What follows belongs to an exercise in optimizing a design on an open flow for small area, a short achievable clock period and few clock cycles; a production flow would make more cautious choices.
Not every run is shown, and edits may drop behaviour that the tests do not exercise.
No functional check of the RTL was part of any run shown here.

## constraint.sdc

```tcl
create_clock -name core_clock -period 10.0 [get_ports {clk_i}]
set_input_delay 2.0000 -clock core_clock [delete_from_list [all_inputs] [get_ports {clk_i}]]
set_output_delay 2.0000 -clock core_clock [all_outputs]
set_load 0.01 [all_outputs]
```

## config.mk

```make
export PLATFORM = sky130hd
export DESIGN_NAME = multipler_top
export DESIGN_NICKNAME = multipler_top
export VERILOG_FILES = /design/flow/design.v
export SDC_FILE = /design/flow/constraint.sdc
export NUM_CORES = 4
export LEC_CHECK = 0
export CAP_MARGIN = 20
export CORE_MARGIN = 2
export CORE_UTILIZATION = 45
export SETUP_SLACK_MARGIN = 5
export SLEW_MARGIN = 20
```

## design.v

```verilog
module multipler_16x16 #(
    parameter integer BLOCK_LENGTH = 16
) (
    input  logic                        clk_i,           
    input  logic [BLOCK_LENGTH-1:0]     indata_a_i,      
    input  logic [BLOCK_LENGTH-1:0]     indata_b_i,      
    output logic [BLOCK_LENGTH*2-1:0]   outdata_r_o      
);
logic [BLOCK_LENGTH*2-1:0] result_buffer;
always_ff @(posedge clk_i) begin
    result_buffer <= indata_a_i * indata_b_i;
end
assign outdata_r_o = result_buffer;
endmodule
module multipler_top #(
    parameter integer DATA_LENGTH       = 64,
    parameter integer BLOCK_LENGTH      = 16,
    parameter integer LENGTH            = 16
) (
    input  logic                        clk_i,
    input  logic                        rst_ni,
    input  logic                        start_i,
    output logic                        busy_o,
    output logic                        finish_o,
    input  logic [DATA_LENGTH-1:0]      indata_a_i,
    input  logic [DATA_LENGTH-1:0]      indata_b_i,
    output logic [DATA_LENGTH*2-1:0]    outdata_r_o
);
localparam integer K = 8;
localparam integer N = 8;
localparam integer W = 72;
logic st_run, st_cpa, st_fin;
logic [2:0] cnt_q;
wire  st_idle = ~(st_run | st_cpa | st_fin);
logic [63:0]  a_q;       
logic [63:0]  b_q;       
logic [63:0]  s_q;       
logic [63:0]  c_q;       
logic [K-1:0] ls_q;      
logic [K-1:0] lc_q;      
logic         cy_q;      
always_ff @(posedge clk_i) begin
    if (!rst_ni) begin
        st_run <= 1'b0;
        st_cpa <= 1'b0;
        st_fin <= 1'b0;
        cnt_q  <= '0;
    end else begin
        st_run <= (st_idle & start_i) | (st_run & ~(cnt_q == N-1));
        st_cpa <= st_run & (cnt_q == N-1);
        st_fin <= st_cpa;
        cnt_q  <= st_run ? cnt_q + 1'b1 : '0;
    end
end
logic [K-1:0] dig;     
wire [63:0] pp [K-1:0];
generate
    for (genvar j = 0; j < K; j++) begin : g_pp
        assign pp[j] = a_q & {64{dig[j]}};
    end
endgenerate
wire [W-1:0] csa_s;
wire [W-1:0] csa_c;
wire hs1, hc2, fs3, fc4, fs5, fc6, fs7, fc8, fs9, fc10, fs11, fc12, fs13, fc14, fs15, fc16, fs17, fc18, fs19, fc20, fs21, fc22, fs23, fc24, fs25, fc26, fs27, fc28, fs29, fc30, fs31, fc32, fs33, fc34, fs35, fc36, fs37, fc38, fs39, fc40, fs41, fc42, fs43, fc44, fs45, fc46, fs47, fc48, fs49, fc50, fs51, fc52, fs53, fc54, fs55, fc56, fs57, fc58, fs59, fc60, fs61, fc62, fs63, fc64, fs65, fc66, fs67, fc68, fs69, fc70, fs71, fc72, fs73, fc74, fs75, fc76, fs77, fc78, fs79, fc80, fs81, fc82, fs83, fc84, fs85, fc86, fs87, fc88, fs89, fc90, fs91, fc92, fs93, fc94, fs95, fc96, fs97, fc98, fs99, fc100, fs101, fc102, fs103, fc104, fs105, fc106, fs107, fc108, fs109, fc110, fs111, fc112, fs113, fc114, hs115, hc116, fs117, fc118, hs119, hc120, fs121, fc122, fs123, fc124, hs125, hc126, fs127, fc128, fs129, fc130, fs131, fc132, fs133, fc134, fs135, fc136, fs137, fc138, fs139, fc140, fs141, fc142, fs143, fc144, fs145, fc146, fs147, fc148, fs149, fc150, fs151, fc152, fs153, fc154, fs155, fc156, fs157, fc158, fs159, fc160, fs161, fc162, fs163, fc164, fs165, fc166, fs167, fc168, fs169, fc170, fs171, fc172, fs173, fc174, fs175, fc176, fs177, fc178, fs179, fc180, fs181, fc182, fs183, fc184, fs185, fc186, fs187, fc188, fs189, fc190, fs191, fc192, fs193, fc194, fs195, fc196, fs197, fc198, fs199, fc200, fs201, fc202, fs203, fc204, fs205, fc206, fs207, fc208, fs209, fc210, fs211, fc212, fs213, fc214, fs215, fc216, fs217, fc218, fs219, fc220, fs221, fc222, fs223, fc224, fs225, fc226, fs227, fc228, fs229, fc230, fs231, fc232, fs233, fc234, fs235, fc236, fs237, fc238, fs239, fc240, fs241, fc242, fs243, fc244, fs245, fc246, fs247, fc248, fs249, fc250, fs251, fc252, fs253, fc254, fs255, fc256, fs257, fc258, fs259, fc260, fs261, fc262, fs263, fc264, fs265, fc266, fs267, fc268, fs269, fc270, fs271, fc272, fs273, fc274, fs275, fc276, fs277, fc278, fs279, fc280, fs281, fc282, fs283, fc284, fs285, fc286, fs287, fc288, fs289, fc290, fs291, fc292, fs293, fc294, fs295, fc296, fs297, fc298, fs299, fc300, fs301, fc302, fs303, fc304, fs305, fc306, fs307, fc308, fs309, fc310, fs311, fc312, fs313, fc314, fs315, fc316, fs317, fc318, fs319, fc320, fs321, fc322, fs323, fc324, fs325, fc326, fs327, fc328, fs329, fc330, fs331, fc332, fs333, fc334, fs335, fc336, fs337, fc338, fs339, fc340, fs341, fc342, fs343, fc344, fs345, fc346, fs347, fc348, fs349, fc350, fs351, fc352, fs353, fc354, fs355, fc356, fs357, fc358, fs359, fc360, fs361, fc362, fs363, fc364, fs365, fc366, fs367, fc368, fs369, fc370, fs371, fc372, fs373, fc374, fs375, fc376, fs377, fc378, fs379, fc380, fs381, fc382, fs383, fc384, fs385, fc386, fs387, fc388, fs389, fc390, fs391, fc392, fs393, fc394, fs395, fc396, fs397, fc398, fs399, fc400, fs401, fc402, fs403, fc404, fs405, fc406, fs407, fc408, fs409, fc410, fs411, fc412, fs413, fc414, fs415, fc416, fs417, fc418, fs419, fc420, fs421, fc422, fs423, fc424, fs425, fc426, fs427, fc428, fs429, fc430, fs431, fc432, fs433, fc434, fs435, fc436, fs437, fc438, fs439, fc440, fs441, fc442, fs443, fc444, fs445, fc446, fs447, fc448, fs449, fc450, fs451, fc452, fs453, fc454, fs455, fc456, fs457, fc458, fs459, fc460, fs461, fc462, fs463, fc464, fs465, fc466, fs467, fc468, fs469, fc470, fs471, fc472, hs473, hc474, fs475, fc476, hs477, hc478, hs479, hc480, hs481, hc482, fs483, fc484, hs485, hc486, fs487, fc488, fs489, fc490, fs491, fc492, fs493, fc494, fs495, fc496, fs497, fc498, fs499, fc500, fs501, fc502, fs503, fc504, fs505, fc506, fs507, fc508, fs509, fc510, fs511, fc512, fs513, fc514, fs515, fc516, fs517, fc518, fs519, fc520, fs521, fc522, fs523, fc524, fs525, fc526, fs527, fc528, fs529, fc530, fs531, fc532, fs533, fc534, fs535, fc536, fs537, fc538, fs539, fc540, fs541, fc542, fs543, fc544, fs545, fc546, fs547, fc548, fs549, fc550, fs551, fc552, fs553, fc554, fs555, fc556, fs557, fc558, fs559, fc560, fs561, fc562, fs563, fc564, fs565, fc566, fs567, fc568, fs569, fc570, fs571, fc572, fs573, fc574, fs575, fc576, fs577, fc578, fs579, fc580, fs581, fc582, fs583, fc584, fs585, fc586, fs587, fc588, fs589, fc590, fs591, fc592, fs593, fc594, fs595, fc596, fs597, fc598, fs599, fc600, fs601, fc602, fs603, fc604, fs605, fc606, fs607, fc608, fs609, fc610, fs611, fc612, fs613, fc614, fs615, fc616, fs617, fc618, fs619, fc620, fs621, fc622, fs623, fc624, fs625, fc626, fs627, fc628, fs629, fc630, fs631, fc632, fs633, fc634, fs635, fc636, fs637, fc638, fs639, fc640, fs641, fc642, fs643, fc644, fs645, fc646, fs647, fc648, fs649, fc650, fs651, fc652, fs653, fc654, fs655, fc656, fs657, fc658, fs659, fc660, fs661, fc662, fs663, fc664, fs665, fc666, fs667, fc668, fs669, fc670, fs671, fc672, fs673, fc674, fs675, fc676, fs677, fc678, fs679, fc680, fs681, fc682, fs683, fc684, fs685, fc686, fs687, fc688, fs689, fc690, fs691, fc692, fs693, fc694, fs695, fc696, fs697, fc698, fs699, fc700, fs701, fc702, fs703, fc704, fs705, fc706, fs707, fc708, fs709, fc710, fs711, fc712, fs713, fc714, fs715, fc716, fs717, fc718, fs719, fc720, fs721, fc722, fs723, fc724, fs725, fc726, fs727, fc728, fs729, fc730, fs731, fc732, fs733, fc734, fs735, fc736, fs737, fc738, fs739, fc740, hs741, hc742, hs743, hc744, hs745, hc746, fs747, fc748, fs749, fc750, fs751, fc752, fs753, fc754, fs755, fc756, fs757, fc758, fs759, fc760, fs761, fc762, fs763, fc764, fs765, fc766, fs767, fc768, fs769, fc770, fs771, fc772, fs773, fc774, fs775, fc776, fs777, fc778, fs779, fc780, fs781, fc782, fs783, fc784, fs785, fc786, fs787, fc788, fs789, fc790, fs791, fc792, fs793, fc794, fs795, fc796, fs797, fc798, fs799, fc800, fs801, fc802, fs803, fc804, fs805, fc806, fs807, fc808, fs809, fc810, fs811, fc812, fs813, fc814, fs815, fc816, fs817, fc818, fs819, fc820, fs821, fc822, fs823, fc824, fs825, fc826, fs827, fc828, fs829, fc830, fs831, fc832, fs833, fc834, fs835, fc836, fs837, fc838, fs839, fc840, fs841, fc842, fs843, fc844, fs845, fc846, fs847, fc848, fs849, fc850, fs851, fc852, fs853, fc854, fs855, fc856, fs857, fc858, fs859, fc860, fs861, fc862, fs863, fc864, fs865, fc866, fs867, fc868, fs869, fc870, fs871, fc872, fs873, fc874, fs875, fc876, fs877, fc878, fs879, fc880, hs881, hc882, hs883, hc884, fs885, fc886, fs887, fc888, fs889, fc890, fs891, fc892, fs893, fc894, fs895, fc896, fs897, fc898, fs899, fc900, fs901, fc902, fs903, fc904, fs905, fc906, fs907, fc908, fs909, fc910, fs911, fc912, fs913, fc914, fs915, fc916, fs917, fc918, fs919, fc920, fs921, fc922, fs923, fc924, fs925, fc926, fs927, fc928, fs929, fc930, fs931, fc932, fs933, fc934, fs935, fc936, fs937, fc938, fs939, fc940, fs941, fc942, fs943, fc944, fs945, fc946, fs947, fc948, fs949, fc950, fs951, fc952, fs953, fc954, fs955, fc956, fs957, fc958, fs959, fc960, fs961, fc962, fs963, fc964, fs965, fc966, fs967, fc968, fs969, fc970, fs971, fc972, fs973, fc974, fs975, fc976, fs977, fc978, fs979, fc980, fs981, fc982, fs983, fc984, fs985, fc986, fs987, fc988, fs989, fc990, fs991, fc992, fs993, fc994, fs995, fc996, fs997, fc998, fs999, fc1000, fs1001, fc1002, fs1003, fc1004, fs1005, fc1006, fs1007, fc1008, fs1009, fc1010, fs1011, fc1012, fs1013, fc1014, fs1015, fc1016, fs1017, fc1018, fs1019, fc1020, fs1021, fc1022, hs1023, hc1024;
assign hs1 = pp[0][7] ^ pp[1][6];
assign hc2 = pp[0][7] & pp[1][6];
assign fs3 = pp[0][8] ^ pp[1][7] ^ pp[2][6];
assign fc4 = (pp[0][8] & pp[1][7]) | (pp[0][8] & pp[2][6]) | (pp[1][7] & pp[2][6]);
assign fs5 = pp[0][9] ^ pp[1][8] ^ pp[2][7];
assign fc6 = (pp[0][9] & pp[1][8]) | (pp[0][9] & pp[2][7]) | (pp[1][8] & pp[2][7]);
assign fs7 = pp[0][10] ^ pp[1][9] ^ pp[2][8];
assign fc8 = (pp[0][10] & pp[1][9]) | (pp[0][10] & pp[2][8]) | (pp[1][9] & pp[2][8]);
assign fs9 = pp[0][11] ^ pp[1][10] ^ pp[2][9];
assign fc10 = (pp[0][11] & pp[1][10]) | (pp[0][11] & pp[2][9]) | (pp[1][10] & pp[2][9]);
assign fs11 = pp[0][12] ^ pp[1][11] ^ pp[2][10];
assign fc12 = (pp[0][12] & pp[1][11]) | (pp[0][12] & pp[2][10]) | (pp[1][11] & pp[2][10]);
assign fs13 = pp[0][13] ^ pp[1][12] ^ pp[2][11];
assign fc14 = (pp[0][13] & pp[1][12]) | (pp[0][13] & pp[2][11]) | (pp[1][12] & pp[2][11]);
assign fs15 = pp[0][14] ^ pp[1][13] ^ pp[2][12];
assign fc16 = (pp[0][14] & pp[1][13]) | (pp[0][14] & pp[2][12]) | (pp[1][13] & pp[2][12]);
assign fs17 = pp[0][15] ^ pp[1][14] ^ pp[2][13];
assign fc18 = (pp[0][15] & pp[1][14]) | (pp[0][15] & pp[2][13]) | (pp[1][14] & pp[2][13]);
assign fs19 = pp[0][16] ^ pp[1][15] ^ pp[2][14];
assign fc20 = (pp[0][16] & pp[1][15]) | (pp[0][16] & pp[2][14]) | (pp[1][15] & pp[2][14]);
assign fs21 = pp[0][17] ^ pp[1][16] ^ pp[2][15];
assign fc22 = (pp[0][17] & pp[1][16]) | (pp[0][17] & pp[2][15]) | (pp[1][16] & pp[2][15]);
assign fs23 = pp[0][18] ^ pp[1][17] ^ pp[2][16];
assign fc24 = (pp[0][18] & pp[1][17]) | (pp[0][18] & pp[2][16]) | (pp[1][17] & pp[2][16]);
assign fs25 = pp[0][19] ^ pp[1][18] ^ pp[2][17];
assign fc26 = (pp[0][19] & pp[1][18]) | (pp[0][19] & pp[2][17]) | (pp[1][18] & pp[2][17]);
assign fs27 = pp[0][20] ^ pp[1][19] ^ pp[2][18];
assign fc28 = (pp[0][20] & pp[1][19]) | (pp[0][20] & pp[2][18]) | (pp[1][19] & pp[2][18]);
assign fs29 = pp[0][21] ^ pp[1][20] ^ pp[2][19];
assign fc30 = (pp[0][21] & pp[1][20]) | (pp[0][21] & pp[2][19]) | (pp[1][20] & pp[2][19]);
assign fs31 = pp[0][22] ^ pp[1][21] ^ pp[2][20];
assign fc32 = (pp[0][22] & pp[1][21]) | (pp[0][22] & pp[2][20]) | (pp[1][21] & pp[2][20]);
assign fs33 = pp[0][23] ^ pp[1][22] ^ pp[2][21];
assign fc34 = (pp[0][23] & pp[1][22]) | (pp[0][23] & pp[2][21]) | (pp[1][22] & pp[2][21]);
assign fs35 = pp[0][24] ^ pp[1][23] ^ pp[2][22];
assign fc36 = (pp[0][24] & pp[1][23]) | (pp[0][24] & pp[2][22]) | (pp[1][23] & pp[2][22]);
assign fs37 = pp[0][25] ^ pp[1][24] ^ pp[2][23];
assign fc38 = (pp[0][25] & pp[1][24]) | (pp[0][25] & pp[2][23]) | (pp[1][24] & pp[2][23]);
assign fs39 = pp[0][26] ^ pp[1][25] ^ pp[2][24];
assign fc40 = (pp[0][26] & pp[1][25]) | (pp[0][26] & pp[2][24]) | (pp[1][25] & pp[2][24]);
assign fs41 = pp[0][27] ^ pp[1][26] ^ pp[2][25];
assign fc42 = (pp[0][27] & pp[1][26]) | (pp[0][27] & pp[2][25]) | (pp[1][26] & pp[2][25]);
assign fs43 = pp[0][28] ^ pp[1][27] ^ pp[2][26];
assign fc44 = (pp[0][28] & pp[1][27]) | (pp[0][28] & pp[2][26]) | (pp[1][27] & pp[2][26]);
assign fs45 = pp[0][29] ^ pp[1][28] ^ pp[2][27];
assign fc46 = (pp[0][29] & pp[1][28]) | (pp[0][29] & pp[2][27]) | (pp[1][28] & pp[2][27]);
assign fs47 = pp[0][30] ^ pp[1][29] ^ pp[2][28];
assign fc48 = (pp[0][30] & pp[1][29]) | (pp[0][30] & pp[2][28]) | (pp[1][29] & pp[2][28]);
assign fs49 = pp[0][31] ^ pp[1][30] ^ pp[2][29];
assign fc50 = (pp[0][31] & pp[1][30]) | (pp[0][31] & pp[2][29]) | (pp[1][30] & pp[2][29]);
assign fs51 = pp[0][32] ^ pp[1][31] ^ pp[2][30];
assign fc52 = (pp[0][32] & pp[1][31]) | (pp[0][32] & pp[2][30]) | (pp[1][31] & pp[2][30]);
assign fs53 = pp[0][33] ^ pp[1][32] ^ pp[2][31];
assign fc54 = (pp[0][33] & pp[1][32]) | (pp[0][33] & pp[2][31]) | (pp[1][32] & pp[2][31]);
assign fs55 = pp[0][34] ^ pp[1][33] ^ pp[2][32];
assign fc56 = (pp[0][34] & pp[1][33]) | (pp[0][34] & pp[2][32]) | (pp[1][33] & pp[2][32]);
assign fs57 = pp[0][35] ^ pp[1][34] ^ pp[2][33];
assign fc58 = (pp[0][35] & pp[1][34]) | (pp[0][35] & pp[2][33]) | (pp[1][34] & pp[2][33]);
assign fs59 = pp[0][36] ^ pp[1][35] ^ pp[2][34];
assign fc60 = (pp[0][36] & pp[1][35]) | (pp[0][36] & pp[2][34]) | (pp[1][35] & pp[2][34]);
assign fs61 = pp[0][37] ^ pp[1][36] ^ pp[2][35];
assign fc62 = (pp[0][37] & pp[1][36]) | (pp[0][37] & pp[2][35]) | (pp[1][36] & pp[2][35]);
assign fs63 = pp[0][38] ^ pp[1][37] ^ pp[2][36];
assign fc64 = (pp[0][38] & pp[1][37]) | (pp[0][38] & pp[2][36]) | (pp[1][37] & pp[2][36]);
assign fs65 = pp[0][39] ^ pp[1][38] ^ pp[2][37];
assign fc66 = (pp[0][39] & pp[1][38]) | (pp[0][39] & pp[2][37]) | (pp[1][38] & pp[2][37]);
assign fs67 = pp[0][40] ^ pp[1][39] ^ pp[2][38];
assign fc68 = (pp[0][40] & pp[1][39]) | (pp[0][40] & pp[2][38]) | (pp[1][39] & pp[2][38]);
assign fs69 = pp[0][41] ^ pp[1][40] ^ pp[2][39];
assign fc70 = (pp[0][41] & pp[1][40]) | (pp[0][41] & pp[2][39]) | (pp[1][40] & pp[2][39]);
assign fs71 = pp[0][42] ^ pp[1][41] ^ pp[2][40];
assign fc72 = (pp[0][42] & pp[1][41]) | (pp[0][42] & pp[2][40]) | (pp[1][41] & pp[2][40]);
assign fs73 = pp[0][43] ^ pp[1][42] ^ pp[2][41];
assign fc74 = (pp[0][43] & pp[1][42]) | (pp[0][43] & pp[2][41]) | (pp[1][42] & pp[2][41]);
assign fs75 = pp[0][44] ^ pp[1][43] ^ pp[2][42];
assign fc76 = (pp[0][44] & pp[1][43]) | (pp[0][44] & pp[2][42]) | (pp[1][43] & pp[2][42]);
assign fs77 = pp[0][45] ^ pp[1][44] ^ pp[2][43];
assign fc78 = (pp[0][45] & pp[1][44]) | (pp[0][45] & pp[2][43]) | (pp[1][44] & pp[2][43]);
assign fs79 = pp[0][46] ^ pp[1][45] ^ pp[2][44];
assign fc80 = (pp[0][46] & pp[1][45]) | (pp[0][46] & pp[2][44]) | (pp[1][45] & pp[2][44]);
assign fs81 = pp[0][47] ^ pp[1][46] ^ pp[2][45];
assign fc82 = (pp[0][47] & pp[1][46]) | (pp[0][47] & pp[2][45]) | (pp[1][46] & pp[2][45]);
assign fs83 = pp[0][48] ^ pp[1][47] ^ pp[2][46];
assign fc84 = (pp[0][48] & pp[1][47]) | (pp[0][48] & pp[2][46]) | (pp[1][47] & pp[2][46]);
assign fs85 = pp[0][49] ^ pp[1][48] ^ pp[2][47];
assign fc86 = (pp[0][49] & pp[1][48]) | (pp[0][49] & pp[2][47]) | (pp[1][48] & pp[2][47]);
assign fs87 = pp[0][50] ^ pp[1][49] ^ pp[2][48];
assign fc88 = (pp[0][50] & pp[1][49]) | (pp[0][50] & pp[2][48]) | (pp[1][49] & pp[2][48]);
assign fs89 = pp[0][51] ^ pp[1][50] ^ pp[2][49];
assign fc90 = (pp[0][51] & pp[1][50]) | (pp[0][51] & pp[2][49]) | (pp[1][50] & pp[2][49]);
assign fs91 = pp[0][52] ^ pp[1][51] ^ pp[2][50];
assign fc92 = (pp[0][52] & pp[1][51]) | (pp[0][52] & pp[2][50]) | (pp[1][51] & pp[2][50]);
assign fs93 = pp[0][53] ^ pp[1][52] ^ pp[2][51];
assign fc94 = (pp[0][53] & pp[1][52]) | (pp[0][53] & pp[2][51]) | (pp[1][52] & pp[2][51]);
assign fs95 = pp[0][54] ^ pp[1][53] ^ pp[2][52];
assign fc96 = (pp[0][54] & pp[1][53]) | (pp[0][54] & pp[2][52]) | (pp[1][53] & pp[2][52]);
assign fs97 = pp[0][55] ^ pp[1][54] ^ pp[2][53];
assign fc98 = (pp[0][55] & pp[1][54]) | (pp[0][55] & pp[2][53]) | (pp[1][54] & pp[2][53]);
assign fs99 = pp[0][56] ^ pp[1][55] ^ pp[2][54];
assign fc100 = (pp[0][56] & pp[1][55]) | (pp[0][56] & pp[2][54]) | (pp[1][55] & pp[2][54]);
assign fs101 = pp[0][57] ^ pp[1][56] ^ pp[2][55];
assign fc102 = (pp[0][57] & pp[1][56]) | (pp[0][57] & pp[2][55]) | (pp[1][56] & pp[2][55]);
assign fs103 = pp[0][58] ^ pp[1][57] ^ pp[2][56];
assign fc104 = (pp[0][58] & pp[1][57]) | (pp[0][58] & pp[2][56]) | (pp[1][57] & pp[2][56]);
assign fs105 = pp[0][59] ^ pp[1][58] ^ pp[2][57];
assign fc106 = (pp[0][59] & pp[1][58]) | (pp[0][59] & pp[2][57]) | (pp[1][58] & pp[2][57]);
assign fs107 = pp[0][60] ^ pp[1][59] ^ pp[2][58];
assign fc108 = (pp[0][60] & pp[1][59]) | (pp[0][60] & pp[2][58]) | (pp[1][59] & pp[2][58]);
assign fs109 = pp[0][61] ^ pp[1][60] ^ pp[2][59];
assign fc110 = (pp[0][61] & pp[1][60]) | (pp[0][61] & pp[2][59]) | (pp[1][60] & pp[2][59]);
assign fs111 = pp[0][62] ^ pp[1][61] ^ pp[2][60];
assign fc112 = (pp[0][62] & pp[1][61]) | (pp[0][62] & pp[2][60]) | (pp[1][61] & pp[2][60]);
assign fs113 = pp[0][63] ^ pp[1][62] ^ pp[2][61];
assign fc114 = (pp[0][63] & pp[1][62]) | (pp[0][63] & pp[2][61]) | (pp[1][62] & pp[2][61]);
assign hs115 = pp[0][4] ^ pp[1][3];
assign hc116 = pp[0][4] & pp[1][3];
assign fs117 = pp[0][5] ^ pp[1][4] ^ pp[2][3];
assign fc118 = (pp[0][5] & pp[1][4]) | (pp[0][5] & pp[2][3]) | (pp[1][4] & pp[2][3]);
assign hs119 = pp[3][2] ^ pp[4][1];
assign hc120 = pp[3][2] & pp[4][1];
assign fs121 = pp[0][6] ^ pp[1][5] ^ pp[2][4];
assign fc122 = (pp[0][6] & pp[1][5]) | (pp[0][6] & pp[2][4]) | (pp[1][5] & pp[2][4]);
assign fs123 = pp[3][3] ^ pp[4][2] ^ pp[5][1];
assign fc124 = (pp[3][3] & pp[4][2]) | (pp[3][3] & pp[5][1]) | (pp[4][2] & pp[5][1]);
assign hs125 = pp[6][0] ^ s_q[6];
assign hc126 = pp[6][0] & s_q[6];
assign fs127 = pp[2][5] ^ pp[3][4] ^ pp[4][3];
assign fc128 = (pp[2][5] & pp[3][4]) | (pp[2][5] & pp[4][3]) | (pp[3][4] & pp[4][3]);
assign fs129 = pp[5][2] ^ pp[6][1] ^ pp[7][0];
assign fc130 = (pp[5][2] & pp[6][1]) | (pp[5][2] & pp[7][0]) | (pp[6][1] & pp[7][0]);
assign fs131 = s_q[7] ^ c_q[7] ^ hs1;
assign fc132 = (s_q[7] & c_q[7]) | (s_q[7] & hs1) | (c_q[7] & hs1);
assign fs133 = pp[3][5] ^ pp[4][4] ^ pp[5][3];
assign fc134 = (pp[3][5] & pp[4][4]) | (pp[3][5] & pp[5][3]) | (pp[4][4] & pp[5][3]);
assign fs135 = pp[6][2] ^ pp[7][1] ^ s_q[8];
assign fc136 = (pp[6][2] & pp[7][1]) | (pp[6][2] & s_q[8]) | (pp[7][1] & s_q[8]);
assign fs137 = c_q[8] ^ fs3 ^ hc2;
assign fc138 = (c_q[8] & fs3) | (c_q[8] & hc2) | (fs3 & hc2);
assign fs139 = pp[3][6] ^ pp[4][5] ^ pp[5][4];
assign fc140 = (pp[3][6] & pp[4][5]) | (pp[3][6] & pp[5][4]) | (pp[4][5] & pp[5][4]);
assign fs141 = pp[6][3] ^ pp[7][2] ^ s_q[9];
assign fc142 = (pp[6][3] & pp[7][2]) | (pp[6][3] & s_q[9]) | (pp[7][2] & s_q[9]);
assign fs143 = c_q[9] ^ fs5 ^ fc4;
assign fc144 = (c_q[9] & fs5) | (c_q[9] & fc4) | (fs5 & fc4);
assign fs145 = pp[3][7] ^ pp[4][6] ^ pp[5][5];
assign fc146 = (pp[3][7] & pp[4][6]) | (pp[3][7] & pp[5][5]) | (pp[4][6] & pp[5][5]);
assign fs147 = pp[6][4] ^ pp[7][3] ^ s_q[10];
assign fc148 = (pp[6][4] & pp[7][3]) | (pp[6][4] & s_q[10]) | (pp[7][3] & s_q[10]);
assign fs149 = c_q[10] ^ fs7 ^ fc6;
assign fc150 = (c_q[10] & fs7) | (c_q[10] & fc6) | (fs7 & fc6);
assign fs151 = pp[3][8] ^ pp[4][7] ^ pp[5][6];
assign fc152 = (pp[3][8] & pp[4][7]) | (pp[3][8] & pp[5][6]) | (pp[4][7] & pp[5][6]);
assign fs153 = pp[6][5] ^ pp[7][4] ^ s_q[11];
assign fc154 = (pp[6][5] & pp[7][4]) | (pp[6][5] & s_q[11]) | (pp[7][4] & s_q[11]);
assign fs155 = c_q[11] ^ fs9 ^ fc8;
assign fc156 = (c_q[11] & fs9) | (c_q[11] & fc8) | (fs9 & fc8);
assign fs157 = pp[3][9] ^ pp[4][8] ^ pp[5][7];
assign fc158 = (pp[3][9] & pp[4][8]) | (pp[3][9] & pp[5][7]) | (pp[4][8] & pp[5][7]);
assign fs159 = pp[6][6] ^ pp[7][5] ^ s_q[12];
assign fc160 = (pp[6][6] & pp[7][5]) | (pp[6][6] & s_q[12]) | (pp[7][5] & s_q[12]);
assign fs161 = c_q[12] ^ fs11 ^ fc10;
assign fc162 = (c_q[12] & fs11) | (c_q[12] & fc10) | (fs11 & fc10);
assign fs163 = pp[3][10] ^ pp[4][9] ^ pp[5][8];
assign fc164 = (pp[3][10] & pp[4][9]) | (pp[3][10] & pp[5][8]) | (pp[4][9] & pp[5][8]);
assign fs165 = pp[6][7] ^ pp[7][6] ^ s_q[13];
assign fc166 = (pp[6][7] & pp[7][6]) | (pp[6][7] & s_q[13]) | (pp[7][6] & s_q[13]);
assign fs167 = c_q[13] ^ fs13 ^ fc12;
assign fc168 = (c_q[13] & fs13) | (c_q[13] & fc12) | (fs13 & fc12);
assign fs169 = pp[3][11] ^ pp[4][10] ^ pp[5][9];
assign fc170 = (pp[3][11] & pp[4][10]) | (pp[3][11] & pp[5][9]) | (pp[4][10] & pp[5][9]);
assign fs171 = pp[6][8] ^ pp[7][7] ^ s_q[14];
assign fc172 = (pp[6][8] & pp[7][7]) | (pp[6][8] & s_q[14]) | (pp[7][7] & s_q[14]);
assign fs173 = c_q[14] ^ fs15 ^ fc14;
assign fc174 = (c_q[14] & fs15) | (c_q[14] & fc14) | (fs15 & fc14);
assign fs175 = pp[3][12] ^ pp[4][11] ^ pp[5][10];
assign fc176 = (pp[3][12] & pp[4][11]) | (pp[3][12] & pp[5][10]) | (pp[4][11] & pp[5][10]);
assign fs177 = pp[6][9] ^ pp[7][8] ^ s_q[15];
assign fc178 = (pp[6][9] & pp[7][8]) | (pp[6][9] & s_q[15]) | (pp[7][8] & s_q[15]);
assign fs179 = c_q[15] ^ fs17 ^ fc16;
assign fc180 = (c_q[15] & fs17) | (c_q[15] & fc16) | (fs17 & fc16);
assign fs181 = pp[3][13] ^ pp[4][12] ^ pp[5][11];
assign fc182 = (pp[3][13] & pp[4][12]) | (pp[3][13] & pp[5][11]) | (pp[4][12] & pp[5][11]);
assign fs183 = pp[6][10] ^ pp[7][9] ^ s_q[16];
assign fc184 = (pp[6][10] & pp[7][9]) | (pp[6][10] & s_q[16]) | (pp[7][9] & s_q[16]);
assign fs185 = c_q[16] ^ fs19 ^ fc18;
assign fc186 = (c_q[16] & fs19) | (c_q[16] & fc18) | (fs19 & fc18);
assign fs187 = pp[3][14] ^ pp[4][13] ^ pp[5][12];
assign fc188 = (pp[3][14] & pp[4][13]) | (pp[3][14] & pp[5][12]) | (pp[4][13] & pp[5][12]);
assign fs189 = pp[6][11] ^ pp[7][10] ^ s_q[17];
assign fc190 = (pp[6][11] & pp[7][10]) | (pp[6][11] & s_q[17]) | (pp[7][10] & s_q[17]);
assign fs191 = c_q[17] ^ fs21 ^ fc20;
assign fc192 = (c_q[17] & fs21) | (c_q[17] & fc20) | (fs21 & fc20);
assign fs193 = pp[3][15] ^ pp[4][14] ^ pp[5][13];
assign fc194 = (pp[3][15] & pp[4][14]) | (pp[3][15] & pp[5][13]) | (pp[4][14] & pp[5][13]);
assign fs195 = pp[6][12] ^ pp[7][11] ^ s_q[18];
assign fc196 = (pp[6][12] & pp[7][11]) | (pp[6][12] & s_q[18]) | (pp[7][11] & s_q[18]);
assign fs197 = c_q[18] ^ fs23 ^ fc22;
assign fc198 = (c_q[18] & fs23) | (c_q[18] & fc22) | (fs23 & fc22);
assign fs199 = pp[3][16] ^ pp[4][15] ^ pp[5][14];
assign fc200 = (pp[3][16] & pp[4][15]) | (pp[3][16] & pp[5][14]) | (pp[4][15] & pp[5][14]);
assign fs201 = pp[6][13] ^ pp[7][12] ^ s_q[19];
assign fc202 = (pp[6][13] & pp[7][12]) | (pp[6][13] & s_q[19]) | (pp[7][12] & s_q[19]);
assign fs203 = c_q[19] ^ fs25 ^ fc24;
assign fc204 = (c_q[19] & fs25) | (c_q[19] & fc24) | (fs25 & fc24);
assign fs205 = pp[3][17] ^ pp[4][16] ^ pp[5][15];
assign fc206 = (pp[3][17] & pp[4][16]) | (pp[3][17] & pp[5][15]) | (pp[4][16] & pp[5][15]);
assign fs207 = pp[6][14] ^ pp[7][13] ^ s_q[20];
assign fc208 = (pp[6][14] & pp[7][13]) | (pp[6][14] & s_q[20]) | (pp[7][13] & s_q[20]);
assign fs209 = c_q[20] ^ fs27 ^ fc26;
assign fc210 = (c_q[20] & fs27) | (c_q[20] & fc26) | (fs27 & fc26);
assign fs211 = pp[3][18] ^ pp[4][17] ^ pp[5][16];
assign fc212 = (pp[3][18] & pp[4][17]) | (pp[3][18] & pp[5][16]) | (pp[4][17] & pp[5][16]);
assign fs213 = pp[6][15] ^ pp[7][14] ^ s_q[21];
assign fc214 = (pp[6][15] & pp[7][14]) | (pp[6][15] & s_q[21]) | (pp[7][14] & s_q[21]);
assign fs215 = c_q[21] ^ fs29 ^ fc28;
assign fc216 = (c_q[21] & fs29) | (c_q[21] & fc28) | (fs29 & fc28);
assign fs217 = pp[3][19] ^ pp[4][18] ^ pp[5][17];
assign fc218 = (pp[3][19] & pp[4][18]) | (pp[3][19] & pp[5][17]) | (pp[4][18] & pp[5][17]);
assign fs219 = pp[6][16] ^ pp[7][15] ^ s_q[22];
assign fc220 = (pp[6][16] & pp[7][15]) | (pp[6][16] & s_q[22]) | (pp[7][15] & s_q[22]);
assign fs221 = c_q[22] ^ fs31 ^ fc30;
assign fc222 = (c_q[22] & fs31) | (c_q[22] & fc30) | (fs31 & fc30);
assign fs223 = pp[3][20] ^ pp[4][19] ^ pp[5][18];
assign fc224 = (pp[3][20] & pp[4][19]) | (pp[3][20] & pp[5][18]) | (pp[4][19] & pp[5][18]);
assign fs225 = pp[6][17] ^ pp[7][16] ^ s_q[23];
assign fc226 = (pp[6][17] & pp[7][16]) | (pp[6][17] & s_q[23]) | (pp[7][16] & s_q[23]);
assign fs227 = c_q[23] ^ fs33 ^ fc32;
assign fc228 = (c_q[23] & fs33) | (c_q[23] & fc32) | (fs33 & fc32);
assign fs229 = pp[3][21] ^ pp[4][20] ^ pp[5][19];
assign fc230 = (pp[3][21] & pp[4][20]) | (pp[3][21] & pp[5][19]) | (pp[4][20] & pp[5][19]);
assign fs231 = pp[6][18] ^ pp[7][17] ^ s_q[24];
assign fc232 = (pp[6][18] & pp[7][17]) | (pp[6][18] & s_q[24]) | (pp[7][17] & s_q[24]);
assign fs233 = c_q[24] ^ fs35 ^ fc34;
assign fc234 = (c_q[24] & fs35) | (c_q[24] & fc34) | (fs35 & fc34);
assign fs235 = pp[3][22] ^ pp[4][21] ^ pp[5][20];
assign fc236 = (pp[3][22] & pp[4][21]) | (pp[3][22] & pp[5][20]) | (pp[4][21] & pp[5][20]);
assign fs237 = pp[6][19] ^ pp[7][18] ^ s_q[25];
assign fc238 = (pp[6][19] & pp[7][18]) | (pp[6][19] & s_q[25]) | (pp[7][18] & s_q[25]);
assign fs239 = c_q[25] ^ fs37 ^ fc36;
assign fc240 = (c_q[25] & fs37) | (c_q[25] & fc36) | (fs37 & fc36);
assign fs241 = pp[3][23] ^ pp[4][22] ^ pp[5][21];
assign fc242 = (pp[3][23] & pp[4][22]) | (pp[3][23] & pp[5][21]) | (pp[4][22] & pp[5][21]);
assign fs243 = pp[6][20] ^ pp[7][19] ^ s_q[26];
assign fc244 = (pp[6][20] & pp[7][19]) | (pp[6][20] & s_q[26]) | (pp[7][19] & s_q[26]);
assign fs245 = c_q[26] ^ fs39 ^ fc38;
assign fc246 = (c_q[26] & fs39) | (c_q[26] & fc38) | (fs39 & fc38);
assign fs247 = pp[3][24] ^ pp[4][23] ^ pp[5][22];
assign fc248 = (pp[3][24] & pp[4][23]) | (pp[3][24] & pp[5][22]) | (pp[4][23] & pp[5][22]);
assign fs249 = pp[6][21] ^ pp[7][20] ^ s_q[27];
assign fc250 = (pp[6][21] & pp[7][20]) | (pp[6][21] & s_q[27]) | (pp[7][20] & s_q[27]);
assign fs251 = c_q[27] ^ fs41 ^ fc40;
assign fc252 = (c_q[27] & fs41) | (c_q[27] & fc40) | (fs41 & fc40);
assign fs253 = pp[3][25] ^ pp[4][24] ^ pp[5][23];
assign fc254 = (pp[3][25] & pp[4][24]) | (pp[3][25] & pp[5][23]) | (pp[4][24] & pp[5][23]);
assign fs255 = pp[6][22] ^ pp[7][21] ^ s_q[28];
assign fc256 = (pp[6][22] & pp[7][21]) | (pp[6][22] & s_q[28]) | (pp[7][21] & s_q[28]);
assign fs257 = c_q[28] ^ fs43 ^ fc42;
assign fc258 = (c_q[28] & fs43) | (c_q[28] & fc42) | (fs43 & fc42);
assign fs259 = pp[3][26] ^ pp[4][25] ^ pp[5][24];
assign fc260 = (pp[3][26] & pp[4][25]) | (pp[3][26] & pp[5][24]) | (pp[4][25] & pp[5][24]);
assign fs261 = pp[6][23] ^ pp[7][22] ^ s_q[29];
assign fc262 = (pp[6][23] & pp[7][22]) | (pp[6][23] & s_q[29]) | (pp[7][22] & s_q[29]);
assign fs263 = c_q[29] ^ fs45 ^ fc44;
assign fc264 = (c_q[29] & fs45) | (c_q[29] & fc44) | (fs45 & fc44);
assign fs265 = pp[3][27] ^ pp[4][26] ^ pp[5][25];
assign fc266 = (pp[3][27] & pp[4][26]) | (pp[3][27] & pp[5][25]) | (pp[4][26] & pp[5][25]);
assign fs267 = pp[6][24] ^ pp[7][23] ^ s_q[30];
assign fc268 = (pp[6][24] & pp[7][23]) | (pp[6][24] & s_q[30]) | (pp[7][23] & s_q[30]);
assign fs269 = c_q[30] ^ fs47 ^ fc46;
assign fc270 = (c_q[30] & fs47) | (c_q[30] & fc46) | (fs47 & fc46);
assign fs271 = pp[3][28] ^ pp[4][27] ^ pp[5][26];
assign fc272 = (pp[3][28] & pp[4][27]) | (pp[3][28] & pp[5][26]) | (pp[4][27] & pp[5][26]);
assign fs273 = pp[6][25] ^ pp[7][24] ^ s_q[31];
assign fc274 = (pp[6][25] & pp[7][24]) | (pp[6][25] & s_q[31]) | (pp[7][24] & s_q[31]);
assign fs275 = c_q[31] ^ fs49 ^ fc48;
assign fc276 = (c_q[31] & fs49) | (c_q[31] & fc48) | (fs49 & fc48);
assign fs277 = pp[3][29] ^ pp[4][28] ^ pp[5][27];
assign fc278 = (pp[3][29] & pp[4][28]) | (pp[3][29] & pp[5][27]) | (pp[4][28] & pp[5][27]);
assign fs279 = pp[6][26] ^ pp[7][25] ^ s_q[32];
assign fc280 = (pp[6][26] & pp[7][25]) | (pp[6][26] & s_q[32]) | (pp[7][25] & s_q[32]);
assign fs281 = c_q[32] ^ fs51 ^ fc50;
assign fc282 = (c_q[32] & fs51) | (c_q[32] & fc50) | (fs51 & fc50);
assign fs283 = pp[3][30] ^ pp[4][29] ^ pp[5][28];
assign fc284 = (pp[3][30] & pp[4][29]) | (pp[3][30] & pp[5][28]) | (pp[4][29] & pp[5][28]);
assign fs285 = pp[6][27] ^ pp[7][26] ^ s_q[33];
assign fc286 = (pp[6][27] & pp[7][26]) | (pp[6][27] & s_q[33]) | (pp[7][26] & s_q[33]);
assign fs287 = c_q[33] ^ fs53 ^ fc52;
assign fc288 = (c_q[33] & fs53) | (c_q[33] & fc52) | (fs53 & fc52);
assign fs289 = pp[3][31] ^ pp[4][30] ^ pp[5][29];
assign fc290 = (pp[3][31] & pp[4][30]) | (pp[3][31] & pp[5][29]) | (pp[4][30] & pp[5][29]);
assign fs291 = pp[6][28] ^ pp[7][27] ^ s_q[34];
assign fc292 = (pp[6][28] & pp[7][27]) | (pp[6][28] & s_q[34]) | (pp[7][27] & s_q[34]);
assign fs293 = c_q[34] ^ fs55 ^ fc54;
assign fc294 = (c_q[34] & fs55) | (c_q[34] & fc54) | (fs55 & fc54);
assign fs295 = pp[3][32] ^ pp[4][31] ^ pp[5][30];
assign fc296 = (pp[3][32] & pp[4][31]) | (pp[3][32] & pp[5][30]) | (pp[4][31] & pp[5][30]);
assign fs297 = pp[6][29] ^ pp[7][28] ^ s_q[35];
assign fc298 = (pp[6][29] & pp[7][28]) | (pp[6][29] & s_q[35]) | (pp[7][28] & s_q[35]);
assign fs299 = c_q[35] ^ fs57 ^ fc56;
assign fc300 = (c_q[35] & fs57) | (c_q[35] & fc56) | (fs57 & fc56);
assign fs301 = pp[3][33] ^ pp[4][32] ^ pp[5][31];
assign fc302 = (pp[3][33] & pp[4][32]) | (pp[3][33] & pp[5][31]) | (pp[4][32] & pp[5][31]);
assign fs303 = pp[6][30] ^ pp[7][29] ^ s_q[36];
assign fc304 = (pp[6][30] & pp[7][29]) | (pp[6][30] & s_q[36]) | (pp[7][29] & s_q[36]);
assign fs305 = c_q[36] ^ fs59 ^ fc58;
assign fc306 = (c_q[36] & fs59) | (c_q[36] & fc58) | (fs59 & fc58);
assign fs307 = pp[3][34] ^ pp[4][33] ^ pp[5][32];
assign fc308 = (pp[3][34] & pp[4][33]) | (pp[3][34] & pp[5][32]) | (pp[4][33] & pp[5][32]);
assign fs309 = pp[6][31] ^ pp[7][30] ^ s_q[37];
assign fc310 = (pp[6][31] & pp[7][30]) | (pp[6][31] & s_q[37]) | (pp[7][30] & s_q[37]);
assign fs311 = c_q[37] ^ fs61 ^ fc60;
assign fc312 = (c_q[37] & fs61) | (c_q[37] & fc60) | (fs61 & fc60);
assign fs313 = pp[3][35] ^ pp[4][34] ^ pp[5][33];
assign fc314 = (pp[3][35] & pp[4][34]) | (pp[3][35] & pp[5][33]) | (pp[4][34] & pp[5][33]);
assign fs315 = pp[6][32] ^ pp[7][31] ^ s_q[38];
assign fc316 = (pp[6][32] & pp[7][31]) | (pp[6][32] & s_q[38]) | (pp[7][31] & s_q[38]);
assign fs317 = c_q[38] ^ fs63 ^ fc62;
assign fc318 = (c_q[38] & fs63) | (c_q[38] & fc62) | (fs63 & fc62);
assign fs319 = pp[3][36] ^ pp[4][35] ^ pp[5][34];
assign fc320 = (pp[3][36] & pp[4][35]) | (pp[3][36] & pp[5][34]) | (pp[4][35] & pp[5][34]);
assign fs321 = pp[6][33] ^ pp[7][32] ^ s_q[39];
assign fc322 = (pp[6][33] & pp[7][32]) | (pp[6][33] & s_q[39]) | (pp[7][32] & s_q[39]);
assign fs323 = c_q[39] ^ fs65 ^ fc64;
assign fc324 = (c_q[39] & fs65) | (c_q[39] & fc64) | (fs65 & fc64);
assign fs325 = pp[3][37] ^ pp[4][36] ^ pp[5][35];
assign fc326 = (pp[3][37] & pp[4][36]) | (pp[3][37] & pp[5][35]) | (pp[4][36] & pp[5][35]);
assign fs327 = pp[6][34] ^ pp[7][33] ^ s_q[40];
assign fc328 = (pp[6][34] & pp[7][33]) | (pp[6][34] & s_q[40]) | (pp[7][33] & s_q[40]);
assign fs329 = c_q[40] ^ fs67 ^ fc66;
assign fc330 = (c_q[40] & fs67) | (c_q[40] & fc66) | (fs67 & fc66);
assign fs331 = pp[3][38] ^ pp[4][37] ^ pp[5][36];
assign fc332 = (pp[3][38] & pp[4][37]) | (pp[3][38] & pp[5][36]) | (pp[4][37] & pp[5][36]);
assign fs333 = pp[6][35] ^ pp[7][34] ^ s_q[41];
assign fc334 = (pp[6][35] & pp[7][34]) | (pp[6][35] & s_q[41]) | (pp[7][34] & s_q[41]);
assign fs335 = c_q[41] ^ fs69 ^ fc68;
assign fc336 = (c_q[41] & fs69) | (c_q[41] & fc68) | (fs69 & fc68);
assign fs337 = pp[3][39] ^ pp[4][38] ^ pp[5][37];
assign fc338 = (pp[3][39] & pp[4][38]) | (pp[3][39] & pp[5][37]) | (pp[4][38] & pp[5][37]);
assign fs339 = pp[6][36] ^ pp[7][35] ^ s_q[42];
assign fc340 = (pp[6][36] & pp[7][35]) | (pp[6][36] & s_q[42]) | (pp[7][35] & s_q[42]);
assign fs341 = c_q[42] ^ fs71 ^ fc70;
assign fc342 = (c_q[42] & fs71) | (c_q[42] & fc70) | (fs71 & fc70);
assign fs343 = pp[3][40] ^ pp[4][39] ^ pp[5][38];
assign fc344 = (pp[3][40] & pp[4][39]) | (pp[3][40] & pp[5][38]) | (pp[4][39] & pp[5][38]);
assign fs345 = pp[6][37] ^ pp[7][36] ^ s_q[43];
assign fc346 = (pp[6][37] & pp[7][36]) | (pp[6][37] & s_q[43]) | (pp[7][36] & s_q[43]);
assign fs347 = c_q[43] ^ fs73 ^ fc72;
assign fc348 = (c_q[43] & fs73) | (c_q[43] & fc72) | (fs73 & fc72);
assign fs349 = pp[3][41] ^ pp[4][40] ^ pp[5][39];
assign fc350 = (pp[3][41] & pp[4][40]) | (pp[3][41] & pp[5][39]) | (pp[4][40] & pp[5][39]);
assign fs351 = pp[6][38] ^ pp[7][37] ^ s_q[44];
assign fc352 = (pp[6][38] & pp[7][37]) | (pp[6][38] & s_q[44]) | (pp[7][37] & s_q[44]);
assign fs353 = c_q[44] ^ fs75 ^ fc74;
assign fc354 = (c_q[44] & fs75) | (c_q[44] & fc74) | (fs75 & fc74);
assign fs355 = pp[3][42] ^ pp[4][41] ^ pp[5][40];
assign fc356 = (pp[3][42] & pp[4][41]) | (pp[3][42] & pp[5][40]) | (pp[4][41] & pp[5][40]);
assign fs357 = pp[6][39] ^ pp[7][38] ^ s_q[45];
assign fc358 = (pp[6][39] & pp[7][38]) | (pp[6][39] & s_q[45]) | (pp[7][38] & s_q[45]);
assign fs359 = c_q[45] ^ fs77 ^ fc76;
assign fc360 = (c_q[45] & fs77) | (c_q[45] & fc76) | (fs77 & fc76);
assign fs361 = pp[3][43] ^ pp[4][42] ^ pp[5][41];
assign fc362 = (pp[3][43] & pp[4][42]) | (pp[3][43] & pp[5][41]) | (pp[4][42] & pp[5][41]);
assign fs363 = pp[6][40] ^ pp[7][39] ^ s_q[46];
assign fc364 = (pp[6][40] & pp[7][39]) | (pp[6][40] & s_q[46]) | (pp[7][39] & s_q[46]);
assign fs365 = c_q[46] ^ fs79 ^ fc78;
assign fc366 = (c_q[46] & fs79) | (c_q[46] & fc78) | (fs79 & fc78);
assign fs367 = pp[3][44] ^ pp[4][43] ^ pp[5][42];
assign fc368 = (pp[3][44] & pp[4][43]) | (pp[3][44] & pp[5][42]) | (pp[4][43] & pp[5][42]);
assign fs369 = pp[6][41] ^ pp[7][40] ^ s_q[47];
assign fc370 = (pp[6][41] & pp[7][40]) | (pp[6][41] & s_q[47]) | (pp[7][40] & s_q[47]);
assign fs371 = c_q[47] ^ fs81 ^ fc80;
assign fc372 = (c_q[47] & fs81) | (c_q[47] & fc80) | (fs81 & fc80);
assign fs373 = pp[3][45] ^ pp[4][44] ^ pp[5][43];
assign fc374 = (pp[3][45] & pp[4][44]) | (pp[3][45] & pp[5][43]) | (pp[4][44] & pp[5][43]);
assign fs375 = pp[6][42] ^ pp[7][41] ^ s_q[48];
assign fc376 = (pp[6][42] & pp[7][41]) | (pp[6][42] & s_q[48]) | (pp[7][41] & s_q[48]);
assign fs377 = c_q[48] ^ fs83 ^ fc82;
assign fc378 = (c_q[48] & fs83) | (c_q[48] & fc82) | (fs83 & fc82);
assign fs379 = pp[3][46] ^ pp[4][45] ^ pp[5][44];
assign fc380 = (pp[3][46] & pp[4][45]) | (pp[3][46] & pp[5][44]) | (pp[4][45] & pp[5][44]);
assign fs381 = pp[6][43] ^ pp[7][42] ^ s_q[49];
assign fc382 = (pp[6][43] & pp[7][42]) | (pp[6][43] & s_q[49]) | (pp[7][42] & s_q[49]);
assign fs383 = c_q[49] ^ fs85 ^ fc84;
assign fc384 = (c_q[49] & fs85) | (c_q[49] & fc84) | (fs85 & fc84);
assign fs385 = pp[3][47] ^ pp[4][46] ^ pp[5][45];
assign fc386 = (pp[3][47] & pp[4][46]) | (pp[3][47] & pp[5][45]) | (pp[4][46] & pp[5][45]);
assign fs387 = pp[6][44] ^ pp[7][43] ^ s_q[50];
assign fc388 = (pp[6][44] & pp[7][43]) | (pp[6][44] & s_q[50]) | (pp[7][43] & s_q[50]);
assign fs389 = c_q[50] ^ fs87 ^ fc86;
assign fc390 = (c_q[50] & fs87) | (c_q[50] & fc86) | (fs87 & fc86);
assign fs391 = pp[3][48] ^ pp[4][47] ^ pp[5][46];
assign fc392 = (pp[3][48] & pp[4][47]) | (pp[3][48] & pp[5][46]) | (pp[4][47] & pp[5][46]);
assign fs393 = pp[6][45] ^ pp[7][44] ^ s_q[51];
assign fc394 = (pp[6][45] & pp[7][44]) | (pp[6][45] & s_q[51]) | (pp[7][44] & s_q[51]);
assign fs395 = c_q[51] ^ fs89 ^ fc88;
assign fc396 = (c_q[51] & fs89) | (c_q[51] & fc88) | (fs89 & fc88);
assign fs397 = pp[3][49] ^ pp[4][48] ^ pp[5][47];
assign fc398 = (pp[3][49] & pp[4][48]) | (pp[3][49] & pp[5][47]) | (pp[4][48] & pp[5][47]);
assign fs399 = pp[6][46] ^ pp[7][45] ^ s_q[52];
assign fc400 = (pp[6][46] & pp[7][45]) | (pp[6][46] & s_q[52]) | (pp[7][45] & s_q[52]);
assign fs401 = c_q[52] ^ fs91 ^ fc90;
assign fc402 = (c_q[52] & fs91) | (c_q[52] & fc90) | (fs91 & fc90);
assign fs403 = pp[3][50] ^ pp[4][49] ^ pp[5][48];
assign fc404 = (pp[3][50] & pp[4][49]) | (pp[3][50] & pp[5][48]) | (pp[4][49] & pp[5][48]);
assign fs405 = pp[6][47] ^ pp[7][46] ^ s_q[53];
assign fc406 = (pp[6][47] & pp[7][46]) | (pp[6][47] & s_q[53]) | (pp[7][46] & s_q[53]);
assign fs407 = c_q[53] ^ fs93 ^ fc92;
assign fc408 = (c_q[53] & fs93) | (c_q[53] & fc92) | (fs93 & fc92);
assign fs409 = pp[3][51] ^ pp[4][50] ^ pp[5][49];
assign fc410 = (pp[3][51] & pp[4][50]) | (pp[3][51] & pp[5][49]) | (pp[4][50] & pp[5][49]);
assign fs411 = pp[6][48] ^ pp[7][47] ^ s_q[54];
assign fc412 = (pp[6][48] & pp[7][47]) | (pp[6][48] & s_q[54]) | (pp[7][47] & s_q[54]);
assign fs413 = c_q[54] ^ fs95 ^ fc94;
assign fc414 = (c_q[54] & fs95) | (c_q[54] & fc94) | (fs95 & fc94);
assign fs415 = pp[3][52] ^ pp[4][51] ^ pp[5][50];
assign fc416 = (pp[3][52] & pp[4][51]) | (pp[3][52] & pp[5][50]) | (pp[4][51] & pp[5][50]);
assign fs417 = pp[6][49] ^ pp[7][48] ^ s_q[55];
assign fc418 = (pp[6][49] & pp[7][48]) | (pp[6][49] & s_q[55]) | (pp[7][48] & s_q[55]);
assign fs419 = c_q[55] ^ fs97 ^ fc96;
assign fc420 = (c_q[55] & fs97) | (c_q[55] & fc96) | (fs97 & fc96);
assign fs421 = pp[3][53] ^ pp[4][52] ^ pp[5][51];
assign fc422 = (pp[3][53] & pp[4][52]) | (pp[3][53] & pp[5][51]) | (pp[4][52] & pp[5][51]);
assign fs423 = pp[6][50] ^ pp[7][49] ^ s_q[56];
assign fc424 = (pp[6][50] & pp[7][49]) | (pp[6][50] & s_q[56]) | (pp[7][49] & s_q[56]);
assign fs425 = c_q[56] ^ fs99 ^ fc98;
assign fc426 = (c_q[56] & fs99) | (c_q[56] & fc98) | (fs99 & fc98);
assign fs427 = pp[3][54] ^ pp[4][53] ^ pp[5][52];
assign fc428 = (pp[3][54] & pp[4][53]) | (pp[3][54] & pp[5][52]) | (pp[4][53] & pp[5][52]);
assign fs429 = pp[6][51] ^ pp[7][50] ^ s_q[57];
assign fc430 = (pp[6][51] & pp[7][50]) | (pp[6][51] & s_q[57]) | (pp[7][50] & s_q[57]);
assign fs431 = c_q[57] ^ fs101 ^ fc100;
assign fc432 = (c_q[57] & fs101) | (c_q[57] & fc100) | (fs101 & fc100);
assign fs433 = pp[3][55] ^ pp[4][54] ^ pp[5][53];
assign fc434 = (pp[3][55] & pp[4][54]) | (pp[3][55] & pp[5][53]) | (pp[4][54] & pp[5][53]);
assign fs435 = pp[6][52] ^ pp[7][51] ^ s_q[58];
assign fc436 = (pp[6][52] & pp[7][51]) | (pp[6][52] & s_q[58]) | (pp[7][51] & s_q[58]);
assign fs437 = c_q[58] ^ fs103 ^ fc102;
assign fc438 = (c_q[58] & fs103) | (c_q[58] & fc102) | (fs103 & fc102);
assign fs439 = pp[3][56] ^ pp[4][55] ^ pp[5][54];
assign fc440 = (pp[3][56] & pp[4][55]) | (pp[3][56] & pp[5][54]) | (pp[4][55] & pp[5][54]);
assign fs441 = pp[6][53] ^ pp[7][52] ^ s_q[59];
assign fc442 = (pp[6][53] & pp[7][52]) | (pp[6][53] & s_q[59]) | (pp[7][52] & s_q[59]);
assign fs443 = c_q[59] ^ fs105 ^ fc104;
assign fc444 = (c_q[59] & fs105) | (c_q[59] & fc104) | (fs105 & fc104);
assign fs445 = pp[3][57] ^ pp[4][56] ^ pp[5][55];
assign fc446 = (pp[3][57] & pp[4][56]) | (pp[3][57] & pp[5][55]) | (pp[4][56] & pp[5][55]);
assign fs447 = pp[6][54] ^ pp[7][53] ^ s_q[60];
assign fc448 = (pp[6][54] & pp[7][53]) | (pp[6][54] & s_q[60]) | (pp[7][53] & s_q[60]);
assign fs449 = c_q[60] ^ fs107 ^ fc106;
assign fc450 = (c_q[60] & fs107) | (c_q[60] & fc106) | (fs107 & fc106);
assign fs451 = pp[3][58] ^ pp[4][57] ^ pp[5][56];
assign fc452 = (pp[3][58] & pp[4][57]) | (pp[3][58] & pp[5][56]) | (pp[4][57] & pp[5][56]);
assign fs453 = pp[6][55] ^ pp[7][54] ^ s_q[61];
assign fc454 = (pp[6][55] & pp[7][54]) | (pp[6][55] & s_q[61]) | (pp[7][54] & s_q[61]);
assign fs455 = c_q[61] ^ fs109 ^ fc108;
assign fc456 = (c_q[61] & fs109) | (c_q[61] & fc108) | (fs109 & fc108);
assign fs457 = pp[3][59] ^ pp[4][58] ^ pp[5][57];
assign fc458 = (pp[3][59] & pp[4][58]) | (pp[3][59] & pp[5][57]) | (pp[4][58] & pp[5][57]);
assign fs459 = pp[6][56] ^ pp[7][55] ^ s_q[62];
assign fc460 = (pp[6][56] & pp[7][55]) | (pp[6][56] & s_q[62]) | (pp[7][55] & s_q[62]);
assign fs461 = c_q[62] ^ fs111 ^ fc110;
assign fc462 = (c_q[62] & fs111) | (c_q[62] & fc110) | (fs111 & fc110);
assign fs463 = pp[3][60] ^ pp[4][59] ^ pp[5][58];
assign fc464 = (pp[3][60] & pp[4][59]) | (pp[3][60] & pp[5][58]) | (pp[4][59] & pp[5][58]);
assign fs465 = pp[6][57] ^ pp[7][56] ^ s_q[63];
assign fc466 = (pp[6][57] & pp[7][56]) | (pp[6][57] & s_q[63]) | (pp[7][56] & s_q[63]);
assign fs467 = c_q[63] ^ fs113 ^ fc112;
assign fc468 = (c_q[63] & fs113) | (c_q[63] & fc112) | (fs113 & fc112);
assign fs469 = pp[1][63] ^ pp[2][62] ^ pp[3][61];
assign fc470 = (pp[1][63] & pp[2][62]) | (pp[1][63] & pp[3][61]) | (pp[2][62] & pp[3][61]);
assign fs471 = pp[4][60] ^ pp[5][59] ^ pp[6][58];
assign fc472 = (pp[4][60] & pp[5][59]) | (pp[4][60] & pp[6][58]) | (pp[5][59] & pp[6][58]);
assign hs473 = pp[7][57] ^ fc114;
assign hc474 = pp[7][57] & fc114;
assign fs475 = pp[2][63] ^ pp[3][62] ^ pp[4][61];
assign fc476 = (pp[2][63] & pp[3][62]) | (pp[2][63] & pp[4][61]) | (pp[3][62] & pp[4][61]);
assign hs477 = pp[5][60] ^ pp[6][59];
assign hc478 = pp[5][60] & pp[6][59];
assign hs479 = pp[3][63] ^ pp[4][62];
assign hc480 = pp[3][63] & pp[4][62];
assign hs481 = pp[0][2] ^ pp[1][1];
assign hc482 = pp[0][2] & pp[1][1];
assign fs483 = pp[0][3] ^ pp[1][2] ^ pp[2][1];
assign fc484 = (pp[0][3] & pp[1][2]) | (pp[0][3] & pp[2][1]) | (pp[1][2] & pp[2][1]);
assign hs485 = pp[3][0] ^ s_q[3];
assign hc486 = pp[3][0] & s_q[3];
assign fs487 = pp[2][2] ^ pp[3][1] ^ pp[4][0];
assign fc488 = (pp[2][2] & pp[3][1]) | (pp[2][2] & pp[4][0]) | (pp[3][1] & pp[4][0]);
assign fs489 = s_q[4] ^ c_q[4] ^ hs115;
assign fc490 = (s_q[4] & c_q[4]) | (s_q[4] & hs115) | (c_q[4] & hs115);
assign fs491 = pp[5][0] ^ s_q[5] ^ c_q[5];
assign fc492 = (pp[5][0] & s_q[5]) | (pp[5][0] & c_q[5]) | (s_q[5] & c_q[5]);
assign fs493 = fs117 ^ hs119 ^ hc116;
assign fc494 = (fs117 & hs119) | (fs117 & hc116) | (hs119 & hc116);
assign fs495 = c_q[6] ^ fs121 ^ fs123;
assign fc496 = (c_q[6] & fs121) | (c_q[6] & fs123) | (fs121 & fs123);
assign fs497 = hs125 ^ fc118 ^ hc120;
assign fc498 = (hs125 & fc118) | (hs125 & hc120) | (fc118 & hc120);
assign fs499 = fs127 ^ fs129 ^ fs131;
assign fc500 = (fs127 & fs129) | (fs127 & fs131) | (fs129 & fs131);
assign fs501 = fc122 ^ fc124 ^ hc126;
assign fc502 = (fc122 & fc124) | (fc122 & hc126) | (fc124 & hc126);
assign fs503 = fs133 ^ fs135 ^ fs137;
assign fc504 = (fs133 & fs135) | (fs133 & fs137) | (fs135 & fs137);
assign fs505 = fc128 ^ fc130 ^ fc132;
assign fc506 = (fc128 & fc130) | (fc128 & fc132) | (fc130 & fc132);
assign fs507 = fs139 ^ fs141 ^ fs143;
assign fc508 = (fs139 & fs141) | (fs139 & fs143) | (fs141 & fs143);
assign fs509 = fc134 ^ fc136 ^ fc138;
assign fc510 = (fc134 & fc136) | (fc134 & fc138) | (fc136 & fc138);
assign fs511 = fs145 ^ fs147 ^ fs149;
assign fc512 = (fs145 & fs147) | (fs145 & fs149) | (fs147 & fs149);
assign fs513 = fc140 ^ fc142 ^ fc144;
assign fc514 = (fc140 & fc142) | (fc140 & fc144) | (fc142 & fc144);
assign fs515 = fs151 ^ fs153 ^ fs155;
assign fc516 = (fs151 & fs153) | (fs151 & fs155) | (fs153 & fs155);
assign fs517 = fc146 ^ fc148 ^ fc150;
assign fc518 = (fc146 & fc148) | (fc146 & fc150) | (fc148 & fc150);
assign fs519 = fs157 ^ fs159 ^ fs161;
assign fc520 = (fs157 & fs159) | (fs157 & fs161) | (fs159 & fs161);
assign fs521 = fc152 ^ fc154 ^ fc156;
assign fc522 = (fc152 & fc154) | (fc152 & fc156) | (fc154 & fc156);
assign fs523 = fs163 ^ fs165 ^ fs167;
assign fc524 = (fs163 & fs165) | (fs163 & fs167) | (fs165 & fs167);
assign fs525 = fc158 ^ fc160 ^ fc162;
assign fc526 = (fc158 & fc160) | (fc158 & fc162) | (fc160 & fc162);
assign fs527 = fs169 ^ fs171 ^ fs173;
assign fc528 = (fs169 & fs171) | (fs169 & fs173) | (fs171 & fs173);
assign fs529 = fc164 ^ fc166 ^ fc168;
assign fc530 = (fc164 & fc166) | (fc164 & fc168) | (fc166 & fc168);
assign fs531 = fs175 ^ fs177 ^ fs179;
assign fc532 = (fs175 & fs177) | (fs175 & fs179) | (fs177 & fs179);
assign fs533 = fc170 ^ fc172 ^ fc174;
assign fc534 = (fc170 & fc172) | (fc170 & fc174) | (fc172 & fc174);
assign fs535 = fs181 ^ fs183 ^ fs185;
assign fc536 = (fs181 & fs183) | (fs181 & fs185) | (fs183 & fs185);
assign fs537 = fc176 ^ fc178 ^ fc180;
assign fc538 = (fc176 & fc178) | (fc176 & fc180) | (fc178 & fc180);
assign fs539 = fs187 ^ fs189 ^ fs191;
assign fc540 = (fs187 & fs189) | (fs187 & fs191) | (fs189 & fs191);
assign fs541 = fc182 ^ fc184 ^ fc186;
assign fc542 = (fc182 & fc184) | (fc182 & fc186) | (fc184 & fc186);
assign fs543 = fs193 ^ fs195 ^ fs197;
assign fc544 = (fs193 & fs195) | (fs193 & fs197) | (fs195 & fs197);
assign fs545 = fc188 ^ fc190 ^ fc192;
assign fc546 = (fc188 & fc190) | (fc188 & fc192) | (fc190 & fc192);
assign fs547 = fs199 ^ fs201 ^ fs203;
assign fc548 = (fs199 & fs201) | (fs199 & fs203) | (fs201 & fs203);
assign fs549 = fc194 ^ fc196 ^ fc198;
assign fc550 = (fc194 & fc196) | (fc194 & fc198) | (fc196 & fc198);
assign fs551 = fs205 ^ fs207 ^ fs209;
assign fc552 = (fs205 & fs207) | (fs205 & fs209) | (fs207 & fs209);
assign fs553 = fc200 ^ fc202 ^ fc204;
assign fc554 = (fc200 & fc202) | (fc200 & fc204) | (fc202 & fc204);
assign fs555 = fs211 ^ fs213 ^ fs215;
assign fc556 = (fs211 & fs213) | (fs211 & fs215) | (fs213 & fs215);
assign fs557 = fc206 ^ fc208 ^ fc210;
assign fc558 = (fc206 & fc208) | (fc206 & fc210) | (fc208 & fc210);
assign fs559 = fs217 ^ fs219 ^ fs221;
assign fc560 = (fs217 & fs219) | (fs217 & fs221) | (fs219 & fs221);
assign fs561 = fc212 ^ fc214 ^ fc216;
assign fc562 = (fc212 & fc214) | (fc212 & fc216) | (fc214 & fc216);
assign fs563 = fs223 ^ fs225 ^ fs227;
assign fc564 = (fs223 & fs225) | (fs223 & fs227) | (fs225 & fs227);
assign fs565 = fc218 ^ fc220 ^ fc222;
assign fc566 = (fc218 & fc220) | (fc218 & fc222) | (fc220 & fc222);
assign fs567 = fs229 ^ fs231 ^ fs233;
assign fc568 = (fs229 & fs231) | (fs229 & fs233) | (fs231 & fs233);
assign fs569 = fc224 ^ fc226 ^ fc228;
assign fc570 = (fc224 & fc226) | (fc224 & fc228) | (fc226 & fc228);
assign fs571 = fs235 ^ fs237 ^ fs239;
assign fc572 = (fs235 & fs237) | (fs235 & fs239) | (fs237 & fs239);
assign fs573 = fc230 ^ fc232 ^ fc234;
assign fc574 = (fc230 & fc232) | (fc230 & fc234) | (fc232 & fc234);
assign fs575 = fs241 ^ fs243 ^ fs245;
assign fc576 = (fs241 & fs243) | (fs241 & fs245) | (fs243 & fs245);
assign fs577 = fc236 ^ fc238 ^ fc240;
assign fc578 = (fc236 & fc238) | (fc236 & fc240) | (fc238 & fc240);
assign fs579 = fs247 ^ fs249 ^ fs251;
assign fc580 = (fs247 & fs249) | (fs247 & fs251) | (fs249 & fs251);
assign fs581 = fc242 ^ fc244 ^ fc246;
assign fc582 = (fc242 & fc244) | (fc242 & fc246) | (fc244 & fc246);
assign fs583 = fs253 ^ fs255 ^ fs257;
assign fc584 = (fs253 & fs255) | (fs253 & fs257) | (fs255 & fs257);
assign fs585 = fc248 ^ fc250 ^ fc252;
assign fc586 = (fc248 & fc250) | (fc248 & fc252) | (fc250 & fc252);
assign fs587 = fs259 ^ fs261 ^ fs263;
assign fc588 = (fs259 & fs261) | (fs259 & fs263) | (fs261 & fs263);
assign fs589 = fc254 ^ fc256 ^ fc258;
assign fc590 = (fc254 & fc256) | (fc254 & fc258) | (fc256 & fc258);
assign fs591 = fs265 ^ fs267 ^ fs269;
assign fc592 = (fs265 & fs267) | (fs265 & fs269) | (fs267 & fs269);
assign fs593 = fc260 ^ fc262 ^ fc264;
assign fc594 = (fc260 & fc262) | (fc260 & fc264) | (fc262 & fc264);
assign fs595 = fs271 ^ fs273 ^ fs275;
assign fc596 = (fs271 & fs273) | (fs271 & fs275) | (fs273 & fs275);
assign fs597 = fc266 ^ fc268 ^ fc270;
assign fc598 = (fc266 & fc268) | (fc266 & fc270) | (fc268 & fc270);
assign fs599 = fs277 ^ fs279 ^ fs281;
assign fc600 = (fs277 & fs279) | (fs277 & fs281) | (fs279 & fs281);
assign fs601 = fc272 ^ fc274 ^ fc276;
assign fc602 = (fc272 & fc274) | (fc272 & fc276) | (fc274 & fc276);
assign fs603 = fs283 ^ fs285 ^ fs287;
assign fc604 = (fs283 & fs285) | (fs283 & fs287) | (fs285 & fs287);
assign fs605 = fc278 ^ fc280 ^ fc282;
assign fc606 = (fc278 & fc280) | (fc278 & fc282) | (fc280 & fc282);
assign fs607 = fs289 ^ fs291 ^ fs293;
assign fc608 = (fs289 & fs291) | (fs289 & fs293) | (fs291 & fs293);
assign fs609 = fc284 ^ fc286 ^ fc288;
assign fc610 = (fc284 & fc286) | (fc284 & fc288) | (fc286 & fc288);
assign fs611 = fs295 ^ fs297 ^ fs299;
assign fc612 = (fs295 & fs297) | (fs295 & fs299) | (fs297 & fs299);
assign fs613 = fc290 ^ fc292 ^ fc294;
assign fc614 = (fc290 & fc292) | (fc290 & fc294) | (fc292 & fc294);
assign fs615 = fs301 ^ fs303 ^ fs305;
assign fc616 = (fs301 & fs303) | (fs301 & fs305) | (fs303 & fs305);
assign fs617 = fc296 ^ fc298 ^ fc300;
assign fc618 = (fc296 & fc298) | (fc296 & fc300) | (fc298 & fc300);
assign fs619 = fs307 ^ fs309 ^ fs311;
assign fc620 = (fs307 & fs309) | (fs307 & fs311) | (fs309 & fs311);
assign fs621 = fc302 ^ fc304 ^ fc306;
assign fc622 = (fc302 & fc304) | (fc302 & fc306) | (fc304 & fc306);
assign fs623 = fs313 ^ fs315 ^ fs317;
assign fc624 = (fs313 & fs315) | (fs313 & fs317) | (fs315 & fs317);
assign fs625 = fc308 ^ fc310 ^ fc312;
assign fc626 = (fc308 & fc310) | (fc308 & fc312) | (fc310 & fc312);
assign fs627 = fs319 ^ fs321 ^ fs323;
assign fc628 = (fs319 & fs321) | (fs319 & fs323) | (fs321 & fs323);
assign fs629 = fc314 ^ fc316 ^ fc318;
assign fc630 = (fc314 & fc316) | (fc314 & fc318) | (fc316 & fc318);
assign fs631 = fs325 ^ fs327 ^ fs329;
assign fc632 = (fs325 & fs327) | (fs325 & fs329) | (fs327 & fs329);
assign fs633 = fc320 ^ fc322 ^ fc324;
assign fc634 = (fc320 & fc322) | (fc320 & fc324) | (fc322 & fc324);
assign fs635 = fs331 ^ fs333 ^ fs335;
assign fc636 = (fs331 & fs333) | (fs331 & fs335) | (fs333 & fs335);
assign fs637 = fc326 ^ fc328 ^ fc330;
assign fc638 = (fc326 & fc328) | (fc326 & fc330) | (fc328 & fc330);
assign fs639 = fs337 ^ fs339 ^ fs341;
assign fc640 = (fs337 & fs339) | (fs337 & fs341) | (fs339 & fs341);
assign fs641 = fc332 ^ fc334 ^ fc336;
assign fc642 = (fc332 & fc334) | (fc332 & fc336) | (fc334 & fc336);
assign fs643 = fs343 ^ fs345 ^ fs347;
assign fc644 = (fs343 & fs345) | (fs343 & fs347) | (fs345 & fs347);
assign fs645 = fc338 ^ fc340 ^ fc342;
assign fc646 = (fc338 & fc340) | (fc338 & fc342) | (fc340 & fc342);
assign fs647 = fs349 ^ fs351 ^ fs353;
assign fc648 = (fs349 & fs351) | (fs349 & fs353) | (fs351 & fs353);
assign fs649 = fc344 ^ fc346 ^ fc348;
assign fc650 = (fc344 & fc346) | (fc344 & fc348) | (fc346 & fc348);
assign fs651 = fs355 ^ fs357 ^ fs359;
assign fc652 = (fs355 & fs357) | (fs355 & fs359) | (fs357 & fs359);
assign fs653 = fc350 ^ fc352 ^ fc354;
assign fc654 = (fc350 & fc352) | (fc350 & fc354) | (fc352 & fc354);
assign fs655 = fs361 ^ fs363 ^ fs365;
assign fc656 = (fs361 & fs363) | (fs361 & fs365) | (fs363 & fs365);
assign fs657 = fc356 ^ fc358 ^ fc360;
assign fc658 = (fc356 & fc358) | (fc356 & fc360) | (fc358 & fc360);
assign fs659 = fs367 ^ fs369 ^ fs371;
assign fc660 = (fs367 & fs369) | (fs367 & fs371) | (fs369 & fs371);
assign fs661 = fc362 ^ fc364 ^ fc366;
assign fc662 = (fc362 & fc364) | (fc362 & fc366) | (fc364 & fc366);
assign fs663 = fs373 ^ fs375 ^ fs377;
assign fc664 = (fs373 & fs375) | (fs373 & fs377) | (fs375 & fs377);
assign fs665 = fc368 ^ fc370 ^ fc372;
assign fc666 = (fc368 & fc370) | (fc368 & fc372) | (fc370 & fc372);
assign fs667 = fs379 ^ fs381 ^ fs383;
assign fc668 = (fs379 & fs381) | (fs379 & fs383) | (fs381 & fs383);
assign fs669 = fc374 ^ fc376 ^ fc378;
assign fc670 = (fc374 & fc376) | (fc374 & fc378) | (fc376 & fc378);
assign fs671 = fs385 ^ fs387 ^ fs389;
assign fc672 = (fs385 & fs387) | (fs385 & fs389) | (fs387 & fs389);
assign fs673 = fc380 ^ fc382 ^ fc384;
assign fc674 = (fc380 & fc382) | (fc380 & fc384) | (fc382 & fc384);
assign fs675 = fs391 ^ fs393 ^ fs395;
assign fc676 = (fs391 & fs393) | (fs391 & fs395) | (fs393 & fs395);
assign fs677 = fc386 ^ fc388 ^ fc390;
assign fc678 = (fc386 & fc388) | (fc386 & fc390) | (fc388 & fc390);
assign fs679 = fs397 ^ fs399 ^ fs401;
assign fc680 = (fs397 & fs399) | (fs397 & fs401) | (fs399 & fs401);
assign fs681 = fc392 ^ fc394 ^ fc396;
assign fc682 = (fc392 & fc394) | (fc392 & fc396) | (fc394 & fc396);
assign fs683 = fs403 ^ fs405 ^ fs407;
assign fc684 = (fs403 & fs405) | (fs403 & fs407) | (fs405 & fs407);
assign fs685 = fc398 ^ fc400 ^ fc402;
assign fc686 = (fc398 & fc400) | (fc398 & fc402) | (fc400 & fc402);
assign fs687 = fs409 ^ fs411 ^ fs413;
assign fc688 = (fs409 & fs411) | (fs409 & fs413) | (fs411 & fs413);
assign fs689 = fc404 ^ fc406 ^ fc408;
assign fc690 = (fc404 & fc406) | (fc404 & fc408) | (fc406 & fc408);
assign fs691 = fs415 ^ fs417 ^ fs419;
assign fc692 = (fs415 & fs417) | (fs415 & fs419) | (fs417 & fs419);
assign fs693 = fc410 ^ fc412 ^ fc414;
assign fc694 = (fc410 & fc412) | (fc410 & fc414) | (fc412 & fc414);
assign fs695 = fs421 ^ fs423 ^ fs425;
assign fc696 = (fs421 & fs423) | (fs421 & fs425) | (fs423 & fs425);
assign fs697 = fc416 ^ fc418 ^ fc420;
assign fc698 = (fc416 & fc418) | (fc416 & fc420) | (fc418 & fc420);
assign fs699 = fs427 ^ fs429 ^ fs431;
assign fc700 = (fs427 & fs429) | (fs427 & fs431) | (fs429 & fs431);
assign fs701 = fc422 ^ fc424 ^ fc426;
assign fc702 = (fc422 & fc424) | (fc422 & fc426) | (fc424 & fc426);
assign fs703 = fs433 ^ fs435 ^ fs437;
assign fc704 = (fs433 & fs435) | (fs433 & fs437) | (fs435 & fs437);
assign fs705 = fc428 ^ fc430 ^ fc432;
assign fc706 = (fc428 & fc430) | (fc428 & fc432) | (fc430 & fc432);
assign fs707 = fs439 ^ fs441 ^ fs443;
assign fc708 = (fs439 & fs441) | (fs439 & fs443) | (fs441 & fs443);
assign fs709 = fc434 ^ fc436 ^ fc438;
assign fc710 = (fc434 & fc436) | (fc434 & fc438) | (fc436 & fc438);
assign fs711 = fs445 ^ fs447 ^ fs449;
assign fc712 = (fs445 & fs447) | (fs445 & fs449) | (fs447 & fs449);
assign fs713 = fc440 ^ fc442 ^ fc444;
assign fc714 = (fc440 & fc442) | (fc440 & fc444) | (fc442 & fc444);
assign fs715 = fs451 ^ fs453 ^ fs455;
assign fc716 = (fs451 & fs453) | (fs451 & fs455) | (fs453 & fs455);
assign fs717 = fc446 ^ fc448 ^ fc450;
assign fc718 = (fc446 & fc448) | (fc446 & fc450) | (fc448 & fc450);
assign fs719 = fs457 ^ fs459 ^ fs461;
assign fc720 = (fs457 & fs459) | (fs457 & fs461) | (fs459 & fs461);
assign fs721 = fc452 ^ fc454 ^ fc456;
assign fc722 = (fc452 & fc454) | (fc452 & fc456) | (fc454 & fc456);
assign fs723 = fs463 ^ fs465 ^ fs467;
assign fc724 = (fs463 & fs465) | (fs463 & fs467) | (fs465 & fs467);
assign fs725 = fc458 ^ fc460 ^ fc462;
assign fc726 = (fc458 & fc460) | (fc458 & fc462) | (fc460 & fc462);
assign fs727 = fs469 ^ fs471 ^ hs473;
assign fc728 = (fs469 & fs471) | (fs469 & hs473) | (fs471 & hs473);
assign fs729 = fc464 ^ fc466 ^ fc468;
assign fc730 = (fc464 & fc466) | (fc464 & fc468) | (fc466 & fc468);
assign fs731 = pp[7][58] ^ fs475 ^ hs477;
assign fc732 = (pp[7][58] & fs475) | (pp[7][58] & hs477) | (fs475 & hs477);
assign fs733 = fc470 ^ fc472 ^ hc474;
assign fc734 = (fc470 & fc472) | (fc470 & hc474) | (fc472 & hc474);
assign fs735 = pp[5][61] ^ pp[6][60] ^ pp[7][59];
assign fc736 = (pp[5][61] & pp[6][60]) | (pp[5][61] & pp[7][59]) | (pp[6][60] & pp[7][59]);
assign fs737 = hs479 ^ fc476 ^ hc478;
assign fc738 = (hs479 & fc476) | (hs479 & hc478) | (fc476 & hc478);
assign fs739 = pp[4][63] ^ pp[5][62] ^ pp[6][61];
assign fc740 = (pp[4][63] & pp[5][62]) | (pp[4][63] & pp[6][61]) | (pp[5][62] & pp[6][61]);
assign hs741 = pp[7][60] ^ hc480;
assign hc742 = pp[7][60] & hc480;
assign hs743 = pp[5][63] ^ pp[6][62];
assign hc744 = pp[5][63] & pp[6][62];
assign hs745 = pp[0][1] ^ pp[1][0];
assign hc746 = pp[0][1] & pp[1][0];
assign fs747 = pp[2][0] ^ s_q[2] ^ c_q[2];
assign fc748 = (pp[2][0] & s_q[2]) | (pp[2][0] & c_q[2]) | (s_q[2] & c_q[2]);
assign fs749 = c_q[3] ^ fs483 ^ hs485;
assign fc750 = (c_q[3] & fs483) | (c_q[3] & hs485) | (fs483 & hs485);
assign fs751 = fs487 ^ fs489 ^ fc484;
assign fc752 = (fs487 & fs489) | (fs487 & fc484) | (fs489 & fc484);
assign fs753 = fs491 ^ fs493 ^ fc488;
assign fc754 = (fs491 & fs493) | (fs491 & fc488) | (fs493 & fc488);
assign fs755 = fs495 ^ fs497 ^ fc492;
assign fc756 = (fs495 & fs497) | (fs495 & fc492) | (fs497 & fc492);
assign fs757 = fs499 ^ fs501 ^ fc496;
assign fc758 = (fs499 & fs501) | (fs499 & fc496) | (fs501 & fc496);
assign fs759 = fs503 ^ fs505 ^ fc500;
assign fc760 = (fs503 & fs505) | (fs503 & fc500) | (fs505 & fc500);
assign fs761 = fs507 ^ fs509 ^ fc504;
assign fc762 = (fs507 & fs509) | (fs507 & fc504) | (fs509 & fc504);
assign fs763 = fs511 ^ fs513 ^ fc508;
assign fc764 = (fs511 & fs513) | (fs511 & fc508) | (fs513 & fc508);
assign fs765 = fs515 ^ fs517 ^ fc512;
assign fc766 = (fs515 & fs517) | (fs515 & fc512) | (fs517 & fc512);
assign fs767 = fs519 ^ fs521 ^ fc516;
assign fc768 = (fs519 & fs521) | (fs519 & fc516) | (fs521 & fc516);
assign fs769 = fs523 ^ fs525 ^ fc520;
assign fc770 = (fs523 & fs525) | (fs523 & fc520) | (fs525 & fc520);
assign fs771 = fs527 ^ fs529 ^ fc524;
assign fc772 = (fs527 & fs529) | (fs527 & fc524) | (fs529 & fc524);
assign fs773 = fs531 ^ fs533 ^ fc528;
assign fc774 = (fs531 & fs533) | (fs531 & fc528) | (fs533 & fc528);
assign fs775 = fs535 ^ fs537 ^ fc532;
assign fc776 = (fs535 & fs537) | (fs535 & fc532) | (fs537 & fc532);
assign fs777 = fs539 ^ fs541 ^ fc536;
assign fc778 = (fs539 & fs541) | (fs539 & fc536) | (fs541 & fc536);
assign fs779 = fs543 ^ fs545 ^ fc540;
assign fc780 = (fs543 & fs545) | (fs543 & fc540) | (fs545 & fc540);
assign fs781 = fs547 ^ fs549 ^ fc544;
assign fc782 = (fs547 & fs549) | (fs547 & fc544) | (fs549 & fc544);
assign fs783 = fs551 ^ fs553 ^ fc548;
assign fc784 = (fs551 & fs553) | (fs551 & fc548) | (fs553 & fc548);
assign fs785 = fs555 ^ fs557 ^ fc552;
assign fc786 = (fs555 & fs557) | (fs555 & fc552) | (fs557 & fc552);
assign fs787 = fs559 ^ fs561 ^ fc556;
assign fc788 = (fs559 & fs561) | (fs559 & fc556) | (fs561 & fc556);
assign fs789 = fs563 ^ fs565 ^ fc560;
assign fc790 = (fs563 & fs565) | (fs563 & fc560) | (fs565 & fc560);
assign fs791 = fs567 ^ fs569 ^ fc564;
assign fc792 = (fs567 & fs569) | (fs567 & fc564) | (fs569 & fc564);
assign fs793 = fs571 ^ fs573 ^ fc568;
assign fc794 = (fs571 & fs573) | (fs571 & fc568) | (fs573 & fc568);
assign fs795 = fs575 ^ fs577 ^ fc572;
assign fc796 = (fs575 & fs577) | (fs575 & fc572) | (fs577 & fc572);
assign fs797 = fs579 ^ fs581 ^ fc576;
assign fc798 = (fs579 & fs581) | (fs579 & fc576) | (fs581 & fc576);
assign fs799 = fs583 ^ fs585 ^ fc580;
assign fc800 = (fs583 & fs585) | (fs583 & fc580) | (fs585 & fc580);
assign fs801 = fs587 ^ fs589 ^ fc584;
assign fc802 = (fs587 & fs589) | (fs587 & fc584) | (fs589 & fc584);
assign fs803 = fs591 ^ fs593 ^ fc588;
assign fc804 = (fs591 & fs593) | (fs591 & fc588) | (fs593 & fc588);
assign fs805 = fs595 ^ fs597 ^ fc592;
assign fc806 = (fs595 & fs597) | (fs595 & fc592) | (fs597 & fc592);
assign fs807 = fs599 ^ fs601 ^ fc596;
assign fc808 = (fs599 & fs601) | (fs599 & fc596) | (fs601 & fc596);
assign fs809 = fs603 ^ fs605 ^ fc600;
assign fc810 = (fs603 & fs605) | (fs603 & fc600) | (fs605 & fc600);
assign fs811 = fs607 ^ fs609 ^ fc604;
assign fc812 = (fs607 & fs609) | (fs607 & fc604) | (fs609 & fc604);
assign fs813 = fs611 ^ fs613 ^ fc608;
assign fc814 = (fs611 & fs613) | (fs611 & fc608) | (fs613 & fc608);
assign fs815 = fs615 ^ fs617 ^ fc612;
assign fc816 = (fs615 & fs617) | (fs615 & fc612) | (fs617 & fc612);
assign fs817 = fs619 ^ fs621 ^ fc616;
assign fc818 = (fs619 & fs621) | (fs619 & fc616) | (fs621 & fc616);
assign fs819 = fs623 ^ fs625 ^ fc620;
assign fc820 = (fs623 & fs625) | (fs623 & fc620) | (fs625 & fc620);
assign fs821 = fs627 ^ fs629 ^ fc624;
assign fc822 = (fs627 & fs629) | (fs627 & fc624) | (fs629 & fc624);
assign fs823 = fs631 ^ fs633 ^ fc628;
assign fc824 = (fs631 & fs633) | (fs631 & fc628) | (fs633 & fc628);
assign fs825 = fs635 ^ fs637 ^ fc632;
assign fc826 = (fs635 & fs637) | (fs635 & fc632) | (fs637 & fc632);
assign fs827 = fs639 ^ fs641 ^ fc636;
assign fc828 = (fs639 & fs641) | (fs639 & fc636) | (fs641 & fc636);
assign fs829 = fs643 ^ fs645 ^ fc640;
assign fc830 = (fs643 & fs645) | (fs643 & fc640) | (fs645 & fc640);
assign fs831 = fs647 ^ fs649 ^ fc644;
assign fc832 = (fs647 & fs649) | (fs647 & fc644) | (fs649 & fc644);
assign fs833 = fs651 ^ fs653 ^ fc648;
assign fc834 = (fs651 & fs653) | (fs651 & fc648) | (fs653 & fc648);
assign fs835 = fs655 ^ fs657 ^ fc652;
assign fc836 = (fs655 & fs657) | (fs655 & fc652) | (fs657 & fc652);
assign fs837 = fs659 ^ fs661 ^ fc656;
assign fc838 = (fs659 & fs661) | (fs659 & fc656) | (fs661 & fc656);
assign fs839 = fs663 ^ fs665 ^ fc660;
assign fc840 = (fs663 & fs665) | (fs663 & fc660) | (fs665 & fc660);
assign fs841 = fs667 ^ fs669 ^ fc664;
assign fc842 = (fs667 & fs669) | (fs667 & fc664) | (fs669 & fc664);
assign fs843 = fs671 ^ fs673 ^ fc668;
assign fc844 = (fs671 & fs673) | (fs671 & fc668) | (fs673 & fc668);
assign fs845 = fs675 ^ fs677 ^ fc672;
assign fc846 = (fs675 & fs677) | (fs675 & fc672) | (fs677 & fc672);
assign fs847 = fs679 ^ fs681 ^ fc676;
assign fc848 = (fs679 & fs681) | (fs679 & fc676) | (fs681 & fc676);
assign fs849 = fs683 ^ fs685 ^ fc680;
assign fc850 = (fs683 & fs685) | (fs683 & fc680) | (fs685 & fc680);
assign fs851 = fs687 ^ fs689 ^ fc684;
assign fc852 = (fs687 & fs689) | (fs687 & fc684) | (fs689 & fc684);
assign fs853 = fs691 ^ fs693 ^ fc688;
assign fc854 = (fs691 & fs693) | (fs691 & fc688) | (fs693 & fc688);
assign fs855 = fs695 ^ fs697 ^ fc692;
assign fc856 = (fs695 & fs697) | (fs695 & fc692) | (fs697 & fc692);
assign fs857 = fs699 ^ fs701 ^ fc696;
assign fc858 = (fs699 & fs701) | (fs699 & fc696) | (fs701 & fc696);
assign fs859 = fs703 ^ fs705 ^ fc700;
assign fc860 = (fs703 & fs705) | (fs703 & fc700) | (fs705 & fc700);
assign fs861 = fs707 ^ fs709 ^ fc704;
assign fc862 = (fs707 & fs709) | (fs707 & fc704) | (fs709 & fc704);
assign fs863 = fs711 ^ fs713 ^ fc708;
assign fc864 = (fs711 & fs713) | (fs711 & fc708) | (fs713 & fc708);
assign fs865 = fs715 ^ fs717 ^ fc712;
assign fc866 = (fs715 & fs717) | (fs715 & fc712) | (fs717 & fc712);
assign fs867 = fs719 ^ fs721 ^ fc716;
assign fc868 = (fs719 & fs721) | (fs719 & fc716) | (fs721 & fc716);
assign fs869 = fs723 ^ fs725 ^ fc720;
assign fc870 = (fs723 & fs725) | (fs723 & fc720) | (fs725 & fc720);
assign fs871 = fs727 ^ fs729 ^ fc724;
assign fc872 = (fs727 & fs729) | (fs727 & fc724) | (fs729 & fc724);
assign fs873 = fs731 ^ fs733 ^ fc728;
assign fc874 = (fs731 & fs733) | (fs731 & fc728) | (fs733 & fc728);
assign fs875 = fs735 ^ fs737 ^ fc732;
assign fc876 = (fs735 & fs737) | (fs735 & fc732) | (fs737 & fc732);
assign fs877 = fs739 ^ hs741 ^ fc736;
assign fc878 = (fs739 & hs741) | (fs739 & fc736) | (hs741 & fc736);
assign fs879 = pp[7][61] ^ hs743 ^ fc740;
assign fc880 = (pp[7][61] & hs743) | (pp[7][61] & fc740) | (hs743 & fc740);
assign hs881 = pp[6][63] ^ pp[7][62];
assign hc882 = pp[6][63] & pp[7][62];
assign hs883 = pp[0][0] ^ s_q[0];
assign hc884 = pp[0][0] & s_q[0];
assign fs885 = s_q[1] ^ c_q[1] ^ hs745;
assign fc886 = (s_q[1] & c_q[1]) | (s_q[1] & hs745) | (c_q[1] & hs745);
assign fs887 = hs481 ^ fs747 ^ hc746;
assign fc888 = (hs481 & fs747) | (hs481 & hc746) | (fs747 & hc746);
assign fs889 = hc482 ^ fs749 ^ fc748;
assign fc890 = (hc482 & fs749) | (hc482 & fc748) | (fs749 & fc748);
assign fs891 = hc486 ^ fs751 ^ fc750;
assign fc892 = (hc486 & fs751) | (hc486 & fc750) | (fs751 & fc750);
assign fs893 = fc490 ^ fs753 ^ fc752;
assign fc894 = (fc490 & fs753) | (fc490 & fc752) | (fs753 & fc752);
assign fs895 = fc494 ^ fs755 ^ fc754;
assign fc896 = (fc494 & fs755) | (fc494 & fc754) | (fs755 & fc754);
assign fs897 = fc498 ^ fs757 ^ fc756;
assign fc898 = (fc498 & fs757) | (fc498 & fc756) | (fs757 & fc756);
assign fs899 = fc502 ^ fs759 ^ fc758;
assign fc900 = (fc502 & fs759) | (fc502 & fc758) | (fs759 & fc758);
assign fs901 = fc506 ^ fs761 ^ fc760;
assign fc902 = (fc506 & fs761) | (fc506 & fc760) | (fs761 & fc760);
assign fs903 = fc510 ^ fs763 ^ fc762;
assign fc904 = (fc510 & fs763) | (fc510 & fc762) | (fs763 & fc762);
assign fs905 = fc514 ^ fs765 ^ fc764;
assign fc906 = (fc514 & fs765) | (fc514 & fc764) | (fs765 & fc764);
assign fs907 = fc518 ^ fs767 ^ fc766;
assign fc908 = (fc518 & fs767) | (fc518 & fc766) | (fs767 & fc766);
assign fs909 = fc522 ^ fs769 ^ fc768;
assign fc910 = (fc522 & fs769) | (fc522 & fc768) | (fs769 & fc768);
assign fs911 = fc526 ^ fs771 ^ fc770;
assign fc912 = (fc526 & fs771) | (fc526 & fc770) | (fs771 & fc770);
assign fs913 = fc530 ^ fs773 ^ fc772;
assign fc914 = (fc530 & fs773) | (fc530 & fc772) | (fs773 & fc772);
assign fs915 = fc534 ^ fs775 ^ fc774;
assign fc916 = (fc534 & fs775) | (fc534 & fc774) | (fs775 & fc774);
assign fs917 = fc538 ^ fs777 ^ fc776;
assign fc918 = (fc538 & fs777) | (fc538 & fc776) | (fs777 & fc776);
assign fs919 = fc542 ^ fs779 ^ fc778;
assign fc920 = (fc542 & fs779) | (fc542 & fc778) | (fs779 & fc778);
assign fs921 = fc546 ^ fs781 ^ fc780;
assign fc922 = (fc546 & fs781) | (fc546 & fc780) | (fs781 & fc780);
assign fs923 = fc550 ^ fs783 ^ fc782;
assign fc924 = (fc550 & fs783) | (fc550 & fc782) | (fs783 & fc782);
assign fs925 = fc554 ^ fs785 ^ fc784;
assign fc926 = (fc554 & fs785) | (fc554 & fc784) | (fs785 & fc784);
assign fs927 = fc558 ^ fs787 ^ fc786;
assign fc928 = (fc558 & fs787) | (fc558 & fc786) | (fs787 & fc786);
assign fs929 = fc562 ^ fs789 ^ fc788;
assign fc930 = (fc562 & fs789) | (fc562 & fc788) | (fs789 & fc788);
assign fs931 = fc566 ^ fs791 ^ fc790;
assign fc932 = (fc566 & fs791) | (fc566 & fc790) | (fs791 & fc790);
assign fs933 = fc570 ^ fs793 ^ fc792;
assign fc934 = (fc570 & fs793) | (fc570 & fc792) | (fs793 & fc792);
assign fs935 = fc574 ^ fs795 ^ fc794;
assign fc936 = (fc574 & fs795) | (fc574 & fc794) | (fs795 & fc794);
assign fs937 = fc578 ^ fs797 ^ fc796;
assign fc938 = (fc578 & fs797) | (fc578 & fc796) | (fs797 & fc796);
assign fs939 = fc582 ^ fs799 ^ fc798;
assign fc940 = (fc582 & fs799) | (fc582 & fc798) | (fs799 & fc798);
assign fs941 = fc586 ^ fs801 ^ fc800;
assign fc942 = (fc586 & fs801) | (fc586 & fc800) | (fs801 & fc800);
assign fs943 = fc590 ^ fs803 ^ fc802;
assign fc944 = (fc590 & fs803) | (fc590 & fc802) | (fs803 & fc802);
assign fs945 = fc594 ^ fs805 ^ fc804;
assign fc946 = (fc594 & fs805) | (fc594 & fc804) | (fs805 & fc804);
assign fs947 = fc598 ^ fs807 ^ fc806;
assign fc948 = (fc598 & fs807) | (fc598 & fc806) | (fs807 & fc806);
assign fs949 = fc602 ^ fs809 ^ fc808;
assign fc950 = (fc602 & fs809) | (fc602 & fc808) | (fs809 & fc808);
assign fs951 = fc606 ^ fs811 ^ fc810;
assign fc952 = (fc606 & fs811) | (fc606 & fc810) | (fs811 & fc810);
assign fs953 = fc610 ^ fs813 ^ fc812;
assign fc954 = (fc610 & fs813) | (fc610 & fc812) | (fs813 & fc812);
assign fs955 = fc614 ^ fs815 ^ fc814;
assign fc956 = (fc614 & fs815) | (fc614 & fc814) | (fs815 & fc814);
assign fs957 = fc618 ^ fs817 ^ fc816;
assign fc958 = (fc618 & fs817) | (fc618 & fc816) | (fs817 & fc816);
assign fs959 = fc622 ^ fs819 ^ fc818;
assign fc960 = (fc622 & fs819) | (fc622 & fc818) | (fs819 & fc818);
assign fs961 = fc626 ^ fs821 ^ fc820;
assign fc962 = (fc626 & fs821) | (fc626 & fc820) | (fs821 & fc820);
assign fs963 = fc630 ^ fs823 ^ fc822;
assign fc964 = (fc630 & fs823) | (fc630 & fc822) | (fs823 & fc822);
assign fs965 = fc634 ^ fs825 ^ fc824;
assign fc966 = (fc634 & fs825) | (fc634 & fc824) | (fs825 & fc824);
assign fs967 = fc638 ^ fs827 ^ fc826;
assign fc968 = (fc638 & fs827) | (fc638 & fc826) | (fs827 & fc826);
assign fs969 = fc642 ^ fs829 ^ fc828;
assign fc970 = (fc642 & fs829) | (fc642 & fc828) | (fs829 & fc828);
assign fs971 = fc646 ^ fs831 ^ fc830;
assign fc972 = (fc646 & fs831) | (fc646 & fc830) | (fs831 & fc830);
assign fs973 = fc650 ^ fs833 ^ fc832;
assign fc974 = (fc650 & fs833) | (fc650 & fc832) | (fs833 & fc832);
assign fs975 = fc654 ^ fs835 ^ fc834;
assign fc976 = (fc654 & fs835) | (fc654 & fc834) | (fs835 & fc834);
assign fs977 = fc658 ^ fs837 ^ fc836;
assign fc978 = (fc658 & fs837) | (fc658 & fc836) | (fs837 & fc836);
assign fs979 = fc662 ^ fs839 ^ fc838;
assign fc980 = (fc662 & fs839) | (fc662 & fc838) | (fs839 & fc838);
assign fs981 = fc666 ^ fs841 ^ fc840;
assign fc982 = (fc666 & fs841) | (fc666 & fc840) | (fs841 & fc840);
assign fs983 = fc670 ^ fs843 ^ fc842;
assign fc984 = (fc670 & fs843) | (fc670 & fc842) | (fs843 & fc842);
assign fs985 = fc674 ^ fs845 ^ fc844;
assign fc986 = (fc674 & fs845) | (fc674 & fc844) | (fs845 & fc844);
assign fs987 = fc678 ^ fs847 ^ fc846;
assign fc988 = (fc678 & fs847) | (fc678 & fc846) | (fs847 & fc846);
assign fs989 = fc682 ^ fs849 ^ fc848;
assign fc990 = (fc682 & fs849) | (fc682 & fc848) | (fs849 & fc848);
assign fs991 = fc686 ^ fs851 ^ fc850;
assign fc992 = (fc686 & fs851) | (fc686 & fc850) | (fs851 & fc850);
assign fs993 = fc690 ^ fs853 ^ fc852;
assign fc994 = (fc690 & fs853) | (fc690 & fc852) | (fs853 & fc852);
assign fs995 = fc694 ^ fs855 ^ fc854;
assign fc996 = (fc694 & fs855) | (fc694 & fc854) | (fs855 & fc854);
assign fs997 = fc698 ^ fs857 ^ fc856;
assign fc998 = (fc698 & fs857) | (fc698 & fc856) | (fs857 & fc856);
assign fs999 = fc702 ^ fs859 ^ fc858;
assign fc1000 = (fc702 & fs859) | (fc702 & fc858) | (fs859 & fc858);
assign fs1001 = fc706 ^ fs861 ^ fc860;
assign fc1002 = (fc706 & fs861) | (fc706 & fc860) | (fs861 & fc860);
assign fs1003 = fc710 ^ fs863 ^ fc862;
assign fc1004 = (fc710 & fs863) | (fc710 & fc862) | (fs863 & fc862);
assign fs1005 = fc714 ^ fs865 ^ fc864;
assign fc1006 = (fc714 & fs865) | (fc714 & fc864) | (fs865 & fc864);
assign fs1007 = fc718 ^ fs867 ^ fc866;
assign fc1008 = (fc718 & fs867) | (fc718 & fc866) | (fs867 & fc866);
assign fs1009 = fc722 ^ fs869 ^ fc868;
assign fc1010 = (fc722 & fs869) | (fc722 & fc868) | (fs869 & fc868);
assign fs1011 = fc726 ^ fs871 ^ fc870;
assign fc1012 = (fc726 & fs871) | (fc726 & fc870) | (fs871 & fc870);
assign fs1013 = fc730 ^ fs873 ^ fc872;
assign fc1014 = (fc730 & fs873) | (fc730 & fc872) | (fs873 & fc872);
assign fs1015 = fc734 ^ fs875 ^ fc874;
assign fc1016 = (fc734 & fs875) | (fc734 & fc874) | (fs875 & fc874);
assign fs1017 = fc738 ^ fs877 ^ fc876;
assign fc1018 = (fc738 & fs877) | (fc738 & fc876) | (fs877 & fc876);
assign fs1019 = hc742 ^ fs879 ^ fc878;
assign fc1020 = (hc742 & fs879) | (hc742 & fc878) | (fs879 & fc878);
assign fs1021 = hc744 ^ hs881 ^ fc880;
assign fc1022 = (hc744 & hs881) | (hc744 & fc880) | (hs881 & fc880);
assign hs1023 = pp[7][63] ^ hc882;
assign hc1024 = pp[7][63] & hc882;
assign csa_s[0] = c_q[0];
assign csa_s[1] = fs885;
assign csa_s[2] = fs887;
assign csa_s[3] = fs889;
assign csa_s[4] = fs891;
assign csa_s[5] = fs893;
assign csa_s[6] = fs895;
assign csa_s[7] = fs897;
assign csa_s[8] = fs899;
assign csa_s[9] = fs901;
assign csa_s[10] = fs903;
assign csa_s[11] = fs905;
assign csa_s[12] = fs907;
assign csa_s[13] = fs909;
assign csa_s[14] = fs911;
assign csa_s[15] = fs913;
assign csa_s[16] = fs915;
assign csa_s[17] = fs917;
assign csa_s[18] = fs919;
assign csa_s[19] = fs921;
assign csa_s[20] = fs923;
assign csa_s[21] = fs925;
assign csa_s[22] = fs927;
assign csa_s[23] = fs929;
assign csa_s[24] = fs931;
assign csa_s[25] = fs933;
assign csa_s[26] = fs935;
assign csa_s[27] = fs937;
assign csa_s[28] = fs939;
assign csa_s[29] = fs941;
assign csa_s[30] = fs943;
assign csa_s[31] = fs945;
assign csa_s[32] = fs947;
assign csa_s[33] = fs949;
assign csa_s[34] = fs951;
assign csa_s[35] = fs953;
assign csa_s[36] = fs955;
assign csa_s[37] = fs957;
assign csa_s[38] = fs959;
assign csa_s[39] = fs961;
assign csa_s[40] = fs963;
assign csa_s[41] = fs965;
assign csa_s[42] = fs967;
assign csa_s[43] = fs969;
assign csa_s[44] = fs971;
assign csa_s[45] = fs973;
assign csa_s[46] = fs975;
assign csa_s[47] = fs977;
assign csa_s[48] = fs979;
assign csa_s[49] = fs981;
assign csa_s[50] = fs983;
assign csa_s[51] = fs985;
assign csa_s[52] = fs987;
assign csa_s[53] = fs989;
assign csa_s[54] = fs991;
assign csa_s[55] = fs993;
assign csa_s[56] = fs995;
assign csa_s[57] = fs997;
assign csa_s[58] = fs999;
assign csa_s[59] = fs1001;
assign csa_s[60] = fs1003;
assign csa_s[61] = fs1005;
assign csa_s[62] = fs1007;
assign csa_s[63] = fs1009;
assign csa_s[64] = fs1011;
assign csa_s[65] = fs1013;
assign csa_s[66] = fs1015;
assign csa_s[67] = fs1017;
assign csa_s[68] = fs1019;
assign csa_s[69] = fs1021;
assign csa_s[70] = hs1023;
assign csa_s[71] = hc1024;
assign csa_c[0] = hs883;
assign csa_c[1] = hc884;
assign csa_c[2] = fc886;
assign csa_c[3] = fc888;
assign csa_c[4] = fc890;
assign csa_c[5] = fc892;
assign csa_c[6] = fc894;
assign csa_c[7] = fc896;
assign csa_c[8] = fc898;
assign csa_c[9] = fc900;
assign csa_c[10] = fc902;
assign csa_c[11] = fc904;
assign csa_c[12] = fc906;
assign csa_c[13] = fc908;
assign csa_c[14] = fc910;
assign csa_c[15] = fc912;
assign csa_c[16] = fc914;
assign csa_c[17] = fc916;
assign csa_c[18] = fc918;
assign csa_c[19] = fc920;
assign csa_c[20] = fc922;
assign csa_c[21] = fc924;
assign csa_c[22] = fc926;
assign csa_c[23] = fc928;
assign csa_c[24] = fc930;
assign csa_c[25] = fc932;
assign csa_c[26] = fc934;
assign csa_c[27] = fc936;
assign csa_c[28] = fc938;
assign csa_c[29] = fc940;
assign csa_c[30] = fc942;
assign csa_c[31] = fc944;
assign csa_c[32] = fc946;
assign csa_c[33] = fc948;
assign csa_c[34] = fc950;
assign csa_c[35] = fc952;
assign csa_c[36] = fc954;
assign csa_c[37] = fc956;
assign csa_c[38] = fc958;
assign csa_c[39] = fc960;
assign csa_c[40] = fc962;
assign csa_c[41] = fc964;
assign csa_c[42] = fc966;
assign csa_c[43] = fc968;
assign csa_c[44] = fc970;
assign csa_c[45] = fc972;
assign csa_c[46] = fc974;
assign csa_c[47] = fc976;
assign csa_c[48] = fc978;
assign csa_c[49] = fc980;
assign csa_c[50] = fc982;
assign csa_c[51] = fc984;
assign csa_c[52] = fc986;
assign csa_c[53] = fc988;
assign csa_c[54] = fc990;
assign csa_c[55] = fc992;
assign csa_c[56] = fc994;
assign csa_c[57] = fc996;
assign csa_c[58] = fc998;
assign csa_c[59] = fc1000;
assign csa_c[60] = fc1002;
assign csa_c[61] = fc1004;
assign csa_c[62] = fc1006;
assign csa_c[63] = fc1008;
assign csa_c[64] = fc1010;
assign csa_c[65] = fc1012;
assign csa_c[66] = fc1014;
assign csa_c[67] = fc1016;
assign csa_c[68] = fc1018;
assign csa_c[69] = fc1020;
assign csa_c[70] = fc1022;
assign csa_c[71] = 1'b0;
wire [K:0]  low_sum = {1'b0, ls_q} + {1'b0, lc_q} + {{K{1'b0}}, cy_q};
wire [W-1:0] full_sum;
wire [71:0] pa_p0, pa_g0;
assign pa_p0 = {s_q, ls_q} ^ {c_q, lc_q};
assign pa_g0 = {s_q, ls_q} & {c_q, lc_q};
wire [71:0] pa_G_0, pa_P_0;
assign pa_G_0 = {pa_g0[71:1], pa_g0[0] | (pa_p0[0] & cy_q)};
assign pa_P_0 = pa_p0;
wire [71:0] pa_G_1, pa_P_1;
assign pa_G_1[0] = pa_G_0[0];
assign pa_P_1[0] = pa_P_0[0];
assign pa_G_1[1] = pa_G_0[1] | (pa_P_0[1] & pa_G_0[0]);
assign pa_P_1[1] = pa_P_0[1] & pa_P_0[0];
assign pa_G_1[2] = pa_G_0[2];
assign pa_P_1[2] = pa_P_0[2];
assign pa_G_1[3] = pa_G_0[3] | (pa_P_0[3] & pa_G_0[2]);
assign pa_P_1[3] = pa_P_0[3] & pa_P_0[2];
assign pa_G_1[4] = pa_G_0[4];
assign pa_P_1[4] = pa_P_0[4];
assign pa_G_1[5] = pa_G_0[5] | (pa_P_0[5] & pa_G_0[4]);
assign pa_P_1[5] = pa_P_0[5] & pa_P_0[4];
assign pa_G_1[6] = pa_G_0[6];
assign pa_P_1[6] = pa_P_0[6];
assign pa_G_1[7] = pa_G_0[7] | (pa_P_0[7] & pa_G_0[6]);
assign pa_P_1[7] = pa_P_0[7] & pa_P_0[6];
assign pa_G_1[8] = pa_G_0[8];
assign pa_P_1[8] = pa_P_0[8];
assign pa_G_1[9] = pa_G_0[9] | (pa_P_0[9] & pa_G_0[8]);
assign pa_P_1[9] = pa_P_0[9] & pa_P_0[8];
assign pa_G_1[10] = pa_G_0[10];
assign pa_P_1[10] = pa_P_0[10];
assign pa_G_1[11] = pa_G_0[11] | (pa_P_0[11] & pa_G_0[10]);
assign pa_P_1[11] = pa_P_0[11] & pa_P_0[10];
assign pa_G_1[12] = pa_G_0[12];
assign pa_P_1[12] = pa_P_0[12];
assign pa_G_1[13] = pa_G_0[13] | (pa_P_0[13] & pa_G_0[12]);
assign pa_P_1[13] = pa_P_0[13] & pa_P_0[12];
assign pa_G_1[14] = pa_G_0[14];
assign pa_P_1[14] = pa_P_0[14];
assign pa_G_1[15] = pa_G_0[15] | (pa_P_0[15] & pa_G_0[14]);
assign pa_P_1[15] = pa_P_0[15] & pa_P_0[14];
assign pa_G_1[16] = pa_G_0[16];
assign pa_P_1[16] = pa_P_0[16];
assign pa_G_1[17] = pa_G_0[17] | (pa_P_0[17] & pa_G_0[16]);
assign pa_P_1[17] = pa_P_0[17] & pa_P_0[16];
assign pa_G_1[18] = pa_G_0[18];
assign pa_P_1[18] = pa_P_0[18];
assign pa_G_1[19] = pa_G_0[19] | (pa_P_0[19] & pa_G_0[18]);
assign pa_P_1[19] = pa_P_0[19] & pa_P_0[18];
assign pa_G_1[20] = pa_G_0[20];
assign pa_P_1[20] = pa_P_0[20];
assign pa_G_1[21] = pa_G_0[21] | (pa_P_0[21] & pa_G_0[20]);
assign pa_P_1[21] = pa_P_0[21] & pa_P_0[20];
assign pa_G_1[22] = pa_G_0[22];
assign pa_P_1[22] = pa_P_0[22];
assign pa_G_1[23] = pa_G_0[23] | (pa_P_0[23] & pa_G_0[22]);
assign pa_P_1[23] = pa_P_0[23] & pa_P_0[22];
assign pa_G_1[24] = pa_G_0[24];
assign pa_P_1[24] = pa_P_0[24];
assign pa_G_1[25] = pa_G_0[25] | (pa_P_0[25] & pa_G_0[24]);
assign pa_P_1[25] = pa_P_0[25] & pa_P_0[24];
assign pa_G_1[26] = pa_G_0[26];
assign pa_P_1[26] = pa_P_0[26];
assign pa_G_1[27] = pa_G_0[27] | (pa_P_0[27] & pa_G_0[26]);
assign pa_P_1[27] = pa_P_0[27] & pa_P_0[26];
assign pa_G_1[28] = pa_G_0[28];
assign pa_P_1[28] = pa_P_0[28];
assign pa_G_1[29] = pa_G_0[29] | (pa_P_0[29] & pa_G_0[28]);
assign pa_P_1[29] = pa_P_0[29] & pa_P_0[28];
assign pa_G_1[30] = pa_G_0[30];
assign pa_P_1[30] = pa_P_0[30];
assign pa_G_1[31] = pa_G_0[31] | (pa_P_0[31] & pa_G_0[30]);
assign pa_P_1[31] = pa_P_0[31] & pa_P_0[30];
assign pa_G_1[32] = pa_G_0[32];
assign pa_P_1[32] = pa_P_0[32];
assign pa_G_1[33] = pa_G_0[33] | (pa_P_0[33] & pa_G_0[32]);
assign pa_P_1[33] = pa_P_0[33] & pa_P_0[32];
assign pa_G_1[34] = pa_G_0[34];
assign pa_P_1[34] = pa_P_0[34];
assign pa_G_1[35] = pa_G_0[35] | (pa_P_0[35] & pa_G_0[34]);
assign pa_P_1[35] = pa_P_0[35] & pa_P_0[34];
assign pa_G_1[36] = pa_G_0[36];
assign pa_P_1[36] = pa_P_0[36];
assign pa_G_1[37] = pa_G_0[37] | (pa_P_0[37] & pa_G_0[36]);
assign pa_P_1[37] = pa_P_0[37] & pa_P_0[36];
assign pa_G_1[38] = pa_G_0[38];
assign pa_P_1[38] = pa_P_0[38];
assign pa_G_1[39] = pa_G_0[39] | (pa_P_0[39] & pa_G_0[38]);
assign pa_P_1[39] = pa_P_0[39] & pa_P_0[38];
assign pa_G_1[40] = pa_G_0[40];
assign pa_P_1[40] = pa_P_0[40];
assign pa_G_1[41] = pa_G_0[41] | (pa_P_0[41] & pa_G_0[40]);
assign pa_P_1[41] = pa_P_0[41] & pa_P_0[40];
assign pa_G_1[42] = pa_G_0[42];
assign pa_P_1[42] = pa_P_0[42];
assign pa_G_1[43] = pa_G_0[43] | (pa_P_0[43] & pa_G_0[42]);
assign pa_P_1[43] = pa_P_0[43] & pa_P_0[42];
assign pa_G_1[44] = pa_G_0[44];
assign pa_P_1[44] = pa_P_0[44];
assign pa_G_1[45] = pa_G_0[45] | (pa_P_0[45] & pa_G_0[44]);
assign pa_P_1[45] = pa_P_0[45] & pa_P_0[44];
assign pa_G_1[46] = pa_G_0[46];
assign pa_P_1[46] = pa_P_0[46];
assign pa_G_1[47] = pa_G_0[47] | (pa_P_0[47] & pa_G_0[46]);
assign pa_P_1[47] = pa_P_0[47] & pa_P_0[46];
assign pa_G_1[48] = pa_G_0[48];
assign pa_P_1[48] = pa_P_0[48];
assign pa_G_1[49] = pa_G_0[49] | (pa_P_0[49] & pa_G_0[48]);
assign pa_P_1[49] = pa_P_0[49] & pa_P_0[48];
assign pa_G_1[50] = pa_G_0[50];
assign pa_P_1[50] = pa_P_0[50];
assign pa_G_1[51] = pa_G_0[51] | (pa_P_0[51] & pa_G_0[50]);
assign pa_P_1[51] = pa_P_0[51] & pa_P_0[50];
assign pa_G_1[52] = pa_G_0[52];
assign pa_P_1[52] = pa_P_0[52];
assign pa_G_1[53] = pa_G_0[53] | (pa_P_0[53] & pa_G_0[52]);
assign pa_P_1[53] = pa_P_0[53] & pa_P_0[52];
assign pa_G_1[54] = pa_G_0[54];
assign pa_P_1[54] = pa_P_0[54];
assign pa_G_1[55] = pa_G_0[55] | (pa_P_0[55] & pa_G_0[54]);
assign pa_P_1[55] = pa_P_0[55] & pa_P_0[54];
assign pa_G_1[56] = pa_G_0[56];
assign pa_P_1[56] = pa_P_0[56];
assign pa_G_1[57] = pa_G_0[57] | (pa_P_0[57] & pa_G_0[56]);
assign pa_P_1[57] = pa_P_0[57] & pa_P_0[56];
assign pa_G_1[58] = pa_G_0[58];
assign pa_P_1[58] = pa_P_0[58];
assign pa_G_1[59] = pa_G_0[59] | (pa_P_0[59] & pa_G_0[58]);
assign pa_P_1[59] = pa_P_0[59] & pa_P_0[58];
assign pa_G_1[60] = pa_G_0[60];
assign pa_P_1[60] = pa_P_0[60];
assign pa_G_1[61] = pa_G_0[61] | (pa_P_0[61] & pa_G_0[60]);
assign pa_P_1[61] = pa_P_0[61] & pa_P_0[60];
assign pa_G_1[62] = pa_G_0[62];
assign pa_P_1[62] = pa_P_0[62];
assign pa_G_1[63] = pa_G_0[63] | (pa_P_0[63] & pa_G_0[62]);
assign pa_P_1[63] = pa_P_0[63] & pa_P_0[62];
assign pa_G_1[64] = pa_G_0[64];
assign pa_P_1[64] = pa_P_0[64];
assign pa_G_1[65] = pa_G_0[65] | (pa_P_0[65] & pa_G_0[64]);
assign pa_P_1[65] = pa_P_0[65] & pa_P_0[64];
assign pa_G_1[66] = pa_G_0[66];
assign pa_P_1[66] = pa_P_0[66];
assign pa_G_1[67] = pa_G_0[67] | (pa_P_0[67] & pa_G_0[66]);
assign pa_P_1[67] = pa_P_0[67] & pa_P_0[66];
assign pa_G_1[68] = pa_G_0[68];
assign pa_P_1[68] = pa_P_0[68];
assign pa_G_1[69] = pa_G_0[69] | (pa_P_0[69] & pa_G_0[68]);
assign pa_P_1[69] = pa_P_0[69] & pa_P_0[68];
assign pa_G_1[70] = pa_G_0[70];
assign pa_P_1[70] = pa_P_0[70];
assign pa_G_1[71] = pa_G_0[71] | (pa_P_0[71] & pa_G_0[70]);
assign pa_P_1[71] = pa_P_0[71] & pa_P_0[70];
wire [71:0] pa_G_2, pa_P_2;
assign pa_G_2[0] = pa_G_1[0];
assign pa_P_2[0] = pa_P_1[0];
assign pa_G_2[1] = pa_G_1[1];
assign pa_P_2[1] = pa_P_1[1];
assign pa_G_2[2] = pa_G_1[2] | (pa_P_1[2] & pa_G_1[1]);
assign pa_P_2[2] = pa_P_1[2] & pa_P_1[1];
assign pa_G_2[3] = pa_G_1[3] | (pa_P_1[3] & pa_G_1[1]);
assign pa_P_2[3] = pa_P_1[3] & pa_P_1[1];
assign pa_G_2[4] = pa_G_1[4];
assign pa_P_2[4] = pa_P_1[4];
assign pa_G_2[5] = pa_G_1[5];
assign pa_P_2[5] = pa_P_1[5];
assign pa_G_2[6] = pa_G_1[6] | (pa_P_1[6] & pa_G_1[5]);
assign pa_P_2[6] = pa_P_1[6] & pa_P_1[5];
assign pa_G_2[7] = pa_G_1[7] | (pa_P_1[7] & pa_G_1[5]);
assign pa_P_2[7] = pa_P_1[7] & pa_P_1[5];
assign pa_G_2[8] = pa_G_1[8];
assign pa_P_2[8] = pa_P_1[8];
assign pa_G_2[9] = pa_G_1[9];
assign pa_P_2[9] = pa_P_1[9];
assign pa_G_2[10] = pa_G_1[10] | (pa_P_1[10] & pa_G_1[9]);
assign pa_P_2[10] = pa_P_1[10] & pa_P_1[9];
assign pa_G_2[11] = pa_G_1[11] | (pa_P_1[11] & pa_G_1[9]);
assign pa_P_2[11] = pa_P_1[11] & pa_P_1[9];
assign pa_G_2[12] = pa_G_1[12];
assign pa_P_2[12] = pa_P_1[12];
assign pa_G_2[13] = pa_G_1[13];
assign pa_P_2[13] = pa_P_1[13];
assign pa_G_2[14] = pa_G_1[14] | (pa_P_1[14] & pa_G_1[13]);
assign pa_P_2[14] = pa_P_1[14] & pa_P_1[13];
assign pa_G_2[15] = pa_G_1[15] | (pa_P_1[15] & pa_G_1[13]);
assign pa_P_2[15] = pa_P_1[15] & pa_P_1[13];
assign pa_G_2[16] = pa_G_1[16];
assign pa_P_2[16] = pa_P_1[16];
assign pa_G_2[17] = pa_G_1[17];
assign pa_P_2[17] = pa_P_1[17];
assign pa_G_2[18] = pa_G_1[18] | (pa_P_1[18] & pa_G_1[17]);
assign pa_P_2[18] = pa_P_1[18] & pa_P_1[17];
assign pa_G_2[19] = pa_G_1[19] | (pa_P_1[19] & pa_G_1[17]);
assign pa_P_2[19] = pa_P_1[19] & pa_P_1[17];
assign pa_G_2[20] = pa_G_1[20];
assign pa_P_2[20] = pa_P_1[20];
assign pa_G_2[21] = pa_G_1[21];
assign pa_P_2[21] = pa_P_1[21];
assign pa_G_2[22] = pa_G_1[22] | (pa_P_1[22] & pa_G_1[21]);
assign pa_P_2[22] = pa_P_1[22] & pa_P_1[21];
assign pa_G_2[23] = pa_G_1[23] | (pa_P_1[23] & pa_G_1[21]);
assign pa_P_2[23] = pa_P_1[23] & pa_P_1[21];
assign pa_G_2[24] = pa_G_1[24];
assign pa_P_2[24] = pa_P_1[24];
assign pa_G_2[25] = pa_G_1[25];
assign pa_P_2[25] = pa_P_1[25];
assign pa_G_2[26] = pa_G_1[26] | (pa_P_1[26] & pa_G_1[25]);
assign pa_P_2[26] = pa_P_1[26] & pa_P_1[25];
assign pa_G_2[27] = pa_G_1[27] | (pa_P_1[27] & pa_G_1[25]);
assign pa_P_2[27] = pa_P_1[27] & pa_P_1[25];
assign pa_G_2[28] = pa_G_1[28];
assign pa_P_2[28] = pa_P_1[28];
assign pa_G_2[29] = pa_G_1[29];
assign pa_P_2[29] = pa_P_1[29];
assign pa_G_2[30] = pa_G_1[30] | (pa_P_1[30] & pa_G_1[29]);
assign pa_P_2[30] = pa_P_1[30] & pa_P_1[29];
assign pa_G_2[31] = pa_G_1[31] | (pa_P_1[31] & pa_G_1[29]);
assign pa_P_2[31] = pa_P_1[31] & pa_P_1[29];
assign pa_G_2[32] = pa_G_1[32];
assign pa_P_2[32] = pa_P_1[32];
assign pa_G_2[33] = pa_G_1[33];
assign pa_P_2[33] = pa_P_1[33];
assign pa_G_2[34] = pa_G_1[34] | (pa_P_1[34] & pa_G_1[33]);
assign pa_P_2[34] = pa_P_1[34] & pa_P_1[33];
assign pa_G_2[35] = pa_G_1[35] | (pa_P_1[35] & pa_G_1[33]);
assign pa_P_2[35] = pa_P_1[35] & pa_P_1[33];
assign pa_G_2[36] = pa_G_1[36];
assign pa_P_2[36] = pa_P_1[36];
assign pa_G_2[37] = pa_G_1[37];
assign pa_P_2[37] = pa_P_1[37];
assign pa_G_2[38] = pa_G_1[38] | (pa_P_1[38] & pa_G_1[37]);
assign pa_P_2[38] = pa_P_1[38] & pa_P_1[37];
assign pa_G_2[39] = pa_G_1[39] | (pa_P_1[39] & pa_G_1[37]);
assign pa_P_2[39] = pa_P_1[39] & pa_P_1[37];
assign pa_G_2[40] = pa_G_1[40];
assign pa_P_2[40] = pa_P_1[40];
assign pa_G_2[41] = pa_G_1[41];
assign pa_P_2[41] = pa_P_1[41];
assign pa_G_2[42] = pa_G_1[42] | (pa_P_1[42] & pa_G_1[41]);
assign pa_P_2[42] = pa_P_1[42] & pa_P_1[41];
assign pa_G_2[43] = pa_G_1[43] | (pa_P_1[43] & pa_G_1[41]);
assign pa_P_2[43] = pa_P_1[43] & pa_P_1[41];
assign pa_G_2[44] = pa_G_1[44];
assign pa_P_2[44] = pa_P_1[44];
assign pa_G_2[45] = pa_G_1[45];
assign pa_P_2[45] = pa_P_1[45];
assign pa_G_2[46] = pa_G_1[46] | (pa_P_1[46] & pa_G_1[45]);
assign pa_P_2[46] = pa_P_1[46] & pa_P_1[45];
assign pa_G_2[47] = pa_G_1[47] | (pa_P_1[47] & pa_G_1[45]);
assign pa_P_2[47] = pa_P_1[47] & pa_P_1[45];
assign pa_G_2[48] = pa_G_1[48];
assign pa_P_2[48] = pa_P_1[48];
assign pa_G_2[49] = pa_G_1[49];
assign pa_P_2[49] = pa_P_1[49];
assign pa_G_2[50] = pa_G_1[50] | (pa_P_1[50] & pa_G_1[49]);
assign pa_P_2[50] = pa_P_1[50] & pa_P_1[49];
assign pa_G_2[51] = pa_G_1[51] | (pa_P_1[51] & pa_G_1[49]);
assign pa_P_2[51] = pa_P_1[51] & pa_P_1[49];
assign pa_G_2[52] = pa_G_1[52];
assign pa_P_2[52] = pa_P_1[52];
assign pa_G_2[53] = pa_G_1[53];
assign pa_P_2[53] = pa_P_1[53];
assign pa_G_2[54] = pa_G_1[54] | (pa_P_1[54] & pa_G_1[53]);
assign pa_P_2[54] = pa_P_1[54] & pa_P_1[53];
assign pa_G_2[55] = pa_G_1[55] | (pa_P_1[55] & pa_G_1[53]);
assign pa_P_2[55] = pa_P_1[55] & pa_P_1[53];
assign pa_G_2[56] = pa_G_1[56];
assign pa_P_2[56] = pa_P_1[56];
assign pa_G_2[57] = pa_G_1[57];
assign pa_P_2[57] = pa_P_1[57];
assign pa_G_2[58] = pa_G_1[58] | (pa_P_1[58] & pa_G_1[57]);
assign pa_P_2[58] = pa_P_1[58] & pa_P_1[57];
assign pa_G_2[59] = pa_G_1[59] | (pa_P_1[59] & pa_G_1[57]);
assign pa_P_2[59] = pa_P_1[59] & pa_P_1[57];
assign pa_G_2[60] = pa_G_1[60];
assign pa_P_2[60] = pa_P_1[60];
assign pa_G_2[61] = pa_G_1[61];
assign pa_P_2[61] = pa_P_1[61];
assign pa_G_2[62] = pa_G_1[62] | (pa_P_1[62] & pa_G_1[61]);
assign pa_P_2[62] = pa_P_1[62] & pa_P_1[61];
assign pa_G_2[63] = pa_G_1[63] | (pa_P_1[63] & pa_G_1[61]);
assign pa_P_2[63] = pa_P_1[63] & pa_P_1[61];
assign pa_G_2[64] = pa_G_1[64];
assign pa_P_2[64] = pa_P_1[64];
assign pa_G_2[65] = pa_G_1[65];
assign pa_P_2[65] = pa_P_1[65];
assign pa_G_2[66] = pa_G_1[66] | (pa_P_1[66] & pa_G_1[65]);
assign pa_P_2[66] = pa_P_1[66] & pa_P_1[65];
assign pa_G_2[67] = pa_G_1[67] | (pa_P_1[67] & pa_G_1[65]);
assign pa_P_2[67] = pa_P_1[67] & pa_P_1[65];
assign pa_G_2[68] = pa_G_1[68];
assign pa_P_2[68] = pa_P_1[68];
assign pa_G_2[69] = pa_G_1[69];
assign pa_P_2[69] = pa_P_1[69];
assign pa_G_2[70] = pa_G_1[70] | (pa_P_1[70] & pa_G_1[69]);
assign pa_P_2[70] = pa_P_1[70] & pa_P_1[69];
assign pa_G_2[71] = pa_G_1[71] | (pa_P_1[71] & pa_G_1[69]);
assign pa_P_2[71] = pa_P_1[71] & pa_P_1[69];
wire [71:0] pa_G_3, pa_P_3;
assign pa_G_3[0] = pa_G_2[0];
assign pa_P_3[0] = pa_P_2[0];
assign pa_G_3[1] = pa_G_2[1];
assign pa_P_3[1] = pa_P_2[1];
assign pa_G_3[2] = pa_G_2[2];
assign pa_P_3[2] = pa_P_2[2];
assign pa_G_3[3] = pa_G_2[3];
assign pa_P_3[3] = pa_P_2[3];
assign pa_G_3[4] = pa_G_2[4] | (pa_P_2[4] & pa_G_2[3]);
assign pa_P_3[4] = pa_P_2[4] & pa_P_2[3];
assign pa_G_3[5] = pa_G_2[5] | (pa_P_2[5] & pa_G_2[3]);
assign pa_P_3[5] = pa_P_2[5] & pa_P_2[3];
assign pa_G_3[6] = pa_G_2[6] | (pa_P_2[6] & pa_G_2[3]);
assign pa_P_3[6] = pa_P_2[6] & pa_P_2[3];
assign pa_G_3[7] = pa_G_2[7] | (pa_P_2[7] & pa_G_2[3]);
assign pa_P_3[7] = pa_P_2[7] & pa_P_2[3];
assign pa_G_3[8] = pa_G_2[8];
assign pa_P_3[8] = pa_P_2[8];
assign pa_G_3[9] = pa_G_2[9];
assign pa_P_3[9] = pa_P_2[9];
assign pa_G_3[10] = pa_G_2[10];
assign pa_P_3[10] = pa_P_2[10];
assign pa_G_3[11] = pa_G_2[11];
assign pa_P_3[11] = pa_P_2[11];
assign pa_G_3[12] = pa_G_2[12] | (pa_P_2[12] & pa_G_2[11]);
assign pa_P_3[12] = pa_P_2[12] & pa_P_2[11];
assign pa_G_3[13] = pa_G_2[13] | (pa_P_2[13] & pa_G_2[11]);
assign pa_P_3[13] = pa_P_2[13] & pa_P_2[11];
assign pa_G_3[14] = pa_G_2[14] | (pa_P_2[14] & pa_G_2[11]);
assign pa_P_3[14] = pa_P_2[14] & pa_P_2[11];
assign pa_G_3[15] = pa_G_2[15] | (pa_P_2[15] & pa_G_2[11]);
assign pa_P_3[15] = pa_P_2[15] & pa_P_2[11];
assign pa_G_3[16] = pa_G_2[16];
assign pa_P_3[16] = pa_P_2[16];
assign pa_G_3[17] = pa_G_2[17];
assign pa_P_3[17] = pa_P_2[17];
assign pa_G_3[18] = pa_G_2[18];
assign pa_P_3[18] = pa_P_2[18];
assign pa_G_3[19] = pa_G_2[19];
assign pa_P_3[19] = pa_P_2[19];
assign pa_G_3[20] = pa_G_2[20] | (pa_P_2[20] & pa_G_2[19]);
assign pa_P_3[20] = pa_P_2[20] & pa_P_2[19];
assign pa_G_3[21] = pa_G_2[21] | (pa_P_2[21] & pa_G_2[19]);
assign pa_P_3[21] = pa_P_2[21] & pa_P_2[19];
assign pa_G_3[22] = pa_G_2[22] | (pa_P_2[22] & pa_G_2[19]);
assign pa_P_3[22] = pa_P_2[22] & pa_P_2[19];
assign pa_G_3[23] = pa_G_2[23] | (pa_P_2[23] & pa_G_2[19]);
assign pa_P_3[23] = pa_P_2[23] & pa_P_2[19];
assign pa_G_3[24] = pa_G_2[24];
assign pa_P_3[24] = pa_P_2[24];
assign pa_G_3[25] = pa_G_2[25];
assign pa_P_3[25] = pa_P_2[25];
assign pa_G_3[26] = pa_G_2[26];
assign pa_P_3[26] = pa_P_2[26];
assign pa_G_3[27] = pa_G_2[27];
assign pa_P_3[27] = pa_P_2[27];
assign pa_G_3[28] = pa_G_2[28] | (pa_P_2[28] & pa_G_2[27]);
assign pa_P_3[28] = pa_P_2[28] & pa_P_2[27];
assign pa_G_3[29] = pa_G_2[29] | (pa_P_2[29] & pa_G_2[27]);
assign pa_P_3[29] = pa_P_2[29] & pa_P_2[27];
assign pa_G_3[30] = pa_G_2[30] | (pa_P_2[30] & pa_G_2[27]);
assign pa_P_3[30] = pa_P_2[30] & pa_P_2[27];
assign pa_G_3[31] = pa_G_2[31] | (pa_P_2[31] & pa_G_2[27]);
assign pa_P_3[31] = pa_P_2[31] & pa_P_2[27];
assign pa_G_3[32] = pa_G_2[32];
assign pa_P_3[32] = pa_P_2[32];
assign pa_G_3[33] = pa_G_2[33];
assign pa_P_3[33] = pa_P_2[33];
assign pa_G_3[34] = pa_G_2[34];
assign pa_P_3[34] = pa_P_2[34];
assign pa_G_3[35] = pa_G_2[35];
assign pa_P_3[35] = pa_P_2[35];
assign pa_G_3[36] = pa_G_2[36] | (pa_P_2[36] & pa_G_2[35]);
assign pa_P_3[36] = pa_P_2[36] & pa_P_2[35];
assign pa_G_3[37] = pa_G_2[37] | (pa_P_2[37] & pa_G_2[35]);
assign pa_P_3[37] = pa_P_2[37] & pa_P_2[35];
assign pa_G_3[38] = pa_G_2[38] | (pa_P_2[38] & pa_G_2[35]);
assign pa_P_3[38] = pa_P_2[38] & pa_P_2[35];
assign pa_G_3[39] = pa_G_2[39] | (pa_P_2[39] & pa_G_2[35]);
assign pa_P_3[39] = pa_P_2[39] & pa_P_2[35];
assign pa_G_3[40] = pa_G_2[40];
assign pa_P_3[40] = pa_P_2[40];
assign pa_G_3[41] = pa_G_2[41];
assign pa_P_3[41] = pa_P_2[41];
assign pa_G_3[42] = pa_G_2[42];
assign pa_P_3[42] = pa_P_2[42];
assign pa_G_3[43] = pa_G_2[43];
assign pa_P_3[43] = pa_P_2[43];
assign pa_G_3[44] = pa_G_2[44] | (pa_P_2[44] & pa_G_2[43]);
assign pa_P_3[44] = pa_P_2[44] & pa_P_2[43];
assign pa_G_3[45] = pa_G_2[45] | (pa_P_2[45] & pa_G_2[43]);
assign pa_P_3[45] = pa_P_2[45] & pa_P_2[43];
assign pa_G_3[46] = pa_G_2[46] | (pa_P_2[46] & pa_G_2[43]);
assign pa_P_3[46] = pa_P_2[46] & pa_P_2[43];
assign pa_G_3[47] = pa_G_2[47] | (pa_P_2[47] & pa_G_2[43]);
assign pa_P_3[47] = pa_P_2[47] & pa_P_2[43];
assign pa_G_3[48] = pa_G_2[48];
assign pa_P_3[48] = pa_P_2[48];
assign pa_G_3[49] = pa_G_2[49];
assign pa_P_3[49] = pa_P_2[49];
assign pa_G_3[50] = pa_G_2[50];
assign pa_P_3[50] = pa_P_2[50];
assign pa_G_3[51] = pa_G_2[51];
assign pa_P_3[51] = pa_P_2[51];
assign pa_G_3[52] = pa_G_2[52] | (pa_P_2[52] & pa_G_2[51]);
assign pa_P_3[52] = pa_P_2[52] & pa_P_2[51];
assign pa_G_3[53] = pa_G_2[53] | (pa_P_2[53] & pa_G_2[51]);
assign pa_P_3[53] = pa_P_2[53] & pa_P_2[51];
assign pa_G_3[54] = pa_G_2[54] | (pa_P_2[54] & pa_G_2[51]);
assign pa_P_3[54] = pa_P_2[54] & pa_P_2[51];
assign pa_G_3[55] = pa_G_2[55] | (pa_P_2[55] & pa_G_2[51]);
assign pa_P_3[55] = pa_P_2[55] & pa_P_2[51];
assign pa_G_3[56] = pa_G_2[56];
assign pa_P_3[56] = pa_P_2[56];
assign pa_G_3[57] = pa_G_2[57];
assign pa_P_3[57] = pa_P_2[57];
assign pa_G_3[58] = pa_G_2[58];
assign pa_P_3[58] = pa_P_2[58];
assign pa_G_3[59] = pa_G_2[59];
assign pa_P_3[59] = pa_P_2[59];
assign pa_G_3[60] = pa_G_2[60] | (pa_P_2[60] & pa_G_2[59]);
assign pa_P_3[60] = pa_P_2[60] & pa_P_2[59];
assign pa_G_3[61] = pa_G_2[61] | (pa_P_2[61] & pa_G_2[59]);
assign pa_P_3[61] = pa_P_2[61] & pa_P_2[59];
assign pa_G_3[62] = pa_G_2[62] | (pa_P_2[62] & pa_G_2[59]);
assign pa_P_3[62] = pa_P_2[62] & pa_P_2[59];
assign pa_G_3[63] = pa_G_2[63] | (pa_P_2[63] & pa_G_2[59]);
assign pa_P_3[63] = pa_P_2[63] & pa_P_2[59];
assign pa_G_3[64] = pa_G_2[64];
assign pa_P_3[64] = pa_P_2[64];
assign pa_G_3[65] = pa_G_2[65];
assign pa_P_3[65] = pa_P_2[65];
assign pa_G_3[66] = pa_G_2[66];
assign pa_P_3[66] = pa_P_2[66];
assign pa_G_3[67] = pa_G_2[67];
assign pa_P_3[67] = pa_P_2[67];
assign pa_G_3[68] = pa_G_2[68] | (pa_P_2[68] & pa_G_2[67]);
assign pa_P_3[68] = pa_P_2[68] & pa_P_2[67];
assign pa_G_3[69] = pa_G_2[69] | (pa_P_2[69] & pa_G_2[67]);
assign pa_P_3[69] = pa_P_2[69] & pa_P_2[67];
assign pa_G_3[70] = pa_G_2[70] | (pa_P_2[70] & pa_G_2[67]);
assign pa_P_3[70] = pa_P_2[70] & pa_P_2[67];
assign pa_G_3[71] = pa_G_2[71] | (pa_P_2[71] & pa_G_2[67]);
assign pa_P_3[71] = pa_P_2[71] & pa_P_2[67];
wire [71:0] pa_G_4, pa_P_4;
assign pa_G_4[0] = pa_G_3[0];
assign pa_P_4[0] = pa_P_3[0];
assign pa_G_4[1] = pa_G_3[1];
assign pa_P_4[1] = pa_P_3[1];
assign pa_G_4[2] = pa_G_3[2];
assign pa_P_4[2] = pa_P_3[2];
assign pa_G_4[3] = pa_G_3[3];
assign pa_P_4[3] = pa_P_3[3];
assign pa_G_4[4] = pa_G_3[4];
assign pa_P_4[4] = pa_P_3[4];
assign pa_G_4[5] = pa_G_3[5];
assign pa_P_4[5] = pa_P_3[5];
assign pa_G_4[6] = pa_G_3[6];
assign pa_P_4[6] = pa_P_3[6];
assign pa_G_4[7] = pa_G_3[7];
assign pa_P_4[7] = pa_P_3[7];
assign pa_G_4[8] = pa_G_3[8] | (pa_P_3[8] & pa_G_3[7]);
assign pa_P_4[8] = pa_P_3[8] & pa_P_3[7];
assign pa_G_4[9] = pa_G_3[9] | (pa_P_3[9] & pa_G_3[7]);
assign pa_P_4[9] = pa_P_3[9] & pa_P_3[7];
assign pa_G_4[10] = pa_G_3[10] | (pa_P_3[10] & pa_G_3[7]);
assign pa_P_4[10] = pa_P_3[10] & pa_P_3[7];
assign pa_G_4[11] = pa_G_3[11] | (pa_P_3[11] & pa_G_3[7]);
assign pa_P_4[11] = pa_P_3[11] & pa_P_3[7];
assign pa_G_4[12] = pa_G_3[12] | (pa_P_3[12] & pa_G_3[7]);
assign pa_P_4[12] = pa_P_3[12] & pa_P_3[7];
assign pa_G_4[13] = pa_G_3[13] | (pa_P_3[13] & pa_G_3[7]);
assign pa_P_4[13] = pa_P_3[13] & pa_P_3[7];
assign pa_G_4[14] = pa_G_3[14] | (pa_P_3[14] & pa_G_3[7]);
assign pa_P_4[14] = pa_P_3[14] & pa_P_3[7];
assign pa_G_4[15] = pa_G_3[15] | (pa_P_3[15] & pa_G_3[7]);
assign pa_P_4[15] = pa_P_3[15] & pa_P_3[7];
assign pa_G_4[16] = pa_G_3[16];
assign pa_P_4[16] = pa_P_3[16];
assign pa_G_4[17] = pa_G_3[17];
assign pa_P_4[17] = pa_P_3[17];
assign pa_G_4[18] = pa_G_3[18];
assign pa_P_4[18] = pa_P_3[18];
assign pa_G_4[19] = pa_G_3[19];
assign pa_P_4[19] = pa_P_3[19];
assign pa_G_4[20] = pa_G_3[20];
assign pa_P_4[20] = pa_P_3[20];
assign pa_G_4[21] = pa_G_3[21];
assign pa_P_4[21] = pa_P_3[21];
assign pa_G_4[22] = pa_G_3[22];
assign pa_P_4[22] = pa_P_3[22];
assign pa_G_4[23] = pa_G_3[23];
assign pa_P_4[23] = pa_P_3[23];
assign pa_G_4[24] = pa_G_3[24] | (pa_P_3[24] & pa_G_3[23]);
assign pa_P_4[24] = pa_P_3[24] & pa_P_3[23];
assign pa_G_4[25] = pa_G_3[25] | (pa_P_3[25] & pa_G_3[23]);
assign pa_P_4[25] = pa_P_3[25] & pa_P_3[23];
assign pa_G_4[26] = pa_G_3[26] | (pa_P_3[26] & pa_G_3[23]);
assign pa_P_4[26] = pa_P_3[26] & pa_P_3[23];
assign pa_G_4[27] = pa_G_3[27] | (pa_P_3[27] & pa_G_3[23]);
assign pa_P_4[27] = pa_P_3[27] & pa_P_3[23];
assign pa_G_4[28] = pa_G_3[28] | (pa_P_3[28] & pa_G_3[23]);
assign pa_P_4[28] = pa_P_3[28] & pa_P_3[23];
assign pa_G_4[29] = pa_G_3[29] | (pa_P_3[29] & pa_G_3[23]);
assign pa_P_4[29] = pa_P_3[29] & pa_P_3[23];
assign pa_G_4[30] = pa_G_3[30] | (pa_P_3[30] & pa_G_3[23]);
assign pa_P_4[30] = pa_P_3[30] & pa_P_3[23];
assign pa_G_4[31] = pa_G_3[31] | (pa_P_3[31] & pa_G_3[23]);
assign pa_P_4[31] = pa_P_3[31] & pa_P_3[23];
assign pa_G_4[32] = pa_G_3[32];
assign pa_P_4[32] = pa_P_3[32];
assign pa_G_4[33] = pa_G_3[33];
assign pa_P_4[33] = pa_P_3[33];
assign pa_G_4[34] = pa_G_3[34];
assign pa_P_4[34] = pa_P_3[34];
assign pa_G_4[35] = pa_G_3[35];
assign pa_P_4[35] = pa_P_3[35];
assign pa_G_4[36] = pa_G_3[36];
assign pa_P_4[36] = pa_P_3[36];
assign pa_G_4[37] = pa_G_3[37];
assign pa_P_4[37] = pa_P_3[37];
assign pa_G_4[38] = pa_G_3[38];
assign pa_P_4[38] = pa_P_3[38];
assign pa_G_4[39] = pa_G_3[39];
assign pa_P_4[39] = pa_P_3[39];
assign pa_G_4[40] = pa_G_3[40] | (pa_P_3[40] & pa_G_3[39]);
assign pa_P_4[40] = pa_P_3[40] & pa_P_3[39];
assign pa_G_4[41] = pa_G_3[41] | (pa_P_3[41] & pa_G_3[39]);
assign pa_P_4[41] = pa_P_3[41] & pa_P_3[39];
assign pa_G_4[42] = pa_G_3[42] | (pa_P_3[42] & pa_G_3[39]);
assign pa_P_4[42] = pa_P_3[42] & pa_P_3[39];
assign pa_G_4[43] = pa_G_3[43] | (pa_P_3[43] & pa_G_3[39]);
assign pa_P_4[43] = pa_P_3[43] & pa_P_3[39];
assign pa_G_4[44] = pa_G_3[44] | (pa_P_3[44] & pa_G_3[39]);
assign pa_P_4[44] = pa_P_3[44] & pa_P_3[39];
assign pa_G_4[45] = pa_G_3[45] | (pa_P_3[45] & pa_G_3[39]);
assign pa_P_4[45] = pa_P_3[45] & pa_P_3[39];
assign pa_G_4[46] = pa_G_3[46] | (pa_P_3[46] & pa_G_3[39]);
assign pa_P_4[46] = pa_P_3[46] & pa_P_3[39];
assign pa_G_4[47] = pa_G_3[47] | (pa_P_3[47] & pa_G_3[39]);
assign pa_P_4[47] = pa_P_3[47] & pa_P_3[39];
assign pa_G_4[48] = pa_G_3[48];
assign pa_P_4[48] = pa_P_3[48];
assign pa_G_4[49] = pa_G_3[49];
assign pa_P_4[49] = pa_P_3[49];
assign pa_G_4[50] = pa_G_3[50];
assign pa_P_4[50] = pa_P_3[50];
assign pa_G_4[51] = pa_G_3[51];
assign pa_P_4[51] = pa_P_3[51];
assign pa_G_4[52] = pa_G_3[52];
assign pa_P_4[52] = pa_P_3[52];
assign pa_G_4[53] = pa_G_3[53];
assign pa_P_4[53] = pa_P_3[53];
assign pa_G_4[54] = pa_G_3[54];
assign pa_P_4[54] = pa_P_3[54];
assign pa_G_4[55] = pa_G_3[55];
assign pa_P_4[55] = pa_P_3[55];
assign pa_G_4[56] = pa_G_3[56] | (pa_P_3[56] & pa_G_3[55]);
assign pa_P_4[56] = pa_P_3[56] & pa_P_3[55];
assign pa_G_4[57] = pa_G_3[57] | (pa_P_3[57] & pa_G_3[55]);
assign pa_P_4[57] = pa_P_3[57] & pa_P_3[55];
assign pa_G_4[58] = pa_G_3[58] | (pa_P_3[58] & pa_G_3[55]);
assign pa_P_4[58] = pa_P_3[58] & pa_P_3[55];
assign pa_G_4[59] = pa_G_3[59] | (pa_P_3[59] & pa_G_3[55]);
assign pa_P_4[59] = pa_P_3[59] & pa_P_3[55];
assign pa_G_4[60] = pa_G_3[60] | (pa_P_3[60] & pa_G_3[55]);
assign pa_P_4[60] = pa_P_3[60] & pa_P_3[55];
assign pa_G_4[61] = pa_G_3[61] | (pa_P_3[61] & pa_G_3[55]);
assign pa_P_4[61] = pa_P_3[61] & pa_P_3[55];
assign pa_G_4[62] = pa_G_3[62] | (pa_P_3[62] & pa_G_3[55]);
assign pa_P_4[62] = pa_P_3[62] & pa_P_3[55];
assign pa_G_4[63] = pa_G_3[63] | (pa_P_3[63] & pa_G_3[55]);
assign pa_P_4[63] = pa_P_3[63] & pa_P_3[55];
assign pa_G_4[64] = pa_G_3[64];
assign pa_P_4[64] = pa_P_3[64];
assign pa_G_4[65] = pa_G_3[65];
assign pa_P_4[65] = pa_P_3[65];
assign pa_G_4[66] = pa_G_3[66];
assign pa_P_4[66] = pa_P_3[66];
assign pa_G_4[67] = pa_G_3[67];
assign pa_P_4[67] = pa_P_3[67];
assign pa_G_4[68] = pa_G_3[68];
assign pa_P_4[68] = pa_P_3[68];
assign pa_G_4[69] = pa_G_3[69];
assign pa_P_4[69] = pa_P_3[69];
assign pa_G_4[70] = pa_G_3[70];
assign pa_P_4[70] = pa_P_3[70];
assign pa_G_4[71] = pa_G_3[71];
assign pa_P_4[71] = pa_P_3[71];
wire [71:0] pa_G_5, pa_P_5;
assign pa_G_5[0] = pa_G_4[0];
assign pa_P_5[0] = pa_P_4[0];
assign pa_G_5[1] = pa_G_4[1];
assign pa_P_5[1] = pa_P_4[1];
assign pa_G_5[2] = pa_G_4[2];
assign pa_P_5[2] = pa_P_4[2];
assign pa_G_5[3] = pa_G_4[3];
assign pa_P_5[3] = pa_P_4[3];
assign pa_G_5[4] = pa_G_4[4];
assign pa_P_5[4] = pa_P_4[4];
assign pa_G_5[5] = pa_G_4[5];
assign pa_P_5[5] = pa_P_4[5];
assign pa_G_5[6] = pa_G_4[6];
assign pa_P_5[6] = pa_P_4[6];
assign pa_G_5[7] = pa_G_4[7];
assign pa_P_5[7] = pa_P_4[7];
assign pa_G_5[8] = pa_G_4[8];
assign pa_P_5[8] = pa_P_4[8];
assign pa_G_5[9] = pa_G_4[9];
assign pa_P_5[9] = pa_P_4[9];
assign pa_G_5[10] = pa_G_4[10];
assign pa_P_5[10] = pa_P_4[10];
assign pa_G_5[11] = pa_G_4[11];
assign pa_P_5[11] = pa_P_4[11];
assign pa_G_5[12] = pa_G_4[12];
assign pa_P_5[12] = pa_P_4[12];
assign pa_G_5[13] = pa_G_4[13];
assign pa_P_5[13] = pa_P_4[13];
assign pa_G_5[14] = pa_G_4[14];
assign pa_P_5[14] = pa_P_4[14];
assign pa_G_5[15] = pa_G_4[15];
assign pa_P_5[15] = pa_P_4[15];
assign pa_G_5[16] = pa_G_4[16] | (pa_P_4[16] & pa_G_4[15]);
assign pa_P_5[16] = pa_P_4[16] & pa_P_4[15];
assign pa_G_5[17] = pa_G_4[17] | (pa_P_4[17] & pa_G_4[15]);
assign pa_P_5[17] = pa_P_4[17] & pa_P_4[15];
assign pa_G_5[18] = pa_G_4[18] | (pa_P_4[18] & pa_G_4[15]);
assign pa_P_5[18] = pa_P_4[18] & pa_P_4[15];
assign pa_G_5[19] = pa_G_4[19] | (pa_P_4[19] & pa_G_4[15]);
assign pa_P_5[19] = pa_P_4[19] & pa_P_4[15];
assign pa_G_5[20] = pa_G_4[20] | (pa_P_4[20] & pa_G_4[15]);
assign pa_P_5[20] = pa_P_4[20] & pa_P_4[15];
assign pa_G_5[21] = pa_G_4[21] | (pa_P_4[21] & pa_G_4[15]);
assign pa_P_5[21] = pa_P_4[21] & pa_P_4[15];
assign pa_G_5[22] = pa_G_4[22] | (pa_P_4[22] & pa_G_4[15]);
assign pa_P_5[22] = pa_P_4[22] & pa_P_4[15];
assign pa_G_5[23] = pa_G_4[23] | (pa_P_4[23] & pa_G_4[15]);
assign pa_P_5[23] = pa_P_4[23] & pa_P_4[15];
assign pa_G_5[24] = pa_G_4[24] | (pa_P_4[24] & pa_G_4[15]);
assign pa_P_5[24] = pa_P_4[24] & pa_P_4[15];
assign pa_G_5[25] = pa_G_4[25] | (pa_P_4[25] & pa_G_4[15]);
assign pa_P_5[25] = pa_P_4[25] & pa_P_4[15];
assign pa_G_5[26] = pa_G_4[26] | (pa_P_4[26] & pa_G_4[15]);
assign pa_P_5[26] = pa_P_4[26] & pa_P_4[15];
assign pa_G_5[27] = pa_G_4[27] | (pa_P_4[27] & pa_G_4[15]);
assign pa_P_5[27] = pa_P_4[27] & pa_P_4[15];
assign pa_G_5[28] = pa_G_4[28] | (pa_P_4[28] & pa_G_4[15]);
assign pa_P_5[28] = pa_P_4[28] & pa_P_4[15];
assign pa_G_5[29] = pa_G_4[29] | (pa_P_4[29] & pa_G_4[15]);
assign pa_P_5[29] = pa_P_4[29] & pa_P_4[15];
assign pa_G_5[30] = pa_G_4[30] | (pa_P_4[30] & pa_G_4[15]);
assign pa_P_5[30] = pa_P_4[30] & pa_P_4[15];
assign pa_G_5[31] = pa_G_4[31] | (pa_P_4[31] & pa_G_4[15]);
assign pa_P_5[31] = pa_P_4[31] & pa_P_4[15];
assign pa_G_5[32] = pa_G_4[32];
assign pa_P_5[32] = pa_P_4[32];
assign pa_G_5[33] = pa_G_4[33];
assign pa_P_5[33] = pa_P_4[33];
assign pa_G_5[34] = pa_G_4[34];
assign pa_P_5[34] = pa_P_4[34];
assign pa_G_5[35] = pa_G_4[35];
assign pa_P_5[35] = pa_P_4[35];
assign pa_G_5[36] = pa_G_4[36];
assign pa_P_5[36] = pa_P_4[36];
assign pa_G_5[37] = pa_G_4[37];
assign pa_P_5[37] = pa_P_4[37];
assign pa_G_5[38] = pa_G_4[38];
assign pa_P_5[38] = pa_P_4[38];
assign pa_G_5[39] = pa_G_4[39];
assign pa_P_5[39] = pa_P_4[39];
assign pa_G_5[40] = pa_G_4[40];
assign pa_P_5[40] = pa_P_4[40];
assign pa_G_5[41] = pa_G_4[41];
assign pa_P_5[41] = pa_P_4[41];
assign pa_G_5[42] = pa_G_4[42];
assign pa_P_5[42] = pa_P_4[42];
assign pa_G_5[43] = pa_G_4[43];
assign pa_P_5[43] = pa_P_4[43];
assign pa_G_5[44] = pa_G_4[44];
assign pa_P_5[44] = pa_P_4[44];
assign pa_G_5[45] = pa_G_4[45];
assign pa_P_5[45] = pa_P_4[45];
assign pa_G_5[46] = pa_G_4[46];
assign pa_P_5[46] = pa_P_4[46];
assign pa_G_5[47] = pa_G_4[47];
assign pa_P_5[47] = pa_P_4[47];
assign pa_G_5[48] = pa_G_4[48] | (pa_P_4[48] & pa_G_4[47]);
assign pa_P_5[48] = pa_P_4[48] & pa_P_4[47];
assign pa_G_5[49] = pa_G_4[49] | (pa_P_4[49] & pa_G_4[47]);
assign pa_P_5[49] = pa_P_4[49] & pa_P_4[47];
assign pa_G_5[50] = pa_G_4[50] | (pa_P_4[50] & pa_G_4[47]);
assign pa_P_5[50] = pa_P_4[50] & pa_P_4[47];
assign pa_G_5[51] = pa_G_4[51] | (pa_P_4[51] & pa_G_4[47]);
assign pa_P_5[51] = pa_P_4[51] & pa_P_4[47];
assign pa_G_5[52] = pa_G_4[52] | (pa_P_4[52] & pa_G_4[47]);
assign pa_P_5[52] = pa_P_4[52] & pa_P_4[47];
assign pa_G_5[53] = pa_G_4[53] | (pa_P_4[53] & pa_G_4[47]);
assign pa_P_5[53] = pa_P_4[53] & pa_P_4[47];
assign pa_G_5[54] = pa_G_4[54] | (pa_P_4[54] & pa_G_4[47]);
assign pa_P_5[54] = pa_P_4[54] & pa_P_4[47];
assign pa_G_5[55] = pa_G_4[55] | (pa_P_4[55] & pa_G_4[47]);
assign pa_P_5[55] = pa_P_4[55] & pa_P_4[47];
assign pa_G_5[56] = pa_G_4[56] | (pa_P_4[56] & pa_G_4[47]);
assign pa_P_5[56] = pa_P_4[56] & pa_P_4[47];
assign pa_G_5[57] = pa_G_4[57] | (pa_P_4[57] & pa_G_4[47]);
assign pa_P_5[57] = pa_P_4[57] & pa_P_4[47];
assign pa_G_5[58] = pa_G_4[58] | (pa_P_4[58] & pa_G_4[47]);
assign pa_P_5[58] = pa_P_4[58] & pa_P_4[47];
assign pa_G_5[59] = pa_G_4[59] | (pa_P_4[59] & pa_G_4[47]);
assign pa_P_5[59] = pa_P_4[59] & pa_P_4[47];
assign pa_G_5[60] = pa_G_4[60] | (pa_P_4[60] & pa_G_4[47]);
assign pa_P_5[60] = pa_P_4[60] & pa_P_4[47];
assign pa_G_5[61] = pa_G_4[61] | (pa_P_4[61] & pa_G_4[47]);
assign pa_P_5[61] = pa_P_4[61] & pa_P_4[47];
assign pa_G_5[62] = pa_G_4[62] | (pa_P_4[62] & pa_G_4[47]);
assign pa_P_5[62] = pa_P_4[62] & pa_P_4[47];
assign pa_G_5[63] = pa_G_4[63] | (pa_P_4[63] & pa_G_4[47]);
assign pa_P_5[63] = pa_P_4[63] & pa_P_4[47];
assign pa_G_5[64] = pa_G_4[64];
assign pa_P_5[64] = pa_P_4[64];
assign pa_G_5[65] = pa_G_4[65];
assign pa_P_5[65] = pa_P_4[65];
assign pa_G_5[66] = pa_G_4[66];
assign pa_P_5[66] = pa_P_4[66];
assign pa_G_5[67] = pa_G_4[67];
assign pa_P_5[67] = pa_P_4[67];
assign pa_G_5[68] = pa_G_4[68];
assign pa_P_5[68] = pa_P_4[68];
assign pa_G_5[69] = pa_G_4[69];
assign pa_P_5[69] = pa_P_4[69];
assign pa_G_5[70] = pa_G_4[70];
assign pa_P_5[70] = pa_P_4[70];
assign pa_G_5[71] = pa_G_4[71];
assign pa_P_5[71] = pa_P_4[71];
wire [71:0] pa_G_6, pa_P_6;
assign pa_G_6[0] = pa_G_5[0];
assign pa_P_6[0] = pa_P_5[0];
assign pa_G_6[1] = pa_G_5[1];
assign pa_P_6[1] = pa_P_5[1];
assign pa_G_6[2] = pa_G_5[2];
assign pa_P_6[2] = pa_P_5[2];
assign pa_G_6[3] = pa_G_5[3];
assign pa_P_6[3] = pa_P_5[3];
assign pa_G_6[4] = pa_G_5[4];
assign pa_P_6[4] = pa_P_5[4];
assign pa_G_6[5] = pa_G_5[5];
assign pa_P_6[5] = pa_P_5[5];
assign pa_G_6[6] = pa_G_5[6];
assign pa_P_6[6] = pa_P_5[6];
assign pa_G_6[7] = pa_G_5[7];
assign pa_P_6[7] = pa_P_5[7];
assign pa_G_6[8] = pa_G_5[8];
assign pa_P_6[8] = pa_P_5[8];
assign pa_G_6[9] = pa_G_5[9];
assign pa_P_6[9] = pa_P_5[9];
assign pa_G_6[10] = pa_G_5[10];
assign pa_P_6[10] = pa_P_5[10];
assign pa_G_6[11] = pa_G_5[11];
assign pa_P_6[11] = pa_P_5[11];
assign pa_G_6[12] = pa_G_5[12];
assign pa_P_6[12] = pa_P_5[12];
assign pa_G_6[13] = pa_G_5[13];
assign pa_P_6[13] = pa_P_5[13];
assign pa_G_6[14] = pa_G_5[14];
assign pa_P_6[14] = pa_P_5[14];
assign pa_G_6[15] = pa_G_5[15];
assign pa_P_6[15] = pa_P_5[15];
assign pa_G_6[16] = pa_G_5[16];
assign pa_P_6[16] = pa_P_5[16];
assign pa_G_6[17] = pa_G_5[17];
assign pa_P_6[17] = pa_P_5[17];
assign pa_G_6[18] = pa_G_5[18];
assign pa_P_6[18] = pa_P_5[18];
assign pa_G_6[19] = pa_G_5[19];
assign pa_P_6[19] = pa_P_5[19];
assign pa_G_6[20] = pa_G_5[20];
assign pa_P_6[20] = pa_P_5[20];
assign pa_G_6[21] = pa_G_5[21];
assign pa_P_6[21] = pa_P_5[21];
assign pa_G_6[22] = pa_G_5[22];
assign pa_P_6[22] = pa_P_5[22];
assign pa_G_6[23] = pa_G_5[23];
assign pa_P_6[23] = pa_P_5[23];
assign pa_G_6[24] = pa_G_5[24];
assign pa_P_6[24] = pa_P_5[24];
assign pa_G_6[25] = pa_G_5[25];
assign pa_P_6[25] = pa_P_5[25];
assign pa_G_6[26] = pa_G_5[26];
assign pa_P_6[26] = pa_P_5[26];
assign pa_G_6[27] = pa_G_5[27];
assign pa_P_6[27] = pa_P_5[27];
assign pa_G_6[28] = pa_G_5[28];
assign pa_P_6[28] = pa_P_5[28];
assign pa_G_6[29] = pa_G_5[29];
assign pa_P_6[29] = pa_P_5[29];
assign pa_G_6[30] = pa_G_5[30];
assign pa_P_6[30] = pa_P_5[30];
assign pa_G_6[31] = pa_G_5[31];
assign pa_P_6[31] = pa_P_5[31];
assign pa_G_6[32] = pa_G_5[32] | (pa_P_5[32] & pa_G_5[31]);
assign pa_P_6[32] = pa_P_5[32] & pa_P_5[31];
assign pa_G_6[33] = pa_G_5[33] | (pa_P_5[33] & pa_G_5[31]);
assign pa_P_6[33] = pa_P_5[33] & pa_P_5[31];
assign pa_G_6[34] = pa_G_5[34] | (pa_P_5[34] & pa_G_5[31]);
assign pa_P_6[34] = pa_P_5[34] & pa_P_5[31];
assign pa_G_6[35] = pa_G_5[35] | (pa_P_5[35] & pa_G_5[31]);
assign pa_P_6[35] = pa_P_5[35] & pa_P_5[31];
assign pa_G_6[36] = pa_G_5[36] | (pa_P_5[36] & pa_G_5[31]);
assign pa_P_6[36] = pa_P_5[36] & pa_P_5[31];
assign pa_G_6[37] = pa_G_5[37] | (pa_P_5[37] & pa_G_5[31]);
assign pa_P_6[37] = pa_P_5[37] & pa_P_5[31];
assign pa_G_6[38] = pa_G_5[38] | (pa_P_5[38] & pa_G_5[31]);
assign pa_P_6[38] = pa_P_5[38] & pa_P_5[31];
assign pa_G_6[39] = pa_G_5[39] | (pa_P_5[39] & pa_G_5[31]);
assign pa_P_6[39] = pa_P_5[39] & pa_P_5[31];
assign pa_G_6[40] = pa_G_5[40] | (pa_P_5[40] & pa_G_5[31]);
assign pa_P_6[40] = pa_P_5[40] & pa_P_5[31];
assign pa_G_6[41] = pa_G_5[41] | (pa_P_5[41] & pa_G_5[31]);
assign pa_P_6[41] = pa_P_5[41] & pa_P_5[31];
assign pa_G_6[42] = pa_G_5[42] | (pa_P_5[42] & pa_G_5[31]);
assign pa_P_6[42] = pa_P_5[42] & pa_P_5[31];
assign pa_G_6[43] = pa_G_5[43] | (pa_P_5[43] & pa_G_5[31]);
assign pa_P_6[43] = pa_P_5[43] & pa_P_5[31];
assign pa_G_6[44] = pa_G_5[44] | (pa_P_5[44] & pa_G_5[31]);
assign pa_P_6[44] = pa_P_5[44] & pa_P_5[31];
assign pa_G_6[45] = pa_G_5[45] | (pa_P_5[45] & pa_G_5[31]);
assign pa_P_6[45] = pa_P_5[45] & pa_P_5[31];
assign pa_G_6[46] = pa_G_5[46] | (pa_P_5[46] & pa_G_5[31]);
assign pa_P_6[46] = pa_P_5[46] & pa_P_5[31];
assign pa_G_6[47] = pa_G_5[47] | (pa_P_5[47] & pa_G_5[31]);
assign pa_P_6[47] = pa_P_5[47] & pa_P_5[31];
assign pa_G_6[48] = pa_G_5[48] | (pa_P_5[48] & pa_G_5[31]);
assign pa_P_6[48] = pa_P_5[48] & pa_P_5[31];
assign pa_G_6[49] = pa_G_5[49] | (pa_P_5[49] & pa_G_5[31]);
assign pa_P_6[49] = pa_P_5[49] & pa_P_5[31];
assign pa_G_6[50] = pa_G_5[50] | (pa_P_5[50] & pa_G_5[31]);
assign pa_P_6[50] = pa_P_5[50] & pa_P_5[31];
assign pa_G_6[51] = pa_G_5[51] | (pa_P_5[51] & pa_G_5[31]);
assign pa_P_6[51] = pa_P_5[51] & pa_P_5[31];
assign pa_G_6[52] = pa_G_5[52] | (pa_P_5[52] & pa_G_5[31]);
assign pa_P_6[52] = pa_P_5[52] & pa_P_5[31];
assign pa_G_6[53] = pa_G_5[53] | (pa_P_5[53] & pa_G_5[31]);
assign pa_P_6[53] = pa_P_5[53] & pa_P_5[31];
assign pa_G_6[54] = pa_G_5[54] | (pa_P_5[54] & pa_G_5[31]);
assign pa_P_6[54] = pa_P_5[54] & pa_P_5[31];
assign pa_G_6[55] = pa_G_5[55] | (pa_P_5[55] & pa_G_5[31]);
assign pa_P_6[55] = pa_P_5[55] & pa_P_5[31];
assign pa_G_6[56] = pa_G_5[56] | (pa_P_5[56] & pa_G_5[31]);
assign pa_P_6[56] = pa_P_5[56] & pa_P_5[31];
assign pa_G_6[57] = pa_G_5[57] | (pa_P_5[57] & pa_G_5[31]);
assign pa_P_6[57] = pa_P_5[57] & pa_P_5[31];
assign pa_G_6[58] = pa_G_5[58] | (pa_P_5[58] & pa_G_5[31]);
assign pa_P_6[58] = pa_P_5[58] & pa_P_5[31];
assign pa_G_6[59] = pa_G_5[59] | (pa_P_5[59] & pa_G_5[31]);
assign pa_P_6[59] = pa_P_5[59] & pa_P_5[31];
assign pa_G_6[60] = pa_G_5[60] | (pa_P_5[60] & pa_G_5[31]);
assign pa_P_6[60] = pa_P_5[60] & pa_P_5[31];
assign pa_G_6[61] = pa_G_5[61] | (pa_P_5[61] & pa_G_5[31]);
assign pa_P_6[61] = pa_P_5[61] & pa_P_5[31];
assign pa_G_6[62] = pa_G_5[62] | (pa_P_5[62] & pa_G_5[31]);
assign pa_P_6[62] = pa_P_5[62] & pa_P_5[31];
assign pa_G_6[63] = pa_G_5[63] | (pa_P_5[63] & pa_G_5[31]);
assign pa_P_6[63] = pa_P_5[63] & pa_P_5[31];
assign pa_G_6[64] = pa_G_5[64];
assign pa_P_6[64] = pa_P_5[64];
assign pa_G_6[65] = pa_G_5[65];
assign pa_P_6[65] = pa_P_5[65];
assign pa_G_6[66] = pa_G_5[66];
assign pa_P_6[66] = pa_P_5[66];
assign pa_G_6[67] = pa_G_5[67];
assign pa_P_6[67] = pa_P_5[67];
assign pa_G_6[68] = pa_G_5[68];
assign pa_P_6[68] = pa_P_5[68];
assign pa_G_6[69] = pa_G_5[69];
assign pa_P_6[69] = pa_P_5[69];
assign pa_G_6[70] = pa_G_5[70];
assign pa_P_6[70] = pa_P_5[70];
assign pa_G_6[71] = pa_G_5[71];
assign pa_P_6[71] = pa_P_5[71];
wire [71:0] pa_G_7, pa_P_7;
assign pa_G_7[0] = pa_G_6[0];
assign pa_P_7[0] = pa_P_6[0];
assign pa_G_7[1] = pa_G_6[1];
assign pa_P_7[1] = pa_P_6[1];
assign pa_G_7[2] = pa_G_6[2];
assign pa_P_7[2] = pa_P_6[2];
assign pa_G_7[3] = pa_G_6[3];
assign pa_P_7[3] = pa_P_6[3];
assign pa_G_7[4] = pa_G_6[4];
assign pa_P_7[4] = pa_P_6[4];
assign pa_G_7[5] = pa_G_6[5];
assign pa_P_7[5] = pa_P_6[5];
assign pa_G_7[6] = pa_G_6[6];
assign pa_P_7[6] = pa_P_6[6];
assign pa_G_7[7] = pa_G_6[7];
assign pa_P_7[7] = pa_P_6[7];
assign pa_G_7[8] = pa_G_6[8];
assign pa_P_7[8] = pa_P_6[8];
assign pa_G_7[9] = pa_G_6[9];
assign pa_P_7[9] = pa_P_6[9];
assign pa_G_7[10] = pa_G_6[10];
assign pa_P_7[10] = pa_P_6[10];
assign pa_G_7[11] = pa_G_6[11];
assign pa_P_7[11] = pa_P_6[11];
assign pa_G_7[12] = pa_G_6[12];
assign pa_P_7[12] = pa_P_6[12];
assign pa_G_7[13] = pa_G_6[13];
assign pa_P_7[13] = pa_P_6[13];
assign pa_G_7[14] = pa_G_6[14];
assign pa_P_7[14] = pa_P_6[14];
assign pa_G_7[15] = pa_G_6[15];
assign pa_P_7[15] = pa_P_6[15];
assign pa_G_7[16] = pa_G_6[16];
assign pa_P_7[16] = pa_P_6[16];
assign pa_G_7[17] = pa_G_6[17];
assign pa_P_7[17] = pa_P_6[17];
assign pa_G_7[18] = pa_G_6[18];
assign pa_P_7[18] = pa_P_6[18];
assign pa_G_7[19] = pa_G_6[19];
assign pa_P_7[19] = pa_P_6[19];
assign pa_G_7[20] = pa_G_6[20];
assign pa_P_7[20] = pa_P_6[20];
assign pa_G_7[21] = pa_G_6[21];
assign pa_P_7[21] = pa_P_6[21];
assign pa_G_7[22] = pa_G_6[22];
assign pa_P_7[22] = pa_P_6[22];
assign pa_G_7[23] = pa_G_6[23];
assign pa_P_7[23] = pa_P_6[23];
assign pa_G_7[24] = pa_G_6[24];
assign pa_P_7[24] = pa_P_6[24];
assign pa_G_7[25] = pa_G_6[25];
assign pa_P_7[25] = pa_P_6[25];
assign pa_G_7[26] = pa_G_6[26];
assign pa_P_7[26] = pa_P_6[26];
assign pa_G_7[27] = pa_G_6[27];
assign pa_P_7[27] = pa_P_6[27];
assign pa_G_7[28] = pa_G_6[28];
assign pa_P_7[28] = pa_P_6[28];
assign pa_G_7[29] = pa_G_6[29];
assign pa_P_7[29] = pa_P_6[29];
assign pa_G_7[30] = pa_G_6[30];
assign pa_P_7[30] = pa_P_6[30];
assign pa_G_7[31] = pa_G_6[31];
assign pa_P_7[31] = pa_P_6[31];
assign pa_G_7[32] = pa_G_6[32];
assign pa_P_7[32] = pa_P_6[32];
assign pa_G_7[33] = pa_G_6[33];
assign pa_P_7[33] = pa_P_6[33];
assign pa_G_7[34] = pa_G_6[34];
assign pa_P_7[34] = pa_P_6[34];
assign pa_G_7[35] = pa_G_6[35];
assign pa_P_7[35] = pa_P_6[35];
assign pa_G_7[36] = pa_G_6[36];
assign pa_P_7[36] = pa_P_6[36];
assign pa_G_7[37] = pa_G_6[37];
assign pa_P_7[37] = pa_P_6[37];
assign pa_G_7[38] = pa_G_6[38];
assign pa_P_7[38] = pa_P_6[38];
assign pa_G_7[39] = pa_G_6[39];
assign pa_P_7[39] = pa_P_6[39];
assign pa_G_7[40] = pa_G_6[40];
assign pa_P_7[40] = pa_P_6[40];
assign pa_G_7[41] = pa_G_6[41];
assign pa_P_7[41] = pa_P_6[41];
assign pa_G_7[42] = pa_G_6[42];
assign pa_P_7[42] = pa_P_6[42];
assign pa_G_7[43] = pa_G_6[43];
assign pa_P_7[43] = pa_P_6[43];
assign pa_G_7[44] = pa_G_6[44];
assign pa_P_7[44] = pa_P_6[44];
assign pa_G_7[45] = pa_G_6[45];
assign pa_P_7[45] = pa_P_6[45];
assign pa_G_7[46] = pa_G_6[46];
assign pa_P_7[46] = pa_P_6[46];
assign pa_G_7[47] = pa_G_6[47];
assign pa_P_7[47] = pa_P_6[47];
assign pa_G_7[48] = pa_G_6[48];
assign pa_P_7[48] = pa_P_6[48];
assign pa_G_7[49] = pa_G_6[49];
assign pa_P_7[49] = pa_P_6[49];
assign pa_G_7[50] = pa_G_6[50];
assign pa_P_7[50] = pa_P_6[50];
assign pa_G_7[51] = pa_G_6[51];
assign pa_P_7[51] = pa_P_6[51];
assign pa_G_7[52] = pa_G_6[52];
assign pa_P_7[52] = pa_P_6[52];
assign pa_G_7[53] = pa_G_6[53];
assign pa_P_7[53] = pa_P_6[53];
assign pa_G_7[54] = pa_G_6[54];
assign pa_P_7[54] = pa_P_6[54];
assign pa_G_7[55] = pa_G_6[55];
assign pa_P_7[55] = pa_P_6[55];
assign pa_G_7[56] = pa_G_6[56];
assign pa_P_7[56] = pa_P_6[56];
assign pa_G_7[57] = pa_G_6[57];
assign pa_P_7[57] = pa_P_6[57];
assign pa_G_7[58] = pa_G_6[58];
assign pa_P_7[58] = pa_P_6[58];
assign pa_G_7[59] = pa_G_6[59];
assign pa_P_7[59] = pa_P_6[59];
assign pa_G_7[60] = pa_G_6[60];
assign pa_P_7[60] = pa_P_6[60];
assign pa_G_7[61] = pa_G_6[61];
assign pa_P_7[61] = pa_P_6[61];
assign pa_G_7[62] = pa_G_6[62];
assign pa_P_7[62] = pa_P_6[62];
assign pa_G_7[63] = pa_G_6[63];
assign pa_P_7[63] = pa_P_6[63];
assign pa_G_7[64] = pa_G_6[64] | (pa_P_6[64] & pa_G_6[63]);
assign pa_P_7[64] = pa_P_6[64] & pa_P_6[63];
assign pa_G_7[65] = pa_G_6[65] | (pa_P_6[65] & pa_G_6[63]);
assign pa_P_7[65] = pa_P_6[65] & pa_P_6[63];
assign pa_G_7[66] = pa_G_6[66] | (pa_P_6[66] & pa_G_6[63]);
assign pa_P_7[66] = pa_P_6[66] & pa_P_6[63];
assign pa_G_7[67] = pa_G_6[67] | (pa_P_6[67] & pa_G_6[63]);
assign pa_P_7[67] = pa_P_6[67] & pa_P_6[63];
assign pa_G_7[68] = pa_G_6[68] | (pa_P_6[68] & pa_G_6[63]);
assign pa_P_7[68] = pa_P_6[68] & pa_P_6[63];
assign pa_G_7[69] = pa_G_6[69] | (pa_P_6[69] & pa_G_6[63]);
assign pa_P_7[69] = pa_P_6[69] & pa_P_6[63];
assign pa_G_7[70] = pa_G_6[70] | (pa_P_6[70] & pa_G_6[63]);
assign pa_P_7[70] = pa_P_6[70] & pa_P_6[63];
assign pa_G_7[71] = pa_G_6[71] | (pa_P_6[71] & pa_G_6[63]);
assign pa_P_7[71] = pa_P_6[71] & pa_P_6[63];
assign full_sum = pa_p0 ^ {pa_G_7[70:0], cy_q};
always_ff @(posedge clk_i) begin
    a_q  <= st_idle ? indata_a_i : a_q;
    b_q  <= st_idle ? indata_b_i : {low_sum[K-1:0], b_q[63:K]};
    dig  <= st_idle ? indata_b_i[K-1:0] : b_q[2*K-1:K];
    s_q  <= st_cpa ? full_sum[W-1:K] : (st_run ? csa_s[W-1:K] : 64'd0);
    c_q  <= st_run ? csa_c[W-1:K] : 64'd0;
    ls_q <= st_run ? csa_s[K-1:0] : {K{1'b0}};
    lc_q <= st_run ? csa_c[K-1:0] : {K{1'b0}};
    cy_q <= st_run & low_sum[K];
end
assign busy_o      = st_run | st_cpa;
assign finish_o    = st_fin;
assign outdata_r_o = {s_q, b_q};
endmodule
```

## run.sh

```bash
#!/bin/bash
# synth_recipe.tcl (not shown) runs the flow's synth.tcl, then flattens the netlist and writes it again
# the make line also repeats each setting of config.mk as NAME=value (left out here)
make -C /OpenROAD-flow-scripts/flow DESIGN_CONFIG=/design/flow/config.mk WORK_HOME=/design/flow/orfs CLKGATE_MAP_FILE= SYNTH_SCRIPT=/design/flow/synth_recipe.tcl finish
```

Fig. 1: run 1, placement by cell class
Scale bar: 50 um.
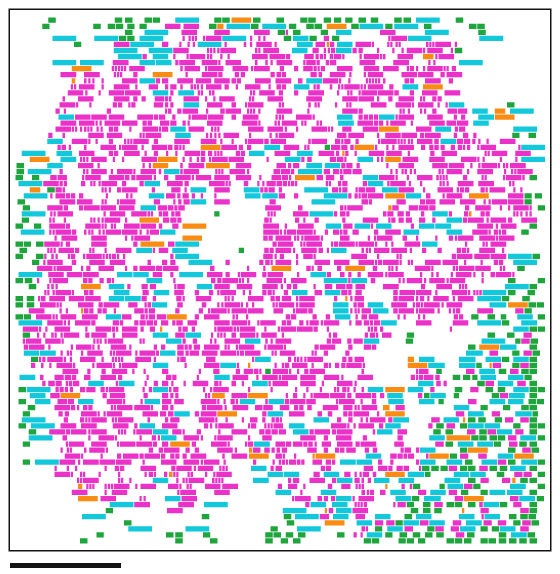
legend:
  clock drivers and dummy loads:
    colour: orange
    cells: 70
  other buffers and delay cells:
    colour: green
    cells: 275
  all other logic:
    colour: magenta
    cells: 2126
  flops:
    colour: cyan
    cells: 278

Fig. 2: run 1, power grid
Scale bar: 50 um. Pins as bars on the die edge.
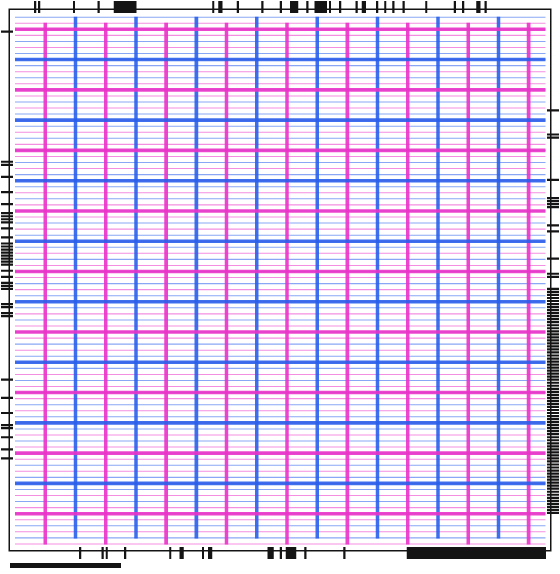
legend:
  VSS:
    colour: magenta
  VDD:
    colour: blue
met1 rails: 88
met4 straps: 17
signal pins: 261

Fig. 3: run 1, wires after detailed routing
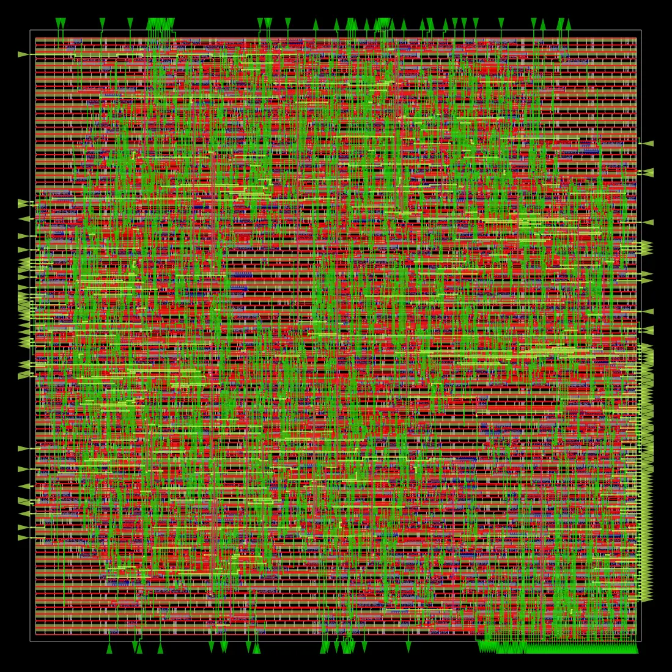
Tot GR Track Use: 0.2528
met3 wire len: 4.220 mm

[run 1: cells by family after synthesis]
| kind of cell | Yosys count |
|---|---|
| xor+xnor | 56 |
| simple gates | 749 |
| buf+inv | 560 |
| mux | 58 |
| compound gates | 200 |
| flops | 278 |
| fa+ha+maj | 590 |
[run 1: registers in the layout (all words and copies together), names as in the netlist]
name / cells
a_q: 64
dig: 7
s_q: 64
st_run: 1
st_fin: 1
cnt_q: 3
cy_q: 1
c_q: 63
lc_q: 8
st_cpa: 1
b_q: 57
ls_q: 8
[run 1: worst max path at each step]
stage / startpoint / endpoint / slack [ps]
after CTS: dig[3]$_DFF_P_ / outdata_r_o[3] / 5570
after floorplan: dig[1]$_DFF_P_ / s_q[30]$_DFF_P_ / 6280
final: dig[3]$_DFF_P_ / outdata_r_o[3] / 5580
after global placement: dig[1]$_DFF_P_ / s_q[25]$_DFF_P_ / 5880
after detailed placement: dig[1]$_DFF_P_ / s_q[46]$_DFF_P_ / 5820
after global routing: dig[4]$_DFF_P_ / outdata_r_o[4] / 5500
[run 1: final cells by class]
cell class | instances | area (um2) | share of cell area
Timing Repair Buffer | 275 | 2715 | 0.08973
Inverter | 473 | 1775 | 0.05868
Clock inverter | 23 | 260.3 | 0.008601
Multi-Input combinational cell | 1653 | 17320 | 0.5725
Antenna cell | 2 | 5.005 | 0.0001654
Tap cell | 756 | 945.9 | 0.03126
Clock buffer | 47 | 1015 | 0.03354
Sequential cell | 278 | 6217 | 0.2055
[run 1: layer usage]
metal / vias to the layer above / part of all wire
met2: 575 / 0.50
met5: - / 0
met4: 0 / 0.020
li1: 8000 / -
met3: 98 / 0.059
met1: 9301 / 0.43
[run 1: worst max-delay path, stage by stage (launching register included)]
cell and delay, ps:
dfxtp_2 310, buf_4 820, clkdlybuf4s50_1 710
[run 1: cell usage in the layout, fill, tap and decap left out, drive strengths merged, types with 3 or more instances in the layout]
master	n
buf	15
and4	8
nor2b	8
and3	4
fa	502
xor2	26
and2	307
or2	3
nand4	4
clkinv	15
mux2	57
o21a	5
dfxtp	214
o21ai	74
or3	6
inv	477
nand3	9
bufinv	4
a21oi	46
nor2	15
xnor2	30
o211ai	4
clkdlybuf4s50	260
a21o	19
o21bai	5
a32o	4
a21boi	3
nand2	373
a221oi	5
nand2b	3
clkbuf	47
a22o	10
nor3	5
ha	88
a221o	4
edfxtp	64
a211oi	3
[run 1: stage by stage]
step	cell area (um2)	hold WS, ps	std cells	utilization
global placement	28980	404.5	3435	0.5139
CTS	30250	431.2	3505	0.5365
finish	30260	423.2	3507	0.5366
global route	30260	443.1	3507	0.5366
detailed placement	28980	423.5	3435	0.5139
floorplan	25620	396.2	2491	-
==> notes.md, run 1 <==
outcome timing/DRC/antenna clean; Synth Cell Area 25620 um2; placed wire-length estimate 52.98 mm; most instantiated cells after synthesis fa_1 (502), inv_1 (473), nand2_1 (373), and2_1 (307), dfxtp_1 (214); post-synth top area share 0.3923; initial core utilization 0.4543; critical path class reg -> out; CP Launch Type flop; Avg Vias per Cell 5.125; worst endpoint required time 8000 ps; worst slew pin tran 1128 ps; synthesized area per cell 10.28 um2; worst hold path endpoint cnt_q[0]$_SDFF_PN0_; post-synthesis to final-layout area growth 18.12%; CTS sink count 278; EDFF count, synth 64; yosys warns 1; full die area 58850 um2; CP Capture Type output pin; Avg WL per Cell 20.57 um; reg2reg path depth 10; FILL cells 5155; boundary pin count 261; cell count after synthesis 2491; global routing usage on met2 0.4331; top-count cell post-synth fa_1; vias in the first global route 20030; r2r startpoint dig[1]$_DFF_P_; Root Buffer clkbuf_16; XOR/XNOR share of the synthesized area 0.01915; R2R Setup Slk 5790 ps; Setup WS pre-CTS 5824 ps; final setup margin 5576 ps; largest net degree at the start of global routing 66; FFs w/ async S/R, synth 0; final slew viol count 0; post_cts resized 0; Synth Area in Compound Gates 0.05001; busiest grt layer met2; max_cap viols 0; Worst-path clk slew 50 ps; initial antenna violation count 2; DR pass1 iterations 5; fin nets 3440; Post-Synth Adder-Cell Area 0.4353; RSZ-0062 raised after global routing no; Tmin final 4424 ps; mux cell area share after synthesis 0.02545; Hold Path Cell Cnt 1; Tcrit/Tclk final 0.4424; worst reg2reg endpoint s_q[46]$_DFF_P_; Clock Tree Buf Depth 3; highest clock rate 226.0 MHz; Post-CTS Setup Repair Bufs 0; FF+latch count, synth 278; relative slew slack 0.2481; Yosys cell types 59; FP Rows 87; vias 17970; DIE WIDTH 242.6 um; Routability Congestion 0.8641; crit path max fanout 65; synth top area cells fa_1 (39%), dfxtp_1 (17%), edfxtp_1 (7.5%); IO Port Bufs 260; post-synth top area cell fa_1; DR iter-0 viols 1046; die height 242.6 um; Post-DRT Antenna Nets 0; later-pin clock latency in the skew report 580 ps; setup TNS 0 ps; met1 Usage GRT 0.3362; Synthesized Nets 3212; Hold Vio Cnt, Final 0
==> inputs of run 2 (changes only) <==
--- a/design.v
+++ b/design.v
@@ -2258,5 +2258,5 @@
     a_q  <= st_idle ? indata_a_i : a_q;
     b_q  <= st_idle ? indata_b_i : {low_sum[K-1:0], b_q[63:K]};
-    dig  <= st_idle ? indata_b_i[K-1:0] : b_q[2*K-1:K];
+    dig  <= st_idle ? indata_b_i[K-1:0] : (st_run ? b_q[2*K-1:K] : dig);   
     s_q  <= st_cpa ? full_sum[W-1:K] : (st_run ? csa_s[W-1:K] : 64'd0);
     c_q  <= st_run ? csa_c[W-1:K] : 64'd0;
==> notes.md, run 2 <==
synthesized area per cell 10.29 um2 (about the same); reg2reg path depth 13 (+3); area of the multi-input gates 17330 um2 (about the same); Crit-path slowest cell o41ai_2; post-synth top area cell fa_1; vias 18040 (+0.36%); post_cts resized 0 (unchanged); non-filler cells in the finished layout 3522 (+0.43%); FFs w/ async S/R, synth 0 (unchanged); highest clock rate 224.2 MHz (-0.82%); Avg Vias per Cell 5.122 (about the same); cell count after synthesis 2513 (+0.88%); crit path max fanout 5 (-92%); CP Capture Point s_q[60]$_DFF_P_; Synth Cell Area 25870 um2 (+0.98%); FILL cells 5076 (-1.5%); smallest hold slack 420.9 ps (-2.304 ps); worst endpoint required time 10510 ps (+2510 ps); synth top area cells fa_1 (39%), dfxtp_1 (17%), edfxtp_1 (8.4%); post-synth top area share 0.3885 (-0.003814); most common cell after layout, fill and taps aside fa_1; most instantiated cells after synthesis fa_1 (502), inv_1 (474), nand2_1 (363), and2_1 (305), dfxtp_1 (214); Tcrit/Tclk final 0.4461 (+0.003678); top-count cell post-synth fa_1; final slew viol count 0 (unchanged); DR pass1 iterations 5 (unchanged); Post-CTS Setup Repair Bufs 0 (unchanged); Worst path max stage delay 860 ps (+40 ps); largest net degree at the start of global routing 76 (+15%); CP Launch Type flop; Tmin final 4461 ps (+36.78 ps); FF+latch count, synth 286 (+2.9%); DR iter-0 viols 990 (-5.4%); outcome timing/DRC/antenna clean; r2r startpoint ls_q[0]$_SDFF_PN0_; CP Cell Sequence inv_1, fa_1, inv_1, fa_1, a211oi_1, o21bai_1, o211ai_1, a31oi_1, a21oi_1, o41ai_2, a41oi_1, or4_1, nand3_1; yosys warns 1 (unchanged); Worst-path clk slew 60 ps (about the same); IO Port Bufs 260 (unchanged); Routability Congestion 0.8660 (+0.22%); most frequent cells in the layout fa_1 (502), inv_1 (474), nand2_1 (363); RSZ-0062 raised after global routing no; Reg area 6447 um2 (+3.7%); critical path class reg -> reg; worst slew pin tran 1076 ps (-51.62 ps); biggest regs a_q x64, b_q x64, s_q x64; setup TNS 0 ps (unchanged); vias in the first global route 20300 (+1.4%); R2R Setup Slk 5540 ps (-250 ps); DIE WIDTH 243.8 um (+0.48%); worst reg2reg endpoint s_q[60]$_DFF_P_; DP Cell Count 3455 (+0.58%); Root Buffer clkbuf_16; EDFF count, synth 72 (+13%); Crit path depth 13 (+11); relative slew slack 0.2825 (+0.03441); full die area 59420 um2 (+0.96%); Tot GR Track Use 0.2512 (-0.001658); Clock Tree Buf Depth 3 (unchanged); Yosys cell types 47 (-20%)
## run 2: cell count changes after synthesis, moves of 6 or more
cell	change
nand2_1	-10
o21ai_0	+10
edfxtp_1	+8
nor2_1	+7
xor2_1	-6
## run 2: cell families (layout without fill, tap and decap cells)
group,Yosys count,count (layout),share of synthesized area
other,0,1,0
adders and majority gates,590,590,0.4311
muxes,57,57,0.02481
AOI/OAI and AO/OA,214,214,0.05171
and+or+nand+nor,750,750,0.1434
DFF,286,286,0.2492
xor gates and xnor gates,54,54,0.01828
buffers and inverters,562,814,0.08155
## run 2: cell type report
type	count	share of cell area
Tap cell	756	0.03102
Clock inverter	12	0.006155
Clock buffer	54	0.03586
Timing Repair Buffer	274	0.08880
Inverter	474	0.05835
Multi-Input combinational cell	1665	0.5683
Sequential cell	286	0.2114
Antenna cell	1	0.00008207
## run 2: routing by layer
metal | wire length (um) | GRT usage | vias up
met5 | 0 | 0 | -
met4 | 1709 | 0.06600 | 0
met3 | 4208 | 0.04351 | 109
met2 | 35120 | 0.4245 | 556
met1 | 31000 | 0.3348 | 9327
li1 | - | - | 8046
## run 2: how the worst min path moves through the flow
stage / from / end / slack [ps] / depth (start not counted)
after floorplan: cnt_q[0]$_SDFF_PN0_ / cnt_q[0]$_SDFF_PN0_ / 400 / 1
after global placement: cnt_q[0]$_SDFF_PN0_ / cnt_q[0]$_SDFF_PN0_ / 410 / 1
after detailed placement: cnt_q[0]$_SDFF_PN0_ / cnt_q[0]$_SDFF_PN0_ / 420 / 1
after CTS: cnt_q[0]$_SDFF_PN0_ / cnt_q[0]$_SDFF_PN0_ / 430 / 1
after global routing: cnt_q[0]$_SDFF_PN0_ / cnt_q[0]$_SDFF_PN0_ / 440 / 1
final: cnt_q[0]$_SDFF_PN0_ / cnt_q[0]$_SDFF_PN0_ / 420 / 1
## run 2: stage by stage
| step | area, um2 | setup slack [ps] |
|---|---|---|
| 6_report | 30490 | 5539 |
| 4_1_cts | 30490 | 5530 |
| 5_1_grt | 30490 | 5264 |
| 2_1_floorplan | 25870 | 6259 |
| 3_5_place_dp | 29210 | 5564 |
| 3_3_place_gp | 29210 | 5666 |
Fig. 4: run 2, wires after detailed routing
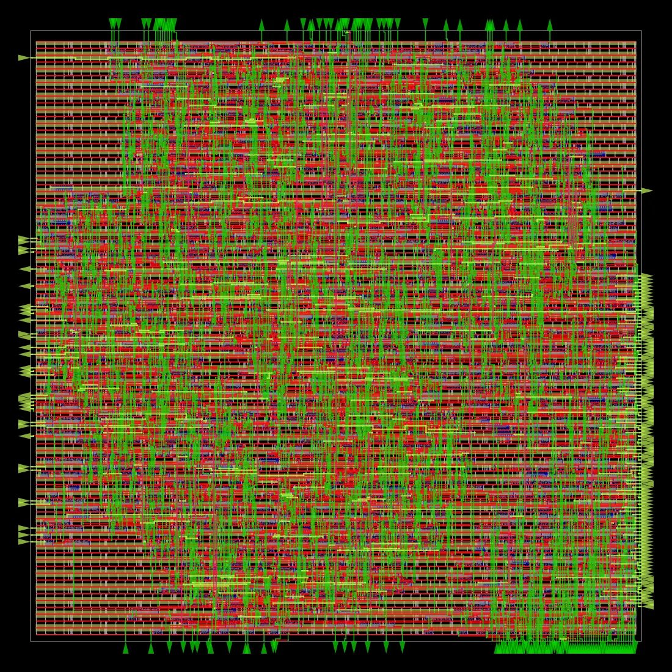
met2 wire length: 35.12 mm
DRT met1 WL: 31.00 mm

Fig. 5: run 2, power grid
Scale bar: 50 um. Pins as bars on the die edge.
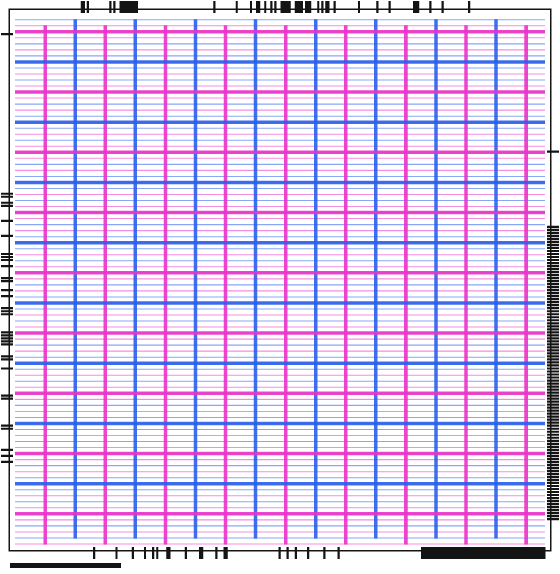
die height: 243.8 um

Fig. 6: run 2, finished layout with every layer on
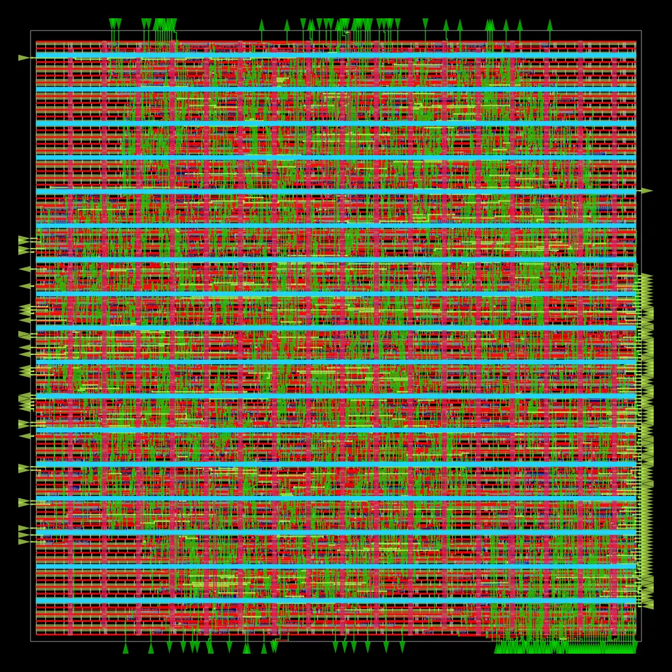
final instance area: 30490 um2
boundary pin count: 261
Final Util: 0.5387
FP Rows: 87

Fig. 7: run 2, signal wires by layer
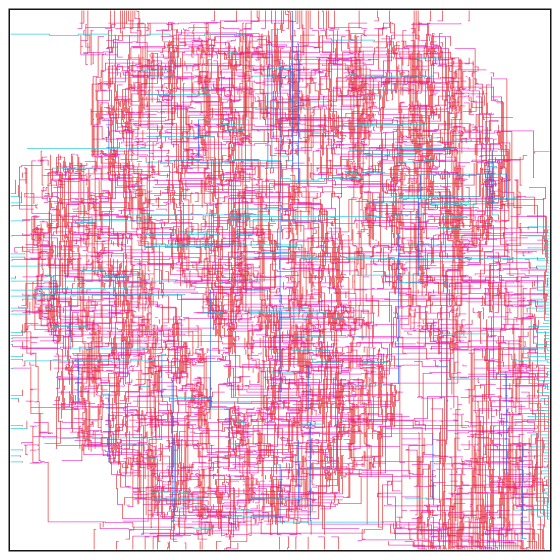
legend:
  met2:
    colour: red
    wire_length: 35.1 mm
  met3:
    colour: cyan
    wire_length: 4210 um
  met4:
    colour: blue
    wire_length: 1710 um
  met1:
    colour: magenta
    wire_length: 31.0 mm

==> inputs of run 3 (changes only) <==
==> flow/run.sh (new file) <==
#!/bin/bash
set -euo pipefail
MARGIN=$(cat flow/margin.txt)
{
  echo "include $(pwd)/config.mk"
  echo "export SETUP_SLACK_MARGIN = $MARGIN"
} > margin_config.mk
sed "s#DESIGN_CONFIG=[^ ]*#DESIGN_CONFIG=$(pwd)/margin_config.mk#" standard.sh > standard_margin.sh
bash standard_margin.sh > standard.log 2>&1
==> flow/margin.txt (new file) <==
6.5
==> standard.sh (new file) <==
#!/bin/bash
# synth_recipe.tcl (not shown) runs the flow's synth.tcl, then flattens the netlist and writes it again
# the make line also repeats each setting of config.mk as NAME=value (left out here)
make -C /OpenROAD-flow-scripts/flow DESIGN_CONFIG=/design/flow/config.mk WORK_HOME=/design/flow/orfs CLKGATE_MAP_FILE= SYNTH_SCRIPT=/design/flow/synth_recipe.tcl "${@:-finish}"
--- a/config.mk
+++ b/config.mk
@@ -9,4 +9,3 @@
 export CORE_MARGIN = 2
 export CORE_UTILIZATION = 45
-export SETUP_SLACK_MARGIN = 5
 export SLEW_MARGIN = 20
removed: run.sh
==> notes.md, run 3 <==
outcome timing/DRC/antenna clean; Clock Tree Buf Depth 3 (unchanged); cell count after synthesis 2513 (unchanged); most frequent cells in the layout inv_1 (466), fa_1 (433), nand2_1 (362); synthesized area per cell 10.29 um2 (unchanged); post-synthesis to final-layout area growth 20.32%; DR iter-0 viols 1128 (+14%); CTS sink count 286; Worst-path clk slew 60 ps (about the same); Reg area 6523 um2 (+1.2%); Critical Path AT 4330 ps; synth top area cells fa_1 (39%), dfxtp_1 (17%), edfxtp_1 (8.4%); yosys warns 1 (unchanged); reg2reg path depth 12 (-1); Tcrit/Tclk final 0.3887 (-0.05743); XOR/XNOR share of the synthesized area 0.01828 (unchanged); post-synth top area share 0.3885 (unchanged); top-count cell post-synth fa_1; most common cell after layout, fill and taps aside inv_1; layout cell share with drive strength beyond 1 0.1117; Worst Setup SP dig[2]$_DFFE_PP_; final slew viol count 0 (unchanged); IO Port Bufs 260 (unchanged); Post-Route WL 73.79 mm; mux cell area share after synthesis 0.02481 (unchanged); Avg Vias per Cell 5.204 (+1.6%); post-synth top area cell fa_1; biggest regs a_q x64, b_q x64, s_q x64; relative slew slack 0.2845 (+0.001968); max_cap viols 0; boundary pin count 261 (unchanged); later-pin clock latency in the skew report 570 ps; vias 18420 (+2.1%); core footprint 56600 um2; Yosys cell types 47 (unchanged); Root Buffer clkbuf_16; Post-Synth Adder-Cell Area 0.4311 (unchanged); CP Capture Type flop; vias in the first global route 20790 (+2.4%); first-pass GRT wire length 117.3 mm; TritonCTS clock tree built; setup TNS 0 ps (unchanged); Routability Congestion 0.8590 (-0.81%); critical path class reg -> reg; global route total overflow 0; Synthesized Nets 3234; area of the multi-input gates 17690 um2 (+2.1%); most instantiated cells after synthesis fa_1 (502), inv_1 (474), nand2_1 (363), and2_1 (305), dfxtp_1 (214); top_reg_cell synth dfxtp_1; Avg WL per Cell 20.84 um; initial core utilization 0.4570; CP Launch Type flop; FP Rows 87 (unchanged); Synth Cell Area 25870 um2 (unchanged); Tmin final 3887 ps (-574.3 ps); die height 243.8 um (unchanged); FILL cells 5114 (+0.75%); Synth Area in Compound Gates 0.05170 (unchanged); worst slew pin tran 1073 ps (-2.953 ps); HP Class reg -> reg; initial antenna violation count 1; post-synthesis sequential area ratio 0.2492; r2r startpoint dig[2]$_DFFE_PP_; largest net degree at the start of global routing 133 (+75%); FF+latch count, synth 286 (unchanged); Tot GR Track Use 0.2570 (+0.005867); Hold Path Cell Cnt 1 (unchanged); crit path max fanout 16 (+11); depth of the CTS H-tree 2; FFs w/ async S/R, synth 0 (unchanged); Min-Delay Startpoint cnt_q[0]$_SDFF_PN0_; worst clock skew 16.29 ps; Final setup viols 0; total CTS buffers 39; Simple-Gate Fraction of Synth Area 0.1434 (unchanged); placed wire-length estimate 52.61 mm; Post-DRT Antenna Nets 0; DR pass1 iterations 5 (unchanged); fin nets 3474; RSZ-0062 raised after global routing yes; EDFF count, synth 72 (unchanged); R2R Setup Slk 6110 ps (+570 ps); worst reg2reg endpoint s_q[10]$_DFF_P_; largest family of logic cells by synthesized area adder cells; DIE WIDTH 243.8 um (unchanged); highest clock rate 257.3 MHz (+15%); ANT cells 0 (-1); Hold Vio Cnt, Final 0; DRC Markers 0; worst endpoint required time 10440 ps (-70 ps); worst hold path endpoint cnt_q[0]$_SDFF_PN0_
## run 3: cell counts after synthesis
No cell type changed its count.
## run 3: worst max path at each step
stage	to	slack, ps	cells after the start
global route	s_q[31]$_DFF_P_	6020	11
detailed placement	s_q[47]$_DFF_P_	5630	14
finish	s_q[10]$_DFF_P_	6110	12
global placement	s_q[54]$_DFF_P_	5820	14
CTS	s_q[25]$_DFF_P_	6150	11
floorplan	s_q[39]$_DFF_P_	6400	11
## run 3: through the flow
step                      hold slack [ps]  instance area [um2]  std cells  worst slack [ps]
after global routing                438.7                31130       3540              6023
final                               417.1                31130       3540              6113
after detailed placement            416.5                29380       3454              5628
after global placement              406.4                29380       3454              5815
after floorplan                     396.2                26160       2513              6395
after CTS                           424.4                30800       3529              6152
## run 3: final cells by class
cell class | count | area share
inverters | 474 | 0.05716
clock inverters | 17 | 0.005387
well taps | 756 | 0.03039
multi-input cells | 1665 | 0.5682
flip-flops and latches | 286 | 0.2096
clock buffers | 55 | 0.03726
repair buffers | 287 | 0.09201
## run 3: logic make-up (layout without fill, tap and decap cells)
| kind of cell | count (synthesis) | in the layout |
|---|---|---|
| AO/OA/AOI/OAI | 214 | 214 |
| XOR/XNOR | 54 | 54 |
| buffers and inverters | 562 | 833 |
| AND/OR/NAND/NOR | 750 | 750 |
| flip-flops | 286 | 286 |
| adder cells (fa/ha/maj) | 590 | 590 |
| multiplexers | 57 | 57 |
## run 3: timing repair
action,in CTS,in global routing
setup endpoints to repair,219,136
pin swaps,5,22
hold buffers,0,0
resized for setup,160,72
cloned,0,2
buffers inserted,3,9
## run 3: critical path: stages (launching register included)
cell	delay, ps
edfxtp_1	410
buf_4	200
buf_16	180
and2_1	170
fa_1	510
fa_2	540
inv_1	60
fa_2	570
fa_1	410
inv_1	90
fa_1	440
nand2_1	70
o21ai_0	90
## run 3: layer usage
| layer | up-vias | track usage | routed length, um |
|---|---|---|---|
| li1 | 8104 | - | - |
| met1 | 9468 | 0.3444 | 31000 |
| met2 | 717 | 0.4310 | 35270 |
| met3 | 132 | 0.04505 | 5635 |
| met4 | 0 | 0.06994 | 1878 |
| met5 | - | 0 | 0 |
Fig. 8: run 3, clock network drawn from the DEF
Scale bar: 50 um.
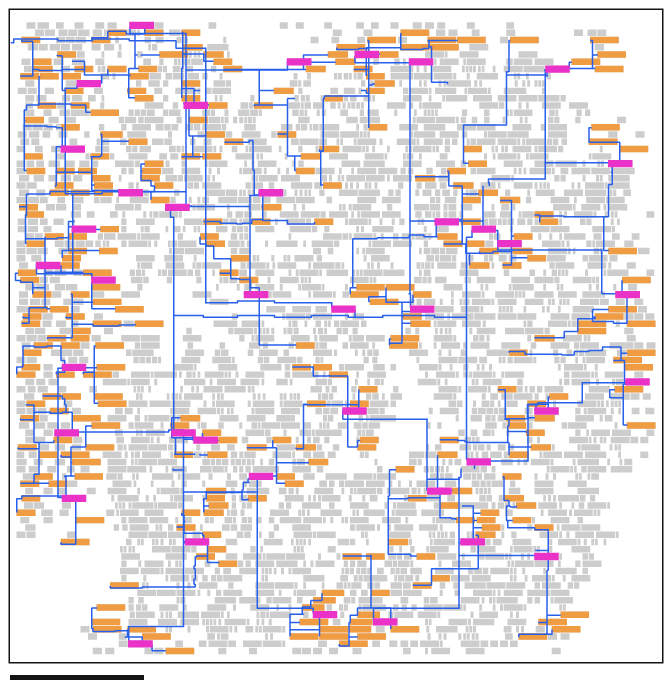
legend:
  flip-flops:
    colour: orange
    count: 286
  clock wires:
    colour: blue
    length: 4830 um
  cells driving clock nets:
    colour: magenta
    count: 39
routed clock nets: 40
flops lie: spread over the die

Fig. 9: run 3, power grid
Scale bar: 50 um. Pins as bars on the die edge.
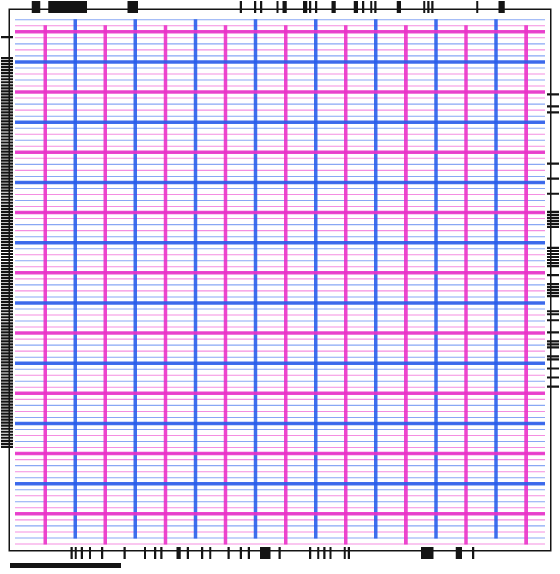
legend:
  VDD:
    colour: blue
  VSS:
    colour: magenta
rows: 87
met1 rails: 88

Fig. 10: run 3, finished layout with every layer on
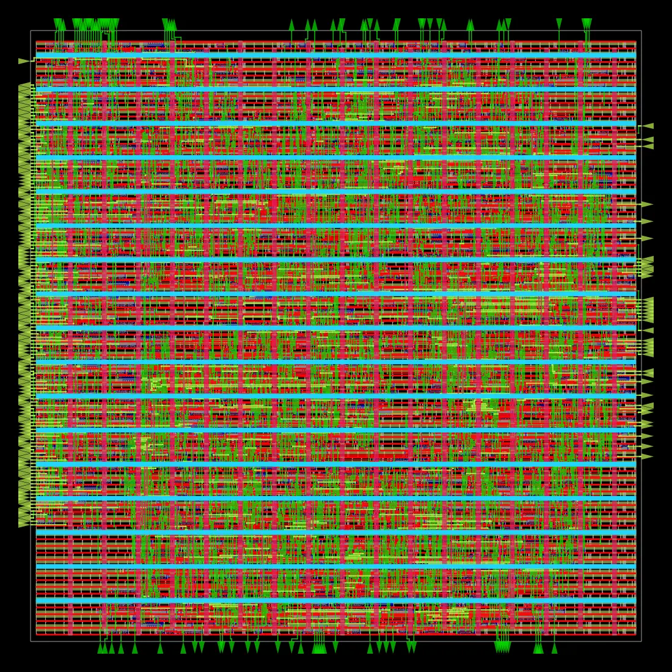
Final Util: 0.5499
final instance area: 31130 um2
full die area: 59420 um2

Fig. 11: run 3, signal wires by layer
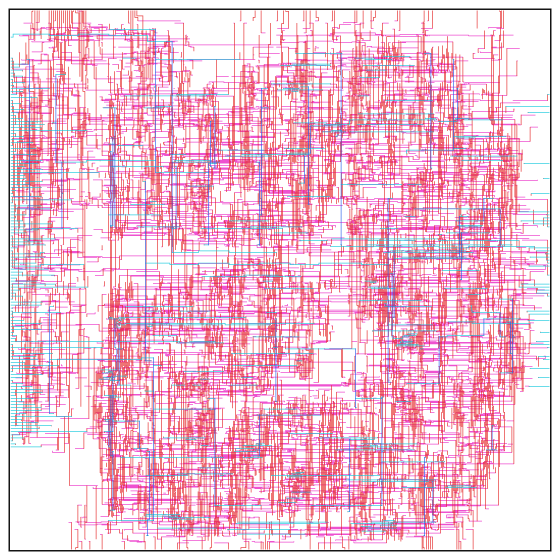
legend:
  met2:
    colour: red
    wire_length: 35.3 mm
  met3:
    colour: cyan
    wire_length: 5640 um
  met4:
    colour: blue
    wire_length: 1880 um
  met1:
    colour: magenta
    wire_length: 31.0 mm

## Run 4: large edit since run 3, in outline
design.v: 2270 -> 1694 lines; modules unchanged: 1
  multipler_top: edited, 2256 -> 1680 lines
==> run.sh (new file) <==
#!/bin/bash
# synth_recipe.tcl (not shown) runs the flow's synth.tcl, then flattens the netlist and writes it again
# the make line also repeats each setting of config.mk as NAME=value (left out here)
make -C /OpenROAD-flow-scripts/flow DESIGN_CONFIG=/design/flow/config.mk WORK_HOME=/design/flow/orfs CLKGATE_MAP_FILE= SYNTH_SCRIPT=/design/flow/synth_recipe.tcl finish
--- a/config.mk
+++ b/config.mk
@@ -9,3 +9,4 @@
 export CORE_MARGIN = 2
 export CORE_UTILIZATION = 45
+export SETUP_SLACK_MARGIN = 5
 export SLEW_MARGIN = 20
removed: flow/run.sh
removed: flow/margin.txt
removed: standard.sh
==> notes.md, run 4 <==
outcome timing/DRC/antenna clean; Avg WL per Cell 17.69 um (-15%); die height 207.6 um (-15%); post_cts resized 0 (-100%); Routability Congestion 0.8440 (-1.7%); global route total overflow 0 (unchanged); CP Launch Type flop; HP Class reg -> reg; worst endpoint required time 8000 ps (-2440 ps); core footprint 40830 um2 (-28%); yosys warns 1 (unchanged); post-synthesis sequential area ratio 0.3252 (+0.07600); RSZ-0062 raised after global routing no; post-synth top area share 0.2737 (-0.1148); hold buffers post-CTS 0 (unchanged); Yosys cell types 50 (+6.4%); TritonCTS clock tree built; initial antenna violation count 0 (-1); Post-CTS Setup Repair Bufs 0 (-3); CTS sink count 271 (-5.2%); cell count after synthesis 1766 (-30%); max_cap viols 0 (unchanged); EDFF count, synth 64 (-11%); top-count cell post-synth and2_1; ANT cells 0 (unchanged); synthesized area per cell 10.56 um2 (+2.6%); largest net degree at the start of global routing 78 (-41%); DRC Markers 0 (unchanged); Synth Cell Area 18650 um2 (-28%); post-synthesis to final-layout area growth 23.01%; relative slew slack 0.3488 (+0.06430); FFs w/ async S/R, synth 0 (unchanged); vias in the first global route 13580 (-35%); Tmin final 4098 ps (+211.1 ps); Hold Vio Cnt, Final 0 (unchanged); placed wire-length estimate 33.99 mm (-35%); IO Port Bufs 260 (unchanged); post-synth top area cell fa_1; layout cell share with drive strength beyond 1 0.06719 (-0.04452); CP Capture Type output pin; biggest regs a_q x64, b_q x64, s_q x64; Clock Tree Buf Depth 3 (unchanged); setup TNS 0 ps (unchanged); worst clock skew 17.67 ps (+1.374 ps); crit path max fanout 65 (+49); initial core utilization 0.4568 (about the same); Synthesized Nets 2227 (-31%); highest clock rate 244.0 MHz (-5.2%); most frequent cells in the layout and2_1 (327), inv_1 (326), clkdlybuf4s50_1 (260); total CTS buffers 35 (-10%); synth top area cells fa_1 (27%), dfxtp_1 (22%), and2_1 (11%); final slew viol count 0 (unchanged); FF+latch count, synth 271 (-5.2%); worst slew pin tran 976.8 ps (-96.45 ps); Critical Path AT 2100 ps (-2230 ps); DIE WIDTH 207.6 um (-15%); Post-DRT Antenna Nets 0 (unchanged); Root Buffer clkbuf_16; Final setup viols 0 (unchanged); most common cell after layout, fill and taps aside and2_1; Tot GR Track Use 0.2188 (-0.03826); first-pass GRT wire length 74.75 mm (-36%); critical path class reg -> out; depth of the CTS H-tree 2 (unchanged); most instantiated cells after synthesis and2_1 (327), inv_1 (326), fa_1 (255), dfxtp_1 (207), nand2_1 (78); DR iter-0 viols 538 (-52%); Avg Vias per Cell 4.879 (-6.2%); top_reg_cell synth dfxtp_1
[run 4: cell count changes after synthesis, sizes merged, moves of 5 or more]
cell    change
and2       +22
ha         -13
nand2     -285
xor2        +6
o21ai      -13
xnor2       -7
clkbuf     -32
a21o        +5
edfxtp      -8
fa        -247
inv       -148
dfxtp       -7
a22o        -7
[run 4: worst max-delay path: stages, from the launching register on]
cell             delay (ps)
dfxtp_2                 310
buf_4                   570
clkdlybuf4s50_1         670
[run 4: final timing paths]
path | from | endpoint | slack, ps | cells past startpoint
setup / recovery | b_q[0]$_DFF_P_ | outdata_r_o[0] | 5900 | 2
hold / removal | cnt_q[0]$_SDFF_PN0_ | cnt_q[0]$_SDFF_PN0_ | 460 | 1
setup reg to reg | ls_q[0]$_SDFF_PN0_ | s_q[60]$_DFF_P_ | 6180 | 15
hold reg to reg | cnt_q[0]$_SDFF_PN0_ | cnt_q[0]$_SDFF_PN0_ | 460 | 1
[run 4: metal layers]
layer / part of all wire / track usage
met1: 0.45 / 0.2955
met2: 0.47 / 0.3574
met4: 0.028 / 0.06256
met5: 0 / 0
met3: 0.052 / 0.04493
[run 4: logic make-up (layout without fill, tap and decap cells)]
| group | Yosys count | in the layout | synth area share |
|---|---|---|---|
| AO/OA/AOI/OAI | 190 | 190 | 0.06493 |
| flip-flops | 271 | 271 | 0.3252 |
| AND/OR/NAND/NOR | 476 | 476 | 0.1464 |
| buffers and inverters | 384 | 657 | 0.07727 |
| XOR/XNOR | 53 | 53 | 0.02489 |
| adder cells (fa/ha/maj) | 330 | 330 | 0.3240 |
| multiplexers | 62 | 62 | 0.03736 |
[run 4: area by class of cell]
class / count / area (um2)
sequential: 271 / 6072
timing repair buffer: 270 / 2678
multi-input combinational: 1111 / 11160
tap: 532 / 665.6
fill: 3637 / 17890
inverter: 327 / 1227
clock buffer: 52 / 1054
clock inverter: 8 / 87.58
[run 4: stage by stage]
step | hold slack (ps) | cell area, um2 | worst slack [ps] | instances
global route | 477.3 | 22940 | 5799 | 2571
CTS | 460.9 | 22940 | 5851 | 2571
detailed placement | 446.6 | 21800 | 6219 | 2511
floorplan | 417.6 | 18650 | 6083 | 1766
finish | 460.5 | 22940 | 5902 | 2571
global placement | 430.5 | 21800 | 6368 | 2511
Fig. 12: run 4, power grid
Scale bar: 50 um. Pins as bars on the die edge.
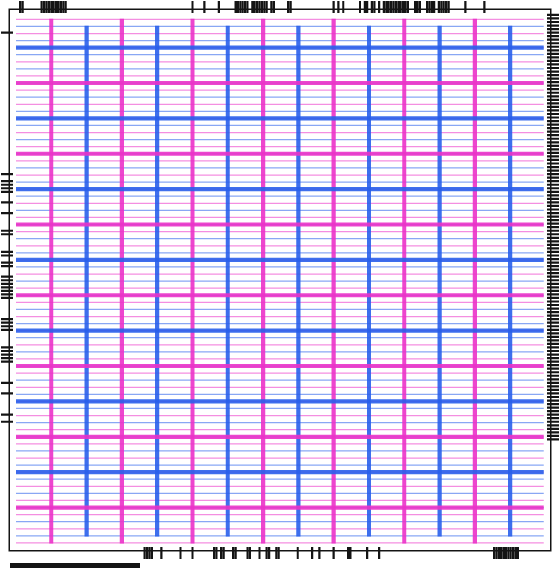
legend:
  VDD:
    colour: blue
  VSS:
    colour: magenta
rows: 74
met1 rails: 75
signal pins: 261

Fig. 13: run 4, finished layout with every layer on
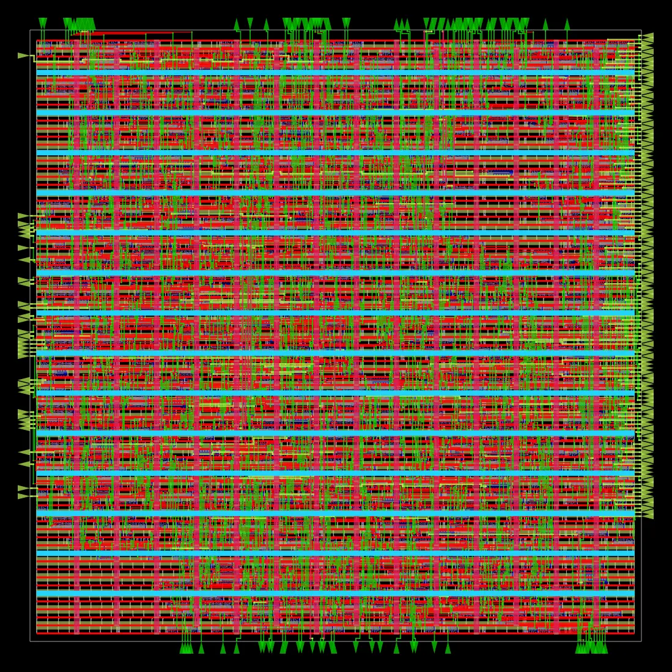
full die area: 43100 um2
FP Rows: 74
Final Util: 0.5619
Post-Route WL: 45.49 mm

Fig. 14: run 4, clock network drawn from the DEF
Scale bar: 50 um.
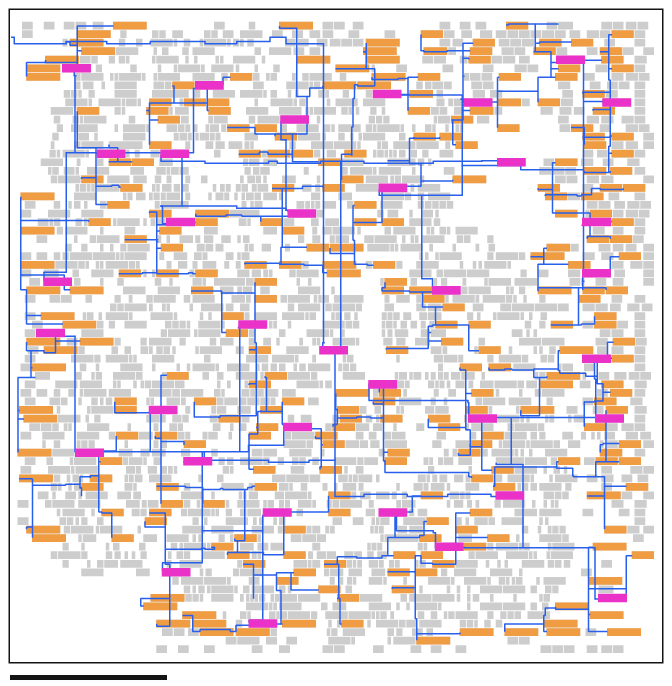
later-pin clock latency in the skew report: 540 ps

Fig. 15: run 4, placement by cell class
Scale bar: 50 um.
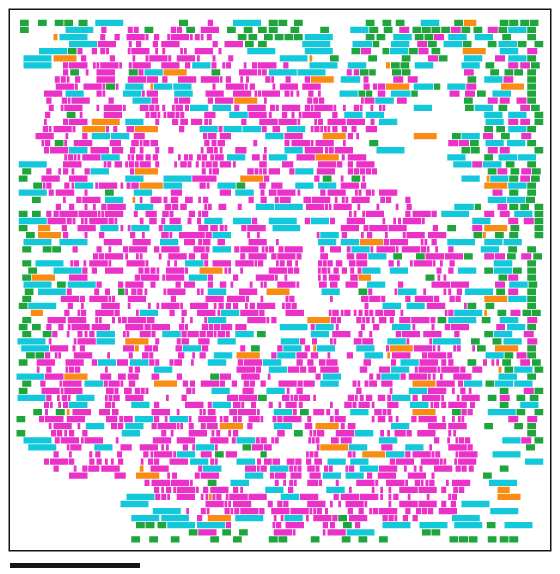
legend:
  clock drivers and dummy loads:
    colour: orange
    cells: 60
  all other logic:
    colour: magenta
    cells: 1438
  other buffers and delay cells:
    colour: green
    cells: 270
  flops:
    colour: cyan
    cells: 271

==> run 5: too many edits to list; what changed since run 4 <==
design.v: 1694 -> 2154 lines; modules unchanged: 1
  multipler_top: edited, 1680 -> 2140 lines
==> notes.md, run 5 <==
FFs w/ async S/R, synth 0 (unchanged); FILL cells 5782 (+59%); final setup margin 5117 ps (-785.1 ps); EDFF count, synth 82 (+28%); Synth Cell Area 29250 um2 (+57%); Tot GR Track Use 0.2805 (+0.06167); CTS sink count 314 (+16%); later-pin clock latency in the skew report 610 ps (+70 ps); Hold Vio Cnt, Final 0 (unchanged); Avg Vias per Cell 5.641 (+16%); Critical Path AT 5390 ps (+3290 ps); post-synth top area cell fa_1; post-synth top area share 0.2656 (-0.008084); most common cell after layout, fill and taps aside inv_1; layout cell share with drive strength beyond 1 0.03657 (-0.03062); Tmin final 4883 ps (+785.1 ps); IO Port Bufs 260 (unchanged); setup TNS 0 ps (unchanged); yosys warns 1 (unchanged); Tcrit/Tclk final 0.4883; highest clock rate 204.8 MHz (-16%); DRT met1 WL 38.04 mm (+84%); DRC Markers 0 (unchanged); vias in the first global route 23790 (+75%); CP Launch Type flop; global route total overflow 0 (unchanged); top_reg_cell synth dfxtp_1; crit path max fanout 40 (-38%); FF+latch count, synth 314 (+16%); outcome timing/DRC/antenna clean; synth top area cells fa_1 (27%), dfxtp_1 (16%), a22oi_1 (9.8%); TritonCTS clock tree built; placed wire-length estimate 63.91 mm (+88%); most frequent cells in the layout inv_1 (395), fa_1 (388), a22oi_1 (381); critical path class reg -> reg; Root Buffer clkbuf_16; worst endpoint required time 10510 ps (+2510 ps); depth of the CTS H-tree 2 (unchanged); initial core utilization 0.4545 (-0.002334); max_cap viols 0 (unchanged); Post-DRT Antenna Nets 0 (unchanged); initial antenna violation count 3 (+3); Worst-path clk slew 70 ps; final slew viol count 0 (unchanged); synthesized area per cell 9.697 um2 (-8.2%); Final setup viols 0 (unchanged); RSZ-0062 raised after global routing no; Clock Tree Buf Depth 3 (unchanged); Setup WS pre-CTS 5186 ps (-1034 ps); DR iter-0 viols 2138 (+300%); met3 wire len 8.752 mm (+270%); Biggest register b_q; first-pass GRT wire length 144.0 mm (+93%); cell count after synthesis 3016 (+71%); CP Capture Type flop; top-count cell post-synth inv_1; worst clock skew 30.60 ps (+12.94 ps); Yosys cell types 63 (+26%); post-synthesis sequential area ratio 0.2430 (-0.08219); post-synthesis to final-layout area growth 13.93%; Post-CTS Setup Repair Bufs 0 (unchanged); highest metal used met5; Routability Congestion 0.9137 (+8.3%); total CTS buffers 41 (+17%); biggest regs b_q x72, s_q x65; largest net degree at the start of global routing 82 (+5.1%)
==> run 5: changes by cell type after synthesis, sizes merged, moves of 25 or more <==
cell    delta
a22oi    +379
and2     -252
xor2     +219
nand2    +179
xnor2    +168
fa       +133
clkbuf   +126
buf      +106
inv       +73
mux2      -61
nor2      +44
dfxtp     +25
==> run 5: critical path: stages, from the launching register on <==
cell and delay [ps]:
edfxtp_1 740, inv_2 510, buf_4 710, xnor2_1 220, fa_1 590, fa_1 430, fa_1 490, fa_1 570
o32a_1 140, nand2_1 50, a211o_1 220
==> run 5: kinds of logic (layout without fill, tap and decap cells) <==
kind of cell / Yosys count / in the layout / share of synthesized area
buf+inv: 689 / 763 / 0.09562
flops: 314 / 314 / 0.2430
compound gates: 589 / 589 / 0.1429
fa+ha+maj: 484 / 484 / 0.3067
xor+xnor: 440 / 440 / 0.1318
other cells: 0 / 1 / 0
simple gates: 496 / 496 / 0.07868
mux: 4 / 4 / 0.001369
==> run 5: per-stage QoR <==
| step | cells | utilization | area, um2 | hold slack (ps) |
|---|---|---|---|---|
| 6_report | 3946 | 0.5178 | 33320 | 441.9 |
| 3_5_place_dp | 3869 | 0.4949 | 31840 | 431.1 |
| 5_1_grt | 3945 | 0.5178 | 33320 | 468.8 |
| 2_1_floorplan | 3016 | - | 29250 | 433.2 |
| 4_1_cts | 3945 | 0.5177 | 33310 | 442.4 |
| 3_3_place_gp | 3869 | 0.4948 | 31840 | 431.2 |
==> run 5: area by class of cell <==
cell class	count	area, um2	area share
Clock buffer	47	1080	0.03241
Tap cell	855	1070	0.03211
Antenna cell	1	2.502	0.00007510
Clock inverter	29	387.9	0.01164
Inverter	400	1506	0.04521
Timing Repair Buffer	287	2809	0.08430
Sequential cell	314	7111	0.2134
Multi-Input combinational cell	2013	19350	0.5808
==> run 5: worst paths after layout <==
path                           start               to  slack [ps]  cells after the start
hold / removal       b_q[24]$_DFF_P_  b_q[12]$_DFF_P_         440                      2
hold reg to reg      b_q[24]$_DFF_P_  b_q[12]$_DFF_P_         440                      2
setup reg to reg  neg_q[2]$_DFFE_PP_   s_q[3]$_DFF_P_        5120                     10
setup / recovery  neg_q[2]$_DFFE_PP_   s_q[3]$_DFF_P_        5120                     10
==> run 5: metal layers <==
layer  GRT usage  vias up
met2      0.4458     1161
li1            -     9808
met1      0.3744    11080
met5           0        -
met3     0.06337      205
met4      0.1052        6
==> run 5: repair_timing <==
item / 4_1_cts / 5_1_grt
resized for setup: 1 / 0
hold buffers: 0 / 0
hold endpoints to repair: 0 / 0
setup endpoints to repair: 1 / 0
Fig. 16: run 5, placement by cell class
Scale bar: 100 um.
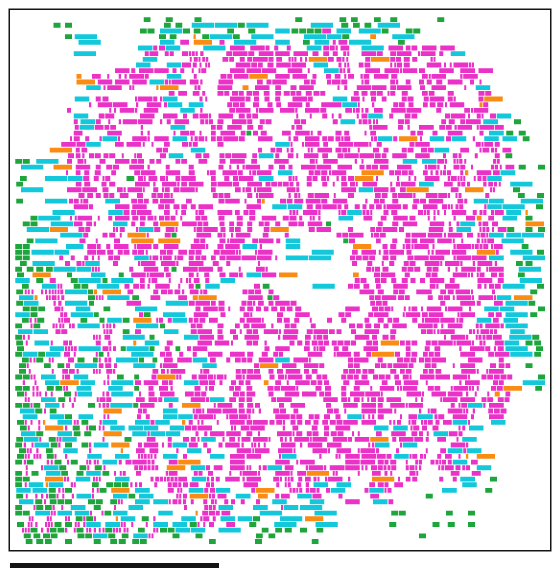
FP Rows: 93
Final Util: 0.5178
final instance area: 33320 um2
Seq area share: 0.2134
core footprint: 64350 um2

Fig. 17: run 5, finished layout with every layer on
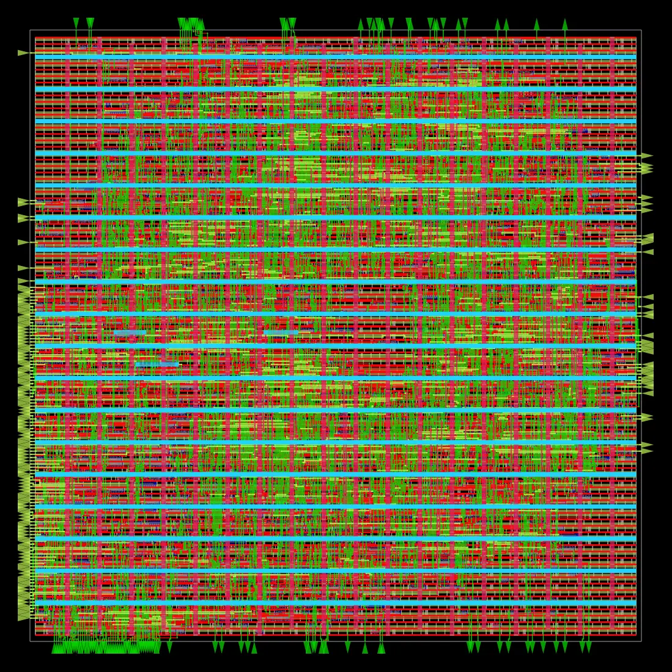
Post-Route WL: 93.56 mm
full die area: 67040 um2
die height: 258.9 um
DIE WIDTH: 258.9 um
non-filler cells in the finished layout: 3946

Fig. 18: run 5, signal wires by layer
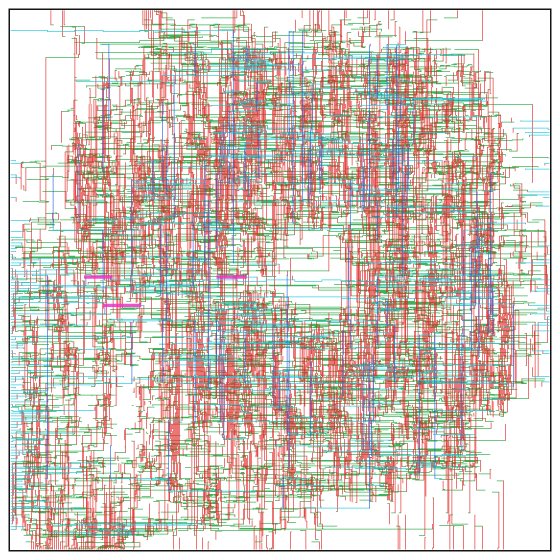
legend:
  met1:
    colour: green
    wire_length: 38.0 mm
  met4:
    colour: blue
    wire_length: 3280 um
  met5:
    colour: magenta
    wire_length: 41.4 um
  met2:
    colour: red
    wire_length: 43.4 mm
  met3:
    colour: cyan
    wire_length: 8750 um

Fig. 19: run 5, wires after detailed routing
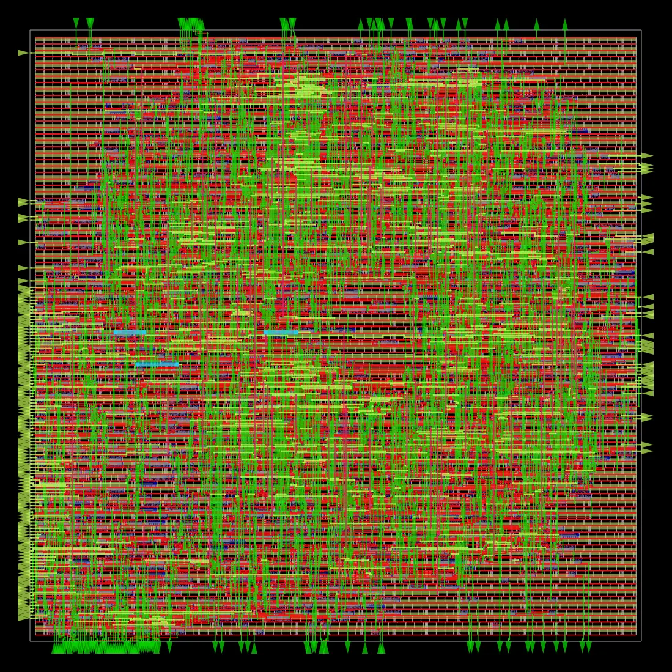
vias: 22260
met2 wire length: 43.44 mm
Avg WL per Cell: 23.71 um

==> inputs of run 6 (changes only) <==
==> flow/run.sh (new file) <==
#!/bin/bash
set -euo pipefail
MARGIN=$(cat flow/margin.txt)
{
  echo "include $(pwd)/config.mk"
  echo "export SETUP_SLACK_MARGIN = $MARGIN"
} > margin_config.mk
sed "s#DESIGN_CONFIG=[^ ]*#DESIGN_CONFIG=$(pwd)/margin_config.mk#" standard.sh > standard_margin.sh
bash standard_margin.sh > standard.log 2>&1
==> flow/margin.txt (new file) <==
6.5
==> standard.sh (new file) <==
#!/bin/bash
# synth_recipe.tcl (not shown) runs the flow's synth.tcl, then flattens the netlist and writes it again
# the make line also repeats each setting of config.mk as NAME=value (left out here)
make -C /OpenROAD-flow-scripts/flow DESIGN_CONFIG=/design/flow/config.mk WORK_HOME=/design/flow/orfs CLKGATE_MAP_FILE= SYNTH_SCRIPT=/design/flow/synth_recipe.tcl "${@:-finish}"
--- a/config.mk
+++ b/config.mk
@@ -9,4 +9,3 @@
 export CORE_MARGIN = 2
 export CORE_UTILIZATION = 45
-export SETUP_SLACK_MARGIN = 5
 export SLEW_MARGIN = 20
removed: run.sh
==> notes.md, run 6 <==
EDFF count, synth 82 (unchanged); Crit path top cell by count fa_2; Crit-path slowest cell fa_2; DR pass1 iterations 9; Avg Vias per Cell 5.940 (+5.3%); global route total overflow 0 (unchanged); most frequent cells in the layout inv_1 (359), fa_1 (285), nand2_1 (254); post-synth top area cell fa_1; full die area 67040 um2 (unchanged); HP Class reg -> reg; core footprint 64350 um2 (unchanged); yosys warns 1 (unchanged); most instantiated cells after synthesis inv_1 (396), fa_1 (388), a22oi_1 (381), nand2_1 (256), xor2_1 (245); FFs w/ async S/R, synth 0 (unchanged); Critical Path AT 4320 ps (-1070 ps); Hold Vio Cnt, Final 0 (unchanged); vias in the first global route 26130 (+9.8%); Synthesized Nets 3631; synth top area cells fa_1 (27%), dfxtp_1 (16%), a22oi_1 (9.8%); top_reg_cell synth dfxtp_1; Setup WS pre-CTS 5337 ps (+151.4 ps); outcome timing/DRC/antenna clean; Yosys cell types 63 (unchanged); post-synth top area share 0.2656 (unchanged); cell count after synthesis 3016 (unchanged); DR iter-0 viols 2617 (+22%); CTS sink count 314 (unchanged); Routability Congestion 0.8796 (-3.7%); final setup margin 6134 ps (+1018 ps); Worst path max stage delay 610 ps (-130 ps); final slew viol count 0 (unchanged); Worst-path clk slew 70 ps (about the same); most common cell after layout, fill and taps aside inv_1; total CTS buffers 42 (+2.4%); critical path class reg -> reg; boundary pin count 261; area post-placement 31880 um2 (+0.10%); Post-DRT Antenna Nets 0 (unchanged); Root Buffer clkbuf_16; CP Capture Type flop; smallest hold slack 443.0 ps (+1.106 ps); FF+latch count, synth 314 (unchanged); initial core utilization 0.4545 (unchanged); post-synthesis to final-layout area growth 33.43%; post-synthesis sequential area ratio 0.2430 (unchanged); initial antenna violation count 8 (+5); DRC Markers 0 (unchanged); IO Port Bufs 260 (unchanged); Post-Route WL 115.1 mm (+23%); Clock Tree Buf Depth 3 (unchanged); worst slew pin tran 946.5 ps; Reg area 7143 um2 (+0.46%); CP Launch Type flop; depth of the CTS H-tree 2 (unchanged); worst clock skew 26.44 ps (-4.168 ps); Final setup viols 0 (unchanged); largest net degree at the start of global routing 89 (+8.5%); TritonCTS clock tree built; DIE WIDTH 258.9 um (unchanged); RSZ-0062 raised after global routing yes; FILL cells 5191 (-10%); FP Rows 93 (unchanged); DP Cell Count 3872 (+0.078%); die height 258.9 um (unchanged); top-count cell post-synth inv_1; Largest register FFs 72; fin nets 3936; hold buffers post-CTS 0 (unchanged); worst endpoint required time 10450 ps (-60 ps); Tcrit/Tclk final 0.3866 (-0.1018); CP Cell Sequence buf_4, buf_6, buf_12, buf_16, a22oi_2, xor2_1, fa_1, fa_2, fa_2, fa_2, o22ai_1; Tmin final 3866 ps (-1018 ps); layout cell share with drive strength beyond 1 0.2431 (+0.2065); crit path max fanout 8 (-80%); later-pin clock latency in the skew report 610 ps (about the same); Biggest register b_q; biggest regs b_q x72, s_q x65; max_cap viols 0 (unchanged); Synth Cell Area 29250 um2 (unchanged); relative slew slack 0.3690; setup TNS 0 ps (unchanged); synthesized area per cell 9.697 um2 (unchanged); first-pass GRT wire length 169.1 mm (+17%); area of the multi-input gates 21080 um2 (+8.9%); highest clock rate 258.7 MHz (+26%); placed wire-length estimate 64.17 mm (+0.40%)
[run 6: cell counts after synthesis]
Identical to the previous run, type by type.
[run 6: critical path: cells and delay by family (launching register included)]
kind	cells	cell delay, ps
DFF	1	480
adders and majority gates	4	2130
xor gates and xnor gates	1	270
buffers and inverters	4	600
AOI/OAI and AO/OA	2	240
[run 6: path summary, 6_finish.rpt]
kind | from | to | slack (ps) | depth (start not counted)
worst max register to register | one_q[3]$_DFFE_PP_ | s_q[0]$_DFF_P_ | 6130 | 11
worst max-delay path | one_q[3]$_DFFE_PP_ | s_q[0]$_DFF_P_ | 6130 | 11
worst min-delay path | b_q[25]$_DFF_P_ | b_q[13]$_DFF_P_ | 440 | 2
worst min register to register | b_q[25]$_DFF_P_ | b_q[13]$_DFF_P_ | 440 | 2
[run 6: cells by family (layout without fill, tap and decap cells)]
group,count (synthesis),in the layout,synth area share
other cells,0,6,0
compound gates,589,589,0.1429
xor+xnor,440,440,0.1318
buf+inv,689,1026,0.09562
simple gates,496,496,0.07868
mux,4,4,0.001369
flops,314,314,0.2430
fa+ha+maj,484,484,0.3067
[run 6: metrics by stage]
step                      utilization
after floorplan                     -
after global placement         0.4954
after detailed placement       0.4954
after CTS                      0.5915
after global routing           0.6063
final                          0.6064
[run 6: what timing repair did]
action / in CTS / in global routing
buffers inserted: 163 / 45
resized for setup: 601 / 151
pin swaps: 334 / 178
gates cloned: 50 / 2
setup endpoints to repair: 292 / 173
[run 6: cell type report]
type	instances	area share
multi-input cells	2013	0.5401
flip-flops and latches	314	0.1830
repair buffers	550	0.1740
inverters	400	0.03940
clock buffers	58	0.03059
well taps	855	0.02741
clock inverters	18	0.005098
diodes	6	0.0003848
[run 6: metal layers]
metal	share of wire	up-vias	GRT usage	routed length, um
met3	0.13	551	0.1054	14580
met1	0.37	12370	0.4334	42640
met4	0.073	10	0.1999	8413
met5	0.00059	-	0	68
li1	-	10370	-	-
met2	0.43	1725	0.5128	49410
Fig. 20: run 6, signal wires by layer
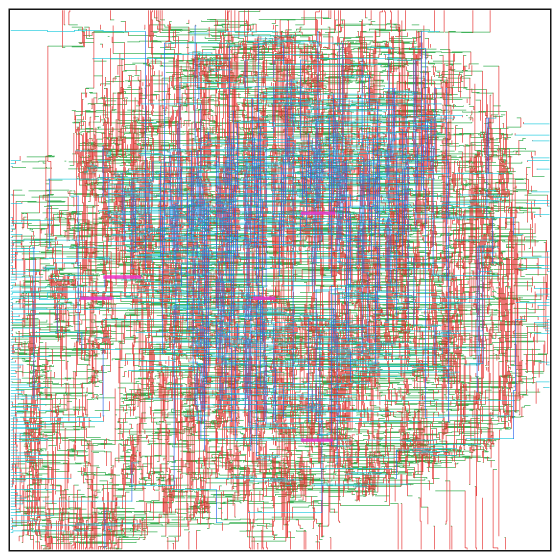
legend:
  met3:
    colour: cyan
    wire_length: 14600 um
  met2:
    colour: red
    wire_length: 49.4 mm
  met4:
    colour: blue
    wire_length: 8410 um
  met1:
    colour: green
    wire_length: 42.6 mm
  met5:
    colour: magenta
    wire_length: 68.3 um

Fig. 21: run 6, placement by cell class
Scale bar: 100 um.
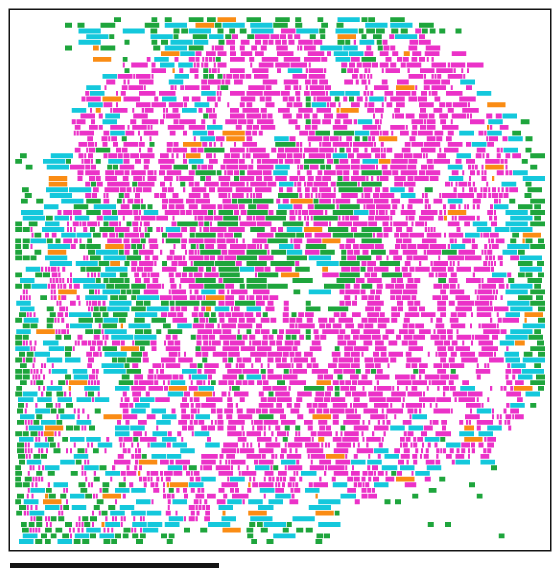
legend:
  other buffers and delay cells:
    colour: green
    cells: 550
  flops:
    colour: cyan
    cells: 314
  all other logic:
    colour: magenta
    cells: 2413
  clock drivers and dummy loads:
    colour: orange
    cells: 76

Fig. 22: run 6, finished layout with every layer on
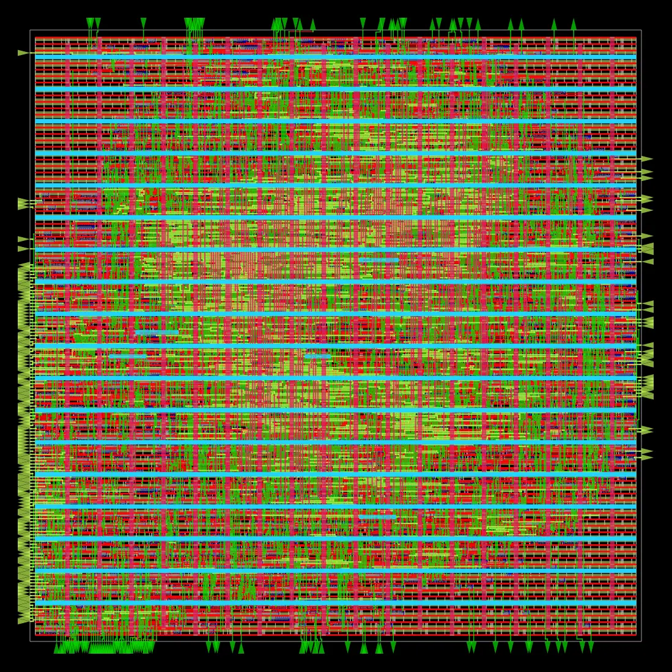
final instance area: 39020 um2
non-filler cells in the finished layout: 4214

Fig. 23: run 6, wires after detailed routing
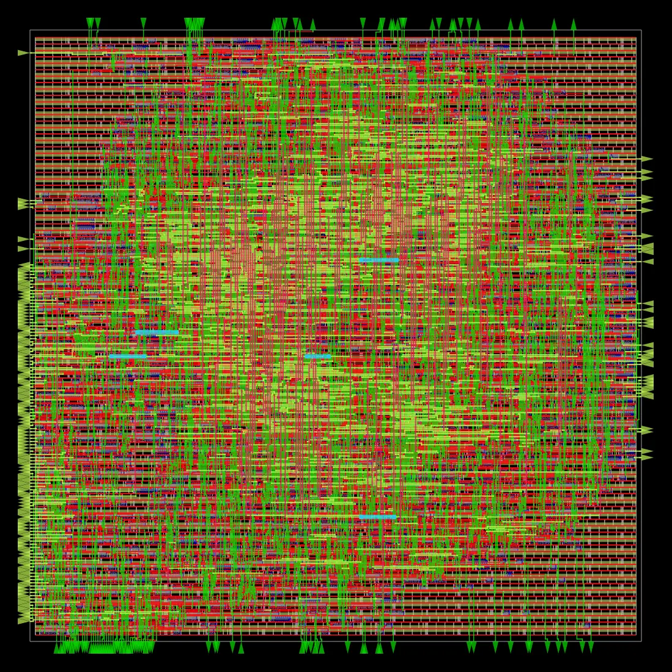
vias: 25030
Avg WL per Cell: 27.32 um
Tot GR Track Use: 0.3411
met2 wire length: 49.41 mm
DRT met1 WL: 42.64 mm

--- run 7: outline of the changes from run 6 ---
design.v: 2154 -> 2156 lines; modules unchanged: 1
  multipler_top: edited, 2140 -> 2142 lines
==> notes.md, run 7 <==
delay-heaviest family, CP compound AO/OA/AOI/OAI gates; Routability Congestion 0.9004 (+2.4%); yosys warns 1 (unchanged); most frequent cells in the layout inv_1 (390), fa_1 (349), a22oi_1 (255), xor2_1 (255), nand2_1 (249); r2r startpoint outdata_r_o[98]$_DFF_P_; global route total overflow 0 (unchanged); relative slew slack 0.4337 (+0.06469); fin nets 4061 (+3.2%); Synthesized Nets 3745 (+3.1%); IO Port Bufs 260 (unchanged); post-synthesis to final-layout area growth 31.39%; FF+latch count, synth 308 (-1.9%); DP Cell Count 3944 (+1.9%); worst reg2reg endpoint outdata_r_o[124]$_DFF_P_; Crit path depth 13 (+2); FFs w/ async S/R, synth 0 (unchanged); later-pin clock latency in the skew report 620 ps (about the same); DRC Markers 0 (unchanged); most common cell after layout, fill and taps aside inv_1; Avg Vias per Cell 5.968 (+0.47%); synthesized area per cell 9.725 um2 (+0.29%); vias in the first global route 26290 (+0.62%); first-pass GRT wire length 164.5 mm (-2.7%); Post-DRT Antenna Nets 0 (unchanged); R2R Setup Slk 6080 ps (-50 ps); crit path max fanout 3 (-5); CP Buf/Inv Count 0 (-4); worst slew pin tran 849.5 ps (-97.04 ps); final slew viol count 0 (unchanged); max_cap viols 0 (unchanged); Root Buffer clkbuf_16; DR pass1 iterations 13 (+4); biggest regs b_q x69, a_q x64, c_q x64; CP Capture Point outdata_r_o[124]$_DFF_P_; highest clock rate 255.3 MHz (-1.3%); post-synth top area cell fa_1; Largest register FFs 69 (-4.2%); most instantiated cells after synthesis inv_1 (415), fa_1 (388), a22oi_1 (382), xor2_1 (269), nand2_1 (249); reg2reg path depth 13 (+2); Tcrit/Tclk final 0.3917 (+0.005139); top_reg_cell synth dfxtp_1; setup TNS 0 ps (unchanged); EDFF count, synth 64 (-22%); smallest hold slack 440.1 ps (-2.912 ps); CTS sink count 308 (-1.9%); HP Class reg -> reg; largest net degree at the start of global routing 81 (-9.0%); post-synthesis sequential area ratio 0.2269 (-0.01606); CP Cell Sequence ha_1, and3_1, a221o_1, a31oi_1, o21a_1, o21ai_0, a21oi_1, a21o_1, a311oi_4, a21oi_2, o21bai_1, fa_2, mux2_4; total CTS buffers 39 (-7.1%); layout cell share with drive strength beyond 1 0.2093 (-0.03374); worst endpoint required time 10500 ps (+50 ps); Worst path max stage delay 460 ps (-150 ps); Clock Tree Buf Depth 3 (unchanged); Crit-path slowest cell fa_2; DR iter-0 viols 3388 (+29%); Worst-path clk slew 70 ps (about the same); non-filler cells in the finished layout 4297 (+2.0%); Critical Path AT 4420 ps (+100 ps); initial antenna violation count 7 (-1); CP Launch Type flop; Yosys cell types 66 (+4.8%); synth top area cells fa_1 (26%), dfxtp_1 (16%), a22oi_1 (9.6%); post-synth top area share 0.2590 (-0.006615); depth of the CTS H-tree 2 (unchanged); Final setup viols 0 (unchanged); Tmin final 3917 ps (+51.39 ps); Synth Cell Area 29990 um2 (+2.6%); initial core utilization 0.4554 (+0.0008855); cell count after synthesis 3084 (+2.3%); CP Capture Type flop; Tot GR Track Use 0.3219 (-0.01912); Biggest register b_q; Worst Setup SP outdata_r_o[98]$_DFF_P_; placed wire-length estimate 66.42 mm (+3.5%); outcome timing/DRC/antenna clean; critical path class reg -> reg; TritonCTS clock tree built; boundary pin count 261 (unchanged); hold buffers post-CTS 0 (unchanged); worst clock skew 55.32 ps (+28.88 ps); Hold Vio Cnt, Final 0 (unchanged); top-count cell post-synth inv_1; RSZ-0062 raised after global routing yes
## run 7: changes by cell type after synthesis, sizes merged, moves of 10 or more
| cell | previous run | this run |
|---|---|---|
| dfxtp | 232 | 244 |
| mux2 | 0 | 41 |
| ha | 96 | 142 |
| and2 | 75 | 129 |
| xnor2 | 195 | 182 |
| o22ai | 10 | 0 |
| a21oi | 65 | 49 |
| clkbuf | 181 | 170 |
| nor3 | 24 | 10 |
| edfxtp | 82 | 64 |
| o21ai | 59 | 32 |
| xor2 | 245 | 269 |
| inv | 399 | 418 |
| nor2b | 27 | 12 |
## run 7: how the worst min path moves through the flow
stage / startpoint / endpoint / depth (start not counted)
2_1_floorplan: cnt_q[0]$_SDFF_PN0_ / cnt_q[0]$_SDFF_PN0_ / 1
4_1_cts: cnt_q[0]$_SDFF_PN0_ / cnt_q[0]$_SDFF_PN0_ / 1
6_report: b_q[31]$_DFF_P_ / b_q[19]$_DFF_P_ / 2
3_3_place_gp: b_q[61]$_DFF_P_ / b_q[49]$_DFF_P_ / 2
3_5_place_dp: b_q[46]$_DFF_P_ / b_q[34]$_DFF_P_ / 2
5_1_grt: b_q[61]$_DFF_P_ / b_q[49]$_DFF_P_ / 2
## run 7: cell type report
class                      instances  area, um2
antenna                            3      7.507
fill                            5447      26460
clock buffer                      49       1064
timing repair inverter             1      16.27
tap                              864       1081
timing repair buffer             554       6883
clock inverter                    22      190.2
sequential                       308       6920
inverter                         419       1600
multi-input combinational       2077      21650
## run 7: what timing repair did
item,CTS,global route
cloned,35,27
endpoints found under the setup margin,248,70
setup buffers,133,84
resized for setup,341,252
pin swaps,98,241
endpoints found under the hold margin,0,0
## run 7: logic make-up after synthesis
group	share of synthesized area
buffers and inverters	0.09587
AO/OA/AOI/OAI	0.1292
adder cells (fa/ha/maj)	0.3182
AND/OR/NAND/NOR	0.08172
XOR/XNOR	0.1317
flip-flops	0.2269
multiplexers	0.01639
## run 7: per-layer routing
metal	vias up	wire length, um	part of all wire	global-route usage
li1	10570	-	-	-
met5	-	121	0.0010	0
met1	12690	43620	0.36	0.4098
met2	1810	51950	0.43	0.5002
met4	5	8163	0.068	0.1720
met3	574	15700	0.13	0.08700
## run 7: through the flow
| step | setup slack (ps) | instance area (um2) |
|---|---|---|
| 6_report | 6083 | 39410 |
| 5_1_grt | 5962 | 39410 |
| 4_1_cts | 5992 | 37020 |
| 3_5_place_dp | 5341 | 32610 |
| 3_3_place_gp | 5407 | 32610 |
| 2_1_floorplan | 6388 | 30090 |
## run 7: worst reg2reg max path: cells and delay by family, from the launching register on
kind | cells | cell delay (ps)
AO/OA/AOI/OAI | 9 | 2150
adder cells (fa/ha/maj) | 2 | 810
flip-flops | 1 | 350
multiplexers | 1 | 270
AND/OR/NAND/NOR | 1 | 230
Fig. 24: run 7, clock network drawn from the DEF
Scale bar: 100 um.
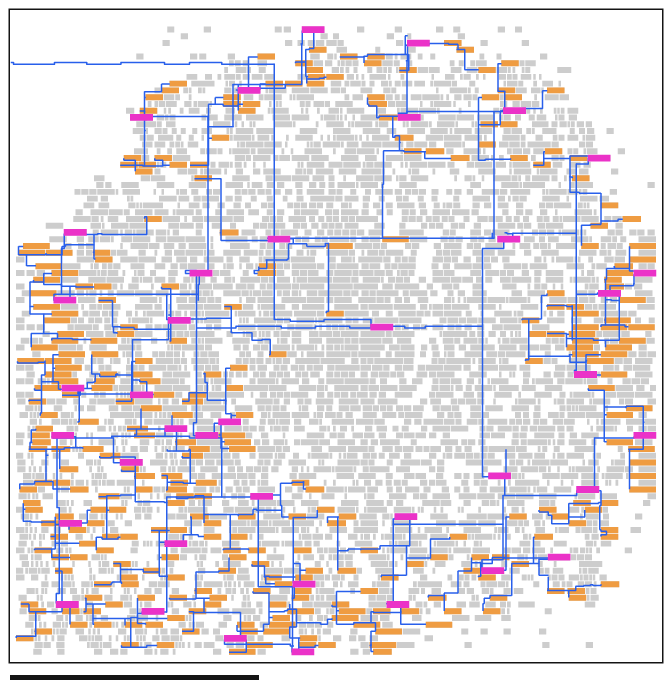
legend:
  flip-flops:
    colour: orange
    count: 308
  cells driving clock nets:
    colour: magenta
    count: 39
  clock wires:
    colour: blue
    length: 5160 um
routed clock nets: 40

Fig. 25: run 7, finished layout with every layer on
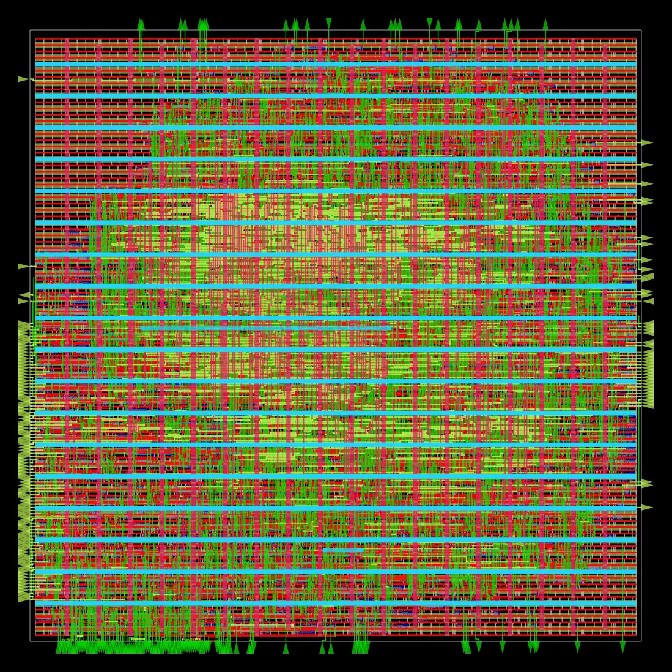
full die area: 68730 um2
DIE WIDTH: 262.2 um

Fig. 26: run 7, wires after detailed routing
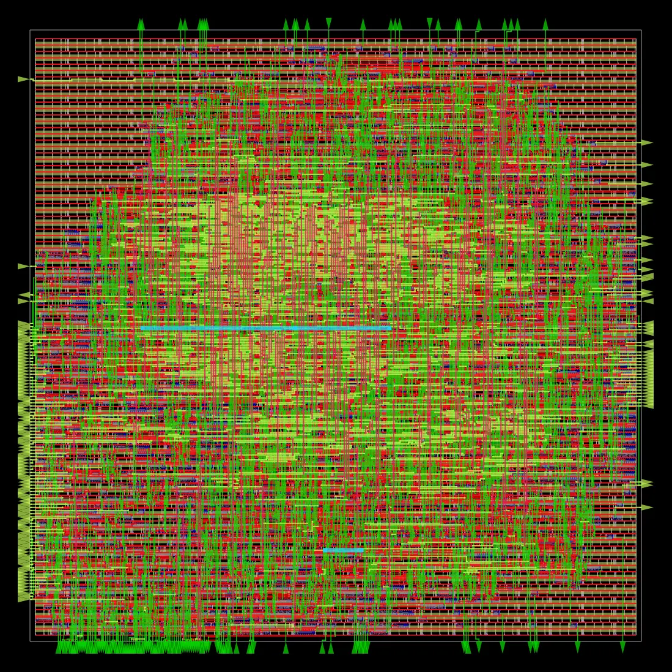
vias: 25640
Avg WL per Cell: 27.82 um
met2 wire length: 51.95 mm
Post-Route WL: 119.6 mm

Fig. 27: run 7, placement by cell class
Scale bar: 100 um.
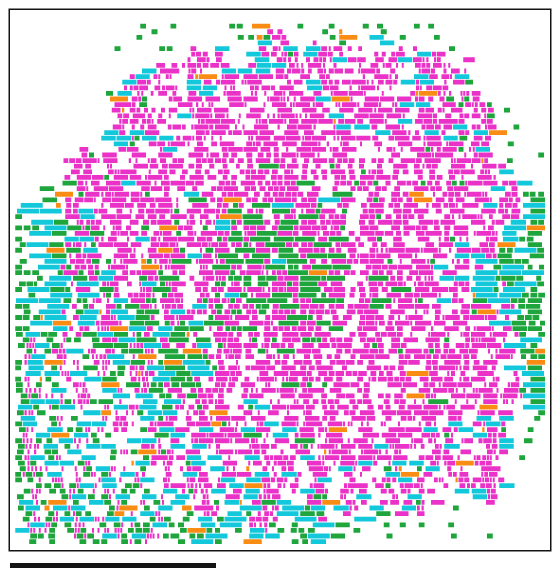
core footprint: 65860 um2
FP Rows: 94
final instance area: 39410 um2
Final Util: 0.5983

==> inputs of run 8 (changes only) <==
--- a/design.v
+++ b/design.v
@@ -34,4 +34,5 @@
 localparam integer W  = 79;
 logic st_run, st_cpa, st_fin;
+logic busy_q;
 logic [2:0] cnt_q;
 wire  st_idle = ~(st_run | st_cpa | st_fin);
@@ -46,5 +47,5 @@
 logic [R-1:0]  one_q;     
 logic [R-1:0]  two_q;     
-logic [R-1:0]  neg_q;     
+logic [R-1:0]  pos_q;     
 always_ff @(posedge clk_i) begin
     if (!rst_ni) begin
@@ -52,6 +53,8 @@
         st_cpa <= 1'b0;
         st_fin <= 1'b0;
+        busy_q <= 1'b0;
         cnt_q  <= '0;
     end else begin
+        busy_q <= (st_idle & start_i) | st_run;
         st_run <= (st_idle & start_i) | (st_run & ~(cnt_q == N-1));
         st_cpa <= st_run & (cnt_q == N-1);
@@ -73,12 +76,13 @@
 assign one_in[5] = (indata_b_i[10] ^ indata_b_i[9]); assign two_in[5] = ((indata_b_i[11] & ~indata_b_i[10] & ~indata_b_i[9]) | (~indata_b_i[11] & indata_b_i[10] & indata_b_i[9])); assign neg_in[5] = indata_b_i[11];
 assign one_nx[5] = (b_q[22] ^ b_q[21]); assign two_nx[5] = ((b_q[23] & ~b_q[22] & ~b_q[21]) | (~b_q[23] & b_q[22] & b_q[21])); assign neg_nx[5] = b_q[23];
+wire [R-1:0] neg = ~pos_q;
 wire [64:0] a_x1 = {1'b0, a_q};
 wire [64:0] a_x2 = {a_q, 1'b0};
-wire [65:0] pp0 = {~neg_q[0], ((a_x1 & {65{one_q[0]}}) | (a_x2 & {65{two_q[0]}})) ^ {65{neg_q[0]}}};
-wire [65:0] pp1 = {~neg_q[1], ((a_x1 & {65{one_q[1]}}) | (a_x2 & {65{two_q[1]}})) ^ {65{neg_q[1]}}};
-wire [65:0] pp2 = {~neg_q[2], ((a_x1 & {65{one_q[2]}}) | (a_x2 & {65{two_q[2]}})) ^ {65{neg_q[2]}}};
-wire [65:0] pp3 = {~neg_q[3], ((a_x1 & {65{one_q[3]}}) | (a_x2 & {65{two_q[3]}})) ^ {65{neg_q[3]}}};
-wire [65:0] pp4 = {~neg_q[4], ((a_x1 & {65{one_q[4]}}) | (a_x2 & {65{two_q[4]}})) ^ {65{neg_q[4]}}};
-wire [65:0] pp5 = {~neg_q[5], ((a_x1 & {65{one_q[5]}}) | (a_x2 & {65{two_q[5]}})) ^ {65{neg_q[5]}}};
+wire [65:0] pp0 = {pos_q[0], ~(((a_x1 & {65{one_q[0]}}) | (a_x2 & {65{two_q[0]}})) ^ {65{pos_q[0]}})};
+wire [65:0] pp1 = {pos_q[1], ~(((a_x1 & {65{one_q[1]}}) | (a_x2 & {65{two_q[1]}})) ^ {65{pos_q[1]}})};
+wire [65:0] pp2 = {pos_q[2], ~(((a_x1 & {65{one_q[2]}}) | (a_x2 & {65{two_q[2]}})) ^ {65{pos_q[2]}})};
+wire [65:0] pp3 = {pos_q[3], ~(((a_x1 & {65{one_q[3]}}) | (a_x2 & {65{two_q[3]}})) ^ {65{pos_q[3]}})};
+wire [65:0] pp4 = {pos_q[4], ~(((a_x1 & {65{one_q[4]}}) | (a_x2 & {65{two_q[4]}})) ^ {65{pos_q[4]}})};
+wire [65:0] pp5 = {pos_q[5], ~(((a_x1 & {65{one_q[5]}}) | (a_x2 & {65{two_q[5]}})) ^ {65{pos_q[5]}})};
 wire [R-1:0] cb;
 assign cb[0] = 1'b1;
@@ -109,6 +113,6 @@
 assign fs15 = pp3[4] ^ pp4[2] ^ pp5[0];
 assign fc16 = (pp3[4] & pp4[2]) | (pp3[4] & pp5[0]) | (pp4[2] & pp5[0]);
-assign hs17 = neg_q[5] ^ s_g[10];
-assign hc18 = neg_q[5] & s_g[10];
+assign hs17 = neg[5] ^ s_g[10];
+assign hc18 = neg[5] & s_g[10];
 assign fs19 = pp0[11] ^ pp1[9] ^ pp2[7];
 assign fc20 = (pp0[11] & pp1[9]) | (pp0[11] & pp2[7]) | (pp1[9] & pp2[7]);
@@ -455,12 +459,12 @@
 assign fs361 = pp0[4] ^ pp1[2] ^ pp2[0];
 assign fc362 = (pp0[4] & pp1[2]) | (pp0[4] & pp2[0]) | (pp1[2] & pp2[0]);
-assign hs363 = neg_q[2] ^ s_g[4];
-assign hc364 = neg_q[2] & s_g[4];
+assign hs363 = neg[2] ^ s_g[4];
+assign hc364 = neg[2] & s_g[4];
 assign fs365 = pp0[5] ^ pp1[3] ^ pp2[1];
 assign fc366 = (pp0[5] & pp1[3]) | (pp0[5] & pp2[1]) | (pp1[3] & pp2[1]);
 assign hs367 = s_g[5] ^ c_g[5];
 assign hc368 = s_g[5] & c_g[5];
-assign fs369 = pp2[2] ^ pp3[0] ^ neg_q[3];
-assign fc370 = (pp2[2] & pp3[0]) | (pp2[2] & neg_q[3]) | (pp3[0] & neg_q[3]);
+assign fs369 = pp2[2] ^ pp3[0] ^ neg[3];
+assign fc370 = (pp2[2] & pp3[0]) | (pp2[2] & neg[3]) | (pp3[0] & neg[3]);
 assign fs371 = s_g[6] ^ c_g[6] ^ hs1;
 assign fc372 = (s_g[6] & c_g[6]) | (s_g[6] & hs1) | (c_g[6] & hs1);
@@ -469,6 +473,6 @@
 assign fs375 = c_g[7] ^ hs3 ^ hc2;
 assign fc376 = (c_g[7] & hs3) | (c_g[7] & hc2) | (hs3 & hc2);
-assign fs377 = neg_q[4] ^ s_g[8] ^ c_g[8];
-assign fc378 = (neg_q[4] & s_g[8]) | (neg_q[4] & c_g[8]) | (s_g[8] & c_g[8]);
+assign fs377 = neg[4] ^ s_g[8] ^ c_g[8];
+assign fc378 = (neg[4] & s_g[8]) | (neg[4] & c_g[8]) | (s_g[8] & c_g[8]);
 assign fs379 = fs5 ^ hs7 ^ hc4;
 assign fc380 = (fs5 & hs7) | (fs5 & hc4) | (hs7 & hc4);
@@ -717,10 +721,10 @@
 assign hs623 = cb[2] ^ pp3[64];
 assign hc624 = cb[2] & pp3[64];
-assign hs625 = pp0[0] ^ neg_q[0];
-assign hc626 = pp0[0] & neg_q[0];
+assign hs625 = pp0[0] ^ neg[0];
+assign hc626 = pp0[0] & neg[0];
 assign hs627 = pp0[1] ^ s_g[1];
 assign hc628 = pp0[1] & s_g[1];
-assign fs629 = neg_q[1] ^ s_g[2] ^ c_g[2];
-assign fc630 = (neg_q[1] & s_g[2]) | (neg_q[1] & c_g[2]) | (s_g[2] & c_g[2]);
+assign fs629 = neg[1] ^ s_g[2] ^ c_g[2];
+assign fc630 = (neg[1] & s_g[2]) | (neg[1] & c_g[2]) | (s_g[2] & c_g[2]);
 assign fs631 = s_g[3] ^ c_g[3] ^ hs359;
 assign fc632 = (s_g[3] & c_g[3]) | (s_g[3] & hs359) | (c_g[3] & hs359);
@@ -1171,6 +1175,6 @@
 assign csa_s[78] = 1'b0;
 assign csa_c[78] = 1'b0;
-wire [K:0]  low_sum = {1'b0, ls_q} + {1'b0, lc_q} + {{K{1'b0}}, cy_q};
 wire [67:0] full_sum;
+wire low_cy;
 wire [67:0] pa_p0, pa_g0;
 assign pa_p0 = {s_q[55:0], ls_q} ^ {c_q[55:0], lc_q};
@@ -2139,17 +2143,18 @@
 assign pa_P_7[67] = pa_P_6[67] & pa_P_6[63];
 assign full_sum = pa_p0 ^ {pa_G_7[66:0], cy_q};
+assign low_cy = pa_G_7[11];
 always_ff @(posedge clk_i) begin
     a_q   <= st_idle ? indata_a_i : a_q;
-    b_q   <= st_idle ? {{(NK-64){1'b0}}, indata_b_i} : {low_sum[K-1:0], b_q[NK-1:K]};
+    b_q   <= st_idle ? {{(NK-64){1'b0}}, indata_b_i} : {full_sum[K-1:0], b_q[NK-1:K]};
     one_q <= st_idle ? one_in : one_nx;
     two_q <= st_idle ? two_in : two_nx;
-    neg_q <= st_idle ? neg_in : neg_nx;
+    pos_q <= st_idle ? ~neg_in : ~neg_nx;
     s_q   <= st_cpa ? {{(M-56){1'b0}}, full_sum[67:K]} : csa_s[W-1:K];
     c_q   <= csa_c[W-1:K];
     ls_q  <= csa_s[K-1:0];
     lc_q  <= csa_c[K-1:0];
-    cy_q  <= st_run & ~first & low_sum[K];
+    cy_q  <= st_run & ~first & low_cy;
 end
-assign busy_o      = st_run | st_cpa;
+assign busy_o      = busy_q;
 assign finish_o    = st_fin;
 assign outdata_r_o = {s_q[55:0], b_q};
==> flow/run.sh (replaced) <==
#!/bin/bash
set -euo pipefail
{
  echo "include $(pwd)/config.mk"
  cat flow/extra.mk
} > extra_config.mk
sed "s#DESIGN_CONFIG=[^ ]*#DESIGN_CONFIG=$(pwd)/extra_config.mk#" standard.sh > standard_extra.sh
bash standard_extra.sh > standard.log 2>&1
==> flow/extra.mk (new file) <==
export SETUP_SLACK_MARGIN = 6.5
export BUFFER_PORTS_ARGS = -buffer_cell sky130_fd_sc_hd__buf_1
removed: flow/margin.txt
==> notes.md, run 8 <==
Yosys cell types 79 (+20%); outcome timing/DRC/antenna clean; TritonCTS clock tree built; initial antenna violation count 7 (unchanged); reg2reg path depth 11 (-2); delay-heaviest family, CP adder cells; post-synthesis to final-layout area growth 23.22%; CTS sink count 315 (+2.3%); crit path max fanout 16 (+13); FF+latch count, synth 315 (+2.3%); full die area 69570 um2 (+1.2%); critical path class reg -> reg; Biggest register b_q; fin nets 4070 (+0.22%); boundary pin count 261 (unchanged); post-synthesis sequential area ratio 0.2288 (+0.001838); Clock Tree Buf Depth 3 (unchanged); r2r startpoint one_q[3]$_DFF_P_; DIE WIDTH 263.8 um (+0.61%); Synthesized Nets 3794 (+1.3%); worst clock skew 35.19 ps (-20.13 ps); setup TNS 0 ps (unchanged); final slew viol count 0 (unchanged); Hold Vio Cnt, Final 0 (unchanged); FFs w/ async S/R, synth 0 (unchanged); most frequent cells in the layout inv_1 (391), fa_1 (336), xnor2_1 (310); CP Capture Point outdata_r_o[99]$_DFF_P_; EDFF count, synth 64 (unchanged); depth of the CTS H-tree 2 (unchanged); yosys warns 1 (unchanged); post-synth top area cell fa_1; Final setup viols 0 (unchanged); most instantiated cells after synthesis inv_1 (421), fa_1 (391), a22oi_1 (382), xnor2_1 (346), nand2_1 (257); worst endpoint required time 10460 ps (-40 ps); core footprint 67040 um2 (+1.8%); Worst path max stage delay 550 ps (+90 ps); area of the multi-input gates 21780 um2 (+0.60%); CP Buf/Inv Count 3 (+3); Reg area 7024 um2 (+1.5%); RSZ-0062 raised after global routing yes; top-count cell post-synth inv_1; largest net degree at the start of global routing 104 (+28%); relative slew slack 0.2605 (-0.1732); later-pin clock latency in the skew report 600 ps (-20 ps); highest clock rate 261.0 MHz (+2.2%); Critical Path AT 4290 ps (-130 ps); Tcrit/Tclk final 0.3832 (-0.008519); IO Port Bufs 260 (unchanged); total CTS buffers 41 (+5.1%); Crit path top cell by count fa_1; Crit path depth 11 (-2); die height 263.8 um; placed wire-length estimate 67.33 mm (+1.4%); worst reg2reg endpoint outdata_r_o[99]$_DFF_P_; Worst Setup SP one_q[3]$_DFF_P_; most common cell after layout, fill and taps aside inv_1; biggest regs b_q x72, a_q x64, c_q x64; top_reg_cell synth dfxtp_1; HP Class reg -> reg; Crit-path slowest cell fa_1; DRC Markers 0 (unchanged); synth top area cells fa_1 (26%), dfxtp_1 (17%), xnor2_1 (10%); vias in the first global route 25450 (-3.2%); DR iter-0 viols 2676 (-21%); Worst-path clk slew 60 ps (about the same); cell count after synthesis 3131 (+1.5%); CP Launch Type flop; Synth Cell Area 30360 um2 (+1.2%); Routability Congestion 0.9348 (+3.8%); hold buffers post-CTS 0 (unchanged); R2R Setup Slk 6170 ps (+90 ps); Tmin final 3832 ps (-85.19 ps); CP Capture Type flop; Post-DRT Antenna Nets 0 (unchanged); global route total overflow 0 (unchanged); Avg Vias per Cell 5.819 (-2.5%); layout cell share with drive strength beyond 1 0.1995 (-0.009853); Root Buffer clkbuf_16; Largest register FFs 72 (+4.3%); CP Cell Sequence buf_12, a22oi_2, xor2_1, fa_1, inv_1, fa_1, fa_1, inv_1, fa_1, a211o_1, or3b_1; FILL cells 5766 (+5.9%); synthesized area per cell 9.698 um2 (-0.28%); initial core utilization 0.4529 (-0.002446); max_cap viols 0 (unchanged); post-synth top area share 0.2578 (-0.001192); worst slew pin tran 1102 ps (+253.0 ps); DR pass1 iterations 6 (-7); first-pass GRT wire length 159.1 mm (-3.3%)
[run 8: changes by cell type after synthesis, sizes merged, moves of 8 or more]
cell / change
a21oi: +10
buf: +9
mux2: -13
nand2: +8
o31ai: +8
xor2: -178
xnor2: +164
[run 8: cells by family (layout without fill, tap and decap cells)]
kind of cell / count (synthesis) / count (layout) / share of synthesized area
compound gates: 560 / 560 / 0.1359
xor+xnor: 437 / 437 / 0.1261
other cells: 0 / 5 / 0
buf+inv: 716 / 1020 / 0.09543
fa+ha+maj: 532 / 532 / 0.3159
mux: 33 / 33 / 0.01203
flops: 315 / 315 / 0.2288
simple gates: 538 / 542 / 0.08592
[run 8: final cells by class]
class | count | area share
Sequential cell | 315 | 0.1877
Antenna cell | 5 | 0.0003344
Timing Repair inverter | 2 | 0.0004682
Timing Repair Buffer | 517 | 0.1182
Inverter | 426 | 0.04368
Clock inverter | 23 | 0.006521
Multi-Input combinational cell | 2104 | 0.5820
Clock buffer | 52 | 0.03184
Tap cell | 873 | 0.02920
[run 8: repair_timing]
item                       4_1_cts  5_1_grt
buffers inserted               120       78
cloned                          28       13
resized for setup              162      267
pin swaps                       48      150
setup endpoints to repair      125       59
[run 8: metrics by stage]
| stage | util | instances | setup slack [ps] | hold slack, ps | area, um2 |
|---|---|---|---|---|---|
| 6_report | 0.5581 | 4317 | 6168 | 441.4 | 37410 |
| 5_1_grt | 0.5580 | 4315 | 6103 | 459.3 | 37410 |
| 3_5_place_dp | 0.4678 | 3998 | 5459 | 434.0 | 31360 |
| 4_1_cts | 0.5284 | 4221 | 6253 | 442.3 | 35420 |
| 3_3_place_gp | 0.4678 | 3998 | 5505 | 428.2 | 31360 |
| 2_1_floorplan | - | 3131 | 6317 | 433.2 | 30470 |
[run 8: routing by layer]
layer,track usage,vias up
met5,0,-
met4,0.1609,4
li1,-,10710
met1,0.3843,12460
met3,0.06320,475
met2,0.4856,1472
[run 8: how the worst min path moves through the flow]
stage / startpoint / endpoint / slack (ps) / cells after the start
after floorplan: cnt_q[0]$_SDFF_PN0_ / cnt_q[0]$_SDFF_PN0_ / 430 / 1
after global placement: b_q[54]$_DFF_P_ / b_q[42]$_DFF_P_ / 430 / 2
after detailed placement: b_q[25]$_DFF_P_ / b_q[13]$_DFF_P_ / 430 / 2
after CTS: b_q[59]$_DFF_P_ / b_q[47]$_DFF_P_ / 440 / 2
after global routing: b_q[59]$_DFF_P_ / b_q[47]$_DFF_P_ / 460 / 2
final: b_q[53]$_DFF_P_ / b_q[41]$_DFF_P_ / 440 / 2
[run 8: worst min-delay path, stage by stage (launching register included)]
cell and delay, ps:
dfxtp_1 310, nand2_1 50, nand2_1 40
Fig. 28: run 8, clock network drawn from the DEF
Scale bar: 100 um.
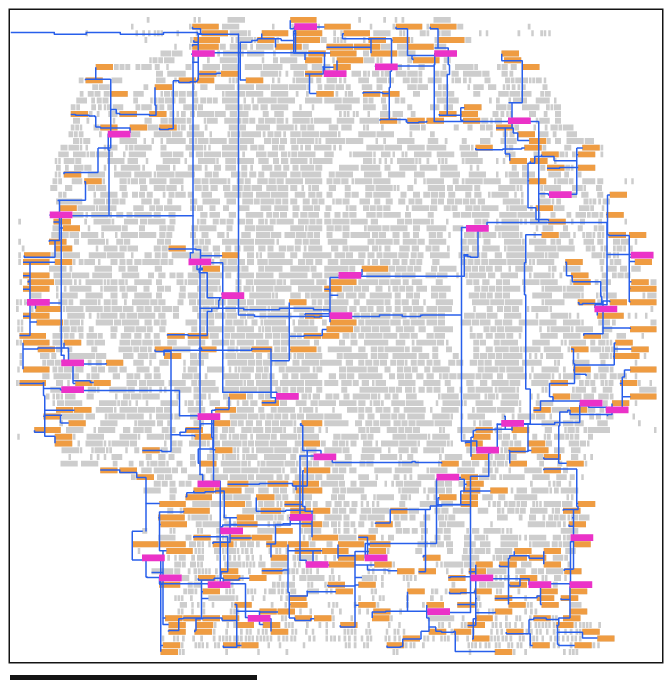
legend:
  clock wires:
    colour: blue
    length: 5270 um
  cells driving clock nets:
    colour: magenta
    count: 41
  flip-flops:
    colour: orange
    count: 315
flops lie: spread over the die
routed clock nets: 42

Fig. 29: run 8, signal wires by layer
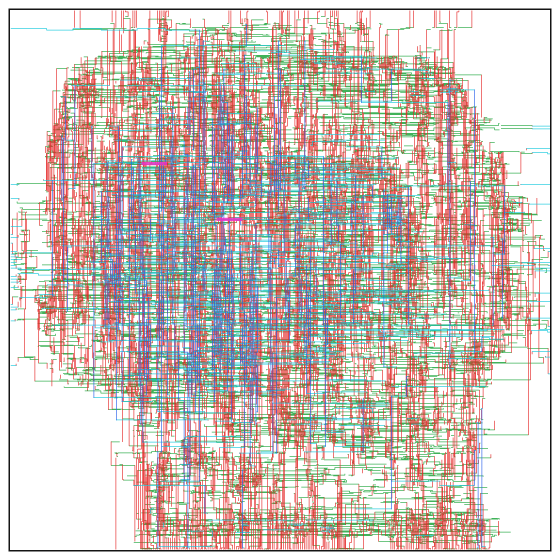
vias: 25120
Tot GR Track Use: 0.3025
Post-Route WL: 111.7 mm
Avg WL per Cell: 25.88 um

Fig. 30: run 8, wires after detailed routing
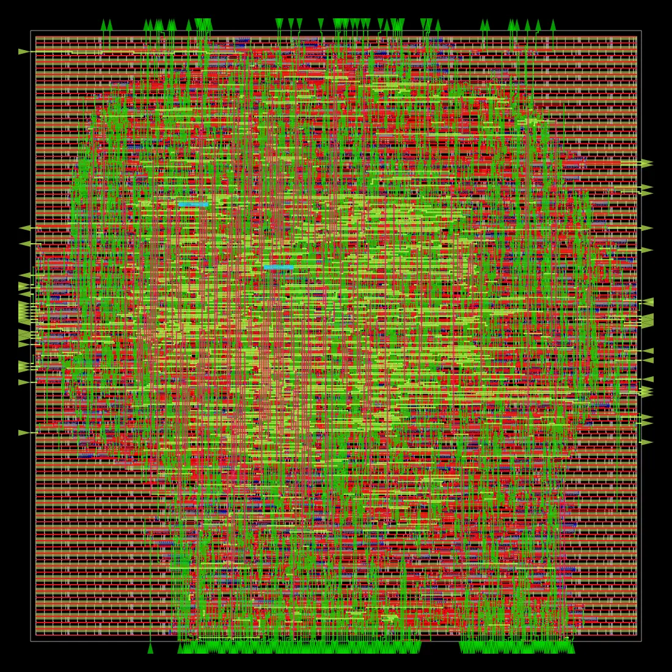
met3 wire len: 11.40 mm
highest metal used: met5
met2 wire length: 50.70 mm
DRT met1 WL: 41.77 mm

Fig. 31: run 8, placement by cell class
Scale bar: 100 um.
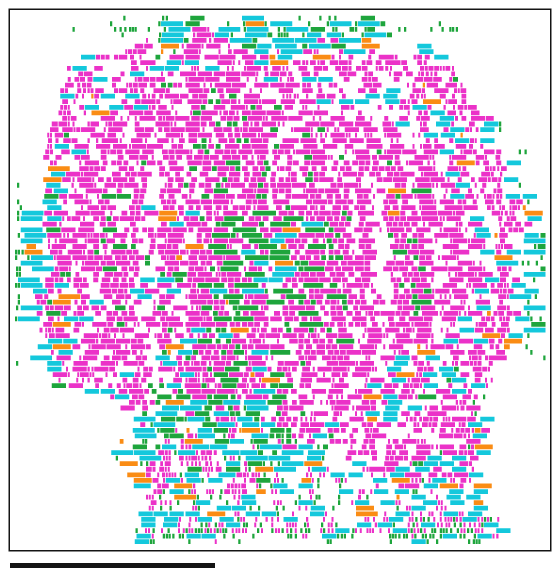
FP Rows: 95
Final Util: 0.5581
Seq area share: 0.1877
final instance area: 37410 um2


==> notes/layouts.md <==
Pictures saved along the way, in no particular order.

Clock network drawn from the DEF.
Plate I
Scale bar: 100 um.
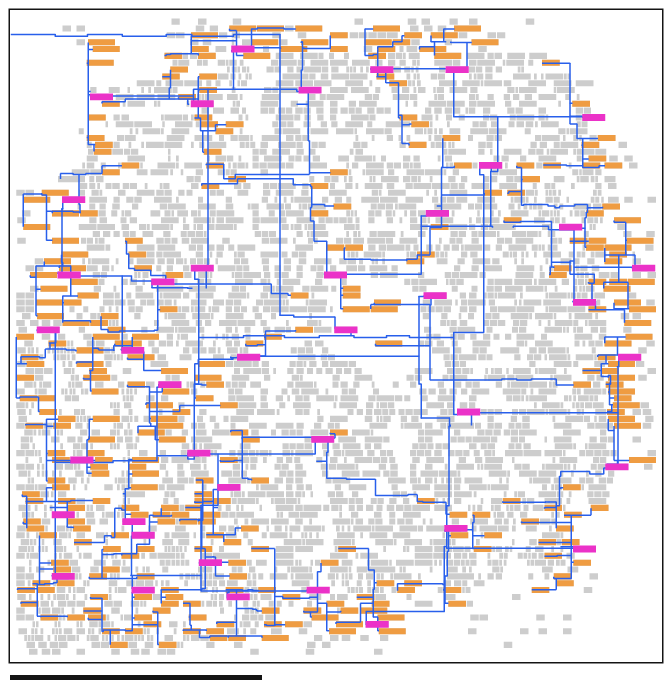
Plate II
Scale bar: 50 um.
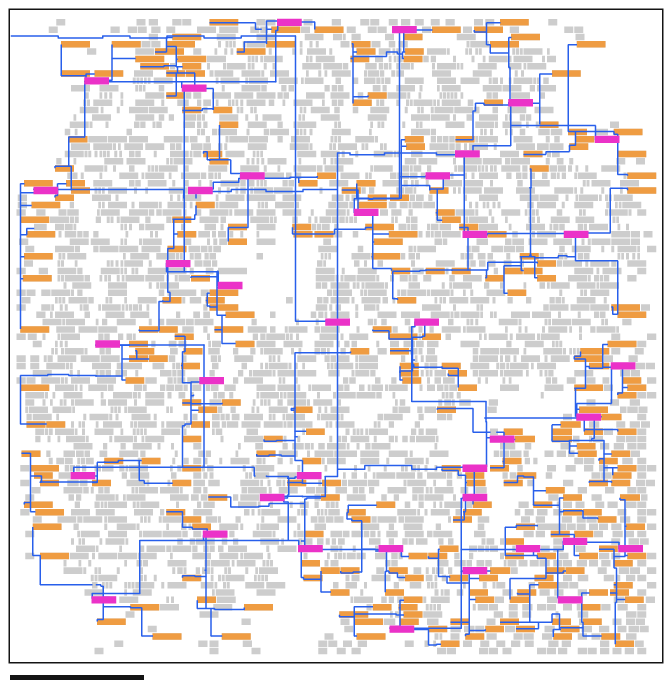
Plate III
Scale bar: 50 um.
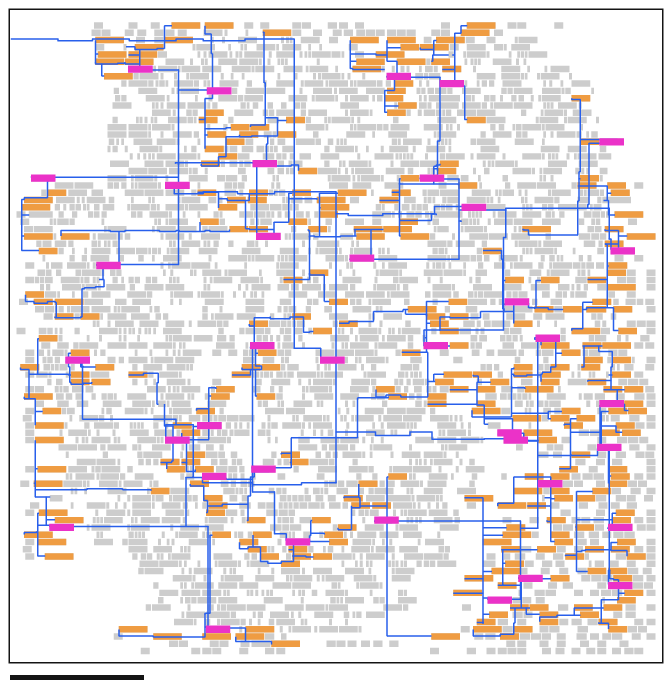
Plate I is run 5.
Plate II is run 1.
Plate III is run 2.


==> screenshots <==
Power grid.
Scale bar: 100 um. Pins as bars on the die edge.
picture 1
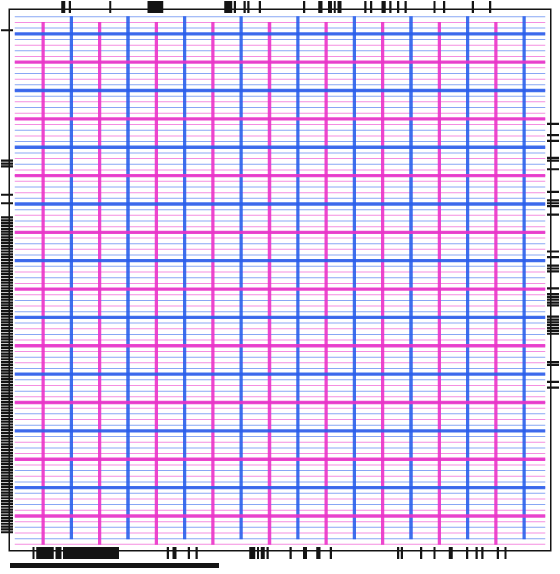
picture 2
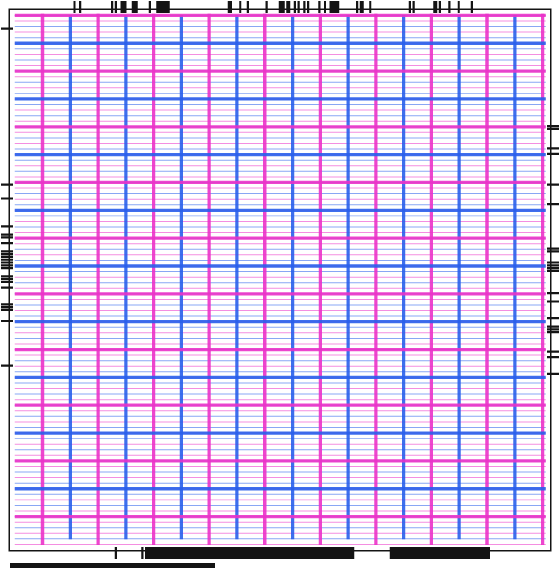
- run 8 = picture 2
- run 6 = picture 1

Key to picture 1:
legend:
  VSS:
    colour: magenta
  VDD:
    colour: blue
rows: 93
met4 straps: 18

[separate check: timing with driven ports]
No port has a modelled driver above. Below, the same layouts with a new extraction and two added sets of constraints. Step 1: set_driving_cell puts a clkbuf_16 on clk_i and a buf_2 on each other input, an assumption about the parent block. Step 2 moves the port delays by t, midway between the first and last clock arrival at a register: inputs arrive t later, outputs are due t later. That takes back most of the time a late clock gives input paths. a / b / c = no drivers / after step 1 / after step 2; a / b = the first two.
run	t (ns)	setup WS [ns]	hold WS [ns]	worst setup path at the end	clock arrival spread, ns
run 1	0.629	5.576 / 5.516 / 5.790	0.423 / 0.423 / 0.423	register to register	0.018 / 0.018
run 2	0.627	5.539 / 5.539 / 5.539	0.421 / 0.421 / 0.421	register to register	0.028 / 0.027
run 3	0.627	6.113 / 6.113 / 6.113	0.417 / 0.417 / 0.417	register to register	0.017 / 0.017
run 4	0.593	5.902 / 5.843 / 6.181	0.461 / 0.461 / 0.461	register to register	0.018 / 0.018
run 5	0.661	5.117 / 5.117 / 5.117	0.442 / 0.442 / 0.442	register to register	0.036 / 0.035
run 6	0.664	6.134 / 6.134 / 6.134	0.443 / 0.443 / 0.443	register to register	0.028 / 0.028
run 7	0.651	6.083 / 6.083 / 6.083	0.440 / 0.440 / 0.440	register to register	0.055 / 0.055
run 8	0.645	6.168 / 6.168 / 6.168	0.441 / 0.441 / 0.441	register to register	0.035 / 0.035
After both steps every run listed still meets setup and hold.
